Background: an optimization exercise with open tools, aiming at small area. Do not read the settings as production practice.
The RTL was checked by simulation tests, not by an equivalence proof against the original design.
The series may have gaps, and a smaller design here may also do less where the tests do not look.

## design/flow/config.mk

```make
export PLATFORM = sky130hd
export DESIGN_NAME = krv_core
export DESIGN_NICKNAME = krv_core
export VERILOG_FILES = /design/flow/design.v
export SDC_FILE = /design/flow/constraint.sdc
export NUM_CORES = 8
export LEC_CHECK = 0
export CAP_MARGIN = 20
export CORE_MARGIN = 2
export CORE_UTILIZATION = 30
export SLEW_MARGIN = 20
```

## design/flow/constraint.sdc

```tcl
create_clock -name core_clock -period 100.0 [get_ports {clk}]
set_input_delay 20.0000 -clock core_clock [delete_from_list [all_inputs] [get_ports {clk}]]
set_output_delay 20.0000 -clock core_clock [all_outputs]
set_load 0.01 [all_outputs]
```

## design/flow/design.v

```verilog
module krv_core (
	input  wire clk,
	input  wire rstn,
	output wire wfi,
	input  wire kplic_int,
	input  wire [63:0] mtime,
	input  wire core_timer_int,
	output wire instr_itcm_access,
	output wire [31:0] instr_itcm_addr,
	input  wire [31:0] instr_itcm_read_data,
	input  wire instr_itcm_read_data_valid,
	output wire data_dtcm_access,
	input  wire data_dtcm_ready,
	output wire data_dtcm_rd0_wr1,
	output wire [3:0] data_dtcm_byte_strobe,
	output wire [31:0] data_dtcm_write_data,
	output wire [31:0] data_dtcm_addr,
	input  wire [31:0] data_dtcm_read_data,
	input  wire data_dtcm_read_data_valid,
	output wire IAXI_access,
	output wire [31:0] IAXI_addr,
	input  wire [31:0] IAXI_read_data,
	input  wire IAXI_read_data_valid,
	output wire DAXI_access,
	output wire DAXI_rd0_wr1,
	output wire [3:0] DAXI_byte_strobe,
	output wire [31:0] DAXI_write_data,
	output wire [31:0] DAXI_addr,
	input  wire DAXI_trans_buffer_full,
	input  wire [31:0] DAXI_read_data,
	input  wire DAXI_read_data_valid
);
core u_core (
	.cpu_clk			(clk),
	.cpu_rstn			(rstn),
	.boot_addr			(32'h0000_0000),
	.pg_resetn			(1'b1),
	.wfi				(wfi),
	.kplic_int			(kplic_int),
	.mtime				(mtime),
	.core_timer_int			(core_timer_int),
	.instr_itcm_access		(instr_itcm_access),
	.instr_itcm_addr		(instr_itcm_addr),
	.instr_itcm_read_data		(instr_itcm_read_data),
	.instr_itcm_read_data_valid	(instr_itcm_read_data_valid),
	.itcm_auto_load			(1'b0),
	.data_dtcm_access		(data_dtcm_access),
	.data_dtcm_ready		(data_dtcm_ready),
	.data_dtcm_rd0_wr1		(data_dtcm_rd0_wr1),
	.data_dtcm_byte_strobe		(data_dtcm_byte_strobe),
	.data_dtcm_write_data		(data_dtcm_write_data),
	.data_dtcm_addr			(data_dtcm_addr),
	.data_dtcm_read_data		(data_dtcm_read_data),
	.data_dtcm_read_data_valid	(data_dtcm_read_data_valid),
	.IAXI_access			(IAXI_access),
	.IAXI_addr			(IAXI_addr),
	.IAXI_read_data			(IAXI_read_data),
	.IAXI_read_data_valid		(IAXI_read_data_valid),
	.DAXI_access			(DAXI_access),
	.DAXI_rd0_wr1			(DAXI_rd0_wr1),
	.DAXI_byte_strobe		(DAXI_byte_strobe),
	.DAXI_write_data		(DAXI_write_data),
	.DAXI_addr			(DAXI_addr),
	.DAXI_trans_buffer_full		(DAXI_trans_buffer_full),
	.DAXI_read_data			(DAXI_read_data),
	.DAXI_read_data_valid		(DAXI_read_data_valid)
);
endmodule
module core (
	input  wire cpu_clk,						 
	input  wire cpu_rstn,						 
	input  wire [32 - 1 : 0] boot_addr,			 
	input  wire pg_resetn,						 
	output wire wfi,						 
	input  wire kplic_int,						 
	input wire [63:0] mtime,
	input wire core_timer_int,					 
	output wire instr_itcm_access,					 
	output wire [32 - 1 : 0] instr_itcm_addr,		 
	input  wire [32 - 1 : 0] instr_itcm_read_data,		 
	input  wire instr_itcm_read_data_valid,				 
	input  wire itcm_auto_load,					 
	output wire data_dtcm_access,	      				 
	input  wire data_dtcm_ready,					 
	output wire data_dtcm_rd0_wr1,					 
	output wire [3:0] data_dtcm_byte_strobe,			 
	output wire [32 - 1 : 0]  data_dtcm_write_data,	 
	output wire [32 - 1 : 0] data_dtcm_addr,		 
	input  wire [32 - 1 : 0] data_dtcm_read_data,		 
	input  wire data_dtcm_read_data_valid,				 
	output wire IAXI_access,					 
	output wire [32 - 1 : 0] IAXI_addr,			 
	input  wire [32 - 1 : 0] IAXI_read_data,		 
	input  wire IAXI_read_data_valid,				 
	output wire DAXI_access,					 
	output wire DAXI_rd0_wr1,					 
	output wire [3:0] DAXI_byte_strobe,				 
	output wire [32 - 1 : 0]  DAXI_write_data,		 
	output wire [32 - 1 : 0] DAXI_addr,			 
	input  wire DAXI_trans_buffer_full,				 
	input  wire [32 - 1 : 0] DAXI_read_data,		 
	input  wire DAXI_read_data_valid				 
);
wire 					jal_dec;
wire 					jalr_dec;
wire [5 - 1 : 0] 		rd_dec;
wire 					ret_ex;
wire 					jalr_ex;
wire 					fence_dec;
wire 					predict_taken_dec;
wire 					predict_taken_ex;
wire 					predict0_taken_dec;
wire 					predict0_taken_ex;
wire 					predict1_taken_dec;
wire 					predict1_taken_ex;
wire 					predict3_taken_dec;
wire 					predict3_taken_ex;
wire 					is_loop_dec;
wire 					is_loop_ex;
wire 					flush_dec;
wire 					ret_stack_pre_rd;
wire 					ret_stack_pre_rd_ex;
wire 					peek_ret_dec;
wire					ret_stack_ren_dec;
wire					ret_stack_ren_ex;
wire[32 - 1 : 0] 		ret_addr_dec;
wire[32 - 1 : 0] 		ret_addr_ex;
wire [32 - 1 : 0] 		pc_dec;
wire [32 - 1 : 0] 		pc_plus4_dec;
wire [5:0] 			rd_ex;
wire signed [32 - 1 : 0]  	src_data1_ex;	
wire signed [32 - 1 : 0]  	src_data2_ex;	
wire signed [32 - 1 : 0] 	imm_ex;
wire signed [32 - 1 : 0] 	imm_dec;
wire					alu_add_ex  ;
wire					alu_sub_ex  ;
wire					alu_com_ex  ;
wire					alu_ucom_ex ;
wire					alu_and_ex  ;
wire					alu_or_ex   ;
wire					alu_xor_ex  ;
wire					alu_sll_ex  ;
wire					alu_srl_ex  ;
wire					alu_sra_ex  ;
wire					alu_mul_ex  ;
wire					alu_mulh_ex  ;
wire					alu_mulhsu_ex  ;
wire					alu_mulhu_ex  ;
wire					alu_rem_ex  ;
wire					alu_remu_ex  ;
wire					alu_div_ex  ;
wire					alu_divu_ex  ;
wire 					beq_ex;
wire 					bne_ex;
wire 					blt_ex;
wire 					bge_ex;
wire 					bltu_ex;
wire 					bgeu_ex;
wire 					branch_taken_ex;
wire 					branch_ex;
wire 					branch_dec;
wire [32 - 1 : 0]		alu_result_ex;				
wire 					load_ex;
wire 					store_ex;
wire 					mem_H_ex;
wire 					mem_B_ex;
wire 					mem_U_ex;
wire [32 - 1 : 0] 		store_data_ex;
wire 					only_src2_used_ex;	
wire [32 - 1 : 0] 		pc_ex;
wire [32 - 1 : 0] 		pc_plus4_ex;
wire [32 - 1 : 0]		mem_addr_ex;
wire [32 - 1 : 0]		data_mem;				
wire [5:0] 			rd_mem;
wire [32 - 1 : 0]		alu_result_mem;		
wire 					load_mem;
wire 					store_mem;
wire 					mem_H_mem;
wire 					mem_B_mem;
wire 					mem_U_mem;
wire [32 - 1 : 0]		store_data_mem;
wire [32 - 1 : 0]		mem_addr_mem;
wire 					mem_wb_data_valid;
wire 					load_wait_data;
wire [5:0] 			rd_wb;
wire signed [32 - 1 : 0]	wr_data_wb;					
wire 					wr_valid_wb;
wire [32 - 1 : 0]		alu_result_wb;				
wire 					alu_result_valid_wb;
wire 					load_wb;	
wire [32 - 1 : 0] 		load_data_wb;
wire 					load_data_valid_wb;
 wire [11:0] 				mcsr_addr;
 wire 					mcsr_rd;
 wire 					mcsr_wr;
 wire 					valid_mcsr_rd;
 wire 					valid_mcsr_wr;
 wire 					mcsr_set;
 wire 					mcsr_clr;
 wire 					meip;		
 wire 					mtip;		
 wire 					meie;		
 wire 					mtie;		
 wire [32 - 1 : 0] 		mepc;		
 wire [32 - 1 : 0] 		dpc;		
 wire [32 - 1 : 0] 		mcause;	
 wire [32 - 1 : 0] 		mtval;	
 wire [32 - 1 : 0] 		mcsr_write_data;
 wire [32 - 1 : 0] 		mcsr_read_data;
 wire 					dtcm_en;
 wire [32 - 1 : 0] 		dtcm_start_addr;
wire 					mis_predict;
wire 					flush_ret_stack;
wire [32 - 1 : 0] 		pc;
wire 					pc_misaligned;
wire 					load_x0;
wire 					csr_illegal_access;
wire [32 - 1 : 0] 		fault_pc;	 
wire 					trap;
wire 					exception_met;
wire 					ecall;
wire 					instr_illegal;
wire 					ebreak;
wire  [32 - 1 : 0] 		vector_addr;
wire 					mret;
wire 					mepc_sel;
wire 					mcause_sel;
wire 					mtval_sel;
wire [32 - 1 : 0] 		illegal_instr;
wire 					valid_interrupt;
wire 					mstatus_mie;
wire [1:0] 				mtvec_mode;
wire [31:0] 				mtvec_base;
wire [32 - 1 : 0] 		instr_dec	;
wire 					instr_read_data_valid;	
wire [32 - 1 : 0] 		instr_read_data;
wire 					if_valid;
wire 					dec_valid;
wire 					ex_valid;
wire 					dec_ready;
wire 					ex_ready;
wire 					mem_ready;
wire 					wb_ready;
wire 					comb_rstn;
reset_comb u_reset_comb (
	.cpu_rstn	(cpu_rstn),
	.pg_resetn	(pg_resetn),
	.comb_rstn	(comb_rstn)
);
imem_ctrl u_imem_ctrl(
.cpu_clk			(cpu_clk),		
.cpu_rstn			(comb_rstn),		
.pc				(pc),	
.instr_read_data		(instr_read_data),
.instr_read_data_valid		(instr_read_data_valid),
.instr_itcm_access		(instr_itcm_access),	
.instr_itcm_addr		(instr_itcm_addr),
.instr_itcm_read_data		(instr_itcm_read_data),
.instr_itcm_read_data_valid	(instr_itcm_read_data_valid),
.itcm_auto_load			(itcm_auto_load),
.IAXI_access			(IAXI_access),	
.IAXI_addr			(IAXI_addr),
.IAXI_read_data			(IAXI_read_data),
.IAXI_read_data_valid		(IAXI_read_data_valid)
);
fetch u_fetch(
.cpu_clk		(cpu_clk),		
.cpu_rstn		(comb_rstn),		
.boot_addr		(boot_addr),
.pc			(pc),	
.instr_read_data	(instr_read_data),
.instr_read_data_valid	(instr_read_data_valid),	
.ret_stack_pre_rd	(ret_stack_pre_rd),
.ret_stack_pre_rd_ex	(ret_stack_pre_rd_ex),
.predict_taken_dec	(predict_taken_dec),
.predict0_taken_dec	(predict0_taken_dec),
.predict1_taken_dec	(predict1_taken_dec),
.predict3_taken_dec	(predict3_taken_dec),
.is_loop_dec		(is_loop_dec),
.peek_ret_dec		(peek_ret_dec),
.ret_stack_ren_dec	(ret_stack_ren_dec),
.ret_addr_dec		(ret_addr_dec),
.flush_dec		(flush_dec),
.pc_dec			(pc_dec),
.pc_plus4_dec		(pc_plus4_dec),
.if_valid		(if_valid ),		
.dec_ready		(dec_ready),		
.instr_dec		(instr_dec ),	
.jal_dec		(jal_dec), 
.jalr_dec		(jalr_dec), 
.rd_dec			(rd_dec), 
.jalr_ex		(jalr_ex), 
.ret_ex			(ret_ex), 
.fence_dec		(fence_dec),
.mis_predict		(mis_predict),
.flush_ret_stack	(flush_ret_stack),
.pc_ex			(pc_ex),
.pc_plus4_ex		(pc_plus4_ex),
.predict_taken_ex	(predict_taken_ex),
.predict0_taken_ex	(predict0_taken_ex),
.predict1_taken_ex	(predict1_taken_ex),
.predict3_taken_ex	(predict3_taken_ex),
.is_loop_ex		(is_loop_ex),
.ret_stack_ren_ex	(ret_stack_ren_ex),
.ret_addr_ex		(ret_addr_ex),
.branch_taken_ex	(branch_taken_ex),
.branch_ex		(branch_ex),
.branch_dec		(branch_dec),
.src_data1_ex		(src_data1_ex ),
.src_data2_ex		(src_data2_ex ),
.imm_ex			(imm_ex),
.imm_dec		(imm_dec),
.mret			(mret),
.pc_misaligned 		(pc_misaligned),
.fault_pc		(fault_pc),
.trap			(trap),
.vector_addr		(vector_addr),
.mepc			(mepc)
);
dec u_dec (
.cpu_clk		(cpu_clk ),	
.cpu_rstn		(comb_rstn ),	
.if_valid		(if_valid ),		
.dec_ready		(dec_ready),		
.instr_dec		(instr_dec ),
.ret_stack_pre_rd	(ret_stack_pre_rd),
.ret_stack_pre_rd_ex	(ret_stack_pre_rd_ex),
.predict_taken_dec	(predict_taken_dec),
.predict0_taken_dec	(predict0_taken_dec),
.predict1_taken_dec	(predict1_taken_dec),
.predict3_taken_dec	(predict3_taken_dec),
.is_loop_dec		(is_loop_dec),
.peek_ret_dec		(peek_ret_dec),
.ret_stack_ren_dec	(ret_stack_ren_dec),
.ret_addr_dec		(ret_addr_dec),
.flush_dec		(flush_dec),
.pc_dec			(pc_dec),
.pc_plus4_dec		(pc_plus4_dec),
.jal_dec		(jal_dec), 
.jalr_dec		(jalr_dec), 
.rd_dec			(rd_dec), 
.jalr_ex		(jalr_ex), 
.ret_ex			(ret_ex), 
.fence_dec		(fence_dec),
.dec_valid		(dec_valid ),		
.ex_ready		(ex_ready),		
.alu_result_ex		(alu_result_ex),
.only_src2_used_ex 	(only_src2_used_ex),
.src_data1_ex		(src_data1_ex ),
.src_data2_ex		(src_data2_ex ),
.alu_add_ex  		(alu_add_ex ),
.alu_sub_ex  		(alu_sub_ex ),
.alu_com_ex  		(alu_com_ex ),
.alu_ucom_ex 		(alu_ucom_ex ),
.alu_and_ex  		(alu_and_ex ),
.alu_or_ex   		(alu_or_ex ),
.alu_xor_ex  		(alu_xor_ex ),
.alu_sll_ex  		(alu_sll_ex ),
.alu_srl_ex  		(alu_srl_ex ),
.alu_sra_ex  		(alu_sra_ex ),
.alu_mul_ex  		(alu_mul_ex ),
.alu_mulh_ex  		(alu_mulh_ex ),
.alu_mulhsu_ex  	(alu_mulhsu_ex ),
.alu_mulhu_ex  		(alu_mulhu_ex ),
.alu_rem_ex  		(alu_rem_ex ),
.alu_remu_ex  		(alu_remu_ex ),
.alu_div_ex  		(alu_div_ex ),
.alu_divu_ex  		(alu_divu_ex ),
.beq_ex			(beq_ex),
.bne_ex			(bne_ex),
.blt_ex			(blt_ex),
.bge_ex			(bge_ex),
.bltu_ex		(bltu_ex),
.bgeu_ex		(bgeu_ex),
.mis_predict		(mis_predict),
.flush_ret_stack	(flush_ret_stack),
.load_ex		(load_ex),
.store_ex		(store_ex),
.mem_H_ex		(mem_H_ex),
.mem_B_ex		(mem_B_ex),
.mem_U_ex		(mem_U_ex),
.store_data_ex		(store_data_ex),
.branch_ex		(branch_ex),
.branch_dec		(branch_dec),
.predict_taken_ex	(predict_taken_ex),
.predict0_taken_ex	(predict0_taken_ex),
.predict1_taken_ex	(predict1_taken_ex),
.predict3_taken_ex	(predict3_taken_ex),
.is_loop_ex		(is_loop_ex),
.ret_stack_ren_ex	(ret_stack_ren_ex),
.ret_addr_ex		(ret_addr_ex),
.pc_ex			(pc_ex),
.pc_plus4_ex		(pc_plus4_ex),
.rd_ex			(rd_ex ), 
.imm_ex			(imm_ex),
.imm_dec		(imm_dec),
.data_mem		(data_mem),
.rd_mem			(rd_mem ),	
.mem_wb_data_valid	(mem_wb_data_valid),
.load_wait_data		(load_wait_data),
.rd_wb			(rd_wb ),	
.wr_valid_wb		(wr_valid_wb ),	
.wr_data_wb		(wr_data_wb),
.mcsr_addr		(mcsr_addr),
.mcsr_rd		(mcsr_rd),
.mcsr_wr		(mcsr_wr),
.valid_mcsr_rd		(valid_mcsr_rd),
.valid_mcsr_wr		(valid_mcsr_wr),
.mcsr_set		(mcsr_set),
.mcsr_clr		(mcsr_clr),
.mcsr_write_data	(mcsr_write_data),
.mcsr_read_data		(mcsr_read_data),
.valid_interrupt	(valid_interrupt),
.exception_met		(exception_met),
.ecall			(ecall),
.ebreak			(ebreak),
.instr_illegal		(instr_illegal),
.load_x0		(load_x0),
.mret			(mret),
.wfi			(wfi)
);
alu u_alu (
.cpu_clk		(cpu_clk ),				
.cpu_rstn		(comb_rstn),				
.alu_result_ex		(alu_result_ex),
.only_src2_used_ex 	(only_src2_used_ex),
.dec_valid		(dec_valid ),		
.ex_ready		(ex_ready),		
.src_data1_ex		(src_data1_ex ),
.src_data2_ex		(src_data2_ex ),	
.alu_add_ex		(alu_add_ex ),				
.alu_sub_ex		(alu_sub_ex ),				
.alu_com_ex		(alu_com_ex ),				
.alu_ucom_ex		(alu_ucom_ex ),				
.alu_and_ex		(alu_and_ex ),				
.alu_or_ex		(alu_or_ex ),				
.alu_xor_ex		(alu_xor_ex ),				
.alu_sll_ex		(alu_sll_ex ),				
.alu_srl_ex		(alu_srl_ex ),				
.alu_sra_ex		(alu_sra_ex ),				
.alu_mul_ex  		(alu_mul_ex ),
.alu_mulh_ex  		(alu_mulh_ex ),
.alu_mulhsu_ex  	(alu_mulhsu_ex ),
.alu_mulhu_ex  		(alu_mulhu_ex ),
.alu_rem_ex  		(alu_rem_ex ),
.alu_remu_ex  		(alu_remu_ex ),
.alu_div_ex  		(alu_div_ex ),
.alu_divu_ex  		(alu_divu_ex ),
.beq_ex			(beq_ex),
.bne_ex			(bne_ex),
.blt_ex			(blt_ex),
.bge_ex			(bge_ex),
.bltu_ex		(bltu_ex),
.bgeu_ex		(bgeu_ex),
.branch_taken_ex	(branch_taken_ex),
.rd_ex			(rd_ex ),			
.load_ex		(load_ex),
.store_ex		(store_ex),
.mem_H_ex		(mem_H_ex),
.mem_B_ex		(mem_B_ex),
.mem_U_ex		(mem_U_ex),
.store_data_ex		(store_data_ex),
.alu_result_mem		(alu_result_mem ),				
.ex_valid		(ex_valid ),				
.mem_ready		(mem_ready),		
.rd_mem			(rd_mem),				
.load_mem		(load_mem),
.store_mem		(store_mem),
.mem_H_mem		(mem_H_mem),
.mem_B_mem		(mem_B_mem),
.mem_U_mem		(mem_U_mem),
.store_data_mem		(store_data_mem),
.mem_addr_mem		(mem_addr_mem)
);
dmem_ctrl u_dmem_ctrl (
.cpu_clk			(cpu_clk ),				
.cpu_rstn			(comb_rstn),				
.load_ex			(load_ex),
.store_ex			(store_ex),
.load_mem			(load_mem),
.store_mem			(store_mem),
.mem_H_mem			(mem_H_mem),
.mem_B_mem			(mem_B_mem),
.mem_U_mem			(mem_U_mem),
.store_data_mem			(store_data_mem),
.mem_addr_mem			(mem_addr_mem),
.alu_result_mem			(alu_result_mem ),		
.ex_valid			(ex_valid ),				
.mem_ready			(mem_ready),		
.data_mem			(data_mem),
.mem_wb_data_valid		(mem_wb_data_valid),
.load_wait_data			(load_wait_data),
.rd_mem				(rd_mem),		
.wb_ready			(wb_ready),		
.load_wb 			(load_wb),			
.alu_result_wb			(alu_result_wb ),				
.alu_result_valid_wb		(alu_result_valid_wb ),				
.load_data_wb			(load_data_wb ),				
.load_data_valid_wb		(load_data_valid_wb ),				
.rd_wb				(rd_wb ),	
.dtcm_en			(dtcm_en),
.dtcm_start_addr		(dtcm_start_addr),
.data_dtcm_access		(data_dtcm_access),
.data_dtcm_ready		(data_dtcm_ready),
.data_dtcm_rd0_wr1		(data_dtcm_rd0_wr1),	
.data_dtcm_byte_strobe		(data_dtcm_byte_strobe),
.data_dtcm_write_data		(data_dtcm_write_data),
.data_dtcm_addr			(data_dtcm_addr),
.data_dtcm_read_data		(data_dtcm_read_data),
.data_dtcm_read_data_valid	(data_dtcm_read_data_valid),
.DAXI_access			(DAXI_access),
.DAXI_rd0_wr1			(DAXI_rd0_wr1),	
.DAXI_byte_strobe		(DAXI_byte_strobe),
.DAXI_write_data		(DAXI_write_data),
.DAXI_addr			(DAXI_addr),
.DAXI_trans_buffer_full		(DAXI_trans_buffer_full),
.DAXI_read_data			(DAXI_read_data),
.DAXI_read_data_valid		(DAXI_read_data_valid)
);
wb_ctrl u_wb_ctrl (
.cpu_clk			(cpu_clk ),				
.cpu_rstn			(comb_rstn),				
.wb_ready			(wb_ready),		
.load_wb 			(load_wb),			
.alu_result_wb			(alu_result_wb ),				
.alu_result_valid_wb		(alu_result_valid_wb ),				
.load_data_wb			(load_data_wb ),				
.load_data_valid_wb		(load_data_valid_wb ),	
.wr_valid_wb			(wr_valid_wb ),	
.wr_data_wb			(wr_data_wb)
);
mcsr u_mcsr(
.cpu_clk		(cpu_clk),		
.cpu_rstn		(comb_rstn),	
.instr_dec		(instr_dec ),	
.csr_addr		(mcsr_addr),
.mcsr_rd		(mcsr_rd),
.mcsr_wr		(mcsr_wr),
.valid_mcsr_rd		(valid_mcsr_rd),
.valid_mcsr_wr		(valid_mcsr_wr),
.mcsr_set		(mcsr_set),
.mcsr_clr		(mcsr_clr),
.write_data		(mcsr_write_data),
.read_data		(mcsr_read_data),
.valid_interrupt	(valid_interrupt),
.mret			(mret),
.meip			(meip),		
.mtip			(mtip),		
.mepc			(mepc),	
.mcause			(mcause),	
.mtval			(mtval),	
.mepc_sel		(mepc_sel),
.mcause_sel		(mcause_sel),
.mtval_sel		(mtval_sel),
.csr_illegal_access	(csr_illegal_access),
.illegal_instr		(illegal_instr ),	
.mstatus_mie		(mstatus_mie),
.meie			(meie),
.mtie			(mtie),
.mtvec_mode		(mtvec_mode),
.mtvec_base		(mtvec_base),
.dtcm_en		(dtcm_en),
.dtcm_start_addr	(dtcm_start_addr),
.mtime			(mtime)
);
trap_ctrl u_trap_ctrl (
.cpu_clk		(cpu_clk),		
.cpu_rstn		(comb_rstn),	
.pc_misaligned 		(pc_misaligned),
.pc			(pc),	
.fault_pc		(fault_pc),
.load_x0		(load_x0),
.csr_illegal_access	(csr_illegal_access),
.illegal_instr		(illegal_instr ),	
.kplic_int		(kplic_int),
.timer_int		(core_timer_int),
.valid_mcsr_rd		(valid_mcsr_rd),
.valid_mcsr_wr		(valid_mcsr_wr),
.mcsr_set		(mcsr_set),
.mcsr_clr		(mcsr_clr),
.write_data		(mcsr_write_data),
.mepc_sel		(mepc_sel),
.mcause_sel		(mcause_sel),
.mtval_sel		(mtval_sel),
.mstatus_mie		(mstatus_mie),
.meie			(meie),
.mtie			(mtie),
.mtvec_mode		(mtvec_mode),
.mtvec_base		(mtvec_base),
.valid_interrupt	(valid_interrupt),
.meip			(meip),				
.mtip			(mtip),		
.mepc			(mepc),
.mcause			(mcause),	
.mtval			(mtval),	
.trap			(trap),
.exception_met		(exception_met),
.ecall			(ecall),
.instr_illegal		(instr_illegal),
.vector_addr		(vector_addr)
);
endmodule
module reset_comb (
input wire cpu_rstn,				 
input wire pg_resetn,				 
output wire comb_rstn				 
);
assign comb_rstn = cpu_rstn && pg_resetn;
endmodule
module imem_ctrl (
input wire cpu_clk,					 
input wire cpu_rstn,					 
input wire [32 - 1 : 0] pc,			 
output wire [32 - 1 : 0] instr_read_data,  	 
output wire instr_read_data_valid,			 
output wire instr_itcm_access,				 
output wire [32 - 1 : 0] instr_itcm_addr,	 
input wire [32 - 1 : 0] instr_itcm_read_data,	 
input wire instr_itcm_read_data_valid,			 
input wire itcm_auto_load,			 
output wire IAXI_access,				 
output wire [32 - 1 : 0] IAXI_addr,		 
input wire [32 - 1 : 0] IAXI_read_data,	 
input wire IAXI_read_data_valid				 
);
wire addr_itcm;
assign addr_itcm =(pc >= 32'h0000_0000) && (pc < 32'h0000_0000 + 32'h0000_4000);
wire addr_AXI;
assign addr_AXI = ~(addr_itcm);
reg addr_AXI_r;
always @ (posedge cpu_clk or negedge cpu_rstn)
begin
	if(!cpu_rstn)
	begin
		addr_AXI_r <= 1'b0;
	end
	else
	begin
		addr_AXI_r <= addr_AXI;
	end
end
assign instr_itcm_access = addr_itcm;
assign instr_itcm_addr = pc;
assign IAXI_access = addr_AXI_r;
assign IAXI_addr = pc;
assign instr_read_data = ({32{(addr_itcm & instr_itcm_read_data_valid)}} & instr_itcm_read_data)
			|({32{(!itcm_auto_load & addr_AXI_r &  IAXI_read_data_valid)}} & IAXI_read_data);
assign instr_read_data_valid = (addr_itcm && instr_itcm_read_data_valid) || (!itcm_auto_load && addr_AXI_r && IAXI_read_data_valid);
endmodule
module fetch (
input wire cpu_clk,					 
input wire cpu_rstn,					 
input wire [32 - 1 : 0] boot_addr,		 
input wire jal_dec, 					 
input wire jalr_dec, 					 
input wire jalr_ex, 					 
input wire [5 - 1 : 0] rd_dec,			 
input wire ret_ex, 					 
input wire fence_dec,					 
input wire flush_dec,					 
output reg predict_taken_dec,				 
output reg predict0_taken_dec,				 
output reg predict1_taken_dec,				 
output reg predict3_taken_dec,				 
output wire ret_stack_pre_rd,				 
output reg ret_stack_ren_dec, 				 
output reg[32 - 1 : 0] ret_addr_dec,		 
output reg peek_ret_dec,				 
output reg is_loop_dec,					 
output reg [32 - 1 : 0] pc_dec,		 
output reg [32 - 1 : 0] pc_plus4_dec,		 
input wire dec_ready, 					 
output reg if_valid,					 
output reg [32 - 1 : 0] instr_dec,		 
input wire signed [32 - 1 : 0] src_data1_ex,	 
input wire signed [32 - 1 : 0] src_data2_ex,	 
input wire signed [32 - 1 : 0] imm_ex,		 
input wire signed [32 - 1 : 0] imm_dec,	 
input wire is_loop_ex,					 
input wire ret_stack_ren_ex,
input wire[32 - 1 : 0] ret_addr_ex,		 
input wire ret_stack_pre_rd_ex,				 
input wire predict_taken_ex,				 
input wire predict0_taken_ex,				 
input wire predict1_taken_ex,				 
input wire predict3_taken_ex,				 
input wire [32 - 1 : 0] pc_ex,			 
input wire [32 - 1 : 0] pc_plus4_ex,		 
output wire mis_predict,				 
output wire flush_ret_stack,				 
input wire branch_dec,
input wire branch_ex,
input wire branch_taken_ex,				 
output reg [32 - 1 : 0] pc,	
input wire instr_read_data_valid,			 
input wire [32 - 1 : 0] instr_read_data, 	 
input wire mret,					 
output wire pc_misaligned,				 
output wire [32 - 1 : 0] fault_pc,		 
input wire trap,					 
input wire  [32 - 1 : 0] vector_addr,		 
input wire [32 - 1 : 0] mepc,			 
);
wire if_bubble;
wire flush_if_r = 1'b0;
wire jal_dec_r = 1'b0;
wire jalr_ex_r = 1'b0;
wire branch_taken_ex_r = 1'b0;
wire predict_taken_ex_r = 1'b0;
wire mret_r = 1'b0;
wire fence_dec_r = 1'b0;
wire [32 - 1 : 0] imm_dec_f = imm_dec;
wire predict_taken;
wire is_loop;
wire [32 - 1 : 0] predict_target_pc;
wire[32 - 1 : 0] branch_target_pc = pc_ex + imm_ex;
wire[32 - 1 : 0] branch_pc_ex = pc_ex; 
wire jump = jal_dec || jalr_ex || ((jal_dec_r || jalr_ex_r) && !instr_read_data_valid);
wire stack_empty;
wire ret_stack_ren = !stack_empty && peek_ret && (!flush_if);
wire [32 - 1 : 0] ret_addr;
wire[32 - 1 : 0] jalr_target_pc = src_data1_ex + imm_ex;
wire[32 - 1 : 0] jal_target_pc = pc_dec + imm_dec_f;
wire [32 - 1 : 0] pc_plus4 = pc + 4;	
reg [32 - 1 : 0] next_pc;
branch_predict u_branch_predict(
.cpu_clk		(cpu_clk		),						
.cpu_rstn		(cpu_rstn		),						
.next_pc		(next_pc		),
.pc			(pc			),
.predict_taken		(predict_taken		),
.predict0_taken		(predict0_taken		),
.predict1_taken		(predict1_taken		),
.predict3_taken		(predict3_taken		),
.is_loop		(is_loop		),
.predict_target_pc	(predict_target_pc	),
.predict0_taken_ex	(predict0_taken_ex	),
.predict1_taken_ex	(predict1_taken_ex	),
.predict3_taken_ex	(predict3_taken_ex	),
.is_loop_dec		(is_loop_dec		),
.is_loop_ex		(is_loop_ex		),
.branch_ex		(branch_ex		),
.jal_dec		(jal_dec		),
.jalr_ex		(jalr_ex		),
.branch_pc_ex		(branch_pc_ex		),
.src_data1_ex		(src_data1_ex		),
.src_data2_ex		(src_data2_ex		),
.branch_target_pc	(branch_target_pc	),
.branch_taken_ex	(branch_taken_ex	)
);
wire mis_predict_taken 	   = (predict_taken_ex && !branch_taken_ex) || (predict_taken_ex_r && !branch_taken_ex_r && !instr_read_data_valid);
wire mis_predict_not_taken = (!predict_taken_ex && branch_taken_ex) || (!predict_taken_ex_r && branch_taken_ex_r && !instr_read_data_valid);
assign mis_predict = mis_predict_taken || mis_predict_not_taken;
wire peek_ret = (instr_read_data == 32'h00008067 );
wire ret_stack_wen = (jal_dec || (!peek_ret_dec && jalr_dec)) && (rd_dec==5'h1) && (!flush_dec);
assign ret_stack_pre_rd =  peek_ret && branch_dec && (!predict_taken_dec);
wire ret_stack_mis_pre_rd = mis_predict_not_taken && ret_stack_pre_rd_ex;
wire peek_ret_err = ret_stack_ren_ex && (!ret_ex);
wire ret_addr_err = (ret_stack_ren_ex && ret_ex) && (ret_addr_ex != jalr_target_pc);
assign flush_ret_stack = ret_addr_err || peek_ret_err;
ret_stack u_ret_stack
(
.cpu_clk		(cpu_clk	),					
.cpu_rstn		(cpu_rstn	),		
.ret_stack_wen		(ret_stack_wen	),
.pc_dec			(pc_dec		),
.ret_stack_mis_pre_rd	(ret_stack_mis_pre_rd),
.ret_stack_ren		(ret_stack_ren	),
.stack_empty		(stack_empty	),
.flush_ret_stack	(flush_ret_stack),
.ret_addr		(ret_addr	)
);
wire keep_pc = fence_dec || (fence_dec_r && !instr_read_data_valid) || !dec_ready || !instr_read_data_valid;
always @*
begin
	if(trap)
	begin
		next_pc = vector_addr;
	end
	else if(mis_predict_taken)
	begin
		next_pc = pc_plus4_ex;
	end
	else if(mis_predict_not_taken)
	begin
		next_pc = branch_target_pc;
	end
	else if(flush_ret_stack || jalr_ex || (jalr_ex_r && !instr_read_data_valid))
	begin
		next_pc = jalr_target_pc;
	end
	else if( jal_dec || (jal_dec_r && !instr_read_data_valid))
	begin
		next_pc = jal_target_pc;
	end
	else if(ret_stack_ren)
	begin
		next_pc = ret_addr;
	end	
	else if(mret || (mret_r))
	begin
		next_pc = mepc;
	end
	else if (keep_pc)
	begin
		next_pc = pc;
	end
	else if(predict_taken)
	begin
		next_pc = predict_target_pc;
	end
	else
	begin
		next_pc = pc_plus4;
	end
end
always @ (posedge cpu_clk or negedge cpu_rstn)
begin
	if (~cpu_rstn)
	begin
		pc <= boot_addr;
	end
	else
	begin
		pc <= next_pc;
	end
end
wire if_stall = 1'b0;
assign if_bubble = !instr_read_data_valid || if_stall;
wire flush_if = fence_dec || fence_dec_r || (jal_dec && dec_ready) || jal_dec_r || jalr_ex || jalr_ex_r || mis_predict || flush_ret_stack || trap | mret || mret_r
;
always @ (posedge cpu_clk or negedge cpu_rstn)
begin
	if (~cpu_rstn)
	begin
		instr_dec <= {32{1'b0}};
		pc_dec <= boot_addr;
		pc_plus4_dec <= boot_addr;
		if_valid <= 1'b0;
		predict_taken_dec <= 1'b0;
		predict0_taken_dec <= 1'b0;
		predict1_taken_dec <= 1'b0;
		predict3_taken_dec <= 1'b0;
		is_loop_dec <= 1'b0;
		peek_ret_dec <= 1'b0;
		ret_stack_ren_dec <= 1'b0;
		ret_addr_dec <= {32{1'b0}};
	end
	else
	begin
		if(flush_if || (flush_if_r && !instr_read_data_valid))
		begin
			instr_dec <= {32{1'b0}};
			if_valid <= 1'b0;
			predict_taken_dec <= 1'b0;
			predict0_taken_dec <= 1'b0;
			predict1_taken_dec <= 1'b0;
			predict3_taken_dec <= 1'b0;
			is_loop_dec <= 1'b0;
			peek_ret_dec <= 1'b0;
			ret_stack_ren_dec <= 1'b0;
			ret_addr_dec <= {32{1'b0}};
		end
		else if(dec_ready)
		begin
			if_valid <= 1'b1;
			if(if_bubble || jump)
			begin
				instr_dec <= {32{1'b0}};
				predict_taken_dec <= 1'b0;
				predict0_taken_dec <= 1'b0;
				predict1_taken_dec <= 1'b0;
				predict3_taken_dec <= 1'b0;
				is_loop_dec <= 1'b0;
				peek_ret_dec <= 1'b0;
				ret_stack_ren_dec <= 1'b0;
				ret_addr_dec <= {32{1'b0}};
			end
			else
			begin
				instr_dec <= instr_read_data;
				pc_dec <= pc;
				pc_plus4_dec <= pc_plus4;
				predict_taken_dec <= predict_taken;
				predict0_taken_dec <= predict0_taken;
				predict1_taken_dec <= predict1_taken;
				predict3_taken_dec <= predict3_taken;
				is_loop_dec <= is_loop;
				peek_ret_dec <= peek_ret;
				ret_addr_dec <= ret_addr;
				ret_stack_ren_dec <= ret_stack_ren;
			end
		end
	end
end
assign pc_misaligned = (|pc[1:0]);
assign fault_pc = pc_misaligned ? pc : {32{1'b0}};
wire [31:0] mis_predict_taken_cnt;
en_cnt u_mis_predict_taken_cnt (.clk(cpu_clk), .rstn(cpu_rstn), .en(mis_predict_taken && dec_ready), .cnt (mis_predict_taken_cnt));
wire [31:0] mis_predict_not_taken_cnt;
en_cnt u_mis_predict_not_taken_cnt (.clk(cpu_clk), .rstn(cpu_rstn), .en(mis_predict_not_taken && dec_ready), .cnt (mis_predict_not_taken_cnt));
wire [31:0] jal_dec_cnt;
en_cnt u_jal_dec_cnt (.clk(cpu_clk), .rstn(cpu_rstn), .en(jal_dec), .cnt (jal_dec_cnt));
wire [31:0] jalr_ex_cnt;
en_cnt u_jalr_ex_cnt (.clk(cpu_clk), .rstn(cpu_rstn), .en(jalr_ex), .cnt (jalr_ex_cnt));
endmodule
module branch_predict (
	input cpu_clk,						
	input cpu_rstn,				
	input [32 - 1 : 0] next_pc,
	input [32 - 1 : 0] pc,
	output predict_taken,
	output predict0_taken,
	output predict1_taken,
	output predict3_taken,
	output is_loop,
	output [32 - 1 : 0] predict_target_pc,
	input predict0_taken_ex,
	input predict1_taken_ex,
	input predict3_taken_ex,
	input [32 - 1 : 0] branch_target_pc,
	input branch_ex,
	input jal_dec,
	input jalr_ex,
	input [32 - 1 : 0] branch_pc_ex,
	input [32 - 1 : 0] src_data1_ex,
	input [32 - 1 : 0] src_data2_ex,
	input is_loop_dec,
	input is_loop_ex,
	input branch_taken_ex
);
parameter ENTRY_NUM = 16;
parameter PR_ADDR_WIDTH = $clog2(ENTRY_NUM);
wire [PR_ADDR_WIDTH - 1 : 0] bht_raddr = next_pc[PR_ADDR_WIDTH + 1 : 2];
wire [PR_ADDR_WIDTH - 1 : 0] bht_waddr = branch_pc_ex[PR_ADDR_WIDTH + 1 : 2];
wire [32 - 1 : 0] bht_w_pc = branch_pc_ex;
wire bht_wen = branch_ex;
reg [ENTRY_NUM - 1 : 0] bht_item_valid;
reg [ENTRY_NUM - 1 : 0] bht_item_is_loop;
reg bht_read_item_valid;
reg is_loop_rec;
reg[15:0] predict0_credit[ENTRY_NUM - 1 : 0];
reg[15:0] predict1_credit[ENTRY_NUM - 1 : 0];
reg[15:0] predict3_credit[ENTRY_NUM - 1 : 0];
reg[15:0] predict0_rd_credit;
reg[15:0] predict1_rd_credit;
reg[15:0] predict3_rd_credit;
always @ (posedge cpu_clk or negedge cpu_rstn)
begin
	if(!cpu_rstn)
	begin
		bht_item_valid <= {ENTRY_NUM{1'b0}};	
		bht_item_is_loop <= {ENTRY_NUM{1'b0}};
		bht_read_item_valid <= 1'b0;
		is_loop_rec <= 1'b0;
		predict0_rd_credit <= 16'h0;
		predict1_rd_credit <= 16'h0;
		predict3_rd_credit <= 16'h0;
	end
	else
	begin
		bht_read_item_valid <= bht_item_valid[bht_raddr];
		is_loop_rec <= bht_item_is_loop[bht_raddr];
		predict0_rd_credit <= predict0_credit[bht_raddr];
		predict1_rd_credit <= predict1_credit[bht_raddr];
		predict3_rd_credit <= predict3_credit[bht_raddr];
		if(bht_wen)
		begin
			bht_item_valid[bht_waddr] <= 1'b1;
			bht_item_is_loop[bht_waddr] <= is_loop_ex;
		end
	end
end
integer i;
wire predict0_credit_full = (predict0_credit[bht_waddr] == 16'hffff);
wire predict1_credit_full = (predict1_credit[bht_waddr] == 16'hffff);
wire predict3_credit_full = (predict3_credit[bht_waddr] == 16'hffff);
wire predict0_score = predict0_taken_ex ~^ branch_taken_ex;
wire predict1_score = predict1_taken_ex ~^ branch_taken_ex;
wire predict3_score = predict3_taken_ex ~^ branch_taken_ex;
always @ (posedge cpu_clk or negedge cpu_rstn)
begin
	if(!cpu_rstn)
	begin
		for(i=0; i<ENTRY_NUM; i=i+1)
		begin
			predict0_credit[i] <= 16'h0;
			predict1_credit[i] <= 16'h0;
			predict3_credit[i] <= 16'h0;
		end
	end
	else
	begin
		if(bht_wen)
		begin
			if(predict0_score && (!predict0_credit_full) && (!is_loop_ex))
			predict0_credit[bht_waddr] <= predict0_credit[bht_waddr] + 16'h1;
			if(predict1_score && (!predict1_credit_full) && (!is_loop_ex))
			predict1_credit[bht_waddr] <= predict1_credit[bht_waddr] + 16'h1;
			if(predict3_score && (!predict3_credit_full) && (!is_loop_ex))
			predict3_credit[bht_waddr] <= predict3_credit[bht_waddr] + 16'h1;
		end
	end
end
reg[32 - 1 : 0] bht [ENTRY_NUM - 1 : 0];
reg[32 - 1 : 0] bht_r_pc;
always @ (posedge cpu_clk)
begin
	bht_r_pc <= bht[bht_raddr];
	if(bht_wen)
	begin
		bht[bht_waddr] <= bht_w_pc;
	end
end
wire hit = bht_read_item_valid ? (pc == bht_r_pc) : 1'b0;
wire predict1_rd_data;
predictor_m2n2 u_predict0(
.cpu_clk		(cpu_clk		),
.cpu_rstn		(cpu_rstn		),
.branch_ex		(branch_ex		),
.is_loop_ex		(is_loop_ex		),
.branch_taken_ex	(branch_taken_ex	),
.next_pc		(next_pc		),
.branch_pc_ex		(branch_pc_ex		),
.predictor		(predict0_rd_data	)
);
wire [PR_ADDR_WIDTH - 1 : 0] predict1_raddr = next_pc[PR_ADDR_WIDTH + 1 : 2];
wire [PR_ADDR_WIDTH - 1 : 0] predict1_waddr = branch_pc_ex[PR_ADDR_WIDTH + 1 : 2];
wire predict1_wen = branch_ex;
basic_predictor_2b #(.entry_num(ENTRY_NUM),.addr_width(PR_ADDR_WIDTH)) u_predict1 (
.cpu_clk		(cpu_clk),
.cpu_rstn		(cpu_rstn),
.predictor_raddr 	(predict1_raddr),
.predictor_waddr 	(predict1_waddr),
.predictor_wen	 	(predict1_wen),
.branch_taken_ex 	(branch_taken_ex),
.predictor_rd_data	(predict1_rd_data)
);
wire predict2_rd_data;
wire is_loop_det;
loop_predictor u_predict2(
.cpu_clk		(cpu_clk),
.cpu_rstn		(cpu_rstn),
.pc_ex			(branch_pc_ex),
.branch_ex		(branch_ex),
.branch_taken_ex	(branch_taken_ex),
.jal_dec		(jal_dec),
.jalr_ex		(jalr_ex),
.pc			(pc),
.is_loop_dec		(is_loop_dec),
.is_loop_ex		(is_loop_ex),
.src_data1_ex		(src_data1_ex),
.src_data2_ex		(src_data2_ex),
.is_loop		(is_loop_det),
.loop_predict_taken	(predict2_rd_data)
);
assign is_loop = is_loop_det;
wire [PR_ADDR_WIDTH - 1 : 0] predict3_raddr = next_pc[PR_ADDR_WIDTH + 1 : 2];
wire [PR_ADDR_WIDTH - 1 : 0] predict3_waddr = branch_pc_ex[PR_ADDR_WIDTH + 1 : 2];
wire predict3_wen = branch_ex;
wire predict3_rd_data;
wire predict3_rd_valid;
predictor_rec #(.entry_num(ENTRY_NUM),.addr_width(PR_ADDR_WIDTH),.rec_num(8)) u_predict3 (
.cpu_clk		(cpu_clk),
.cpu_rstn		(cpu_rstn),
.predictor_raddr 	(predict3_raddr),
.predictor_waddr 	(predict3_waddr),
.predictor_wen	 	(predict3_wen),
.branch_taken_ex 	(branch_taken_ex),
.rec_entry_valid	(predict3_rd_valid),
.predictor_rd_data	(predict3_rd_data)
);
wire predictor;
wire predict0_win = (predict0_rd_credit > predict1_rd_credit) && (predict0_rd_credit > predict3_rd_credit);
wire predict1_win = (predict1_rd_credit >= predict3_rd_credit) && (predict1_rd_credit >= predict0_rd_credit);
wire predict3_win = (predict3_rd_credit > predict0_rd_credit) && (predict3_rd_credit > predict1_rd_credit);
assign predictor = is_loop_det? predict2_rd_data : (predict1_win ? predict1_rd_data : (predict3_win? predict3_rd_data : predict0_rd_data));
assign predict0_taken = hit && predict0_rd_data;
assign predict1_taken = hit && predict1_rd_data;
assign predict3_taken = hit && predict3_rd_data;
assign predict_taken = hit && predictor;
wire [PR_ADDR_WIDTH - 1 : 0] btt_raddr = next_pc[PR_ADDR_WIDTH + 1 : 2];
wire [PR_ADDR_WIDTH - 1 : 0] btt_waddr = branch_pc_ex[PR_ADDR_WIDTH + 1 : 2];
wire [32 - 1 : 0] btt_w_pc = branch_target_pc;
wire btt_wen = branch_ex;
reg[32 - 1 : 0] btt [ENTRY_NUM - 1 : 0];
reg[32 - 1 : 0] btt_r_pc;
always @ (posedge cpu_clk)
begin
	btt_r_pc <= btt[btt_raddr];
	if(btt_wen)
	begin
		btt[btt_waddr] <= btt_w_pc;
	end
end
assign predict_target_pc = btt_r_pc;
endmodule
module predictor_m2n2(
input     			cpu_clk,
input     			cpu_rstn,
input      			branch_ex,
input      			is_loop_ex,
input     			branch_taken_ex,
input [32 - 1 : 0] 	next_pc,
input [32 - 1 : 0] 	branch_pc_ex,
output 				predictor
);
parameter ENTRY_NUM = 16;
parameter PR_ADDR_WIDTH = $clog2(ENTRY_NUM);
wire no_loop_branch_ex = branch_ex && !is_loop_ex;
reg [1 :0] global_history;
always @ (posedge cpu_clk or negedge cpu_rstn)
begin
	if(!cpu_rstn)
	begin
		global_history <= 2'b00;
	end
	else 
	begin
		if(no_loop_branch_ex)
		begin
			global_history <= {global_history[0],branch_taken_ex};
		end
	end
end
wire select_bank0 = (~(|global_history));
wire select_bank1 = ((~global_history[1]) && global_history[0] );
wire select_bank2 = ((global_history[1]) && (~global_history[0]));
wire select_bank3 = (&global_history);
wire [PR_ADDR_WIDTH - 1 : 0] predictor_raddr = next_pc[PR_ADDR_WIDTH + 1 : 2];
wire [PR_ADDR_WIDTH - 1 : 0] predictor_waddr = branch_pc_ex[PR_ADDR_WIDTH + 1 : 2];
wire predictor_bank0_wen = no_loop_branch_ex && select_bank0;
wire predictor_bank0_rd_data;
basic_predictor_2b #(.entry_num(ENTRY_NUM),.addr_width(PR_ADDR_WIDTH)) u_predictor_bank0 (
.cpu_clk		(cpu_clk),
.cpu_rstn		(cpu_rstn),
.predictor_raddr 	(predictor_raddr),
.predictor_waddr 	(predictor_waddr),
.predictor_wen	 	(predictor_bank0_wen),
.branch_taken_ex 	(branch_taken_ex),
.predictor_rd_data	(predictor_bank0_rd_data)
);
wire predictor_bank1_wen = no_loop_branch_ex && select_bank1;
wire predictor_bank1_rd_data;
basic_predictor_2b #(.entry_num(ENTRY_NUM),.addr_width(PR_ADDR_WIDTH)) u_predictor_bank1 (
.cpu_clk		(cpu_clk),
.cpu_rstn		(cpu_rstn),
.predictor_raddr 	(predictor_raddr),
.predictor_waddr 	(predictor_waddr),
.predictor_wen	 	(predictor_bank1_wen),
.branch_taken_ex 	(branch_taken_ex),
.predictor_rd_data	(predictor_bank1_rd_data)
);
wire predictor_bank2_wen = no_loop_branch_ex && select_bank2;
wire predictor_bank2_rd_data;
basic_predictor_2b #(.entry_num(ENTRY_NUM),.addr_width(PR_ADDR_WIDTH)) u_predictor_bank2 (
.cpu_clk		(cpu_clk),
.cpu_rstn		(cpu_rstn),
.predictor_raddr 	(predictor_raddr),
.predictor_waddr 	(predictor_waddr),
.predictor_wen	 	(predictor_bank2_wen),
.branch_taken_ex 	(branch_taken_ex),
.predictor_rd_data	(predictor_bank2_rd_data)
);
wire predictor_bank3_wen = no_loop_branch_ex && select_bank3;
wire predictor_bank3_rd_data;
basic_predictor_2b #(.entry_num(ENTRY_NUM),.addr_width(PR_ADDR_WIDTH)) u_predictor_bank3 (
.cpu_clk		(cpu_clk),
.cpu_rstn		(cpu_rstn),
.predictor_raddr 	(predictor_raddr),
.predictor_waddr 	(predictor_waddr),
.predictor_wen	 	(predictor_bank3_wen),
.branch_taken_ex 	(branch_taken_ex),
.predictor_rd_data	(predictor_bank3_rd_data)
);
assign predictor =  	(select_bank0 & predictor_bank0_rd_data) |
			(select_bank1 & predictor_bank1_rd_data) |
			(select_bank2 & predictor_bank2_rd_data) |
			(select_bank3 & predictor_bank3_rd_data) ;
endmodule
module basic_predictor_2b #
(
parameter entry_num = 256,
parameter addr_width = $clog2(entry_num)
)
(
input cpu_clk,					
input cpu_rstn,		
input wire [addr_width - 1 : 0] predictor_raddr,
input wire [addr_width - 1 : 0] predictor_waddr,
input wire predictor_wen,
input wire branch_taken_ex,
output wire predictor_rd_data
);
reg[1:0] predictor[entry_num - 1 : 0];
reg[1:0] predictor_rd_data_i;
assign predictor_rd_data = predictor_rd_data_i[1];
wire[1:0] predictor_f5 = predictor[245];
integer i;
always @ (posedge cpu_clk or negedge cpu_rstn)
begin
	if(!cpu_rstn)
	begin
		for(i=0; i<entry_num; i=i+1)
		predictor[i] <= 2'b01;	
	end
	else
	begin
		predictor_rd_data_i <= predictor[predictor_raddr];	
		if(predictor_wen)
		begin
			case(predictor[predictor_waddr])
			2'b00: begin
				if(branch_taken_ex)
				predictor[predictor_waddr] <= 2'b01;
				else
				predictor[predictor_waddr] <= 2'b00;
			end
			2'b01: begin
				if(branch_taken_ex)
				predictor[predictor_waddr] <= 2'b10;
				else
				predictor[predictor_waddr] <= 2'b00;
			end
			2'b10: begin
				if(branch_taken_ex)
				predictor[predictor_waddr] <= 2'b11;
				else
				predictor[predictor_waddr] <= 2'b01;
			end
			2'b11: begin
				if(branch_taken_ex)
				predictor[predictor_waddr] <= 2'b11;
				else
				predictor[predictor_waddr] <= 2'b10;
			end
			endcase
		end
	end
end
endmodule
module predictor_rec #
(
parameter entry_num = 256,
parameter addr_width = $clog2(entry_num),
parameter rec_num = 8
)
(
input cpu_clk,					
input cpu_rstn,		
input wire [addr_width - 1 : 0] predictor_raddr,
input wire [addr_width - 1 : 0] predictor_waddr,
input wire predictor_wen,
input wire branch_taken_ex,
output reg rec_entry_valid,
output wire predictor_rd_data
);
reg[3:0] rec_cnt[entry_num - 1 : 0];
reg entry_valid[entry_num - 1 : 0];
integer j;
always @ (posedge cpu_clk or negedge cpu_rstn)
begin
	if(!cpu_rstn)
	begin
		for(j=0; j<entry_num; j=j+1)
		entry_valid[j] <= 1'b0;
	end
	else
	begin
		for(j=0; j<entry_num; j=j+1)
		begin
			if(rec_cnt[j] == (rec_num - 1))
			begin
				entry_valid[j] <= 1'b1;
			end
		end
	end
end
reg [3:0] select_rec;
integer k;
always @ (posedge cpu_clk or negedge cpu_rstn)
begin
	if(!cpu_rstn)
	begin
		select_rec <= 4'h0;
		for(k=0; k<entry_num; k=k+1)
		rec_cnt[k] <= 4'h0;
	end
	else
	begin
		select_rec <= rec_cnt[predictor_raddr];
		if(predictor_wen)
		begin
			if(rec_cnt[predictor_waddr] == (rec_num - 1))
			rec_cnt[predictor_waddr] <= 4'h0;
			else
			rec_cnt[predictor_waddr] <= rec_cnt[predictor_waddr] + 4'h1;
		end
	end
end
reg[rec_num - 1 : 0] rec_rd_data;
reg[rec_num - 1 : 0] rec[entry_num - 1 : 0];
integer i;
wire [rec_num - 1 : 0] rec_wloc_rec = rec[predictor_waddr];
wire [3:0] wr_rec = rec_cnt[predictor_waddr];
always @ (posedge cpu_clk or negedge cpu_rstn)
begin
	if(!cpu_rstn)
	begin
		rec_rd_data <= {rec_num{1'b0}};
		rec_entry_valid <= 1'b0;
		for(i=0; i<entry_num; i=i+1)
		rec[i] <= {rec_num{1'b0}};	
	end
	else
	begin
		rec_entry_valid <= entry_valid[predictor_raddr];
		rec_rd_data <= rec[predictor_raddr];	
		if(predictor_wen)
		begin
			rec[predictor_waddr][wr_rec] <= branch_taken_ex;
		end
	end
end
assign predictor_rd_data = rec_rd_data[select_rec];
endmodule
module loop_predictor(
input wire cpu_clk,
input wire cpu_rstn,
input wire[32 - 1 : 0] pc_ex,
input wire branch_ex,
input wire branch_taken_ex,
input wire jal_dec,
input wire jalr_ex,
input wire[32 - 1 : 0] pc,
input wire is_loop_dec,
input wire is_loop_ex,
input wire[32 - 1 : 0] src_data1_ex,
input wire[32 - 1 : 0] src_data2_ex,
output wire is_loop,
output wire loop_predict_taken
);
reg[32 - 1 : 0] loop_pc;
always @ (posedge cpu_clk or negedge cpu_rstn)
begin
	if(!cpu_rstn)
	begin
		loop_pc <= {32{1'b0}};
	end
	else 
	begin
		if(jal_dec || jalr_ex)
		loop_pc <= {32{1'b0}};
		else if(branch_ex)
		loop_pc <= pc_ex;
	end
end
assign is_loop = (pc == loop_pc);
reg[32 - 1 : 0] loop_src_data1;
reg[32 - 1 : 0] loop_src_data2;
always @ (posedge cpu_clk or negedge cpu_rstn)
begin
	if(!cpu_rstn)
	begin
		loop_src_data1 <= {32{1'b0}};
		loop_src_data2 <= {32{1'b0}};
	end
	else 
	begin
		if(branch_taken_ex)
		begin
			loop_src_data1 <= src_data1_ex;
			loop_src_data2 <= src_data2_ex;
		end
		else if(branch_ex && !is_loop_dec && !is_loop)
		begin
			loop_src_data1 <= src_data1_ex;
			loop_src_data2 <= src_data2_ex;
		end
	end
end
wire [32 - 1 : 0] branch_src_data1_ex = {32{branch_ex & is_loop_ex}} & src_data1_ex;
wire [32 - 1 : 0] branch_src_data2_ex = {32{branch_ex & is_loop_ex}} & src_data2_ex;
wire [32 - 1 : 0] src_data1_incr = is_loop_ex ? ((branch_src_data1_ex > loop_src_data1) ?  (branch_src_data1_ex - loop_src_data1) : (loop_src_data1 - branch_src_data1_ex)) : 0;
wire [32 - 1 : 0] src_data2_incr = is_loop_ex ? ((branch_src_data2_ex > loop_src_data2) ?  (branch_src_data2_ex - loop_src_data2) : (loop_src_data2 - branch_src_data2_ex)) : 0;
wire [32 - 1 : 0] loop_incr_i = src_data1_incr | src_data2_incr;
reg [32 - 1 : 0] loop_incr;
always @ (posedge cpu_clk or negedge cpu_rstn)
begin
	if(!cpu_rstn)
	begin
		loop_incr <= {32{1'b0}};
	end
	else 
	begin
		if(branch_ex && is_loop_ex)
		begin
			loop_incr <= loop_incr_i;
		end
	end
end
wire [32 - 1 : 0] loop_gap = is_loop ? ((loop_src_data1 > loop_src_data2 ) ? (loop_src_data1 - loop_src_data2) : (loop_src_data2 - loop_src_data1)) : {32{1'b0}};
assign loop_predict_taken = (loop_gap > loop_incr);
endmodule
module ret_stack #
(
parameter entry_num = 8,
parameter addr_width = $clog2(entry_num)
)
(
input cpu_clk,					
input cpu_rstn,		
input wire ret_stack_wen,
input wire[32 - 1 : 0] pc_dec,
input wire ret_stack_mis_pre_rd,
input wire ret_stack_ren,
input wire flush_ret_stack,
output wire stack_empty,
output wire[32 - 1 : 0] ret_addr
);
reg [addr_width - 1 : 0] ret_sp;
reg[32 : 0] stack[entry_num - 1 : 0];
assign stack_empty = (ret_sp == 0);
wire stack_full = (ret_sp == entry_num - 1 );
integer i;
always @ (posedge cpu_clk or negedge cpu_rstn)
begin
	if(!cpu_rstn)
	begin
		ret_sp <= {addr_width{1'b0}};
		for(i=0; i<entry_num; i=i+1)
		stack[i] <= {32{1'b0}};	
	end
	else
	begin
		if (flush_ret_stack)
		begin
			ret_sp <= {addr_width{1'b0}};
		end
		else
		begin
			if(ret_stack_wen)
			begin
				stack[ret_sp] <= pc_dec + 32'h4;
				ret_sp <= ret_sp + 1;
			end
			if(ret_stack_mis_pre_rd)
			begin
				ret_sp <= ret_sp + 1;
			end
			if(ret_stack_ren)
			begin
				ret_sp <= ret_sp - 1;
			end
		end
	end
end
assign ret_addr = stack[ret_sp - 1];
endmodule
module dec(
input wire cpu_clk,						 
input wire cpu_rstn,						 
input wire if_valid,						 
output wire dec_ready,						 
input wire predict_taken_dec,					 
input wire predict0_taken_dec,					 
input wire predict1_taken_dec,					 
input wire predict3_taken_dec,					 
input wire is_loop_dec,						 
input wire peek_ret_dec,					 
input wire ret_stack_pre_rd,
input wire ret_stack_ren_dec,
input wire[32 - 1 : 0] ret_addr_dec,
input wire [32 - 1 : 0] instr_dec,			 
input wire [32 - 1 : 0] pc_dec,			 
input wire [32 - 1 : 0] pc_plus4_dec,			 
output wire flush_dec,
output wire fence_dec,						 
output reg ret_stack_pre_rd_ex,
output reg branch_ex,						 
output wire branch_dec,						 
output reg jalr_ex,						 
output reg ret_ex,						 
output wire jal_dec,						 
output wire jalr_dec,						 
output wire [5 - 1 : 0] rd_dec,				 
output reg signed [32 - 1 : 0] imm_ex,			 
output wire signed [32 - 1 : 0] imm_dec,		 
output wire mret,						 
output reg dec_valid,
input wire ex_ready,
input wire[32 - 1 : 0]  alu_result_ex,			 
output reg only_src2_used_ex,					 
output reg signed [32 - 1 : 0]  src_data1_ex,		 
output reg signed [32 - 1 : 0]  src_data2_ex,		 
output reg alu_add_ex  ,					 
output reg alu_sub_ex  ,					 
output reg alu_com_ex  ,					 
output reg alu_ucom_ex ,					 
output reg alu_and_ex  ,					 
output reg alu_or_ex   ,					 
output reg alu_xor_ex  ,					 
output reg alu_sll_ex  ,					 
output reg alu_srl_ex  ,					 
output reg alu_sra_ex  ,					 
output reg alu_mul_ex  ,					 
output reg alu_mulh_ex  ,					 
output reg alu_mulhsu_ex  ,					 
output reg alu_mulhu_ex  ,					 
output reg alu_rem_ex  ,					 
output reg alu_remu_ex  ,					 
output reg alu_div_ex  ,					 
output reg alu_divu_ex  ,					 
output reg beq_ex,						 
output reg bne_ex,  						 
output reg blt_ex,  						 
output reg bge_ex,  						 
output reg bltu_ex, 						 
output reg bgeu_ex, 						 
input wire mis_predict,						 
input wire flush_ret_stack,					
output reg load_ex, 						 
output reg store_ex, 						 
output reg [32 - 1 : 0] store_data_ex,			 
output reg mem_H_ex,						 
output reg mem_B_ex,						 
output reg mem_U_ex,						 
output reg [5:0] rd_ex, 				 
output reg predict_taken_ex,
output reg predict0_taken_ex,
output reg predict1_taken_ex,
output reg predict3_taken_ex,
output reg is_loop_ex,
output reg ret_stack_ren_ex,
output reg [32 - 1 : 0] ret_addr_ex,
output reg [32 - 1 : 0] pc_ex,				 
output reg [32 - 1 : 0] pc_plus4_ex,			 
output reg [32 - 1 : 0] instr_ex,			 
input wire load_wait_data,
input wire [5:0] rd_mem,				 
input wire[32 - 1 : 0]  data_mem,			 
input wire mem_wb_data_valid,
input wire wr_valid_wb,						 
input wire[32 - 1 : 0]  wr_data_wb,			 
input wire [5:0] rd_wb,					 
input wire valid_interrupt,					 
input wire exception_met,					 
output wire load_x0,						 
output wire ecall,						 
output wire ebreak,						 
output wire instr_illegal,					 
output wire mcsr_rd,						 
output wire mcsr_wr,						 
output wire valid_mcsr_rd,					 
output wire valid_mcsr_wr,					 
output wire mcsr_set,						 
output wire mcsr_clr,						 
output wire [11:0] mcsr_addr,					 
output reg [32 - 1 : 0] mcsr_write_data,		 
input wire [32 - 1 : 0] mcsr_read_data,		 
output reg wfi							 
);
wire [32 - 1 : 0]     valid_instr;
wire [7 - 1 : 0]	funct7;
wire [12 - 1 : 0]	funct12;
wire [5 - 1 : 0]	rs2;
wire [5 - 1 : 0] 	rs1;
wire [5 - 1  : 0] 	rd;
assign rd_dec = rd;
wire [3 - 1 : 0]	funct3;
wire [7 - 1 : 0]	opcode;
assign valid_instr = (if_valid) ? instr_dec : {32{1'b0}};
assign opcode 	= valid_instr[6:0] ;
assign funct3 	= valid_instr[14:12] ;
assign funct7 	= valid_instr[31:25] ;
assign funct12 	= valid_instr[31:20] ;
assign rs1 	= valid_instr[19:15] ;
assign rs2 	= valid_instr[24:20] ;
assign rd 	= valid_instr[11:7] ;
wire instruction_is_lui;
wire instruction_is_auipc;
wire instruction_is_jal; 
wire instruction_is_jalr; 
wire instruction_is_branch;
wire instruction_is_alu_rr;
wire instruction_is_alu_ir;
wire instruction_is_load;
wire instruction_is_store;
wire instruction_is_system;
wire instruction_is_fence;
wire instruction_is_ecall_brk;
assign instruction_is_lui	 = (opcode==7'b0110111);
assign instruction_is_auipc	 = (opcode==7'b0010111);
assign instruction_is_jal	 = (opcode==7'b1101111);
assign instruction_is_jalr	 = (opcode==7'b1100111);
assign instruction_is_branch	 = (opcode==7'b1100011);
assign instruction_is_load	 = (opcode==7'b0000011);
assign instruction_is_store	 = (opcode==7'b0100011);
assign instruction_is_alu_ir	 = (opcode==7'b0010011);
assign instruction_is_alu_rr	 = (opcode==7'b0110011);
assign instruction_is_system	 = (opcode==7'b1110011);
assign instruction_is_fence	 = (opcode==7'b0001111);
assign instruction_is_ecall_brk	 = (opcode==7'b1110011);
wire R_type;
wire I_type;
wire S_type;
wire B_type;
wire J_type;
wire U_type;
assign R_type = instruction_is_alu_rr;
assign I_type = instruction_is_load | instruction_is_alu_ir |
			instruction_is_jalr;
assign S_type = instruction_is_store;
assign B_type = instruction_is_branch;
assign J_type = instruction_is_jal;
assign U_type = instruction_is_lui | instruction_is_auipc;
wire funct3_000;
wire funct3_001;
wire funct3_010;
wire funct3_011;
wire funct3_100;
wire funct3_101;
wire funct3_110;
wire funct3_111;
assign funct3_000 = (funct3 == 3'b000);
assign funct3_001 = (funct3 == 3'b001);
assign funct3_010 = (funct3 == 3'b010);
assign funct3_011 = (funct3 == 3'b011);
assign funct3_100 = (funct3 == 3'b100);
assign funct3_101 = (funct3 == 3'b101);
assign funct3_110 = (funct3 == 3'b110);
assign funct3_111 = (funct3 == 3'b111);
wire funct12_mret;
wire funct12_wfi;
wire funct12_ecall;
wire funct12_ebreak;
assign funct12_mret 	= 	(funct12 == 12'b0011_0000_0010);
assign funct12_wfi	= 	(funct12 == 12'b0001_0000_0101);
assign funct12_ecall	= 	(funct12 == 12'b0000_0000_0000);
assign funct12_ebreak	= 	(funct12 == 12'b0000_0000_0001);
wire funct7_000_0000;
wire funct7_000_0001;
wire funct7_010_0000;
assign funct7_000_0000 = (funct7 == 7'b0000000);
assign funct7_000_0001 = (funct7 == 7'b0000001);
assign funct7_010_0000 = (funct7 == 7'b0100000);
wire alu_add_dec;
wire alu_sub_dec;
wire alu_com_dec;
wire alu_ucom_dec;
wire alu_and_dec;
wire alu_or_dec;
wire alu_xor_dec;
wire alu_sll_dec;
wire alu_srl_dec;
wire alu_sra_dec;
wire alu_mul_dec;
wire alu_mulh_dec;
wire alu_mulhsu_dec;
wire alu_mulhu_dec;
wire alu_div_dec;
wire alu_divu_dec;
wire alu_rem_dec;
wire alu_remu_dec;
assign alu_add_dec = instruction_is_auipc || instruction_is_load || instruction_is_store ||
		   ((instruction_is_alu_ir || (instruction_is_alu_rr && funct7_000_0000)) && funct3_000 );
assign alu_sub_dec = (((instruction_is_alu_rr ) &&
		   funct3_000 && funct7_010_0000)) || (instruction_is_branch && (funct3_000 || funct3_001));
assign alu_com_dec = (instruction_is_branch && (funct3_100 || funct3_101 )) ||
		   ((instruction_is_alu_ir || (instruction_is_alu_rr && funct7_000_0000)) && funct3_010);
assign alu_ucom_dec = (instruction_is_branch && (funct3_110 || funct3_111)) ||
		   ((instruction_is_alu_ir || (instruction_is_alu_rr && funct7_000_0000)) &&
		    funct3_011);
assign alu_and_dec = (instruction_is_alu_ir || (instruction_is_alu_rr && funct7_000_0000))&&   funct3_111;
assign alu_or_dec  = (instruction_is_alu_ir || (instruction_is_alu_rr && funct7_000_0000)) &&
		   funct3_110;
assign alu_xor_dec = (instruction_is_alu_ir || (instruction_is_alu_rr && funct7_000_0000)) &&
		   funct3_100;
assign alu_sll_dec = (instruction_is_alu_ir || (instruction_is_alu_rr && funct7_000_0000)) &&
		   funct3_001;
assign alu_srl_dec = (instruction_is_alu_ir || instruction_is_alu_rr) &&
		   funct3_101 && funct7_000_0000;
assign alu_sra_dec = (instruction_is_alu_ir || instruction_is_alu_rr) &&
		   funct3_101 && funct7_010_0000;
assign alu_mul_dec = instruction_is_alu_rr &&
		   funct3_000 && funct7_000_0001;
assign alu_mulh_dec = instruction_is_alu_rr &&
		   funct3_001 && funct7_000_0001;
assign alu_mulhsu_dec = instruction_is_alu_rr &&
		   funct3_010 && funct7_000_0001;
assign alu_mulhu_dec = instruction_is_alu_rr &&
		   funct3_011 && funct7_000_0001;
assign alu_div_dec = instruction_is_alu_rr &&
		   funct3_100 && funct7_000_0001;
assign alu_divu_dec = instruction_is_alu_rr &&
		   funct3_101 && funct7_000_0001;
assign alu_rem_dec = instruction_is_alu_rr &&
		   funct3_110 && funct7_000_0001;
assign alu_remu_dec = instruction_is_alu_rr &&
		   funct3_111 && funct7_000_0001;
wire[32 - 1 : 0]  gprs_data1;
wire[32 - 1 : 0]  gprs_data2;
gprs u_gprs(
.cpu_clk		(cpu_clk),		 
.cpu_rstn		(cpu_rstn),		 
.wr_valid		(wr_valid_wb),		 
.wr_data		(wr_data_wb), 		 
.rd_wb			(rd_wb[4:0]),		 
.rs1_dec		(rs1),			 
.rs2_dec		(rs2),			 
.gprs_data1		(gprs_data1),		 
.gprs_data2		(gprs_data2)		 
);
imm_gen imm_gen_inst (
.instr 		(valid_instr),
.imm_is_I_type 	(I_type),
.imm_is_S_type 	(S_type),
.imm_is_B_type 	(B_type),
.imm_is_J_type 	(J_type),
.imm_is_U_type 	(U_type),
.imm		(imm_dec)
);
wire alu_use_rs2;
wire alu_use_imm;
assign alu_use_rs2 = R_type || B_type ;
assign alu_use_imm = I_type || S_type || U_type;
reg signed [32 - 1 : 0]  src_data1_dec;	 
reg signed [32 - 1 : 0]  src_data2_dec;	 
wire [5  : 0] 	rs1_dec;
wire [5  : 0]	rs2_dec;
assign rs1_dec = {1'b0,rs1};
assign rs2_dec = {1'b0,rs2};
wire dec_stall;
assign jal_dec = instruction_is_jal && !dec_stall;
assign jalr_dec = instruction_is_jalr && !dec_stall;
assign ret_dec = (valid_instr == 32'h00008067 ) && !dec_stall;
wire only_src2_used_dec = instruction_is_lui || mcsr_rd || instruction_is_jal || instruction_is_jalr;  
wire src1_not_used_dec = instruction_is_lui || instruction_is_jal;		   
reg pre_instr_is_load;
reg pre_instr_is_load_r;
always @ *
begin
	if(instruction_is_auipc)
	begin
		src_data1_dec = pc_dec ;
	end
	else
	begin
	  if(!src1_not_used_dec)
		begin
			if(rs1_dec == 0)
			begin
				src_data1_dec = 0;
			end
			else if((!(pre_instr_is_load || pre_instr_is_load_r)) &(rs1_dec == rd_ex))
			begin
				src_data1_dec = alu_result_ex;
			end
			else if (rs1_dec == rd_mem) 
			begin
				src_data1_dec = data_mem;
			end
			else if (rs1_dec == rd_wb)
			begin
				src_data1_dec = wr_data_wb;
			end
			else
			begin
				src_data1_dec = gprs_data1;
			end
		end
	  else  
		begin
			src_data1_dec = 0;
		end
	end
end
reg [32 - 1 : 0]  gprs_data2_mux;	 
always @ *
	begin
		if(rs2_dec == 0)
		begin
			gprs_data2_mux = 0;
		end
		else if(!(pre_instr_is_load || pre_instr_is_load_r) && (rs2_dec == rd_ex))
		begin
			gprs_data2_mux = alu_result_ex;
		end
		else if (rs2_dec == rd_mem)
		begin
			gprs_data2_mux = data_mem;
		end
		else if (rs2_dec == rd_wb)
		begin
			gprs_data2_mux = wr_data_wb;
		end
		else
		begin
			gprs_data2_mux = gprs_data2;
		end
	end
always @ *
begin
	if(instruction_is_jal || instruction_is_jalr)
	begin
		src_data2_dec = pc_dec + 4;
	end
	else if(mcsr_rd)
	begin
		src_data2_dec = (mcsr_read_data
);
	end
	else if (alu_use_rs2)
	begin
		src_data2_dec = gprs_data2_mux;
	end
	else if(alu_use_imm)
	begin
		src_data2_dec = imm_dec;
	end
	else
	begin
		src_data2_dec = 32'h0;
	end
end
wire dec_bubble = !if_valid || dec_stall;
assign flush_dec = mis_predict || flush_ret_stack || jalr_ex || exception_met
;
always @ (posedge cpu_clk or negedge cpu_rstn)
begin
	if (!cpu_rstn)
	begin
		dec_valid    <= 1'b0;
	end
	else
	begin
		if (flush_dec)
		begin
			dec_valid    <= 1'b0;
		end
		else if(ex_ready)
		begin
			dec_valid <= 1'b1;
		end
	end
end
always @ (posedge cpu_clk or negedge cpu_rstn)
begin
	if (!cpu_rstn)
	begin
		src_data1_ex <= {32{1'b0}}; 
		src_data2_ex <= {32{1'b0}}; 
		alu_add_ex <= 1'b0;
		alu_sub_ex <= 1'b0;
		alu_com_ex <= 1'b0;
		alu_ucom_ex <= 1'b0;
		alu_and_ex <= 1'b0;
		alu_or_ex <= 1'b0;
		alu_xor_ex <= 1'b0;
		alu_sll_ex <= 1'b0;
		alu_srl_ex <= 1'b0;
		alu_sra_ex <= 1'b0;
		alu_mul_ex <= 1'b0;
		alu_mulh_ex <= 1'b0;
		alu_mulhsu_ex <= 1'b0;
		alu_mulhu_ex <= 1'b0;
		alu_div_ex <= 1'b0;
		alu_divu_ex <= 1'b0;
		alu_rem_ex <= 1'b0;
		alu_remu_ex <= 1'b0;
	end
	else
	begin
		if (flush_dec)
		begin
			alu_add_ex <= 1'b0;
			alu_sub_ex <= 1'b0;
			alu_com_ex <= 1'b0;
			alu_ucom_ex <= 1'b0;
			alu_and_ex <= 1'b0;
			alu_or_ex <= 1'b0;
			alu_xor_ex <= 1'b0;
			alu_sll_ex <= 1'b0;
			alu_srl_ex <= 1'b0;
			alu_sra_ex <= 1'b0;
			alu_mul_ex <= 1'b0;
			alu_mulh_ex <= 1'b0;
			alu_mulhsu_ex <= 1'b0;
			alu_mulhu_ex <= 1'b0;
			alu_div_ex <= 1'b0;
			alu_divu_ex <= 1'b0;
			alu_rem_ex <= 1'b0;
			alu_remu_ex <= 1'b0;
		end
		else if(ex_ready)
		begin
			if(dec_bubble)
			begin
				src_data1_ex <= {32{1'b0}}; 
				src_data2_ex <= {32{1'b0}}; 
				alu_add_ex <= 1'b0;
				alu_sub_ex <= 1'b0;
				alu_com_ex <= 1'b0;
				alu_ucom_ex <= 1'b0;
				alu_and_ex <= 1'b0;
				alu_or_ex <= 1'b0;
				alu_xor_ex <= 1'b0;
				alu_sll_ex <= 1'b0;
				alu_srl_ex <= 1'b0;
				alu_sra_ex <= 1'b0;
				alu_mul_ex <= 1'b0;
				alu_mulh_ex <= 1'b0;
				alu_mulhsu_ex <= 1'b0;
				alu_mulhu_ex <= 1'b0;
				alu_div_ex <= 1'b0;
				alu_divu_ex <= 1'b0;
				alu_rem_ex <= 1'b0;
				alu_remu_ex <= 1'b0;
			end
			else
			begin
				src_data1_ex <= src_data1_dec; 
				src_data2_ex <= src_data2_dec; 
				alu_add_ex <= alu_add_dec;
				alu_sub_ex <= alu_sub_dec;
				alu_com_ex <= alu_com_dec;
				alu_ucom_ex<= alu_ucom_dec;
				alu_and_ex <= alu_and_dec;
				alu_or_ex  <= alu_or_dec;
				alu_xor_ex <= alu_xor_dec;
				alu_sll_ex <= alu_sll_dec;
				alu_srl_ex <= alu_srl_dec;
				alu_sra_ex <= alu_sra_dec;
				alu_mul_ex <= alu_mul_dec;
				alu_mulh_ex <= alu_mulh_dec;
				alu_mulhsu_ex <= alu_mulhsu_dec;
				alu_mulhu_ex <= alu_mulhu_dec;
				alu_div_ex <= alu_div_dec;
				alu_divu_ex<= alu_divu_dec;
				alu_rem_ex <= alu_rem_dec;
				alu_remu_ex <= alu_remu_dec;
			end
		end
	end
end
assign branch_dec = instruction_is_branch;
always @ (posedge cpu_clk or negedge cpu_rstn)
begin
	if (!cpu_rstn)
	begin
		beq_ex <= 1'b0;
		bne_ex <= 1'b0;
		blt_ex <= 1'b0;
		bge_ex <= 1'b0;
		bltu_ex <= 1'b0;
		bgeu_ex <= 1'b0;
	end
	else
	begin
		if (jalr_ex || exception_met)
			begin
				beq_ex <= 1'b0;
				bne_ex <= 1'b0;
				blt_ex <= 1'b0;
				bge_ex <= 1'b0;
				bltu_ex <= 1'b0;
				bgeu_ex <= 1'b0;
			end
			else if(ex_ready)
			begin
				if(dec_bubble || flush_dec)
				begin
					beq_ex <= 1'b0;
					bne_ex <= 1'b0;
					blt_ex <= 1'b0;
					bge_ex <= 1'b0;
					bltu_ex <= 1'b0;
					bgeu_ex <= 1'b0;
				end
				else
				begin
					beq_ex <= instruction_is_branch && funct3_000;
					bne_ex <= instruction_is_branch && funct3_001;
					blt_ex <= instruction_is_branch && funct3_100;
					bge_ex <= instruction_is_branch && funct3_101;
					bltu_ex <=instruction_is_branch && funct3_110;
					bgeu_ex <=instruction_is_branch && funct3_111;
				end
			end
	end
end
always @ (posedge cpu_clk or negedge cpu_rstn)
begin
	if(!cpu_rstn)
	begin
		branch_ex <= 1'b0;
	end
	else
	begin
		if (flush_dec)
		begin
			branch_ex <= 1'b0;
		end
		else if(ex_ready)
		begin
			if(dec_bubble)
			begin
				branch_ex <= 1'b0;
			end
			else
			begin
				branch_ex <= instruction_is_branch;
			end
		end
		else
		begin
			branch_ex <= 1'b0;
		end
	end
end
wire use_rd;
assign use_rd = R_type || I_type || U_type || J_type || mcsr_rd;
always @ (posedge cpu_clk or negedge cpu_rstn)
begin
	if(!cpu_rstn)
	begin
		rd_ex <= 32;
	end
	else
	begin
		if(flush_dec)
		begin
			rd_ex <= 32;
		end
		else if(ex_ready)
		begin
			if(dec_bubble || !use_rd)
				rd_ex <= 32;
			else
				rd_ex <= {1'b0,rd};
		end
	end
end
always @ (posedge cpu_clk or negedge cpu_rstn)
begin
	if(!cpu_rstn)
	begin
		store_ex <= 1'b0;
		load_ex <= 1'b0;
		mem_H_ex <= 1'b0;
		mem_B_ex <= 1'b0;
		mem_U_ex <= 1'b0;
		predict_taken_ex <= 1'b0;
		ret_stack_pre_rd_ex <= 1'b0;
		predict0_taken_ex <= 1'b0;
		predict1_taken_ex <= 1'b0;
		predict3_taken_ex <= 1'b0;
		is_loop_ex <= 1'b0;
		ret_stack_ren_ex <= 1'b0;
		ret_addr_ex <= {32{1'b0}};
		pc_ex <= 0;
		pc_plus4_ex <= 0;
		instr_ex <= 0;
		imm_ex <= {32{1'b0}};
		pre_instr_is_load <= 1'b0;
	end
	else
	begin
		if (flush_dec)
		begin
			store_ex <= 1'b0;
			load_ex <= 1'b0;
			pre_instr_is_load <= 1'b0;
			predict_taken_ex <= 1'b0;
			ret_stack_pre_rd_ex <= 1'b0;
			predict0_taken_ex <= 1'b0;
			predict1_taken_ex <= 1'b0;
			predict3_taken_ex <= 1'b0;
			is_loop_ex <= 1'b0;
			ret_stack_ren_ex <= 1'b0;
			ret_addr_ex <= {32{1'b0}};
			mem_H_ex <= 1'b0;
			mem_B_ex <= 1'b0;
			mem_U_ex <= 1'b0;
		end
		else if(ex_ready)
		begin
			if(dec_bubble)
			begin
				store_ex <= 1'b0;
				load_ex <= 1'b0;
				pre_instr_is_load <= 1'b0;
				mem_H_ex <= 1'b0;
				mem_B_ex <= 1'b0;
				mem_U_ex <= 1'b0;
				pc_ex <= pc_ex;
				pc_plus4_ex <= pc_plus4_ex;
				instr_ex <= instr_ex;
			end
			else
			begin
				store_ex <= instruction_is_store;
				load_ex <= instruction_is_load;
				pre_instr_is_load <= instruction_is_load;
				mem_H_ex <= (instruction_is_load || instruction_is_store) && (funct3_001 || funct3_101); 
				mem_B_ex <= (instruction_is_load || instruction_is_store) && (funct3_000 || funct3_100); 
				mem_U_ex <= (instruction_is_load || instruction_is_store) && (funct3_101 || funct3_100); 
				predict_taken_ex <= predict_taken_dec;
				ret_stack_pre_rd_ex <= ret_stack_pre_rd;
				predict0_taken_ex <= predict0_taken_dec;
				predict1_taken_ex <= predict1_taken_dec;
				predict3_taken_ex <= predict3_taken_dec;
				is_loop_ex <= is_loop_dec;
				ret_stack_ren_ex <= ret_stack_ren_dec;
				ret_addr_ex <= ret_addr_dec;
				pc_ex <= pc_dec;
				pc_plus4_ex <= pc_plus4_dec;
				instr_ex <= instr_dec;
				imm_ex <= imm_dec;
			end
		end
	end
end
always@(posedge cpu_clk or negedge cpu_rstn)
begin
if(!cpu_rstn)
	begin
		store_data_ex<= {32{1'b0}};
		only_src2_used_ex <= 1'b0;
	end
	else
	begin
		if (flush_dec)
		begin
			store_data_ex<= 0;
			only_src2_used_ex <= 1'b0;
		end
		else if(ex_ready)
		begin
			if(dec_bubble)
			begin
				store_data_ex<= 0;
				only_src2_used_ex <= 1'b0;
			end
			else
			begin
				store_data_ex<= gprs_data2_mux;
				only_src2_used_ex <= only_src2_used_dec || instruction_is_jalr;
			end
		end
	end
end
always@(posedge cpu_clk or negedge cpu_rstn)
begin
if(!cpu_rstn)
	begin
		jalr_ex <= 1'b0;
		ret_ex <= 1'b0;
	end
	else 
	begin
		if(exception_met || mis_predict)
		begin
			jalr_ex <= 1'b0;
			ret_ex <= 1'b0;
		end
		else if(ex_ready)
		begin
			if(dec_bubble)
			begin
				jalr_ex <= 1'b0;
				ret_ex <= 1'b0;
			end
			else
			begin
				jalr_ex <= (jalr_dec && !ret_stack_ren_dec);
				ret_ex <= ret_dec;
			end
		end
	end
end
assign mret = (instruction_is_system && funct12_mret && funct3_000) && !mis_predict;
wire illegal_dret = 1'b0;
assign instr_illegal = illegal_dret;
assign  ecall = (instruction_is_ecall_brk && funct3_000 && funct12_ecall)
;
assign  ebreak = instruction_is_ecall_brk && funct3_000 && funct12_ebreak;
reg wfi_delay1;
reg wfi_delay2;
reg wfi_stall_delay;
wire wfi_i;
assign wfi_i =  ((instruction_is_system && funct12_wfi && funct3_000) && !mis_predict)
;
always @ (posedge cpu_clk or negedge cpu_rstn)
begin
	if(!cpu_rstn)
	begin
		wfi_delay1 <= 1'b0;
		wfi_delay2 <= 1'b0;
		wfi <= 1'b0;
		wfi_stall_delay <= 1'b0;
	end
	else
	begin
		if(ex_ready)
		begin
			wfi_delay1 <= wfi_i;
			wfi_delay2 <= wfi_delay1;
			wfi <= wfi_delay2;
			wfi_stall_delay <= wfi;
		end
	end
end
assign mcsr_addr = valid_instr [31:20];
assign mcsr_rd = instruction_is_system && (((funct3_001 || funct3_101)&&(rd!=0)) || funct3_010 || funct3_011 || funct3_110 || funct3_111 );
assign mcsr_wr = instruction_is_system && (funct3_001 || funct3_101 || ((funct3_010 || funct3_011 || funct3_110 || funct3_111) && (rs1!=0)));
assign valid_mcsr_rd = (!flush_dec) && (ex_ready) && !dec_bubble && mcsr_rd;
assign valid_mcsr_wr = (!flush_dec) && (ex_ready) && !dec_bubble && mcsr_wr;
always @ *
begin
	if (funct3_001 || funct3_010 || funct3_011)
	begin
 		mcsr_write_data =src_data1_dec;
	end
	else if(funct3_101 || funct3_110 || funct3_111)
	begin
		mcsr_write_data = {27'h0, rs1};
	end
	else
	begin
		mcsr_write_data = 32'h0;
	end
end
assign mcsr_set = funct3_010 || funct3_110;
assign mcsr_clr = funct3_011 || funct3_111;
assign load_x0 = instruction_is_load && (!(|rd));
wire load_hazard_1st;  
wire load_hazard_2nd;  
wire rs1_wait_load_1st = ((!src1_not_used_dec) && (rs1_dec == rd_ex)) && load_ex;
wire rs2_wait_load_1st = (rs2_dec == rd_ex) && load_ex;
wire rs1_wait_load_2nd = ((!src1_not_used_dec) && (rs1_dec == rd_mem)) && load_wait_data;
wire rs2_wait_load_2nd = (rs2_dec == rd_mem) && load_wait_data;
reg load_hazard_1st_r;
reg load_hazard_2nd_r;
wire [5:0] hazard_rd_1st =  (rs1_wait_load_1st ? rs1_dec : (rs2_wait_load_1st ? rs2_dec : 6'h32));
wire [5:0] hazard_rd_2nd =  (rs1_wait_load_2nd ? rs1_dec : (rs2_wait_load_2nd ? rs2_dec : 6'h32));
wire [5:0] hazard_rd = load_hazard_2nd ? hazard_rd_2nd : hazard_rd_1st;
reg [5:0] hazard_rd_1st_r;
reg [5:0] hazard_rd_2nd_r;
wire load_hazard_1st_clr = mem_wb_data_valid && ((rd_mem == hazard_rd_1st_r) || (rd_mem == hazard_rd_1st));
wire load_hazard_2nd_clr = mem_wb_data_valid && ((rd_mem == hazard_rd_2nd_r) || (rd_mem == hazard_rd_2nd));
assign load_hazard_1st =(((rs1_wait_load_1st || rs2_wait_load_1st )) ) && (!mret) && !load_hazard_1st_r && !load_hazard_1st_clr;
assign load_hazard_2nd =(((rs1_wait_load_2nd || rs2_wait_load_2nd )) ) && (!mret) && !load_hazard_2nd_r && !load_hazard_1st_r && !load_hazard_2nd_clr && !load_hazard_1st_clr;
wire load_hazard_stall_1st = (load_hazard_1st || load_hazard_1st_r) && (!load_hazard_1st_clr);
wire load_hazard_stall_2nd = (load_hazard_2nd || load_hazard_2nd_r) && (!load_hazard_2nd_clr);
wire load_hazard_stall;
assign load_hazard_stall = load_hazard_stall_1st; 
always@(posedge cpu_clk or negedge cpu_rstn)
begin
	if(!cpu_rstn)
	begin
		load_hazard_1st_r <= 1'b0;
		hazard_rd_1st_r <= 6'h32;
	end
	else if(load_hazard_1st_clr)
	begin
		load_hazard_1st_r <= 1'b0;
		hazard_rd_1st_r <= 6'h32;
	end
	else if(load_hazard_1st)
	begin
		load_hazard_1st_r <= 1'b1;
		hazard_rd_1st_r <= hazard_rd_1st;
	end
end
always@(posedge cpu_clk or negedge cpu_rstn)
begin
	if(!cpu_rstn)
	begin
		load_hazard_2nd_r <= 1'b0;
		hazard_rd_2nd_r <= 6'h32;
	end
	else if(load_hazard_2nd_clr)
	begin
		load_hazard_2nd_r <= 1'b0;
		hazard_rd_2nd_r <= 6'h32;
	end
	else if(load_hazard_2nd)
	begin
		load_hazard_2nd_r <= 1'b1;
		hazard_rd_2nd_r <= hazard_rd_2nd;
	end
end
always@(posedge cpu_clk or negedge cpu_rstn)
begin
	if(!cpu_rstn)
	begin
		pre_instr_is_load_r <= 1'b0;
	end
	else if(load_hazard_1st_clr)
	begin
		pre_instr_is_load_r <= 1'b0;
	end
	else if(load_hazard_1st && pre_instr_is_load)
	begin
		pre_instr_is_load_r <= 1'b1;
	end
end
wire wfi_stall;
assign wfi_stall = wfi_i && !valid_interrupt;
wire fence_stall;
assign fence_dec = (instruction_is_fence && (funct3_000 || funct3_001)) && !fence_stall && !fence_d2 && !fence_d3 && !flush_dec;
reg fence_d1;
reg fence_d2;
reg fence_d3;
reg fence_d4;
reg fence_d5;
reg fence_d6;
always@(posedge cpu_clk or negedge cpu_rstn)
begin
	if(!cpu_rstn)
	begin
		fence_d1 <= 1'b0;
		fence_d2 <= 1'b0;
		fence_d3 <= 1'b0;
		fence_d4 <= 1'b0;
		fence_d5 <= 1'b0;
		fence_d6 <= 1'b0;
	end
	else
	begin
		fence_d1 <= fence_dec;
		fence_d2 <= fence_d1;
		fence_d3 <= fence_d2;
		fence_d4 <= fence_d3;
		fence_d5 <= fence_d4;
		fence_d6 <= fence_d5;
	end
end
assign fence_stall = fence_d1 || fence_d2 || fence_d3 || fence_d4 || fence_d5 ;
assign dec_stall = wfi_stall || load_hazard_stall || fence_stall
;
assign dec_ready = !dec_stall && (ex_ready);
wire [31:0] wfi_stall_cnt;
en_cnt u_wfi_stall_cnt (.clk(cpu_clk), .rstn(cpu_rstn), .en(wfi_stall), .cnt (wfi_stall_cnt));
wire [31:0] load_hazard_stall_cnt;
en_cnt u_load_hazard_stall_cnt (.clk(cpu_clk), .rstn(cpu_rstn), .en(load_hazard_stall), .cnt (load_hazard_stall_cnt));
wire [31:0] fence_stall_cnt;
en_cnt u_fence_stall_cnt (.clk(cpu_clk), .rstn(cpu_rstn), .en(fence_stall), .cnt (fence_stall_cnt));
wire [31:0] branch_cnt;
wire branch = instruction_is_branch && (!flush_dec) && (dec_ready);
en_cnt u_branch_cnt (.clk(cpu_clk), .rstn(cpu_rstn), .en(branch), .cnt (branch_cnt));
wire [31:0] mis_predict_cnt;
wire valid_mis_predict = mis_predict && dec_ready;
en_cnt u_mis_predict_cnt (.clk(cpu_clk), .rstn(cpu_rstn), .en(valid_mis_predict), .cnt (mis_predict_cnt));
endmodule
module gprs (
input cpu_clk,					 
input cpu_rstn,					 
input wr_valid,					 
input [32 - 1 : 0] wr_data, 		 
input [5 - 1 : 0] rd_wb,		 
input [5 - 1 : 0] rs1_dec,		 
output [32 - 1 : 0] gprs_data1,	 
input [5 - 1 : 0] rs2_dec,		 
output [32 - 1 : 0] gprs_data2 	 
);
wire dbg_wr = 1'b0;
wire [16 - 1 : 0]	dbg_regno = 16'h0;
wire [32 - 1 : 0]	dbg_write_data = 32'h0;
wire [32 - 1 : 0] gprs_X [31:0];
reg wr_en [31:1];
integer i;
always @ *
begin
	for(i=1; i<32; i=i+1)
	begin
		wr_en[i] = (wr_valid && (i==rd_wb)) || (dbg_wr && (i==dbg_regno[4:0]));
	end
end
wire [32 - 1 : 0] gprs_wr_data = dbg_wr ? dbg_write_data : wr_data; 		 
genvar gprs_index;
generate 
	for (gprs_index = 0; gprs_index <32; gprs_index = gprs_index + 1)
	begin : GPRS_X
		if (gprs_index == 0)
		begin
		gpr0 u_gpr0 (
			     .rd_data 	(gprs_X[gprs_index])
		);
		end
		else
		begin
		gpr u_gpr (.clk		(cpu_clk),
			   .rstn	(cpu_rstn),
			   .wr_en 	(wr_en[gprs_index]),
			   .wr_data	(gprs_wr_data),
			   .rd_data	(gprs_X[gprs_index])
				);
		end
	end
endgenerate
assign gprs_data1 = gprs_X[rs1_dec];
assign gprs_data2 = gprs_X[rs2_dec];
endmodule
module gpr0 (
output wire [32 - 1 : 0] rd_data
);
assign rd_data = {32 {1'b0}};
endmodule
module gpr (
input clk,
input rstn,
input wr_en,
input [32 - 1 : 0]wr_data,
output reg [32 - 1 : 0] rd_data
);
always @ (posedge clk or negedge rstn)
begin
	if (!rstn)
	begin
		rd_data <= {32 {1'b0}};
	end
	else
	begin
		if (wr_en)
		begin
			rd_data <= wr_data;
		end
	end
end
endmodule
module imm_gen (
input wire [32 - 1 : 0] instr,	 
input wire imm_is_I_type,			 
input wire imm_is_S_type,			 
input wire imm_is_B_type,			 
input wire imm_is_J_type,			 
input wire imm_is_U_type,			 
output reg [32 - 1 : 0] imm		 
);
wire [4:0] imm_type;
assign imm_type = {imm_is_I_type,imm_is_S_type,imm_is_B_type,imm_is_J_type,imm_is_U_type};
always @ *
begin
	case (imm_type)
	5'b00001: imm = {instr[31:12],12'b0};								 
	5'b00010: imm =	{{12{instr[31]}},instr[19:12],instr[20],instr[30:21],1'b0};	 		 
	5'b00100: imm = {{20{instr[31]}},instr[7],instr[30:25],instr[11:8],1'b0};	 		 
	5'b01000: imm = {{21{instr[31]}},instr[30:25],instr[11:7]};				 	 
	5'b10000: imm = {{21{instr[31]}},instr[30:20]}; 						 
	default : imm = 32'b0;
	endcase
end
endmodule
module alu (
input wire cpu_clk,					 
input wire cpu_rstn,					 
input wire dec_valid,
output wire ex_ready,
input wire signed [32 - 1 : 0] src_data1_ex,	 
input wire signed [32 - 1 : 0] src_data2_ex,	 
input wire only_src2_used_ex,				 
input wire alu_add_ex,					 
input wire alu_sub_ex,					 
input wire alu_com_ex,					 
input wire alu_ucom_ex,					 
input wire alu_and_ex,					 
input wire alu_or_ex,					 
input wire alu_xor_ex,					 
input wire alu_sll_ex,					 
input wire alu_srl_ex,					 
input wire alu_sra_ex,					 
input wire alu_mul_ex,					 
input wire alu_mulh_ex,					 
input wire alu_mulhsu_ex,				 
input wire alu_mulhu_ex,				 
input wire alu_rem_ex,					 
input wire alu_remu_ex,					 
input wire alu_div_ex,					 
input wire alu_divu_ex,					 
output wire [32 - 1 : 0] alu_result_ex,	 
input wire beq_ex,					 
input wire bne_ex,					 
input wire blt_ex,					 
input wire bge_ex,					 
input wire bltu_ex,					 
input wire bgeu_ex,					 
output wire branch_taken_ex,				 
input wire load_ex, 	  				 
input wire store_ex, 	    				 
input wire mem_H_ex,					 
input wire mem_B_ex,					 
input wire mem_U_ex,					 
input wire [32 - 1 : 0] store_data_ex, 	 
input wire [5 : 0] rd_ex,			 
output reg ex_valid,					 
input wire mem_ready,					 
output reg [32 - 1 : 0] alu_result_mem,	 
output reg [5:0] rd_mem,			 
output reg load_mem, 					 
output reg store_mem,         				 
output reg mem_H_mem,					 
output reg mem_B_mem,					 
output reg mem_U_mem,					 
output reg [32 - 1 : 0] store_data_mem,	 
output wire [32 - 1 : 0] mem_addr_mem		 
);
wire signed [32 - 1 : 0] adder_src_data1;	 
wire signed [32 - 1 : 0] adder_src_data2;	 
wire signed [32 - 1 : 0] adder_result;		 
assign adder_src_data1 = (alu_add_ex | alu_sub_ex )? src_data1_ex : {32 {1'b0}};
assign adder_src_data2 = alu_add_ex ? src_data2_ex : (alu_sub_ex ? (~src_data2_ex + 32'h1) : {32 {1'b0}});
assign adder_result = adder_src_data1 + adder_src_data2;
wire signed [32 - 1 : 0] com_src_data1;	 
wire signed [32 - 1 : 0] com_src_data2;	 
wire signed [32 - 1 : 0] com_result;		 
assign com_src_data1 = alu_com_ex ? src_data1_ex : {32 {1'b0}};
assign com_src_data2 = alu_com_ex ? src_data2_ex : {32 {1'b0}};
assign com_result = (com_src_data1 < com_src_data2);
wire [32 - 1 : 0] ucom_src_data1;		 
wire [32 - 1 : 0] ucom_src_data2;		 
wire [32 - 1 : 0] ucom_result;			 
assign ucom_src_data1 = alu_ucom_ex ? src_data1_ex : {32 {1'b0}};
assign ucom_src_data2 = alu_ucom_ex ? src_data2_ex : {32 {1'b0}};
assign ucom_result = (ucom_src_data1 < ucom_src_data2);
wire signed [32 - 1 : 0] and_result;		 
assign and_result = alu_and_ex ? src_data1_ex & src_data2_ex : {32{1'b0}};
wire signed [32 - 1 : 0] or_result;		 
assign or_result = alu_or_ex ? src_data1_ex | src_data2_ex : {32{1'b0}};
wire signed [32 - 1 : 0] xor_result;		 
assign xor_result = alu_xor_ex ? src_data1_ex ^ src_data2_ex : {32{1'b0}};
wire [5 - 1 : 0] shamt;
assign shamt = src_data2_ex[5 - 1 : 0];
wire signed [32 - 1 : 0] sll_result;		 
assign sll_result = alu_sll_ex ? src_data1_ex << shamt : {32{1'b0}};
wire signed [32 - 1 : 0] srl_result;		 
assign srl_result = alu_srl_ex ? src_data1_ex >> shamt : {32{1'b0}};
reg signed [32 - 1 : 0] sra_result;		 
always @*
begin
	if(alu_sra_ex)
	begin
		case(shamt)
		5'd0: sra_result = {src_data1_ex};
		5'd1: sra_result = {src_data1_ex[31],src_data1_ex[31:1]};
		5'd2: sra_result = {{2{src_data1_ex[31]}},src_data1_ex[31:2]};
		5'd3: sra_result = {{3{src_data1_ex[31]}},src_data1_ex[31:3]};
		5'd4: sra_result = {{4{src_data1_ex[31]}},src_data1_ex[31:4]};
		5'd5: sra_result = {{5{src_data1_ex[31]}},src_data1_ex[31:5]};
		5'd6: sra_result = {{6{src_data1_ex[31]}},src_data1_ex[31:6]};
		5'd7: sra_result = {{7{src_data1_ex[31]}},src_data1_ex[31:7]};
		5'd8: sra_result = {{8{src_data1_ex[31]}},src_data1_ex[31:8]};
		5'd9: sra_result = {{9{src_data1_ex[31]}},src_data1_ex[31:9]};
		5'd10: sra_result = {{10{src_data1_ex[31]}},src_data1_ex[31:10]};
		5'd11: sra_result = {{11{src_data1_ex[31]}},src_data1_ex[31:11]};
		5'd12: sra_result = {{12{src_data1_ex[31]}},src_data1_ex[31:12]};
		5'd13: sra_result = {{13{src_data1_ex[31]}},src_data1_ex[31:13]};
		5'd14: sra_result = {{14{src_data1_ex[31]}},src_data1_ex[31:14]};
		5'd15: sra_result = {{15{src_data1_ex[31]}},src_data1_ex[31:15]};
		5'd16: sra_result = {{16{src_data1_ex[31]}},src_data1_ex[31:16]};
		5'd17: sra_result = {{17{src_data1_ex[31]}},src_data1_ex[31:17]};
		5'd18: sra_result = {{18{src_data1_ex[31]}},src_data1_ex[31:18]};
		5'd19: sra_result = {{19{src_data1_ex[31]}},src_data1_ex[31:19]};
		5'd20: sra_result = {{20{src_data1_ex[31]}},src_data1_ex[31:20]};
		5'd21: sra_result = {{21{src_data1_ex[31]}},src_data1_ex[31:21]};
		5'd22: sra_result = {{22{src_data1_ex[31]}},src_data1_ex[31:22]};
		5'd23: sra_result = {{23{src_data1_ex[31]}},src_data1_ex[31:23]};
		5'd24: sra_result = {{24{src_data1_ex[31]}},src_data1_ex[31:24]};
		5'd25: sra_result = {{25{src_data1_ex[31]}},src_data1_ex[31:25]};
		5'd26: sra_result = {{26{src_data1_ex[31]}},src_data1_ex[31:26]};
		5'd27: sra_result = {{27{src_data1_ex[31]}},src_data1_ex[31:27]};
		5'd28: sra_result = {{28{src_data1_ex[31]}},src_data1_ex[31:28]};
		5'd29: sra_result = {{29{src_data1_ex[31]}},src_data1_ex[31:29]};
		5'd30: sra_result = {{30{src_data1_ex[31]}},src_data1_ex[31:30]};
		5'd31: sra_result = {{31{src_data1_ex[31]}},src_data1_ex[31:31]};
		endcase
	end
	else
	begin
		sra_result = {32{1'b0}};
	end
end
parameter D_DATA_WIDTH = 2*32;
wire alu_use_mulh = alu_mulh_ex | alu_mulhsu_ex | alu_mulhu_ex;
wire mul_data1_u = alu_mulhu_ex;
wire mul_data2_u = alu_mulhu_ex | alu_mulhsu_ex;
wire mul_data1_s = alu_mul_ex | alu_mulh_ex | alu_mulhsu_ex;
wire mul_data2_s = alu_mul_ex | alu_mulh_ex;
wire [32 - 1 : 0] mul_src_data1_s = mul_data1_s ? (src_data1_ex[31] ? ~(src_data1_ex - 32'h1) : src_data1_ex) : {32 {1'b0}};	 
wire [32 - 1 : 0] mul_src_data2_s = mul_data2_s ? (src_data2_ex[31] ? ~(src_data2_ex - 32'h1) : src_data2_ex) : {32 {1'b0}};	 
wire [32 - 1 : 0] mul_src_data1_u = mul_data1_u ? src_data1_ex : {32 {1'b0}};	 
wire [32 - 1 : 0] mul_src_data2_u = mul_data2_u ? src_data2_ex : {32 {1'b0}};	 
wire [32 - 1 : 0] mul_src_data1 = mul_data1_u ? mul_src_data1_u : mul_src_data1_s;	 
wire [32 - 1 : 0] mul_src_data2 = mul_data2_u ? mul_src_data2_u : mul_src_data2_s;	 
wire [32 - 1 : 0] mul_result_h;	
wire [32 - 1 : 0] mul_result_l;	
assign {mul_result_h,mul_result_l} = (mul_src_data1) * (mul_src_data2);
wire [32 - 1 : 0] mul_result_h_s_i;	
wire [32 - 1 : 0] mul_result_l_s_i;	
assign {mul_result_h_s_i,mul_result_l_s_i} =  ((|src_data1_ex) & (|src_data2_ex) & (src_data1_ex[31] ^ src_data2_ex[31])) ? (~({mul_result_h,mul_result_l}) + 32'h1) : {mul_result_h,mul_result_l};
wire [32 - 1 : 0] mul_result_h_s = alu_mulh_ex ? mul_result_h_s_i : {D_DATA_WIDTH {1'b0}};	
wire [32 - 1 : 0] mul_result_l_s = alu_mul_ex ? mul_result_l_s_i : {D_DATA_WIDTH {1'b0}};	
wire [32 - 1 : 0] mul_result_h_u;	
wire [32 - 1 : 0] mul_result_l_u;	
assign {mul_result_h_u,mul_result_l_u} = alu_mulhu_ex ? {mul_result_h,mul_result_l} : {D_DATA_WIDTH {1'b0}};
wire signed[32 - 1 : 0] mul_result_h_su;	
wire signed[32 - 1 : 0] mul_result_l_su;	
assign {mul_result_h_su,mul_result_l_su} = alu_mulhsu_ex ?  (((|src_data1_ex) & (|src_data2_ex) & (src_data1_ex[31])) ? (~({mul_result_h,mul_result_l}) + 32'h1) : {mul_result_h,mul_result_l}): {D_DATA_WIDTH {1'b0}};
wire alu_use_div_u = alu_divu_ex | alu_remu_ex;
wire [32 - 1 : 0] div_src_data1_u;	 
wire [32 - 1 : 0] div_src_data2_u;	 
assign div_src_data1_u = alu_use_div_u ? src_data1_ex : {32 {1'b0}};
assign div_src_data2_u = alu_use_div_u ? src_data2_ex : 32'h1; 
wire alu_use_div_s = alu_div_ex | alu_rem_ex ;
wire [32 - 1 : 0] div_src_data1_s;	 
wire [32 - 1 : 0] div_src_data2_s;	 
assign div_src_data1_s = alu_use_div_s ? (src_data1_ex[31] ? ~(src_data1_ex - 32'h1) : src_data1_ex) : {32 {1'b0}};
assign div_src_data2_s = alu_use_div_s ? (src_data2_ex[31] ? ~(src_data2_ex - 32'h1) : src_data2_ex) : 32'h1; 
wire [32 - 1 : 0] div_src_data1;	 
wire [32 - 1 : 0] div_src_data2;	 
assign div_src_data1 = alu_use_div_u ? div_src_data1_u : div_src_data1_s;
assign div_src_data2 = alu_use_div_u ? div_src_data2_u : div_src_data2_s;
wire [32 - 1 : 0] div_result;		 
wire [32 - 1 : 0] rem_result;		 
wire div_start = alu_use_div_u | alu_use_div_s;
wire div_done;
div_u u_div_u (
.cpu_clk	(cpu_clk),
.cpu_rstn	(cpu_rstn),
.start		(div_start),
.done		(div_done),
.div_src_data1	(div_src_data1),	
.div_src_data2	(div_src_data2),	
.rem_result	(rem_result),
.div_result	(div_result)
);
wire [32 - 1 : 0] div_result_s_i =  ((|src_data2_ex) && (src_data1_ex[31] ^ src_data2_ex[31])) ? (~div_result + 32'h1) : div_result;
wire [32 - 1 : 0] div_result_s = alu_div_ex ? div_result_s_i : {32 {1'b0}};		
wire [32 - 1 : 0] div_result_u_i =  div_result;
wire [32 - 1 : 0] div_result_u = alu_divu_ex ? div_result_u_i : {32 {1'b0}};		
wire [32 - 1 : 0] rem_result_s_i = src_data1_ex[31] ? (~rem_result + 32'h1) : rem_result;
wire [32 - 1 : 0] rem_result_s = (alu_rem_ex) ? rem_result_s_i : {32 {1'b0}};		 
wire [32 - 1 : 0] rem_result_u_i = rem_result;
wire [32 - 1 : 0] rem_result_u = (alu_remu_ex) ? rem_result_u_i : {32 {1'b0}};		 
wire signed [32 - 1 : 0] alu_result;
assign alu_result = adder_result | com_result | ucom_result | and_result | or_result |
xor_result | sll_result | srl_result | sra_result | mul_result_h_s | mul_result_l_s | mul_result_h_u |  mul_result_h_su |  div_result_u |rem_result_u | div_result_s | rem_result_s; 
assign alu_result_ex = (only_src2_used_ex ? src_data2_ex : alu_result);
wire flush_ex = 1'b0;
wire ex_bubble = !dec_valid || ex_stall;
always@(posedge cpu_clk or negedge cpu_rstn)
begin
	if(!cpu_rstn)
	begin
		alu_result_mem <= {32{1'b0}};
		ex_valid <= 1'b0;
	end
	else
	begin
		if(flush_ex)
		begin
			ex_valid <= 1'b0;
			alu_result_mem <= {32{1'b0}};
		end
	   	else if(mem_ready)
	   	begin
	   	     	ex_valid <= 1'b1;           
			if(ex_bubble)
			begin
				alu_result_mem <= {32{1'b0}};
			end
			else
			begin
	   	     		alu_result_mem <= alu_result_ex;
			end
	   	end
	end
end
assign mem_addr_mem = (load_mem || store_mem ) ? alu_result_mem : {32{1'b0}};
always@(posedge cpu_clk or negedge cpu_rstn)
begin
	if(!cpu_rstn)
	begin
		rd_mem <= 32;
		load_mem <= 1'b0;
		store_mem <= 1'b0;
		mem_H_mem <= 1'b0;
		mem_B_mem <= 1'b0;
		mem_U_mem <= 1'b0;
		store_data_mem <= {32{1'b0}};
	end
	else
	begin
		if(flush_ex)
		begin
			rd_mem <= 32;
			load_mem <= 1'b0;
			store_mem <= 1'b0;
			mem_H_mem <= 1'b0;
			mem_B_mem <= 1'b0;
			mem_U_mem <= 1'b0;
			store_data_mem <= {32{1'b0}};
		end
	   	else if(mem_ready)
	   	begin
	   	     if(ex_bubble)
	   	     begin
	   	     	rd_mem <= 32;
	   	     	load_mem <= 1'b0;
	   	     	store_mem <= 1'b0;
	   	     	mem_H_mem <= 1'b0;
	   	     	mem_B_mem <= 1'b0;
	   	     	mem_U_mem <= 1'b0;
	   	     	store_data_mem <= {32{1'b0}};
	   	     end
	   	     else
	   	     begin
	   	     	rd_mem <= rd_ex;
	   	     	load_mem <= load_ex;
	   	     	store_mem <= store_ex;
	   	     	mem_H_mem <= mem_H_ex;
	   	     	mem_B_mem <= mem_B_ex;
	   	     	mem_U_mem <= mem_U_ex;
	   	     	store_data_mem <= store_data_ex;
	   	     end
	   	end
	end
end
wire adder_res_neq0;
assign adder_res_neq0 = alu_sub_ex && (|adder_result);
wire adder_res_equ0;
assign adder_res_equ0 = ~adder_res_neq0;
wire branch_beq_taken;
wire branch_bne_taken;
wire branch_blt_taken;
wire branch_bge_taken;
wire branch_bltu_taken;
wire branch_bgeu_taken;
assign branch_beq_taken = beq_ex & (adder_res_equ0);
assign branch_bne_taken = bne_ex & (adder_res_neq0);
assign branch_blt_taken = blt_ex & (com_result);
assign branch_bge_taken = bge_ex & (!com_result);
assign branch_bltu_taken = bltu_ex & (ucom_result);
assign branch_bgeu_taken = bgeu_ex & (!ucom_result);
assign branch_taken_ex = branch_beq_taken | branch_bne_taken | branch_blt_taken | branch_bge_taken | branch_bltu_taken | branch_bgeu_taken;
wire ex_stall = (div_start && !div_done) 
;
assign ex_ready = !ex_stall && mem_ready;
wire [31:0] ex_stall_cnt;
en_cnt u_ex_stall_cnt (.clk(cpu_clk), .rstn(cpu_rstn), .en(ex_stall), .cnt (ex_stall_cnt));
endmodule
module div_u (
input wire cpu_clk,				 
input wire cpu_rstn,				 
input wire start,				 
output wire done,				 
input wire [32 - 1 : 0] div_src_data1,	 
input wire [32 - 1 : 0] div_src_data2,	 
output wire [32 - 1 : 0] rem_result,	 
output wire [32 - 1 : 0] div_result	 
);
parameter D_DATA_WIDTH = 32 * 2;
reg [D_DATA_WIDTH - 1 : 0] hold_r;
wire data1ltdata2 = div_src_data1 < div_src_data2;
wire data2equ1 = (div_src_data2 == 1);
wire data2equ0 = (div_src_data2 == 0);
wire single_cycle_div =  data1ltdata2 | data2equ1 | data2equ0;
reg start_r;
always @ (posedge cpu_clk or negedge cpu_rstn)
begin
	if(!cpu_rstn)
	begin
		start_r <= 1'b0;
	end
	else
	begin
		start_r <= start;
	end
end
assign start_rising = start && !start_r;
reg [5:0] div_cycle_cnt;
always @ (posedge cpu_clk or negedge cpu_rstn)
begin
	if(!cpu_rstn)
	begin
		div_cycle_cnt <= 5'h0;
	end
	else
	begin
		if(start_rising && (!single_cycle_div))
		begin
			div_cycle_cnt <= 5'h0;
		end
		else if(start)
		begin
			if(div_cycle_cnt == 32)
			begin
				div_cycle_cnt <= 5'h0;
			end
			else
			begin
				div_cycle_cnt <= div_cycle_cnt + 5'h1;
			end
		end
		else
		begin
			div_cycle_cnt <= 5'h0;
		end
	end
end
always @ (posedge cpu_clk or negedge cpu_rstn)
begin
	if(!cpu_rstn)
	begin
		hold_r <= {D_DATA_WIDTH{1'b0}};
	end
	else 
	begin
		if(start_rising && (!single_cycle_div))
		begin
			hold_r[32 : 1] <= div_src_data1[32 - 1 : 0];
		end
		else if(start)
		begin
			if(div_cycle_cnt < 32)
			begin
				if(hold_r[D_DATA_WIDTH - 1 : 32] >= div_src_data2)	
				begin	
					hold_r[0] <= 1'b1;
					hold_r[D_DATA_WIDTH - 1 : 32 + 1] <= hold_r[D_DATA_WIDTH - 1 : 32] - div_src_data2 ;
					hold_r[32 : 1] <= hold_r[32 - 1 : 0];
				end
				else
				begin
					hold_r[0] <= 1'b0;
					hold_r[D_DATA_WIDTH - 1 : 1] <= hold_r[D_DATA_WIDTH - 2 : 0];
				end
			end
		end
		else 
		begin
			hold_r <= 0;
		end
	end
end
assign done = single_cycle_div | (div_cycle_cnt == 32);
assign div_result = data2equ0 ? {32{1'b1}} : (div_src_data1 / div_src_data2);
assign rem_result = data2equ0 ? div_src_data1 : (div_src_data1 % div_src_data2);
endmodule
module dmem_ctrl (
input wire cpu_clk,						 
input wire cpu_rstn,						 
input load_ex,							 
input store_ex,							 
input load_mem,							 
input store_mem,						 
input wire mem_H_mem,						 
input wire mem_B_mem,						 
input wire mem_U_mem,						 
input wire [32 - 1 : 0]  store_data_mem,		 
input wire [32 - 1 : 0] mem_addr_mem,   		 
input wire [5:0] rd_mem,				 
input wire [32 - 1 : 0] alu_result_mem,		 
input wire ex_valid,						 
output wire mem_ready,
output reg [5:0] rd_wb,					 
output reg [32 - 1 : 0] alu_result_wb,			 
output reg alu_result_valid_wb,		       			 
output reg load_wb,						 
output reg [32 - 1 : 0] load_data_wb,			 
output reg load_data_valid_wb,					 
input wire wb_ready,
output wire mem_wb_data_valid,			 		 
output wire [32 - 1 : 0] data_mem,			 
output wire load_wait_data,					 
input wire dtcm_en,						 
input wire [32 - 1 : 0] dtcm_start_addr,		 
output wire data_dtcm_access,					 
input wire data_dtcm_ready,					 
output wire data_dtcm_rd0_wr1,					 
output wire [3:0] data_dtcm_byte_strobe,			 
output wire [32 - 1 : 0]  data_dtcm_write_data,	 
output wire [32 - 1 : 0] data_dtcm_addr,		 
input wire [32 - 1 : 0] data_dtcm_read_data,		 
input wire data_dtcm_read_data_valid,				 
output wire DAXI_access,					 
output wire DAXI_rd0_wr1,					 
output wire [3:0] DAXI_byte_strobe,				 
output wire [32 - 1 : 0] DAXI_write_data,		 
output wire [32 - 1 : 0] DAXI_addr,			 
input wire DAXI_trans_buffer_full,				 
input wire [32 - 1 : 0] DAXI_read_data,		 
input wire DAXI_read_data_valid					 
);
wire mem_bubble = !ex_valid || dmem_stall;
reg load_mem_r;
always @ (posedge cpu_clk or negedge cpu_rstn)
begin
	if(!cpu_rstn)
	begin
		load_mem_r <= 1'b0;
	end
	else
	begin
		if(!load_stall)
		load_mem_r <= 1'b0;
		else if(load_mem)
		load_mem_r <= 1'b1;
	end
end
wire mem_access;
assign mem_access = (load_mem || store_mem) && (!load_wait_data_r);
wire addr_dtcm;
wire addr_AXI;
assign addr_dtcm = dtcm_en && (mem_addr_mem >= dtcm_start_addr) && (mem_addr_mem < (dtcm_start_addr + 32'h0000_4000));
assign addr_AXI = ~(addr_dtcm );
reg addr_dtcm_r;
reg addr_AXI_r;
always @ (posedge cpu_clk or negedge cpu_rstn)
begin
	if(!cpu_rstn)
	begin
		addr_dtcm_r <= 1'b0;
		addr_AXI_r <= 1'b0;
	end
	else
	begin
		addr_dtcm_r <= addr_dtcm;
		addr_AXI_r <= addr_AXI;
	end
end
wire rd0_wr1;								 
reg [32 - 1 : 0]  mem_write_data;
wire [3:0] mem_byte_strobe;
assign mem_byte_strobe = mem_B_mem ? (4'b0001<<mem_addr_mem[1:0]) : 		 
			(mem_H_mem ? (4'b0011<<{mem_addr_mem[1],1'b0}) : 	 
			4'b1111);				   		 
reg mem_U_mem_r;
reg mem_B_mem_r;
reg mem_H_mem_r;
reg [3:0] mem_byte_strobe_r;
always @ (posedge cpu_clk or negedge cpu_rstn)
begin
	if(!cpu_rstn)
	begin
		mem_byte_strobe_r <= 4'h0;
		mem_U_mem_r <= 1'b0;
		mem_H_mem_r <= 1'b0;
		mem_B_mem_r <= 1'b0;
	end
	else
	begin
		mem_byte_strobe_r <= mem_byte_strobe;
		mem_U_mem_r <= mem_U_mem;
		mem_H_mem_r <= mem_H_mem;
		mem_B_mem_r <= mem_B_mem;
	end
end
assign rd0_wr1 = store_mem;
reg [32 - 1 : 0]  store_data_for_sb;
reg [32 - 1 : 0]  store_data_for_sh;
always @ *
begin
	case (mem_byte_strobe)
		4'b0001:  store_data_for_sb = {24'h0,store_data_mem[7:0]};
		4'b0010:  store_data_for_sb = {16'h0,store_data_mem[7:0], 8'h0};
		4'b0100:  store_data_for_sb = {8'h0,store_data_mem[7:0], 16'h0};
		4'b1000:  store_data_for_sb = {store_data_mem[7:0], 24'h0};
		default:  store_data_for_sb = 32'h0;
	endcase
end
always @ *
begin
	case (mem_byte_strobe)
		4'b0011:  store_data_for_sh = {16'h0,store_data_mem[15:0]};
		4'b1100:  store_data_for_sh = {store_data_mem[15:0], 16'h0};
		default:  store_data_for_sh = 32'h0;
	endcase
end
always @ *
begin
	case ({mem_H_mem,mem_B_mem})
	2'b00: mem_write_data = store_data_mem;	 	  
	2'b01: mem_write_data = store_data_for_sb;	  
	2'b10: mem_write_data = store_data_for_sh;	  
	default: mem_write_data = {32{1'b0}};
	endcase
end			
assign data_dtcm_access 	= mem_access && addr_dtcm; 
assign data_dtcm_rd0_wr1 	= rd0_wr1;
assign data_dtcm_write_data 	= mem_write_data;
assign data_dtcm_addr 		= mem_addr_mem - dtcm_start_addr;
assign data_dtcm_byte_strobe 	= mem_byte_strobe;
assign DAXI_access 		= mem_access && addr_AXI; 
assign DAXI_rd0_wr1 		= rd0_wr1;
assign DAXI_write_data 		= mem_write_data;
assign DAXI_addr 		= mem_addr_mem;
assign DAXI_size 		= mem_B_mem ? 3'b000 : (mem_H_mem ? 3'b001 : 3'b010);
assign DAXI_byte_strobe 	= mem_byte_strobe;
wire [32 - 1 : 0] mem_read_data;
assign mem_read_data = data_dtcm_read_data_valid ? data_dtcm_read_data : (DAXI_read_data_valid ? DAXI_read_data : (  {32{1'b0}}));
wire load_data_sign_bit;
assign load_data_sign_bit = mem_byte_strobe[3]? mem_read_data[31] : 
			   (mem_byte_strobe[2]? mem_read_data[23] : 
			   (mem_byte_strobe[1]? mem_read_data[15] :
			    			mem_read_data[7]));
reg [32 - 1 : 0] mem_wb_data;
reg [32 - 1 : 0] mem_wb_data_for_lb;
reg [32 - 1 : 0] mem_wb_data_for_lh;
reg [32 - 1 : 0] mem_wb_data_for_lbu;
reg [32 - 1 : 0] mem_wb_data_for_lhu;
always @ *
begin
	case(mem_byte_strobe)
		4'b0001: mem_wb_data_for_lb = {{24{load_data_sign_bit}}, mem_read_data[7:0]};
		4'b0010: mem_wb_data_for_lb = {{24{load_data_sign_bit}}, mem_read_data[15:8]};
		4'b0100: mem_wb_data_for_lb = {{24{load_data_sign_bit}}, mem_read_data[23:16]};
		4'b1000: mem_wb_data_for_lb = {{24{load_data_sign_bit}}, mem_read_data[31:24]};
		default: mem_wb_data_for_lb = {32{1'b0}};
	endcase
end
always @ *
begin
	case(mem_byte_strobe)
		4'b0001: mem_wb_data_for_lbu = {{24{1'b0}}, mem_read_data[7:0]};
		4'b0010: mem_wb_data_for_lbu = {{24{1'b0}}, mem_read_data[15:8]};
		4'b0100: mem_wb_data_for_lbu = {{24{1'b0}}, mem_read_data[23:16]};
		4'b1000: mem_wb_data_for_lbu = {{24{1'b0}}, mem_read_data[31:24]};
		default: mem_wb_data_for_lbu = {32{1'b0}};
	endcase
end
always @ *
begin
	case(mem_byte_strobe)
		4'b0011: mem_wb_data_for_lh = {{16{load_data_sign_bit}}, mem_read_data[15:0]};
		4'b1100: mem_wb_data_for_lh = {{16{load_data_sign_bit}}, mem_read_data[31:16]};
		default: mem_wb_data_for_lh = {32{1'b0}};
	endcase
end
always @ *
begin
	case(mem_byte_strobe)
		4'b0011: mem_wb_data_for_lhu = {{16{1'b0}}, mem_read_data[15:0]};
		4'b1100: mem_wb_data_for_lhu = {{16{1'b0}}, mem_read_data[31:16]};
		default: mem_wb_data_for_lhu = {32{1'b0}};
	endcase
end
always @ *
begin
	if (mem_U_mem)
	begin
		case ({mem_H_mem,mem_B_mem})
		2'b00: mem_wb_data = mem_read_data;		  
		2'b01: mem_wb_data = mem_wb_data_for_lbu;	  
		2'b10: mem_wb_data = mem_wb_data_for_lhu;	  
		default: mem_wb_data = {32{1'b0}};
		endcase
	end
	else
	begin
		case ({mem_H_mem,mem_B_mem})
		2'b00: mem_wb_data = mem_read_data;		  
		2'b01: mem_wb_data = mem_wb_data_for_lb;	  
		2'b10: mem_wb_data = mem_wb_data_for_lh;	  
		default: mem_wb_data = {32{1'b0}};
		endcase
	end
end
assign mem_wb_data_valid = (addr_dtcm && data_dtcm_read_data_valid) | (addr_AXI_r && DAXI_read_data_valid) ;
always@(posedge cpu_clk or negedge cpu_rstn)
begin
	if(~cpu_rstn)
	begin
		alu_result_wb <= {32{1'b0}};
		alu_result_valid_wb <= 1'b0;
		load_data_wb <= {32{1'b0}};
		load_data_valid_wb <= 1'b0;
	end
	else
	begin
		if(mem_bubble)
		begin
			alu_result_wb <= {32{1'b0}};
			alu_result_valid_wb <= 1'b0;
			load_data_wb <= {32{1'b0}};
			load_data_valid_wb <= 1'b0;
		end
		else
		begin
			alu_result_wb <= alu_result_mem;
			alu_result_valid_wb <= !(load_mem || store_mem);
			load_data_wb <= mem_wb_data;
			load_data_valid_wb <= mem_wb_data_valid;
		end
	end
end
always@(posedge cpu_clk or negedge cpu_rstn)
begin
	if(~cpu_rstn)
	begin
		rd_wb <= {1'b1,{5{1'b0}}};
	end
	else
	begin
		if(mem_bubble)
		begin
			rd_wb <= {1'b1,{5{1'b0}}};
		end
		else
		begin
			rd_wb <= rd_mem;
		end
	end
end
always@(posedge cpu_clk or negedge cpu_rstn)
begin
	if(~cpu_rstn)
	begin
		load_wb <= 1'b0;
	end
	else
	begin
		if(mem_bubble)
		begin
			load_wb <= 1'b0;
		end
		else
		begin
			load_wb <= load_mem;
		end
	end
end
assign data_mem = (load_mem || load_mem_r)? mem_wb_data : alu_result_mem;
reg load_wait_data_r;
assign load_wait_data = load_mem || load_wait_data_r;
always@(posedge cpu_clk or negedge cpu_rstn)
begin
	if(~cpu_rstn)
	begin
		load_wait_data_r <= 1'b0;
	end
	else 
	begin
		if(mem_wb_data_valid)
		begin
			load_wait_data_r <= 1'b0;
		end
		else if(load_mem)
		begin
			load_wait_data_r <= 1'b1;
		end
	end
end
wire load_stall = (load_mem & (!mem_wb_data_valid));
wire store_stall = (store_mem && ((addr_AXI && DAXI_trans_buffer_full) || (addr_dtcm && !data_dtcm_ready)));
wire dmem_stall =  (load_stall || store_stall);
assign mem_ready = !dmem_stall && wb_ready;
wire [31:0] load_stall_cnt;
en_cnt u_load_stall_cnt (.clk(cpu_clk), .rstn(cpu_rstn), .en(load_stall), .cnt (load_stall_cnt));
wire [31:0] store_stall_cnt;
en_cnt u_store_stall_cnt (.clk(cpu_clk), .rstn(cpu_rstn), .en(store_stall), .cnt (store_stall_cnt));
endmodule
module wb_ctrl (
input wire cpu_clk,				 
input wire cpu_rstn,				 
input wire [32 - 1 : 0] alu_result_wb,	 
input wire alu_result_valid_wb,		       	 
input load_wb,					 
input wire [32 - 1 : 0] load_data_wb,	 
input wire load_data_valid_wb,			 
output wire wb_ready,
output reg [32 - 1 : 0] wr_data_wb,     
output reg wr_valid_wb				 
);
wire wb_type;
assign wb_type = load_wb;
always @ *
begin
	case (wb_type)
	1'b0: begin					 
		wr_data_wb = alu_result_wb;
		wr_valid_wb = alu_result_valid_wb;
	end
	1'b1: begin					 
		wr_data_wb = load_data_wb;
		wr_valid_wb =load_data_valid_wb;
	end
	default: begin
		wr_data_wb = {32{1'b0}};
		wr_valid_wb = 1'b0;
	end
	endcase
end
assign wb_ready = 1;
endmodule
module mcsr (
input wire cpu_clk,					 
input wire cpu_rstn,					 
input  wire [32 - 1 : 0] instr_dec,		 
input wire [11:0] csr_addr,				 
input wire mcsr_rd,					 
input wire mcsr_wr,					 
input wire valid_mcsr_rd,				 
input wire valid_mcsr_wr,				 
input wire mcsr_set,					 
input wire mcsr_clr,					 
input wire [32 - 1 : 0] write_data,		 
output wire [32 - 1 : 0] read_data,		 
input wire meip,					 
input wire mtip,					 
input wire [32 - 1 : 0] mepc,			 
input wire [32 - 1 : 0] mcause,		 
input wire [32 - 1 : 0] mtval,			 
input wire valid_interrupt,				 
input wire mret,					 
output wire mepc_sel,					 
output wire mcause_sel,					 
output wire mtval_sel,					 
output wire csr_illegal_access,				 
output wire [32 - 1 : 0] illegal_instr,	 
output reg meie,					 
output reg mtie,					 
output reg mstatus_mie,					 
output reg [1:0] mtvec_mode,				 
output reg [31:0] mtvec_base,				 
input wire [63:0] mtime,
output reg dtcm_en,					 
output reg [32 - 1 : 0] dtcm_start_addr	 
);
wire dbg_csrs_access = 1'b0;
wire dbg_wr = 1'b0;
wire dbg_rd = 1'b0;
wire [32 - 1 : 0]	dbg_write_data = 32'h0;
wire [11:0] dbg_addr = 12'h0;
wire [11:0] csr_access_addr = dbg_csrs_access ? dbg_addr : csr_addr;
wire mvendorid_sel 	= (csr_access_addr == 12'hF11);
wire marchid_sel 	= (csr_access_addr == 12'hF12);
wire mimpid_sel 	= (csr_access_addr == 12'hF13);
wire mhartid_sel 	= (csr_access_addr == 12'hF14);
wire mstatus_sel 	= (csr_access_addr == 12'h300);
wire misa_sel 		= (csr_access_addr == 12'h301);
wire mie_sel 		= (csr_access_addr == 12'h304);
wire mtvec_sel 		= (csr_access_addr == 12'h305);
assign mepc_sel 		= (csr_access_addr == 12'h341);
assign mcause_sel 	= (csr_access_addr == 12'h342);
assign mtval_sel 		= (csr_access_addr == 12'h343);
wire mip_sel 		= (csr_access_addr == 12'h344);
wire tcm_ctrl_sel	= (csr_access_addr == 12'h500);
wire dtcm_start_addr_sel	= (csr_access_addr == 12'h504);
wire time_sel 		= (csr_access_addr == 12'hc01);
wire timeh_sel 		= (csr_access_addr == 12'hc81);
wire stvec_sel			= (csr_access_addr == 12'h105);
wire satp_sel			= (csr_access_addr == 12'h180);
wire pmpcfg0_sel		= (csr_access_addr == 12'h3a0);
wire pmpaddr0_sel		= (csr_access_addr == 12'h3b0);
wire medeleg_sel		= (csr_access_addr == 12'h302);
wire mideleg_sel		= (csr_access_addr == 12'h303);
wire [22 - 1 : 0] mcsr_sel;
assign mcsr_sel = {mvendorid_sel,marchid_sel,mimpid_sel,mhartid_sel,mstatus_sel,misa_sel,mie_sel,mtvec_sel,mepc_sel,mcause_sel,mtval_sel,mip_sel,tcm_ctrl_sel,dtcm_start_addr_sel,time_sel,timeh_sel,stvec_sel, satp_sel, pmpcfg0_sel, pmpaddr0_sel, medeleg_sel, mideleg_sel};
wire non_exist_csr_access;
assign non_exist_csr_access = (mcsr_rd | mcsr_wr) & (!(|mcsr_sel));
wire wr_ro_csr;
assign wr_ro_csr = (mvendorid_sel | marchid_sel | mimpid_sel | mhartid_sel) & mcsr_wr;
assign csr_illegal_access = non_exist_csr_access | wr_ro_csr;
assign illegal_instr = csr_illegal_access ? instr_dec : {32{1'b0}};
reg [25:0] misa;
always @ (posedge cpu_clk or negedge cpu_rstn)
begin
	if(!cpu_rstn)
	begin
		misa <= 26'h000_0100;
	end
	else
	begin
		if (dbg_wr && misa_sel)
		begin
			misa = dbg_write_data[25:0];
		end
		else if (misa_sel & valid_mcsr_wr)
		begin
			if(mcsr_set)
			begin
				misa <= misa | write_data[25:0];
			end
			else if(mcsr_clr)
			begin
				misa <= misa & (~write_data[25:0]);
			end
			else
			begin
				misa <= write_data[25:0];
			end
		end
		else
		begin
			misa <= misa;
		end
	end
end
wire [32 - 1 : 0] misa_rd_data;
assign misa_rd_data = (misa_sel)? {2'h1,4'h0,misa} : {32{1'b0}};
wire [32 - 1 : 0] mvendorid_rd_data;
assign mvendorid_rd_data = {32{1'b0}};	 
wire [32 - 1 : 0] marchid_rd_data;
assign marchid_rd_data = (marchid_sel) ? {1'h0,31'h0} : {32{1'b0}};  
wire [32 - 1 : 0] mimpid_rd_data;
assign mimpid_rd_data = (mimpid_sel) ? {4'h1,28'h0} : {32{1'b0}};  
wire [32 - 1 : 0] mhartid_rd_data;
assign mhartid_rd_data = {32{1'b0}};
reg is_int;
always @ (posedge cpu_clk or negedge cpu_rstn)
begin
	if(!cpu_rstn)
	begin
		is_int <= 1'b0;
	end
	else
	begin
		if(mret)
		begin
			is_int <= 1'b0;
		end
		else if(valid_interrupt)
		begin
			is_int <= 1'b1;
		end
	end
end
reg mstatus_mpie;
always @ (posedge cpu_clk or negedge cpu_rstn)
begin
	if(!cpu_rstn)
	begin
		mstatus_mpie <= 1'b0;
	end
	else
	begin
		if (dbg_wr && mstatus_sel)
		begin
			mstatus_mpie = dbg_write_data[7];
		end
		else if(mret && is_int)
		begin
			mstatus_mpie <= 1'b1;
		end
		else if(valid_interrupt)
		begin
			mstatus_mpie <= mstatus_mie;
		end
		else if(mstatus_sel & valid_mcsr_wr)
		begin
			if(mcsr_set)
			begin
				mstatus_mpie <= mstatus_mpie | write_data[7];
			end
			else if(mcsr_clr)
			begin
				mstatus_mpie <= mstatus_mpie & (~write_data[7]);
			end
			else
			begin
				mstatus_mpie <= write_data[7];
			end
		end
	end
end
always @ (posedge cpu_clk or negedge cpu_rstn)
begin
	if(!cpu_rstn)
	begin
		mstatus_mie <= 1'b0;
	end
	else
	begin
		if (dbg_wr && mstatus_sel)
		begin
			mstatus_mie = dbg_write_data[3];
		end
		else if(mret && is_int)
		begin
			mstatus_mie <= mstatus_mpie;  
		end
		else if(valid_interrupt)
		begin
			mstatus_mie <= 1'b0;  
		end
		else if(mstatus_sel & valid_mcsr_wr)
		begin
			if(mcsr_set)
			begin
				mstatus_mie <= mstatus_mie | write_data[3];
			end
			else if(mcsr_clr)
			begin
				mstatus_mie <= mstatus_mie & (~write_data[3]);
			end
			else
			begin
				mstatus_mie <= write_data[3];
			end
		end
		else
		begin
			mstatus_mie <= mstatus_mie;
		end
	end
end
wire [32 - 1 : 0] mstatus_rd_data;
assign mstatus_rd_data = (mstatus_sel) ? {24'h0,mstatus_mpie,3'h0,mstatus_mie,3'h0} : {32{1'b0}}; 
always @ (posedge cpu_clk or negedge cpu_rstn)
begin
	if(!cpu_rstn)
	begin
		mtvec_mode <= 2'h0;
		mtvec_base <= 30'h0000_0000;
	end
	else
	begin
		if (dbg_wr && mtvec_sel)
		begin
			mtvec_mode = dbg_write_data[1:0];
			mtvec_base <= {dbg_write_data[31:2],2'h0};
		end
		else if(mtvec_sel & valid_mcsr_wr)
		begin
			if(mcsr_set)
			begin
				mtvec_mode <= mtvec_mode | write_data[1:0];
				mtvec_base <= mtvec_base | write_data[31:2];
			end
			else if(mcsr_clr)
			begin
				mtvec_mode <= mtvec_mode & (~write_data[1:0]);
				mtvec_base <= mtvec_base & (~write_data[31:2]);
			end
			else
			begin
				mtvec_mode <= write_data[1:0];
				mtvec_base <= {write_data[31:2],2'h0};
			end
		end
		else
		begin
			mtvec_mode <= mtvec_mode;
			mtvec_base <= mtvec_base;
		end
	end
end
wire [32 - 1 : 0] mtvec_rd_data;
assign mtvec_rd_data = (mtvec_sel) ? {mtvec_base[31:2], mtvec_mode} : {32{1'b0}}; 
wire [32 - 1 : 0] mip_rd_data;
assign mip_rd_data = (mip_sel) ? {20'h0, meip,3'h0, mtip, 7'h0} : {32{1'b0}}; 
always @ (posedge cpu_clk or negedge cpu_rstn)
begin
	if(!cpu_rstn)
	begin
		meie <= 1'b1;
		mtie <= 1'b1;
	end
	else
	begin
		if (dbg_wr && mie_sel)
		begin
			meie <= dbg_write_data[11];
			mtie <= dbg_write_data[7];
		end
		else if(mie_sel & valid_mcsr_wr)
		begin
			if(mcsr_set)
			begin
				meie <= meie | write_data[11];
				mtie <= mtie | write_data[7];
			end
			else if(mcsr_clr)
			begin
				meie <= meie & (~write_data[11]);
				mtie <= mtie & (~write_data[7]);
			end
			else
			begin
				meie <= write_data[11];
				mtie <= write_data[7];
			end
		end
		else
		begin
			meie <= meie;
			mtie <= mtie;
		end
	end
end
wire [32 - 1 : 0] mie_rd_data;
assign mie_rd_data = (mie_sel) ? {20'h0, meie, 3'h0, mtie, 7'h0} : {32{1'b0}}; 
wire [32 - 1 : 0] mepc_rd_data;
assign mepc_rd_data = (mepc_sel) ? mepc : {32{1'b0}}; 
wire [32 - 1 : 0] mcause_rd_data;
assign mcause_rd_data = (mcause_sel) ? mcause : {32{1'b0}}; 
wire [32 - 1 : 0] mtval_rd_data;
assign mtval_rd_data = (mtval_sel) ? mtval : {32{1'b0}}; 
always @ (posedge cpu_clk or negedge cpu_rstn)
begin
	if(!cpu_rstn)
	begin
		dtcm_start_addr <= 32'h0004_0000;
	end
	else
	begin
		if (dbg_wr && dtcm_start_addr_sel)
		begin
			dtcm_start_addr <= dbg_write_data;
		end
		else if (dtcm_start_addr_sel & valid_mcsr_wr)
		begin
			if(mcsr_set)
			begin
				dtcm_start_addr <= dtcm_start_addr | write_data;
			end
			else if(mcsr_clr)
			begin
				dtcm_start_addr <= dtcm_start_addr & (~write_data);
			end
			else
			begin
				dtcm_start_addr <= write_data;
			end
		end
		else
		begin
			dtcm_start_addr <= dtcm_start_addr;
		end
	end
end
wire [32 - 1 : 0] dtcm_start_addr_rd_data;
assign dtcm_start_addr_rd_data = (dtcm_start_addr_sel)? dtcm_start_addr : {32{1'b0}};
always @ (posedge cpu_clk or negedge cpu_rstn)
begin
	if(!cpu_rstn)
	begin
		dtcm_en <= 1'h1;
	end
	else
	begin
		if (dbg_wr && tcm_ctrl_sel)
		begin
			dtcm_en <= dbg_write_data[0];
		end
		else if (tcm_ctrl_sel & valid_mcsr_wr)
		begin
			if(mcsr_set)
			begin
				dtcm_en <= dtcm_en | write_data[0];
			end
			else if(mcsr_clr)
			begin
				dtcm_en <= dtcm_en & (~write_data[0]);
			end
			else
			begin
				dtcm_en <= write_data[0];
			end
		end
		else
		begin
			dtcm_en <= dtcm_en;
		end
	end
end
wire [32 - 1 : 0] tcm_ctrl_rd_data;
assign tcm_ctrl_rd_data = (tcm_ctrl_sel)? {31'h0, dtcm_en} : {32{1'b0}};
wire [32 - 1 : 0] time_rd_data;
assign time_rd_data = (time_sel) ? mtime[31:0] : {32{1'b0}}; 
wire [32 - 1 : 0] timeh_rd_data;
assign timeh_rd_data = (timeh_sel) ? mtime[63:32] : {32{1'b0}}; 
assign read_data = {32{valid_mcsr_rd || dbg_rd}} & 
		       (misa_rd_data |
			mvendorid_rd_data |
			marchid_rd_data |
			mimpid_rd_data |
			mhartid_rd_data |
			mstatus_rd_data |
			mtvec_rd_data |
			mip_rd_data |
			mie_rd_data |
			mepc_rd_data |
			mcause_rd_data |
			mtval_rd_data |
			dtcm_start_addr_rd_data |
			tcm_ctrl_rd_data |
			time_rd_data |
			timeh_rd_data
	   		);
endmodule
module trap_ctrl (
input wire cpu_clk,					 
input wire cpu_rstn,					 
input wire kplic_int,					 
input wire timer_int,					 
input wire pc_misaligned,				 
input wire [32 - 1 : 0] pc,			 
input wire [32 - 1 : 0] fault_pc,		 
output wire exception_met,				 
output wire trap,					 
output reg  [32 - 1 : 0] vector_addr,		 
input wire load_x0,					 
input wire ecall,
input wire instr_illegal,
input wire valid_mcsr_rd,				 
input wire valid_mcsr_wr,				 
input wire mcsr_set,					 
input wire mcsr_clr,					 
input wire [32 - 1 : 0] write_data,		 
input wire csr_illegal_access,				 
input wire [32 - 1 : 0] illegal_instr,	 
input wire mepc_sel,					 
input wire mcause_sel,					 
input wire mtval_sel,					 
input wire mstatus_mie,					 
input wire meie,					 
input wire mtie,					 
input wire [1:0] mtvec_mode,				 
input wire [31:0] mtvec_base,				 
output wire valid_interrupt,				 
output reg meip,					 
output reg mtip,					 
output reg [32 - 1 : 0] mepc,			 
output reg [32 - 1 : 0] mcause,		 
output reg [32 - 1 : 0] mtval			 
);
wire [32 - 1 : 0]	dbg_write_data = {32{1'b0}};
wire 				dbg_mode = 1'b0;
wire 				dbg_wr = 1'b0;
reg kplic_int_sync1;
reg kplic_int_sync2; 
always @ (posedge cpu_clk or negedge cpu_rstn)
begin
	if (!cpu_rstn)
	begin
		kplic_int_sync1 <= 1'b0;
		kplic_int_sync2 <= 1'b0;
	end
	else
	begin
		kplic_int_sync1 <= kplic_int;
		kplic_int_sync2 <= kplic_int_sync1;
	end
end
always @ (posedge cpu_clk or negedge cpu_rstn)
begin
	if (!cpu_rstn)
	begin
		meip <= 1'b0;
	end
	else
	begin
		meip <= kplic_int_sync2;
	end
end
always @ (posedge cpu_clk or negedge cpu_rstn)
begin
	if (!cpu_rstn)
	begin
		mtip <= 1'b0;
	end
	else
	begin
		mtip <= timer_int;
	end
end
wire valid_wr;
assign valid_wr = valid_mcsr_wr;
wire valid_timer_int;
wire valid_ex_int;
always @ (posedge cpu_clk or negedge cpu_rstn)
begin
	if (!cpu_rstn)
	begin
		mepc <= {32{1'b0}};
	end
	else
	begin
		if (dbg_wr && mepc_sel)
		begin
			mepc = dbg_write_data;
		end
		else if(mepc_sel & valid_wr)	 
		begin
			if(mcsr_set)
			begin
				mepc <= mepc | write_data;
			end
			else if(mcsr_clr)
			begin
				mepc <= mepc & (~write_data);
			end
			else
			begin
				mepc <= write_data;
			end
		end
		else 		 
		begin
			if(exception_met)	 
			begin
				if(ecall)
				begin
					mepc <= pc - 4;
				end
				else
				begin
					mepc <= pc;
				end
			end
			else if (valid_ex_int)
			begin
				mepc <= pc;	 
			end
			else 			 
			begin
				mepc <= mepc;		
			end
		end
	end
end
always @ (posedge cpu_clk or negedge cpu_rstn)
begin
	if (!cpu_rstn)
	begin
		mcause <= {32{1'b1}}; 
	end
	else
	begin
		if (dbg_wr && mcause_sel)
		begin
			mcause = dbg_write_data;
		end
		else if(mcause_sel & valid_wr)	 
		begin
			if(mcsr_set)
			begin
				mcause <= mcause | write_data;
			end
			else if(mcsr_clr)
			begin
				mcause <= mcause & (~write_data);
			end
			else
			begin
				mcause <= write_data;
			end
		end
		else
		begin
			if(exception_met)	 
			begin
				if(pc_misaligned)
				begin
					mcause <= 32'h0;
				end
				else if(load_x0)
				begin
					mcause <= 32'h5;
				end
				else if(csr_illegal_access)
				begin
					mcause <= 32'h2;
				end
				else if(ecall)
				begin
					mcause <= 32'hb;
				end
			end
			else if(valid_timer_int)
			begin
				mcause <= 32'h8000_0007;
			end
			else if(valid_ex_int)
			begin
				mcause <= 32'h8000_000B;
			end
			else
			begin
				mcause <= mcause;
			end
		end
	end
end
always @ (posedge cpu_clk or negedge cpu_rstn)
begin
	if (!cpu_rstn)
	begin
		mtval <= {32{1'b0}}; 
	end
	else
	begin
		if (dbg_wr && mtval_sel)
		begin
			mtval = dbg_write_data;
		end
		else if(mtval_sel & valid_wr)	 
		begin
			if(mcsr_set)
			begin
				mtval <= mtval | write_data;
			end
			else if(mcsr_clr)
			begin
				mtval <= mtval & (~write_data);
			end
			else
			begin
				mtval <= write_data;
			end
		end
		else
		begin
			if(exception_met)	 
			begin
				if(pc_misaligned)
				begin
					mtval <= fault_pc;
				end
				else if(csr_illegal_access)
				begin
					mtval <= illegal_instr;
				end
			end
			else 
			begin
				mtval <= mtval;
			end
		end
	end
end
always @ *
begin
	case (mtvec_mode)
		2'b00: begin
			vector_addr = mtvec_base;
		end
		2'b01: begin
			if(exception_met)						 
			begin
				vector_addr = mtvec_base;
			end
			else								 
			begin
				vector_addr = mtvec_base + (mcause << 2);
			end
		end
		default: begin
			vector_addr = mtvec_base;
		end
	endcase
end
assign valid_interrupt = valid_ex_int || valid_timer_int;
assign valid_ex_int = mstatus_mie && meie && meip;
assign valid_timer_int = mstatus_mie && mtie && mtip;
assign exception_met = pc_misaligned | load_x0 | csr_illegal_access | ecall | instr_illegal;
assign trap = (exception_met | valid_interrupt)
;
endmodule
module en_cnt (
input wire clk,
input wire rstn,
input wire en,
output reg [31:0] cnt
);
always @ (posedge clk or negedge rstn)
begin
	if(!rstn)
	begin
		cnt <= 0;
	end
	else
	begin 
		if(en)
		begin
			cnt <= cnt + 1;
		end
	end
end
endmodule
```

## design/flow/run.sh

```bash
#!/bin/bash
# synth_recipe.tcl (not shown) runs the flow's synth.tcl, then flattens the netlist and writes it again
# the make line also repeats each setting of config.mk as NAME=value (left out here)
make -C /OpenROAD-flow-scripts/flow DESIGN_CONFIG=/design/flow/config.mk WORK_HOME=/design/flow/orfs CLKGATE_MAP_FILE= SYNTH_SCRIPT=/design/flow/synth_recipe.tcl finish
```

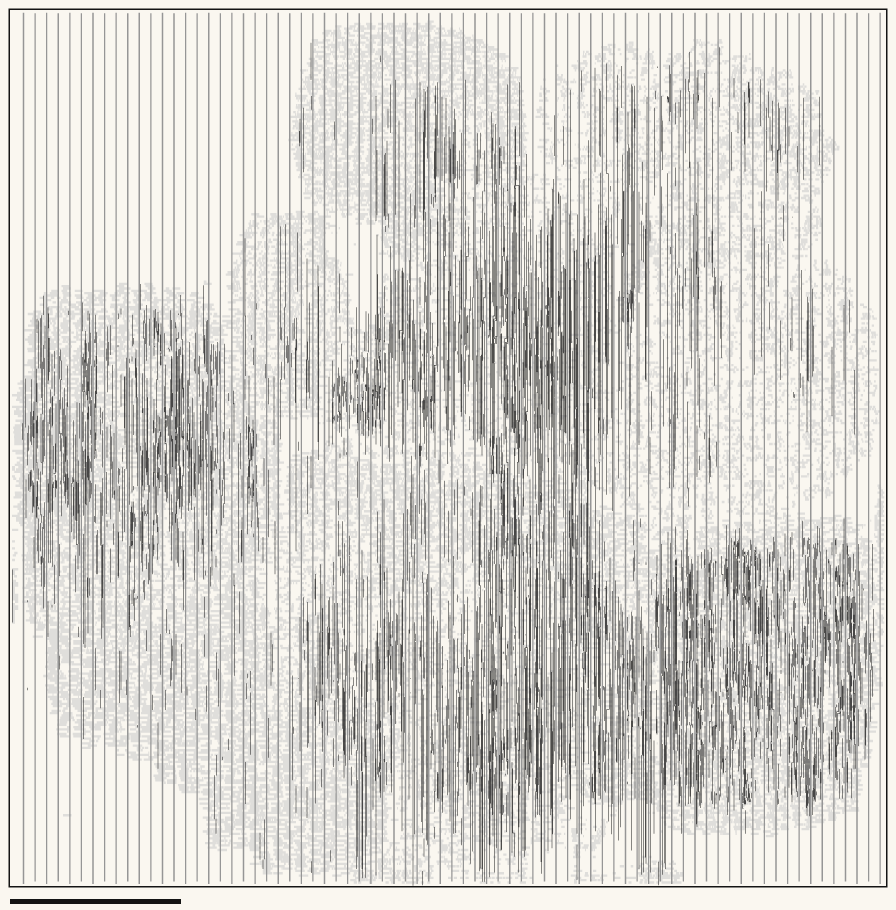
**Above:** run 1 (M4 wires).
Scale bar: 200 um. Supply wires on this layer in gray. Cells faint in the background.
share of all routed wire: 7.9%
nets with wire on the layer: 1,401
main direction: vertical
total number of vias: 315,500
routed wire length: 1,843,000 um

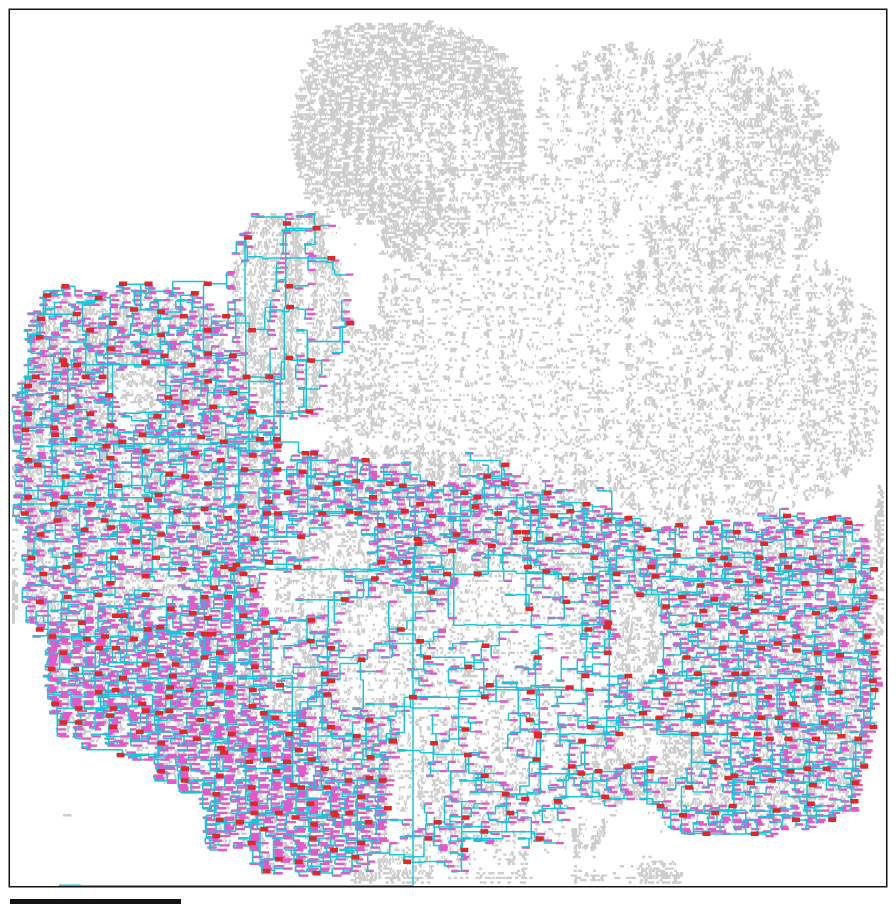
**Above:** run 1 (clock distribution).
Scale bar: 200 um.
[flip-flops] magenta | count: 4,479
[clock drivers] red | count: 478
[clock wires] cyan | length: 62.5 mm
routed clock nets: 479
Setup Skew: 197.9 ps
clock latency (worst-skew pair): 1180 ps

==> results.sh, run 1 <==
export IMPL_status="finished clean"
export IMPL_synth_edf_count=1029
export IMPL_start_kind="flip-flop"
export IMPL_cts_tree="done"
export IMPL_avgViaCountPerCell=6.164
export IMPL_layout_drive_gt1_share_pct=15.94
export IMPL_ios=409
export IMPL_yosys_area_share_simple_pct=15.59
export IMPL_drc=0
export IMPL_cp_endpoint="u_core.u_trap_ctrl.mcause[1]$_DFFE_PN1P_"
export IMPL_fin_setup_tns_ps=0
export IMPL_synth_area_per_cell_um2=8.936
export IMPL_synth_fa_ha_area_share_pct=11.65
export IMPL_finalMaxSlewViolations=0
export IMPL_placed_cell_area_um2=353700
export IMPL_r2r_cells=370
export IMPL_clk_pin_slew_ps=70
export IMPL_die_area_um2=1054000
export IMPL_cp_num_cells=370
export IMPL_grt_start_max_net_pins=188
export IMPL_synthArstFlopShare_pct=75.60
export IMPL_multi_input_cells=26300
export IMPL_antenna_cells=134
export IMPL_register_area_um2=117100
export IMPL_cts_setup_buffers=0
export IMPL_yosysWarnings=39
export IMPL_stdcell_area_um2=370400
export IMPL_holdPathStages=0
export IMPL_r2r_start="u_core.u_dec.src_data2_ex[1]$_DFFE_PN0P_"
export IMPL_rsz0062_at_grt="no"
export IMPL_synthTopCellsByArea="dfrtp_1, edfxtp_1, nand2_1"
export IMPL_antenna_found_initial=203
export IMPL_synth_flop_cell="dfrtp_1"
export IMPL_grt_pass1_vias=300600
export IMPL_numPlacedInstances=50170
export IMPL_dpl_worst_slack_ps=7837
export IMPL_route_met3_wl_um=202900
export IMPL_muxShareOfSynthArea_pct=4.473
export IMPL_area_delta_synth_final_pct=18.01
export IMPL_cp_end_kind="flip-flop"
export IMPL_seq_cell_share_pct=31.62
export IMPL_cp_required_ps=100900
export IMPL_core_region_area_um2=1043000
export IMPL_met2_length_um=779400
export IMPL_post_dp_hpwl_um=1323000
export IMPL_wirelength_met1_um=713400
export IMPL_nonClockInverterCount=1702
export IMPL_clock_sinks=4479
export IMPL_finalHoldViolations=0
export IMPL_fin_nets=39280
export IMPL_setup_ws_ps=6227
export IMPL_layout_cells_non_filler=51180
export IMPL_yosys_area_top_type="dfrtp_1"
export IMPL_nFillCells=105900
export IMPL_gp_congestion=1.032
export IMPL_clock_buffers=673
export IMPL_cts_resized=0
export IMPL_multi_input_comb_area_um2=183100
export IMPL_maxCapViolCount=0
export IMPL_syn_num_nets=37700
export IMPL_max_stage_delay_ps=1090
export IMPL_largest_class="multi-input gates"
export IMPL_ctsHoldBuffers=0
export IMPL_slowest_stage="nand4_1"
export IMPL_ant_nets=0
export IMPL_syn_inst=35130
export IMPL_synthXorXnorAreaFrac_pct=2.825
export IMPL_slew_headroom_pct=2.646
export IMPL_cp_max_fo=29
export IMPL_startpoint="u_core.u_dec.src_data2_ex[1]$_DFFE_PN0P_"
export IMPL_final_common_cell="nand2_1"
export IMPL_nFlopsAndLatches=4479
export IMPL_synth_compound_area_share_pct=22.87
export IMPL_syn_cell_area_um2=313900
export IMPL_synth_cell_types=116
export IMPL_cts_htree_levels=5
export IMPL_max_freq_ghz=0.01066
export IMPL_top_usage_layer="met2"
export IMPL_cp_buffers_inverters=62
export IMPL_clkCellAreaFrac_pct=4.319
export IMPL_numCtsBuffers=478
export IMPL_grt_pass1_wl_um=2503000
export IMPL_routedWlPerCell_um=36.01
export IMPL_top_regs="u_core.u_dec.u_gprs.GPRS_X.genblk1.u_gpr.rd_data x992, u_core.u_fetch.u_branch_predict.bht x512, u_core.u_fetch.u_branch_predict.btt x512"
export IMPL_min_to="u_core.u_trap_ctrl.meip$_DFF_PN0_"
export IMPL_largest_reg_flops=992
export IMPL_cts_root_buf="clkbuf_16"
export IMPL_synth_top_family_by_area="compound AO/OA/AOI/OAI gates"
export IMPL_dr_first_iter_drc_count=48890
export IMPL_multi_input_area_share_pct=49.42
export IMPL_firstDrtPassIters=13
export IMPL_min_delay_start="u_core.u_trap_ctrl.kplic_int_sync2$_DFF_PN0_"
export IMPL_hold_ws_ps=360.9
export IMPL_ys_top_cells_by_count="nand2_1, dfrtp_1, o21ai_0"
export IMPL_crit_arrival_ps=94680
export IMPL_final_cell_mix="nand2_1, buf_4, dfrtp_1"
export IMPL_synth_most_common_cell="nand2_1"
export IMPL_ys_seq_elements=4479
export IMPL_regMostFlops="u_core.u_dec.u_gprs.GPRS_X.genblk1.u_gpr.rd_data"
export IMPL_setup_viol=0
export IMPL_crit_path_frequent_cell="buf_4"
export IMPL_overflow=0
export IMPL_fin_util_pct=35.51
export IMPL_nWellTaps=13950
export IMPL_initial_utilization_pct=30.09
export IMPL_nNonClkBuffers=3748
export IMPL_synth_top_area_share_pct=26.01
export IMPL_track_usage_pct=33.55
export IMPL_routed_top_layer="met5"
export IMPL_path_class="reg2reg"
export IMPL_min_path_type="reg2reg"
export IMPL_met1_usage_pct=42.34
export IMPL_ys_seq_area_share_pct=37.30
export IMPL_met2_usage_pct=49.81
export IMPL_row_count=375
export IMPL_reg2reg_to="u_core.u_trap_ctrl.mcause[1]$_DFFE_PN1P_"
export IMPL_period_minus_slack_ps=93770
export IMPL_clk_path_buf_depth=5
export IMPL_grt_util_met3_pct=10.07
export IMPL_path_delay_family="compound AO/OA/AOI/OAI gates"
export IMPL_nonClkBufAreaFrac_pct=8.098
export IMPL_tightest_slew_ps=1450
export IMPL_period_share_pct=93.77
export IMPL_r2r_setup_slack_ps=6230
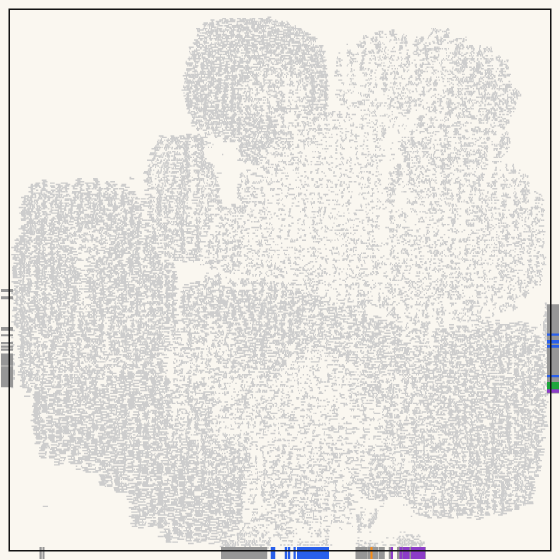
**Above:** run 1 (ports around the boundary).
Pins as bars across the die edge, other pins in gray.
| port | color | pins | direction | edge |
|---|---|---|---|---|
| data_dtcm_read_data | purple | 32 | input | 29 bottom, 3 right |
| mtime | blue | 64 | input | 57 bottom, 7 right |
| DAXI_byte_strobe | green | 4 | output | right |
| DAXI_rd0_wr1 | orange | 1 | output | bottom |
die height: 1027 um
Buffers on Ports: 408
Die W: 1027 um

==> run 2: too many edits to list; what changed since run 1 <==
design/flow/design.v: 3883 -> 5495 lines; modules unchanged: 9
  core: edited, 534 -> 534 lines
  fetch: edited, 257 -> 273 lines
  branch_predict: edited, 191 -> 165 lines
  predictor_m2n2: edited, 83 -> 92 lines
  loop_predictor: edited, 78 -> 81 lines
  ret_stack: edited, 55 -> 61 lines
  dec: edited, 897 -> 904 lines
  gprs: edited, 49 -> 39 lines
  alu: edited, 297 -> 259 lines
  mul33: new, 1618 lines
  div_u: edited, 98 -> 91 lines
  dmem_ctrl: edited, 313 -> 322 lines
  trap_ctrl: edited, 269 -> 278 lines
  rca: new, 22 lines
  rinc: new, 21 lines
  removed: gpr0, gpr
==> module div_u as of run 2 <==
module div_u (
input wire cpu_clk,				 
input wire cpu_rstn,				 
input wire start,				 
input wire first,				 
output wire done,				 
input wire [32 - 1 : 0] div_src_data1,	 
input wire [32 - 1 : 0] div_src_data2,	 
output wire [32 - 1 : 0] rem_result,	 
output wire [32 - 1 : 0] div_result	 
);
wire [32 - 1 : 0] lt_s;
wire data1gedata2;
rca #(.W(32)) u_lt (.a(div_src_data1), .b(~div_src_data2), .ci(1'b1), .s(lt_s), .co(data1gedata2));
wire data1ltdata2 = !data1gedata2;
wire data2equ1 = (div_src_data2 == 1);
wire data2equ0 = (div_src_data2 == 0);
wire single_cycle_div =  data1ltdata2 | data2equ1 | data2equ0;
reg start_r;
always @ (posedge cpu_clk or negedge cpu_rstn)
begin
	if(!cpu_rstn)
	begin
		start_r <= 1'b0;
	end
	else
	begin
		start_r <= start;
	end
end
wire start_rising = start && !start_r;
reg [5:0] div_cycle_cnt;
always @ (posedge cpu_clk or negedge cpu_rstn)
begin
	if(!cpu_rstn)
	begin
		div_cycle_cnt <= 6'h0;
	end
	else
	begin
		if(start_rising && (!single_cycle_div))
		begin
			div_cycle_cnt <= 6'h0;
		end
		else if(start)
		begin
			if(div_cycle_cnt == 32)
			begin
				div_cycle_cnt <= 6'h0;
			end
			else
			begin
				div_cycle_cnt <= div_cycle_cnt + 6'h1;
			end
		end
		else
		begin
			div_cycle_cnt <= 6'h0;
		end
	end
end
assign done = single_cycle_div | (div_cycle_cnt == 32);
reg [32 - 1 : 0] rem_r;
reg [32 - 1 : 0] quo_r;
reg [3:0] it;
wire [32 - 1 : 0] r0 = first ? {32{1'b0}} : rem_r;
wire [32 - 1 : 0] q0 = first ? div_src_data1 : quo_r;
wire [32 : 0] t1 = {r0, q0[32 - 1]};
wire [32 : 0] d1;
wire ge1;
rca #(.W(32 + 1)) u_d1 (.a(t1), .b({1'b1, ~div_src_data2}), .ci(1'b1), .s(d1), .co(ge1));
wire [32 - 1 : 0] r1 = ge1 ? d1[32 - 1 : 0] : t1[32 - 1 : 0];
wire [32 - 1 : 0] q1 = {q0[32 - 2 : 0], ge1};
wire [32 : 0] t2 = {r1, q1[32 - 1]};
wire [32 : 0] d2;
wire ge2;
rca #(.W(32 + 1)) u_d2 (.a(t2), .b({1'b1, ~div_src_data2}), .ci(1'b1), .s(d2), .co(ge2));
wire [32 - 1 : 0] r2 = ge2 ? d2[32 - 1 : 0] : t2[32 - 1 : 0];
wire [32 - 1 : 0] q2 = {q1[32 - 2 : 0], ge2};
always @ (posedge cpu_clk)
begin
	if(first || (it != 4'h0))
	begin
		rem_r <= r2;
		quo_r <= q2;
		it <= first ? 4'hf : it - 4'h1;
	end
end
assign div_result = data2equ0 ? {32{1'b1}} : (data2equ1 ? div_src_data1 : (data1ltdata2 ? {32{1'b0}} : quo_r));
assign rem_result = data2equ1 ? {32{1'b0}} : ((data1ltdata2 | data2equ0) ? div_src_data1 : rem_r);
endmodule
==> module ret_stack as of run 2 <==
module ret_stack #
(
parameter entry_num = 8,
parameter addr_width = $clog2(entry_num)
)
(
input cpu_clk,					
input cpu_rstn,		
input wire ret_stack_wen,
input wire[32 - 1 : 0] pc_dec_plus4,
input wire ret_stack_mis_pre_rd,
input wire ret_stack_ren,
input wire flush_ret_stack,
output wire stack_empty,
output wire[32 - 1 : 0] ret_addr
);
reg [addr_width - 1 : 0] ret_sp;
reg [32 - 1 : 2] stack [entry_num - 1 : 0];
reg [entry_num - 1 : 0] stack_valid;
assign stack_empty = (ret_sp == 0);
always @ (posedge cpu_clk or negedge cpu_rstn)
begin
	if(!cpu_rstn)
	begin
		ret_sp <= {addr_width{1'b0}};
		stack_valid <= {entry_num{1'b0}};
	end
	else
	begin
		if (flush_ret_stack)
		begin
			ret_sp <= {addr_width{1'b0}};
		end
		else
		begin
			if(ret_stack_wen)
			begin
				stack_valid[ret_sp] <= 1'b1;
				ret_sp <= ret_sp + 1;
			end
			if(ret_stack_mis_pre_rd)
			begin
				ret_sp <= ret_sp + 1;
			end
			if(ret_stack_ren)
			begin
				ret_sp <= ret_sp - 1;
			end
		end
	end
end
always @ (posedge cpu_clk)
begin
	if(!flush_ret_stack && ret_stack_wen)
	begin
		stack[ret_sp] <= pc_dec_plus4[32 - 1 : 2];
	end
end
wire [addr_width - 1 : 0] top = ret_sp - 1'b1;
assign ret_addr = stack_valid[top] ? {stack[top], 2'b00} : {32{1'b0}};
endmodule
==> module branch_predict as of run 2 <==
module branch_predict (
	input cpu_clk,						
	input cpu_rstn,				
	input [32 - 1 : 0] next_pc,
	input [32 - 1 : 0] pc,
	output predict_taken,
	output predict0_taken,
	output predict1_taken,
	output predict3_taken,
	output is_loop,
	output [32 - 1 : 0] predict_target_pc,
	input predict0_taken_ex,
	input predict1_taken_ex,
	input predict3_taken_ex,
	input [32 - 1 : 0] imm_ex,
	input branch_ex,
	input jal_dec,
	input jalr_ex,
	input [32 - 1 : 0] branch_pc_ex,
	input [32 - 1 : 0] src_data1_ex,
	input [32 - 1 : 0] src_data2_ex,
	input is_loop_dec,
	input is_loop_ex,
	input branch_taken_ex
);
parameter ENTRY_NUM = 16;
parameter PR_ADDR_WIDTH = $clog2(ENTRY_NUM);
wire [PR_ADDR_WIDTH - 1 : 0] raddr = next_pc[PR_ADDR_WIDTH + 1 : 2];
wire [PR_ADDR_WIDTH - 1 : 0] waddr = branch_pc_ex[PR_ADDR_WIDTH + 1 : 2];
wire wen = branch_ex;
reg [ENTRY_NUM - 1 : 0] item_valid;
reg [25:0] tag [ENTRY_NUM - 1 : 0];
reg [11:0] offs [ENTRY_NUM - 1 : 0];
reg [15:0] credit0 [ENTRY_NUM - 1 : 0];
reg [15:0] credit1 [ENTRY_NUM - 1 : 0];
reg [15:0] credit3 [ENTRY_NUM - 1 : 0];
reg [1:0] bp2b [ENTRY_NUM - 1 : 0];
reg [2:0] rec_cnt [ENTRY_NUM - 1 : 0];
reg [7:0] rec [ENTRY_NUM - 1 : 0];
reg [1:0] win [ENTRY_NUM - 1 : 0];
wire [7:0] rrec = rec[raddr];
wire hit_i = item_valid[raddr] && (tag[raddr] == next_pc[32 - 1 : 6]) && (next_pc[1:0] == 2'b00);
reg hit;
always @ (posedge cpu_clk or negedge cpu_rstn)
begin
	if(!cpu_rstn)
		hit <= 1'b0;
	else
		hit <= hit_i;
end
reg [11:0] offs_r;
reg predict1_win;
reg predict3_win;
reg predict1_rd_data;
reg predict3_rd_data;
always @ (posedge cpu_clk)
begin
	offs_r <= offs[raddr];
	predict1_win <= win[raddr][0];
	predict3_win <= win[raddr][1];
	predict1_rd_data <= bp2b[raddr][1];
	predict3_rd_data <= rrec[rec_cnt[raddr]];
end
wire wvalid = item_valid[waddr];
wire [15:0] wc0 = wvalid ? credit0[waddr] : 16'h0;
wire [15:0] wc1 = wvalid ? credit1[waddr] : 16'h0;
wire [15:0] wc3 = wvalid ? credit3[waddr] : 16'h0;
wire [1:0] wbp = wvalid ? bp2b[waddr] : 2'b01;
wire [2:0] wcnt = wvalid ? rec_cnt[waddr] : 3'h0;
wire [7:0] wrec = wvalid ? rec[waddr] : 8'h0;
wire predict0_score = predict0_taken_ex ~^ branch_taken_ex;
wire predict1_score = predict1_taken_ex ~^ branch_taken_ex;
wire predict3_score = predict3_taken_ex ~^ branch_taken_ex;
wire inc0 = predict0_score && (wc0 != 16'hffff) && (!is_loop_ex);
wire inc1 = predict1_score && (wc1 != 16'hffff) && (!is_loop_ex);
wire inc3 = predict3_score && (wc3 != 16'hffff) && (!is_loop_ex);
wire [15:0] nc0, nc1, nc3;
wire nc0_co, nc1_co, nc3_co;
rinc #(.W(16)) u_nc0 (.a(wc0), .ci(inc0), .s(nc0), .co(nc0_co));
rinc #(.W(16)) u_nc1 (.a(wc1), .ci(inc1), .s(nc1), .co(nc1_co));
rinc #(.W(16)) u_nc3 (.a(wc3), .ci(inc3), .s(nc3), .co(nc3_co));
wire [15:0] cmp_s0, cmp_s1, cmp_s2;
wire c1_ge_c3, c1_ge_c0, c0_ge_c3;
rca #(.W(16)) u_c1_ge_c3 (.a(nc1), .b(~nc3), .ci(1'b1), .s(cmp_s0), .co(c1_ge_c3));
rca #(.W(16)) u_c1_ge_c0 (.a(nc1), .b(~nc0), .ci(1'b1), .s(cmp_s1), .co(c1_ge_c0));
rca #(.W(16)) u_c0_ge_c3 (.a(nc0), .b(~nc3), .ci(1'b1), .s(cmp_s2), .co(c0_ge_c3));
wire nwin1 = c1_ge_c3 && c1_ge_c0;
wire nwin3 = !c0_ge_c3 && !c1_ge_c3;
reg [1:0] nbp;
always @*
begin
	case(wbp)
	2'b00: nbp = branch_taken_ex ? 2'b01 : 2'b00;
	2'b01: nbp = branch_taken_ex ? 2'b10 : 2'b00;
	2'b10: nbp = branch_taken_ex ? 2'b11 : 2'b01;
	default: nbp = branch_taken_ex ? 2'b11 : 2'b10;
	endcase
end
reg [7:0] nrec;
always @*
begin
	nrec = wrec;
	nrec[wcnt] = branch_taken_ex;
end
always @ (posedge cpu_clk or negedge cpu_rstn)
begin
	if(!cpu_rstn)
		item_valid <= {ENTRY_NUM{1'b0}};
	else if(wen)
		item_valid[waddr] <= 1'b1;
end
always @ (posedge cpu_clk)
begin
	if(wen)
	begin
		tag[waddr] <= branch_pc_ex[32 - 1 : 6];
		offs[waddr] <= imm_ex[12:1];
		credit0[waddr] <= nc0;
		credit1[waddr] <= nc1;
		credit3[waddr] <= nc3;
		win[waddr] <= {nwin3, nwin1};
		bp2b[waddr] <= nbp;
		rec_cnt[waddr] <= wcnt + 3'h1;
		rec[waddr] <= nrec;
	end
end
wire predict0_rd_data;
predictor_m2n2 u_predict0(
.cpu_clk		(cpu_clk		),
.cpu_rstn		(cpu_rstn		),
.branch_ex		(branch_ex		),
.is_loop_ex		(is_loop_ex		),
.branch_taken_ex	(branch_taken_ex	),
.next_pc		(next_pc		),
.branch_pc_ex		(branch_pc_ex		),
.predictor		(predict0_rd_data	)
);
wire predict2_rd_data;
wire is_loop_det;
loop_predictor u_predict2(
.cpu_clk		(cpu_clk),
.cpu_rstn		(cpu_rstn),
.pc_ex			(branch_pc_ex),
.branch_ex		(branch_ex),
.branch_taken_ex	(branch_taken_ex),
.jal_dec		(jal_dec),
.jalr_ex		(jalr_ex),
.pc			(pc),
.is_loop_dec		(is_loop_dec),
.is_loop_ex		(is_loop_ex),
.src_data1_ex		(src_data1_ex),
.src_data2_ex		(src_data2_ex),
.is_loop		(is_loop_det),
.loop_predict_taken	(predict2_rd_data)
);
assign is_loop = is_loop_det;
wire predictor = is_loop_det? predict2_rd_data : (predict1_win ? predict1_rd_data : (predict3_win? predict3_rd_data : predict0_rd_data));
assign predict0_taken = hit && predict0_rd_data;
assign predict1_taken = hit && predict1_rd_data;
assign predict3_taken = hit && predict3_rd_data;
assign predict_taken = hit && predictor;
wire predict_target_co;
rca #(.W(32 - 1)) u_predict_target (.a(pc[32 - 1 : 1]), .b({{19{offs_r[11]}}, offs_r}), .ci(1'b0), .s(predict_target_pc[32 - 1 : 1]), .co(predict_target_co));
assign predict_target_pc[0] = pc[0];
endmodule
==> module gprs as of run 2 <==
module gprs (
input cpu_clk,					 
input cpu_rstn,					 
input wr_valid,					 
input [32 - 1 : 0] wr_data, 		 
input [5 - 1 : 0] rd_wb,		 
input [5 - 1 : 0] rs1_dec,		 
output [32 - 1 : 0] gprs_data1,	 
input [5 - 1 : 0] rs2_dec,		 
output [32 - 1 : 0] gprs_data2 	 
);
reg [32 - 1 : 0] rf [31:1];
reg [31:1] rf_valid;
wire wr_en = wr_valid && (rd_wb != 5'h0);
always @ (posedge cpu_clk or negedge cpu_rstn)
begin
	if (!cpu_rstn)
	begin
		rf_valid <= 31'h0;
	end
	else
	begin
		if (wr_en)
		begin
			rf_valid[rd_wb] <= 1'b1;
		end
	end
end
always @ (posedge cpu_clk)
begin
	if (wr_en)
	begin
		rf[rd_wb] <= wr_data;
	end
end
wire [31:0] rf_valid_0 = {rf_valid, 1'b0};
assign gprs_data1 = rf_valid_0[rs1_dec] ? rf[rs1_dec] : {32 {1'b0}};
assign gprs_data2 = rf_valid_0[rs2_dec] ? rf[rs2_dec] : {32 {1'b0}};
endmodule
==> module loop_predictor as of run 2 <==
module loop_predictor(
input wire cpu_clk,
input wire cpu_rstn,
input wire[32 - 1 : 0] pc_ex,
input wire branch_ex,
input wire branch_taken_ex,
input wire jal_dec,
input wire jalr_ex,
input wire[32 - 1 : 0] pc,
input wire is_loop_dec,
input wire is_loop_ex,
input wire[32 - 1 : 0] src_data1_ex,
input wire[32 - 1 : 0] src_data2_ex,
output wire is_loop,
output wire loop_predict_taken
);
reg[32 - 1 : 2] loop_pc;
always @ (posedge cpu_clk or negedge cpu_rstn)
begin
	if(!cpu_rstn)
	begin
		loop_pc <= {(32 - 2){1'b0}};
	end
	else 
	begin
		if(jal_dec || jalr_ex)
		loop_pc <= {(32 - 2){1'b0}};
		else if(branch_ex)
		loop_pc <= pc_ex[32 - 1 : 2];
	end
end
assign is_loop = (pc[32 - 1 : 2] == loop_pc) && (pc[1:0] == 2'b00);
reg[32 - 1 : 0] loop_src_data1;
reg[32 - 1 : 0] loop_src_data2;
always @ (posedge cpu_clk or negedge cpu_rstn)
begin
	if(!cpu_rstn)
	begin
		loop_src_data1 <= {32{1'b0}};
		loop_src_data2 <= {32{1'b0}};
	end
	else 
	begin
		if(branch_taken_ex || (branch_ex && !is_loop_dec && !is_loop))
		begin
			loop_src_data1 <= src_data1_ex;
			loop_src_data2 <= src_data2_ex;
		end
	end
end
wire [32 - 1 : 0] d1, d2, dg;
wire nb1, nb2, nbg;
rca #(.W(32)) u_d1 (.a(src_data1_ex), .b(~loop_src_data1), .ci(1'b1), .s(d1), .co(nb1));
rca #(.W(32)) u_d2 (.a(src_data2_ex), .b(~loop_src_data2), .ci(1'b1), .s(d2), .co(nb2));
rca #(.W(32)) u_dg (.a(loop_src_data1), .b(~loop_src_data2), .ci(1'b1), .s(dg), .co(nbg));
wire [32 - 1 : 0] a1, a2, ag;
wire a1_co, a2_co, ag_co;
rinc #(.W(32)) u_a1 (.a(d1 ^ {32{!nb1}}), .ci(!nb1), .s(a1), .co(a1_co));
rinc #(.W(32)) u_a2 (.a(d2 ^ {32{!nb2}}), .ci(!nb2), .s(a2), .co(a2_co));
rinc #(.W(32)) u_ag (.a(dg ^ {32{!nbg}}), .ci(!nbg), .s(ag), .co(ag_co));
wire [32 - 1 : 0] loop_incr_i = a1 | a2;
reg [32 - 1 : 0] loop_incr;
always @ (posedge cpu_clk or negedge cpu_rstn)
begin
	if(!cpu_rstn)
	begin
		loop_incr <= {32{1'b0}};
	end
	else 
	begin
		if(branch_ex && is_loop_ex)
		begin
			loop_incr <= loop_incr_i;
		end
	end
end
wire [32 - 1 : 0] gap_cmp_s;
wire incr_ge_gap;
rca #(.W(32)) u_gap_cmp (.a(loop_incr), .b(~ag), .ci(1'b1), .s(gap_cmp_s), .co(incr_ge_gap));
assign loop_predict_taken = !incr_ge_gap;
endmodule
==> module rca as of run 2 <==
module rca #(
parameter W = 32
)
(
input wire [W - 1 : 0] a,
input wire [W - 1 : 0] b,
input wire ci,
output wire [W - 1 : 0] s,
output wire co
);
wire [W : 0] c;
assign c[0] = ci;
genvar i;
generate
	for (i = 0; i < W; i = i + 1)
	begin : bit_i
		assign s[i] = a[i] ^ b[i] ^ c[i];
		assign c[i + 1] = (a[i] & b[i]) | (c[i] & (a[i] ^ b[i]));
	end
endgenerate
assign co = c[W];
endmodule
==> module rinc as of run 2 <==
module rinc #(
parameter W = 32
)
(
input wire [W - 1 : 0] a,
input wire ci,
output wire [W - 1 : 0] s,
output wire co
);
wire [W : 0] c;
assign c[0] = ci;
genvar i;
generate
	for (i = 0; i < W; i = i + 1)
	begin : bit_i
		assign s[i] = a[i] ^ c[i];
		assign c[i + 1] = a[i] & c[i];
	end
endgenerate
assign co = c[W];
endmodule
==> design/flow/flow/run.sh (new file) <==
#!/bin/bash
# Own flow: the standard flow, except that synthesis maps the logic with an
# area-oriented ABC script (delay relaxed: the clock period is far above the
# logic depth). Registers are mapped exactly as in the standard synthesis
# (dfflibmap runs before ABC, and ABC does not touch flip-flops).
set -euo pipefail
HERE=$(pwd)
rm -rf "$HERE/scripts"
cp -r "$FLOW_HOME/scripts" "$HERE/scripts"
cp "$HERE/flow/abc_area.script" "$HERE/scripts/abc_speed.script"
# synthesis with the area ABC script
sed 's#^make -C#SCRIPTS_DIR='"$HERE"'/scripts make -C#' standard.sh > standard_area.sh
bash standard_area.sh synth > synth.log 2>&1
# the rest of the standard flow
bash standard.sh > layout.log 2>&1
==> design/flow/flow/abc_area.script (new file) <==
&get -n
&st
&dch -f
&nf -R 1000 -p
&st
&syn2
&dch -f
&nf -R 1000 -p
&st
&syn2
&dch -f
&nf -R 1000 -p
&st
&syn2
&dch -f
&nf -R 1000 -p
&put
buffer -c
topo
stime -c
upsize -c
dnsize -c
==> design/flow/standard.sh (new file) <==
#!/bin/bash
# synth_recipe.tcl (not shown) runs the flow's synth.tcl, then flattens the netlist and writes it again
# the make line also repeats each setting of config.mk as NAME=value (left out here)
make -C /OpenROAD-flow-scripts/flow DESIGN_CONFIG=/design/flow/config.mk WORK_HOME=/design/flow/orfs CLKGATE_MAP_FILE= SYNTH_SCRIPT=/design/flow/synth_recipe.tcl "${@:-finish}"
--- a/design/flow/config.mk
+++ b/design/flow/config.mk
@@ -6,6 +6,11 @@
 export NUM_CORES = 8
 export LEC_CHECK = 0
-export CAP_MARGIN = 20
+export CAP_MARGIN = 30
 export CORE_MARGIN = 2
-export CORE_UTILIZATION = 30
-export SLEW_MARGIN = 20
+export CORE_UTILIZATION = 48
+export CTS_BUF_LIST = sky130_fd_sc_hd__clkbuf_8
+export CTS_CLUSTER_DIAMETER = 50
+export CTS_CLUSTER_SIZE = 15
+export GPL_TIMING_DRIVEN = 0
+export PLACE_DENSITY = 0.6
+export SLEW_MARGIN = 30
removed: design/flow/run.sh
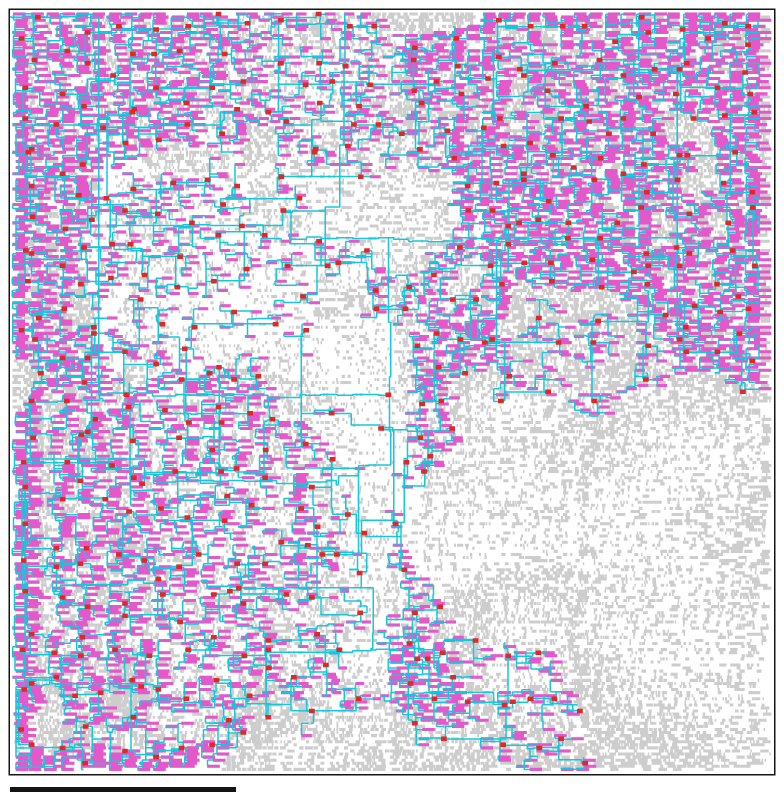
**Above:** run 2 (clock distribution).
Scale bar: 200 um.
[clock wires] cyan | length: 48.9 mm
[flip-flops] magenta | count: 3,933
[clock drivers] red | count: 415
routed clock nets: 416
flops lie: spread over the die
Setup Skew: 156.2 ps
clock latency (worst-skew pair): 1370 ps

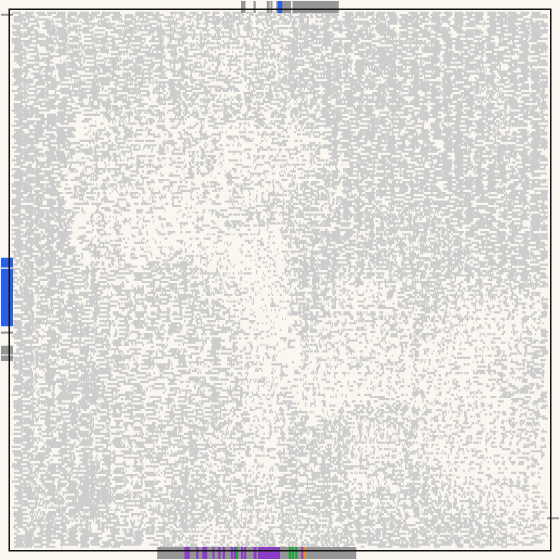
**Above:** run 2 (ports around the boundary).
Pins as bars across the die edge, other pins in gray.
| port | color | pins | direction | edge |
|---|---|---|---|---|
| mtime | blue | 64 | input | 60 left, 4 top |
| data_dtcm_read_data | purple | 32 | input | bottom |
| DAXI_byte_strobe | green | 4 | output | bottom |
| DAXI_rd0_wr1 | orange | 1 | output | bottom |
Die W: 676.8 um
die height: 676.8 um
Buffers on Ports: 407

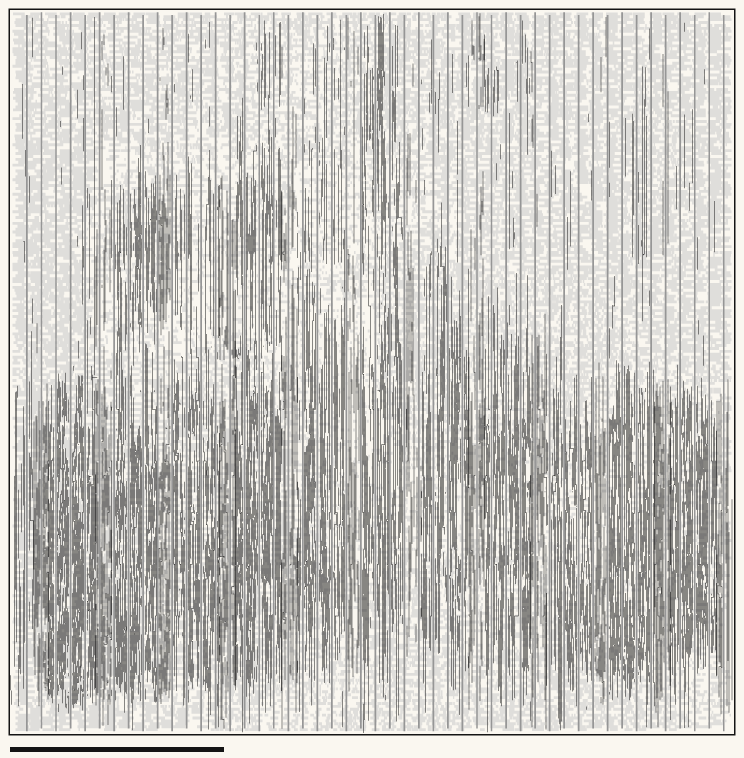
**Above:** run 2 (M4 wires).
Scale bar: 200 um. Supply wires on this layer in gray. Cells faint in the background.
longest straight run: 382 um
main direction: vertical
share of all routed wire: 11%
wire length on this layer: 130 mm
nets with wire on the layer: 1,545
total number of vias: 195,500
routed wire length: 1,234,000 um

==> results.sh, run 2 <==
export IMPL_status="finished with violations"
export IMPL_failed_layout_checks="antenna violations"
export IMPL_ios=409
export IMPL_largest_class="flip-flops and latches"
export IMPL_min_to="u_core.u_trap_ctrl.meip$_DFF_PN0_"
export IMPL_r2r_start="u_core.u_dec.alu_mul_ex$_DFFE_PN0P_"
export IMPL_synth_most_common_cell="edfxtp_1"
export IMPL_syn_cell_area_um2=217300
export IMPL_cp_required_ps=101140
export IMPL_met2_length_um=487900
export IMPL_ant_nets=2
export IMPL_synth_cell_types=91
export IMPL_top_usage_layer="met2"
export IMPL_r2r_cells=94
export IMPL_synth_fa_ha_area_share_pct=10.54
export IMPL_startpoint="u_core.u_dec.alu_mul_ex$_DFFE_PN0P_"
export IMPL_cts_root_buf="clkbuf_8"
export IMPL_cp_buffers_inverters=10
export IMPL_hold_ws_ps=361.4
export IMPL_synth_top_area_share_pct=42.07
export IMPL_path_class="reg2reg"
export IMPL_slew_headroom_pct=8.605
export IMPL_overflow=0
export IMPL_layout_cells_non_filler=26690
export IMPL_antenna_found_initial=151
export IMPL_nFillCells=39390
export IMPL_crit_arrival_ps=40160
export IMPL_cp_max_fo=10
export IMPL_largest_reg_flops=992
export IMPL_stdcell_area_um2=246400
export IMPL_area_delta_synth_final_pct=13.40
export IMPL_nNonClkBuffers=2333
export IMPL_ys_top_cells_by_count="edfxtp_1, nor2_1, nand2_1"
export IMPL_synth_top_family_by_area="compound AO/OA/AOI/OAI gates"
export IMPL_top_regs="u_core.u_dec.u_gprs.rf x992, u_core.u_fetch.u_branch_predict.tag x416"
export IMPL_wirelength_met1_um=418600
export IMPL_nonClockInverterCount=857
export IMPL_fin_nets=21840
export IMPL_cp_endpoint="u_core.u_trap_ctrl.mepc[30]$_DFFE_PN0P_"
export IMPL_finalHoldViolations=0
export IMPL_synth_area_per_cell_um2=11.38
export IMPL_synthXorXnorAreaFrac_pct=2.225
export IMPL_path_delay_family="adder cells"
export IMPL_row_count=247
export IMPL_nWellTaps=5976
export IMPL_avgViaCountPerCell=7.324
export IMPL_max_freq_ghz=0.02563
export IMPL_rsz0062_at_grt="no"
export IMPL_met2_usage_pct=71.20
export IMPL_track_usage_pct=52.39
export IMPL_drc=0
export IMPL_setup_ws_ps=60980
export IMPL_grt_util_met3_pct=25.22
export IMPL_syn_num_nets=20690
export IMPL_yosys_area_top_type="edfxtp_1"
export IMPL_clkCellAreaFrac_pct=3.592
export IMPL_crit_path_frequent_cell="fa_1"
export IMPL_multi_input_comb_area_um2=95620
export IMPL_yosysWarnings=28
export IMPL_ctsHoldBuffers=0
export IMPL_seq_cell_share_pct=45.98
export IMPL_fin_util_pct=54.57
export IMPL_clock_sinks=3933
export IMPL_grt_start_max_net_pins=115
export IMPL_numPlacedInstances=25790
export IMPL_ys_seq_area_share_pct=52.11
export IMPL_finalMaxSlewViolations=0
export IMPL_slowest_stage="a21boi_0"
export IMPL_period_share_pct=39.02
export IMPL_regMostFlops="u_core.u_dec.u_gprs.rf"
export IMPL_layout_drive_gt1_share_pct=11.93
export IMPL_fin_setup_tns_ps=0
export IMPL_final_common_cell="edfxtp_1"
export IMPL_multi_input_cells=12710
export IMPL_clock_buffers=430
export IMPL_reg2reg_to="u_core.u_trap_ctrl.mepc[30]$_DFFE_PN0P_"
export IMPL_die_area_um2=458100
export IMPL_muxShareOfSynthArea_pct=5.756
export IMPL_cts_resized=0
export IMPL_tightest_slew_ps=1371
export IMPL_holdPathStages=0
export IMPL_post_dp_hpwl_um=933500
export IMPL_setup_viol=0
export IMPL_gp_congestion=1.167
export IMPL_cts_tree="done"
export IMPL_initial_utilization_pct=48.12
export IMPL_dr_first_iter_drc_count=39460
export IMPL_dpl_worst_slack_ps=62140
export IMPL_cts_htree_levels=5
export IMPL_synth_compound_area_share_pct=16.55
export IMPL_min_delay_start="u_core.u_trap_ctrl.kplic_int_sync2$_DFF_PN0_"
export IMPL_grt_pass1_wl_um=1620000
export IMPL_maxCapViolCount=0
export IMPL_ys_seq_elements=3933
export IMPL_route_met3_wl_um=196400
export IMPL_synthTopCellsByArea="edfxtp_1, dfrtp_1, fa_1"
export IMPL_clk_pin_slew_ps=100
export IMPL_routedWlPerCell_um=46.25
export IMPL_register_area_um2=113300
export IMPL_grt_pass1_vias=179400
export IMPL_syn_inst=19100
export IMPL_cts_setup_buffers=0
export IMPL_numCtsBuffers=415
export IMPL_routed_top_layer="met5"
export IMPL_firstDrtPassIters=12
export IMPL_yosys_area_share_simple_pct=8.391
export IMPL_nFlopsAndLatches=3933
export IMPL_cp_end_kind="flip-flop"
export IMPL_min_path_type="reg2reg"
export IMPL_synthArstFlopShare_pct=19.76
export IMPL_max_stage_delay_ps=870
export IMPL_start_kind="flip-flop"
export IMPL_core_region_area_um2=451500
export IMPL_nonClkBufAreaFrac_pct=7.154
export IMPL_multi_input_area_share_pct=38.81
export IMPL_period_minus_slack_ps=39020
export IMPL_r2r_setup_slack_ps=60980
export IMPL_clk_path_buf_depth=4
export IMPL_final_cell_mix="edfxtp_1, nor2_1, nand2_1"
export IMPL_met1_usage_pct=63.04
export IMPL_synth_flop_cell="edfxtp_1"
export IMPL_placed_cell_area_um2=236700
export IMPL_cp_num_cells=94
export IMPL_antenna_cells=123
export IMPL_synth_edf_count=3044
**Run 2: signal routing as the flow saved it**

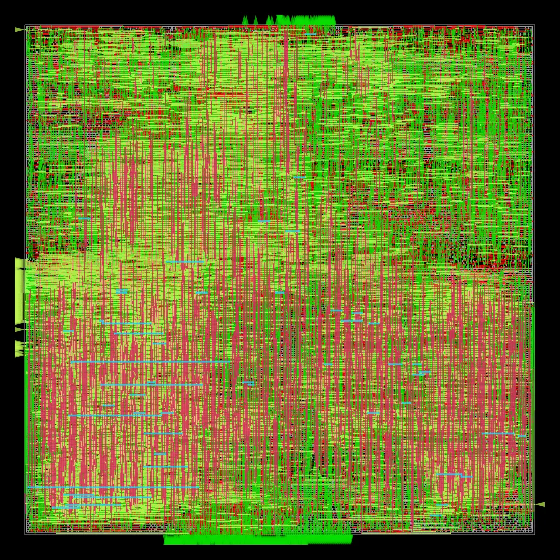

## Run 3: what changed since run 2
==> design/flow/run.sh (new file) <==
#!/bin/bash
# synth_recipe.tcl (not shown) runs the flow's synth.tcl, then flattens the netlist and writes it again
# the make line also repeats each setting of config.mk as NAME=value (left out here)
make -C /OpenROAD-flow-scripts/flow DESIGN_CONFIG=/design/flow/config.mk WORK_HOME=/design/flow/orfs CLKGATE_MAP_FILE= SYNTH_SCRIPT=/design/flow/synth_recipe.tcl finish
removed: design/flow/flow/run.sh
removed: design/flow/flow/abc_area.script
removed: design/flow/standard.sh
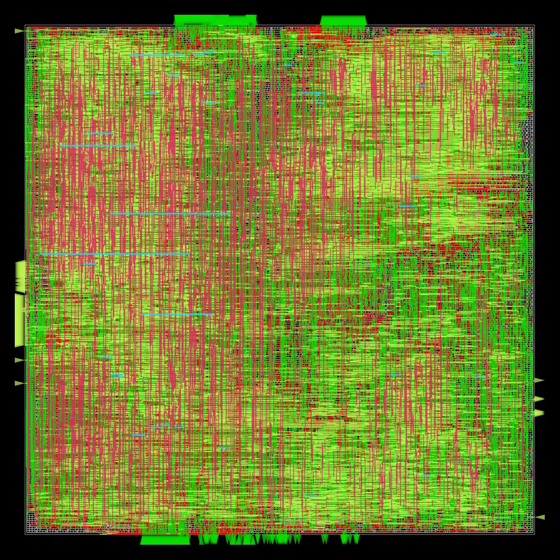
**Above:** run 3 (signal routing as the flow saved it).
Met3 Routed Length: 200,600 um
top sig layer: met5
wire length on met2: 498,100 um
met1 WL: 442,600 um
total number of vias: 199,800

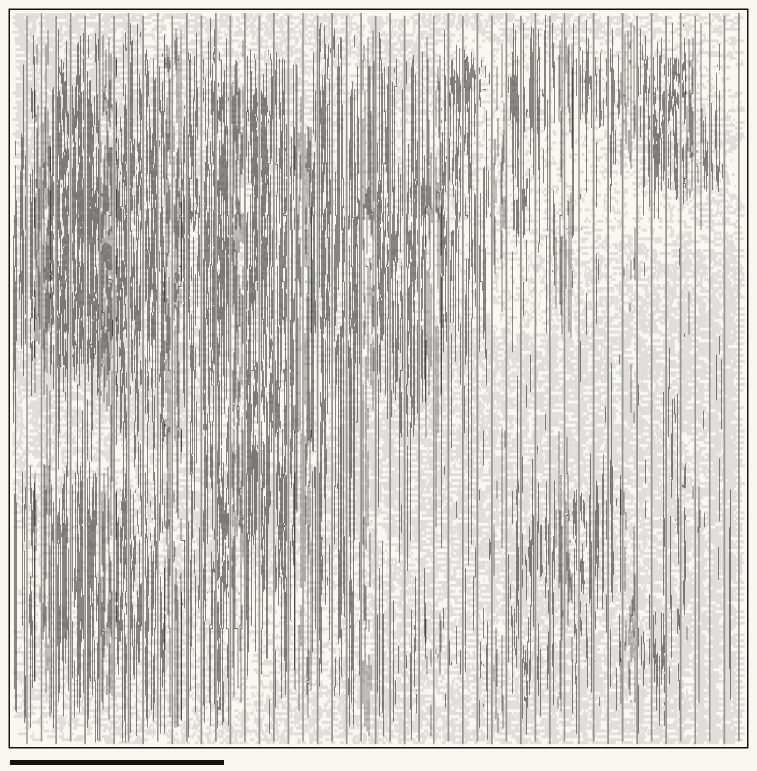
**Above:** run 3 (M4 wires).
Scale bar: 200 um. Supply wires on this layer in gray. Cells faint in the background.
nets with wire on the layer: 1,374
share of all routed wire: 9.9%
longest straight run: 418 um
wire length on this layer: 125 mm
main direction: vertical
routed wire length: 1,268,000 um

==> results.sh, run 3 <==
export IMPL_met1_usage_pct=65.36
export IMPL_hold_ws_ps=352.7
export IMPL_synth_top_family_by_area="compound AO/OA/AOI/OAI gates"
export IMPL_syn_num_nets=21280
export IMPL_syn_cell_area_um2=224900
export IMPL_path_delay_family="adder cells"
export IMPL_synth_area_per_cell_um2=11.42
export IMPL_cp_num_cells=41
export IMPL_io_buffers=407
export IMPL_period_share_pct=40.04
export IMPL_synth_compound_area_share_pct=14.95
export IMPL_fin_util_pct=54.43
export IMPL_cts_root_buf="clkbuf_8"
export IMPL_avgViaCountPerCell=7.269
export IMPL_ys_seq_elements=3933
export IMPL_nWellTaps=6198
export IMPL_synth_edf_count=3044
export IMPL_synth_cell_types=113
export IMPL_grt_util_met3_pct=22.71
export IMPL_status="finished clean"
export IMPL_synthArstFlopShare_pct=19.76
export IMPL_multi_input_cells=13180
export IMPL_ant_nets=0
export IMPL_r2r_start="u_core.u_dec.alu_mulh_ex$_DFFE_PN0P_"
export IMPL_layout_drive_gt1_share_pct=12.52
export IMPL_yosys_area_share_simple_pct=9.606
export IMPL_max_freq_ghz=0.02498
export IMPL_nNonClkBuffers=2402
export IMPL_period_minus_slack_ps=40040
export IMPL_clock_buffers=449
export IMPL_clk_path_buf_depth=4
export IMPL_yosysWarnings=28
export IMPL_cp_buffers_inverters=5
export IMPL_firstDrtPassIters=13
export IMPL_largest_class="flip-flops and latches"
export IMPL_cp_endpoint="data_dtcm_access"
export IMPL_regMostFlops="u_core.u_dec.u_gprs.rf"
export IMPL_path_class="reg2out"
export IMPL_largest_reg_flops=992
export IMPL_overflow=0
export IMPL_start_kind="flip-flop"
export IMPL_cts_htree_levels=5
export IMPL_synth_top_area_share_pct=40.65
export IMPL_setup_viol=0
export IMPL_startpoint="u_core.u_alu.load_mem$_DFFE_PN0N_"
export IMPL_cts_tree="done"
export IMPL_setup_ws_ps=59960
export IMPL_nFillCells=40140
export IMPL_numCtsBuffers=426
export IMPL_layout_cells_non_filler=27490
export IMPL_grt_pass1_wl_um=1665000
export IMPL_nonClockInverterCount=885
export IMPL_cp_required_ps=80000
export IMPL_area_delta_synth_final_pct=13.04
export IMPL_cts_setup_buffers=0
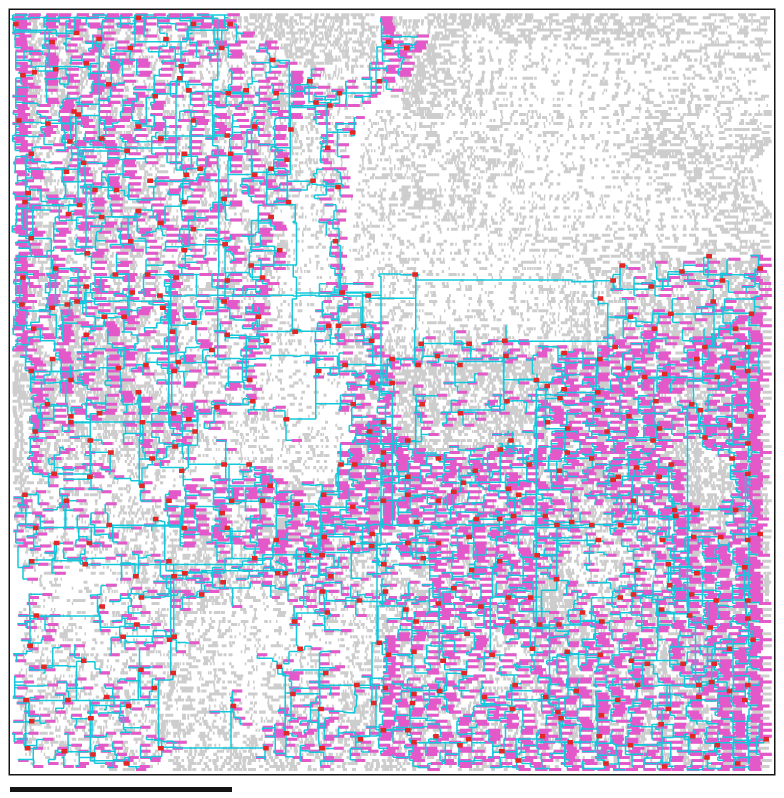
**Above:** run 3 (clock distribution).
Scale bar: 200 um.
[clock wires] cyan | length: 50.3 mm
[flip-flops] magenta | count: 3,933
[clock drivers] red | count: 426
routed clock nets: 427
Setup Skew: 191.6 ps
clock latency (worst-skew pair): 1350 ps


==> notes/layouts.md <==
Pictures saved along the way, in no particular order.

Metal layers overlaid.
Scale bar: 200 um.
image #1
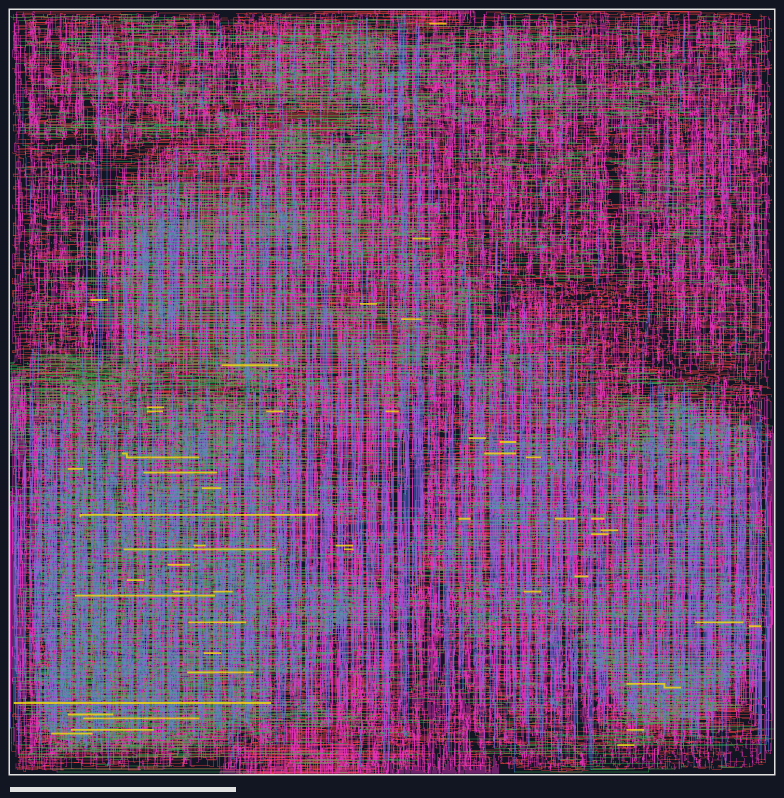
image #2
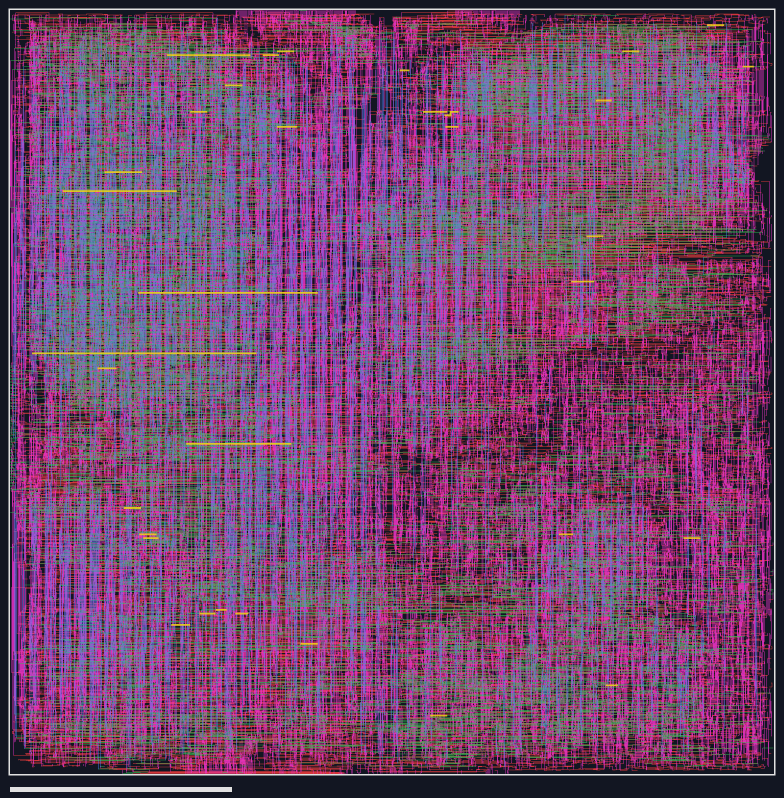
image #3
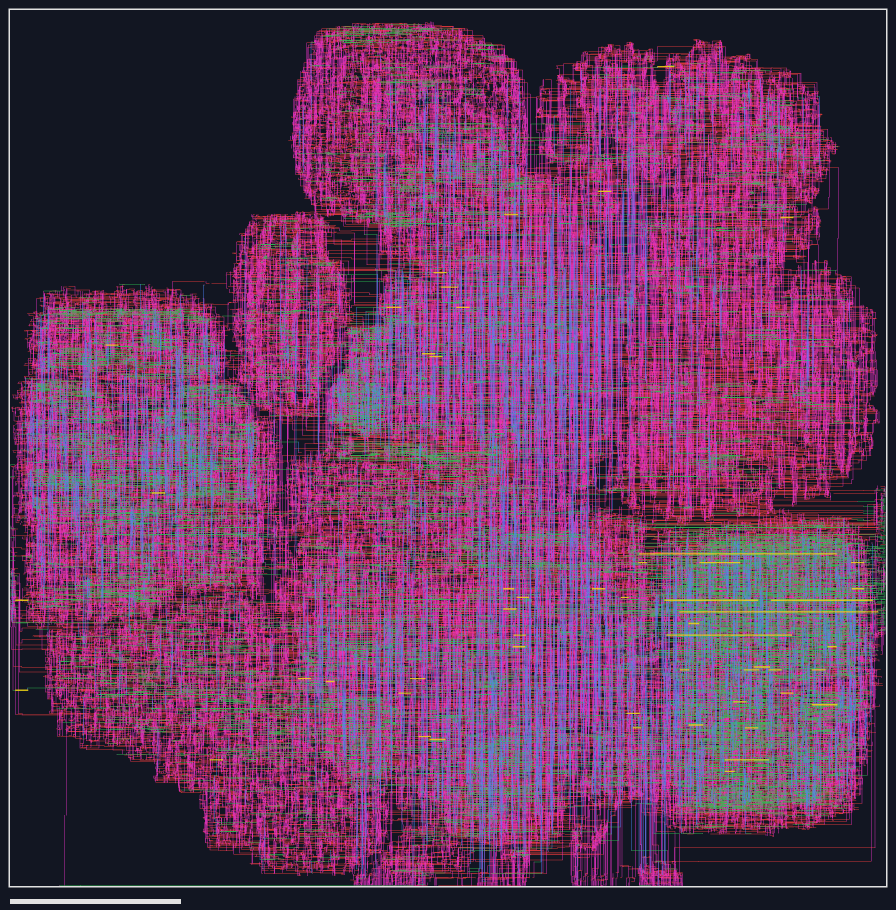
image #3 -> run 1
image #1 -> run 2
image #2 -> run 3

Key to image #1:
| layer | color | wire length |
|---|---|---|
| metal 3 | green | 196 mm |
| metal 4 | blue | 130 mm |
| metal 5 | yellow | 1,770 um |
| metal 1 | red | 419 mm |
| metal 2 | magenta | 488 mm |

[static timing again, ports no longer ideal]
The results above use ideal ports. As a check the final layouts listed here were re-extracted and re-timed, cells and wires unchanged.
Step 1, drivers: a clkbuf_16 drives clk and a buf_2 each remaining input, both assumed.
Step 2 times the ports against the registers' clock, not the clock port: input delays grow and output delays shrink by t, the midpoint of the rising clock arrivals with the driver on.
Slacks: ideal ports / drivers / drivers and shift; pairs: ideal ports / drivers.
| run | t, ns | setup slack, ns | worst setup path after step 2 | worst register clock-pin slew, ns |
|---|---|---|---|---|
| run 1 | 1.215 | 6.227 / 6.227 / 6.227 | register to register | 0.08 / 0.08 |
| run 2 | 1.430 | 60.976 / 60.976 / 60.976 | register to register | 0.11 / 0.11 |
| run 3 | 1.395 | 59.962 / 59.818 / 60.528 | register to register | 0.11 / 0.11 |
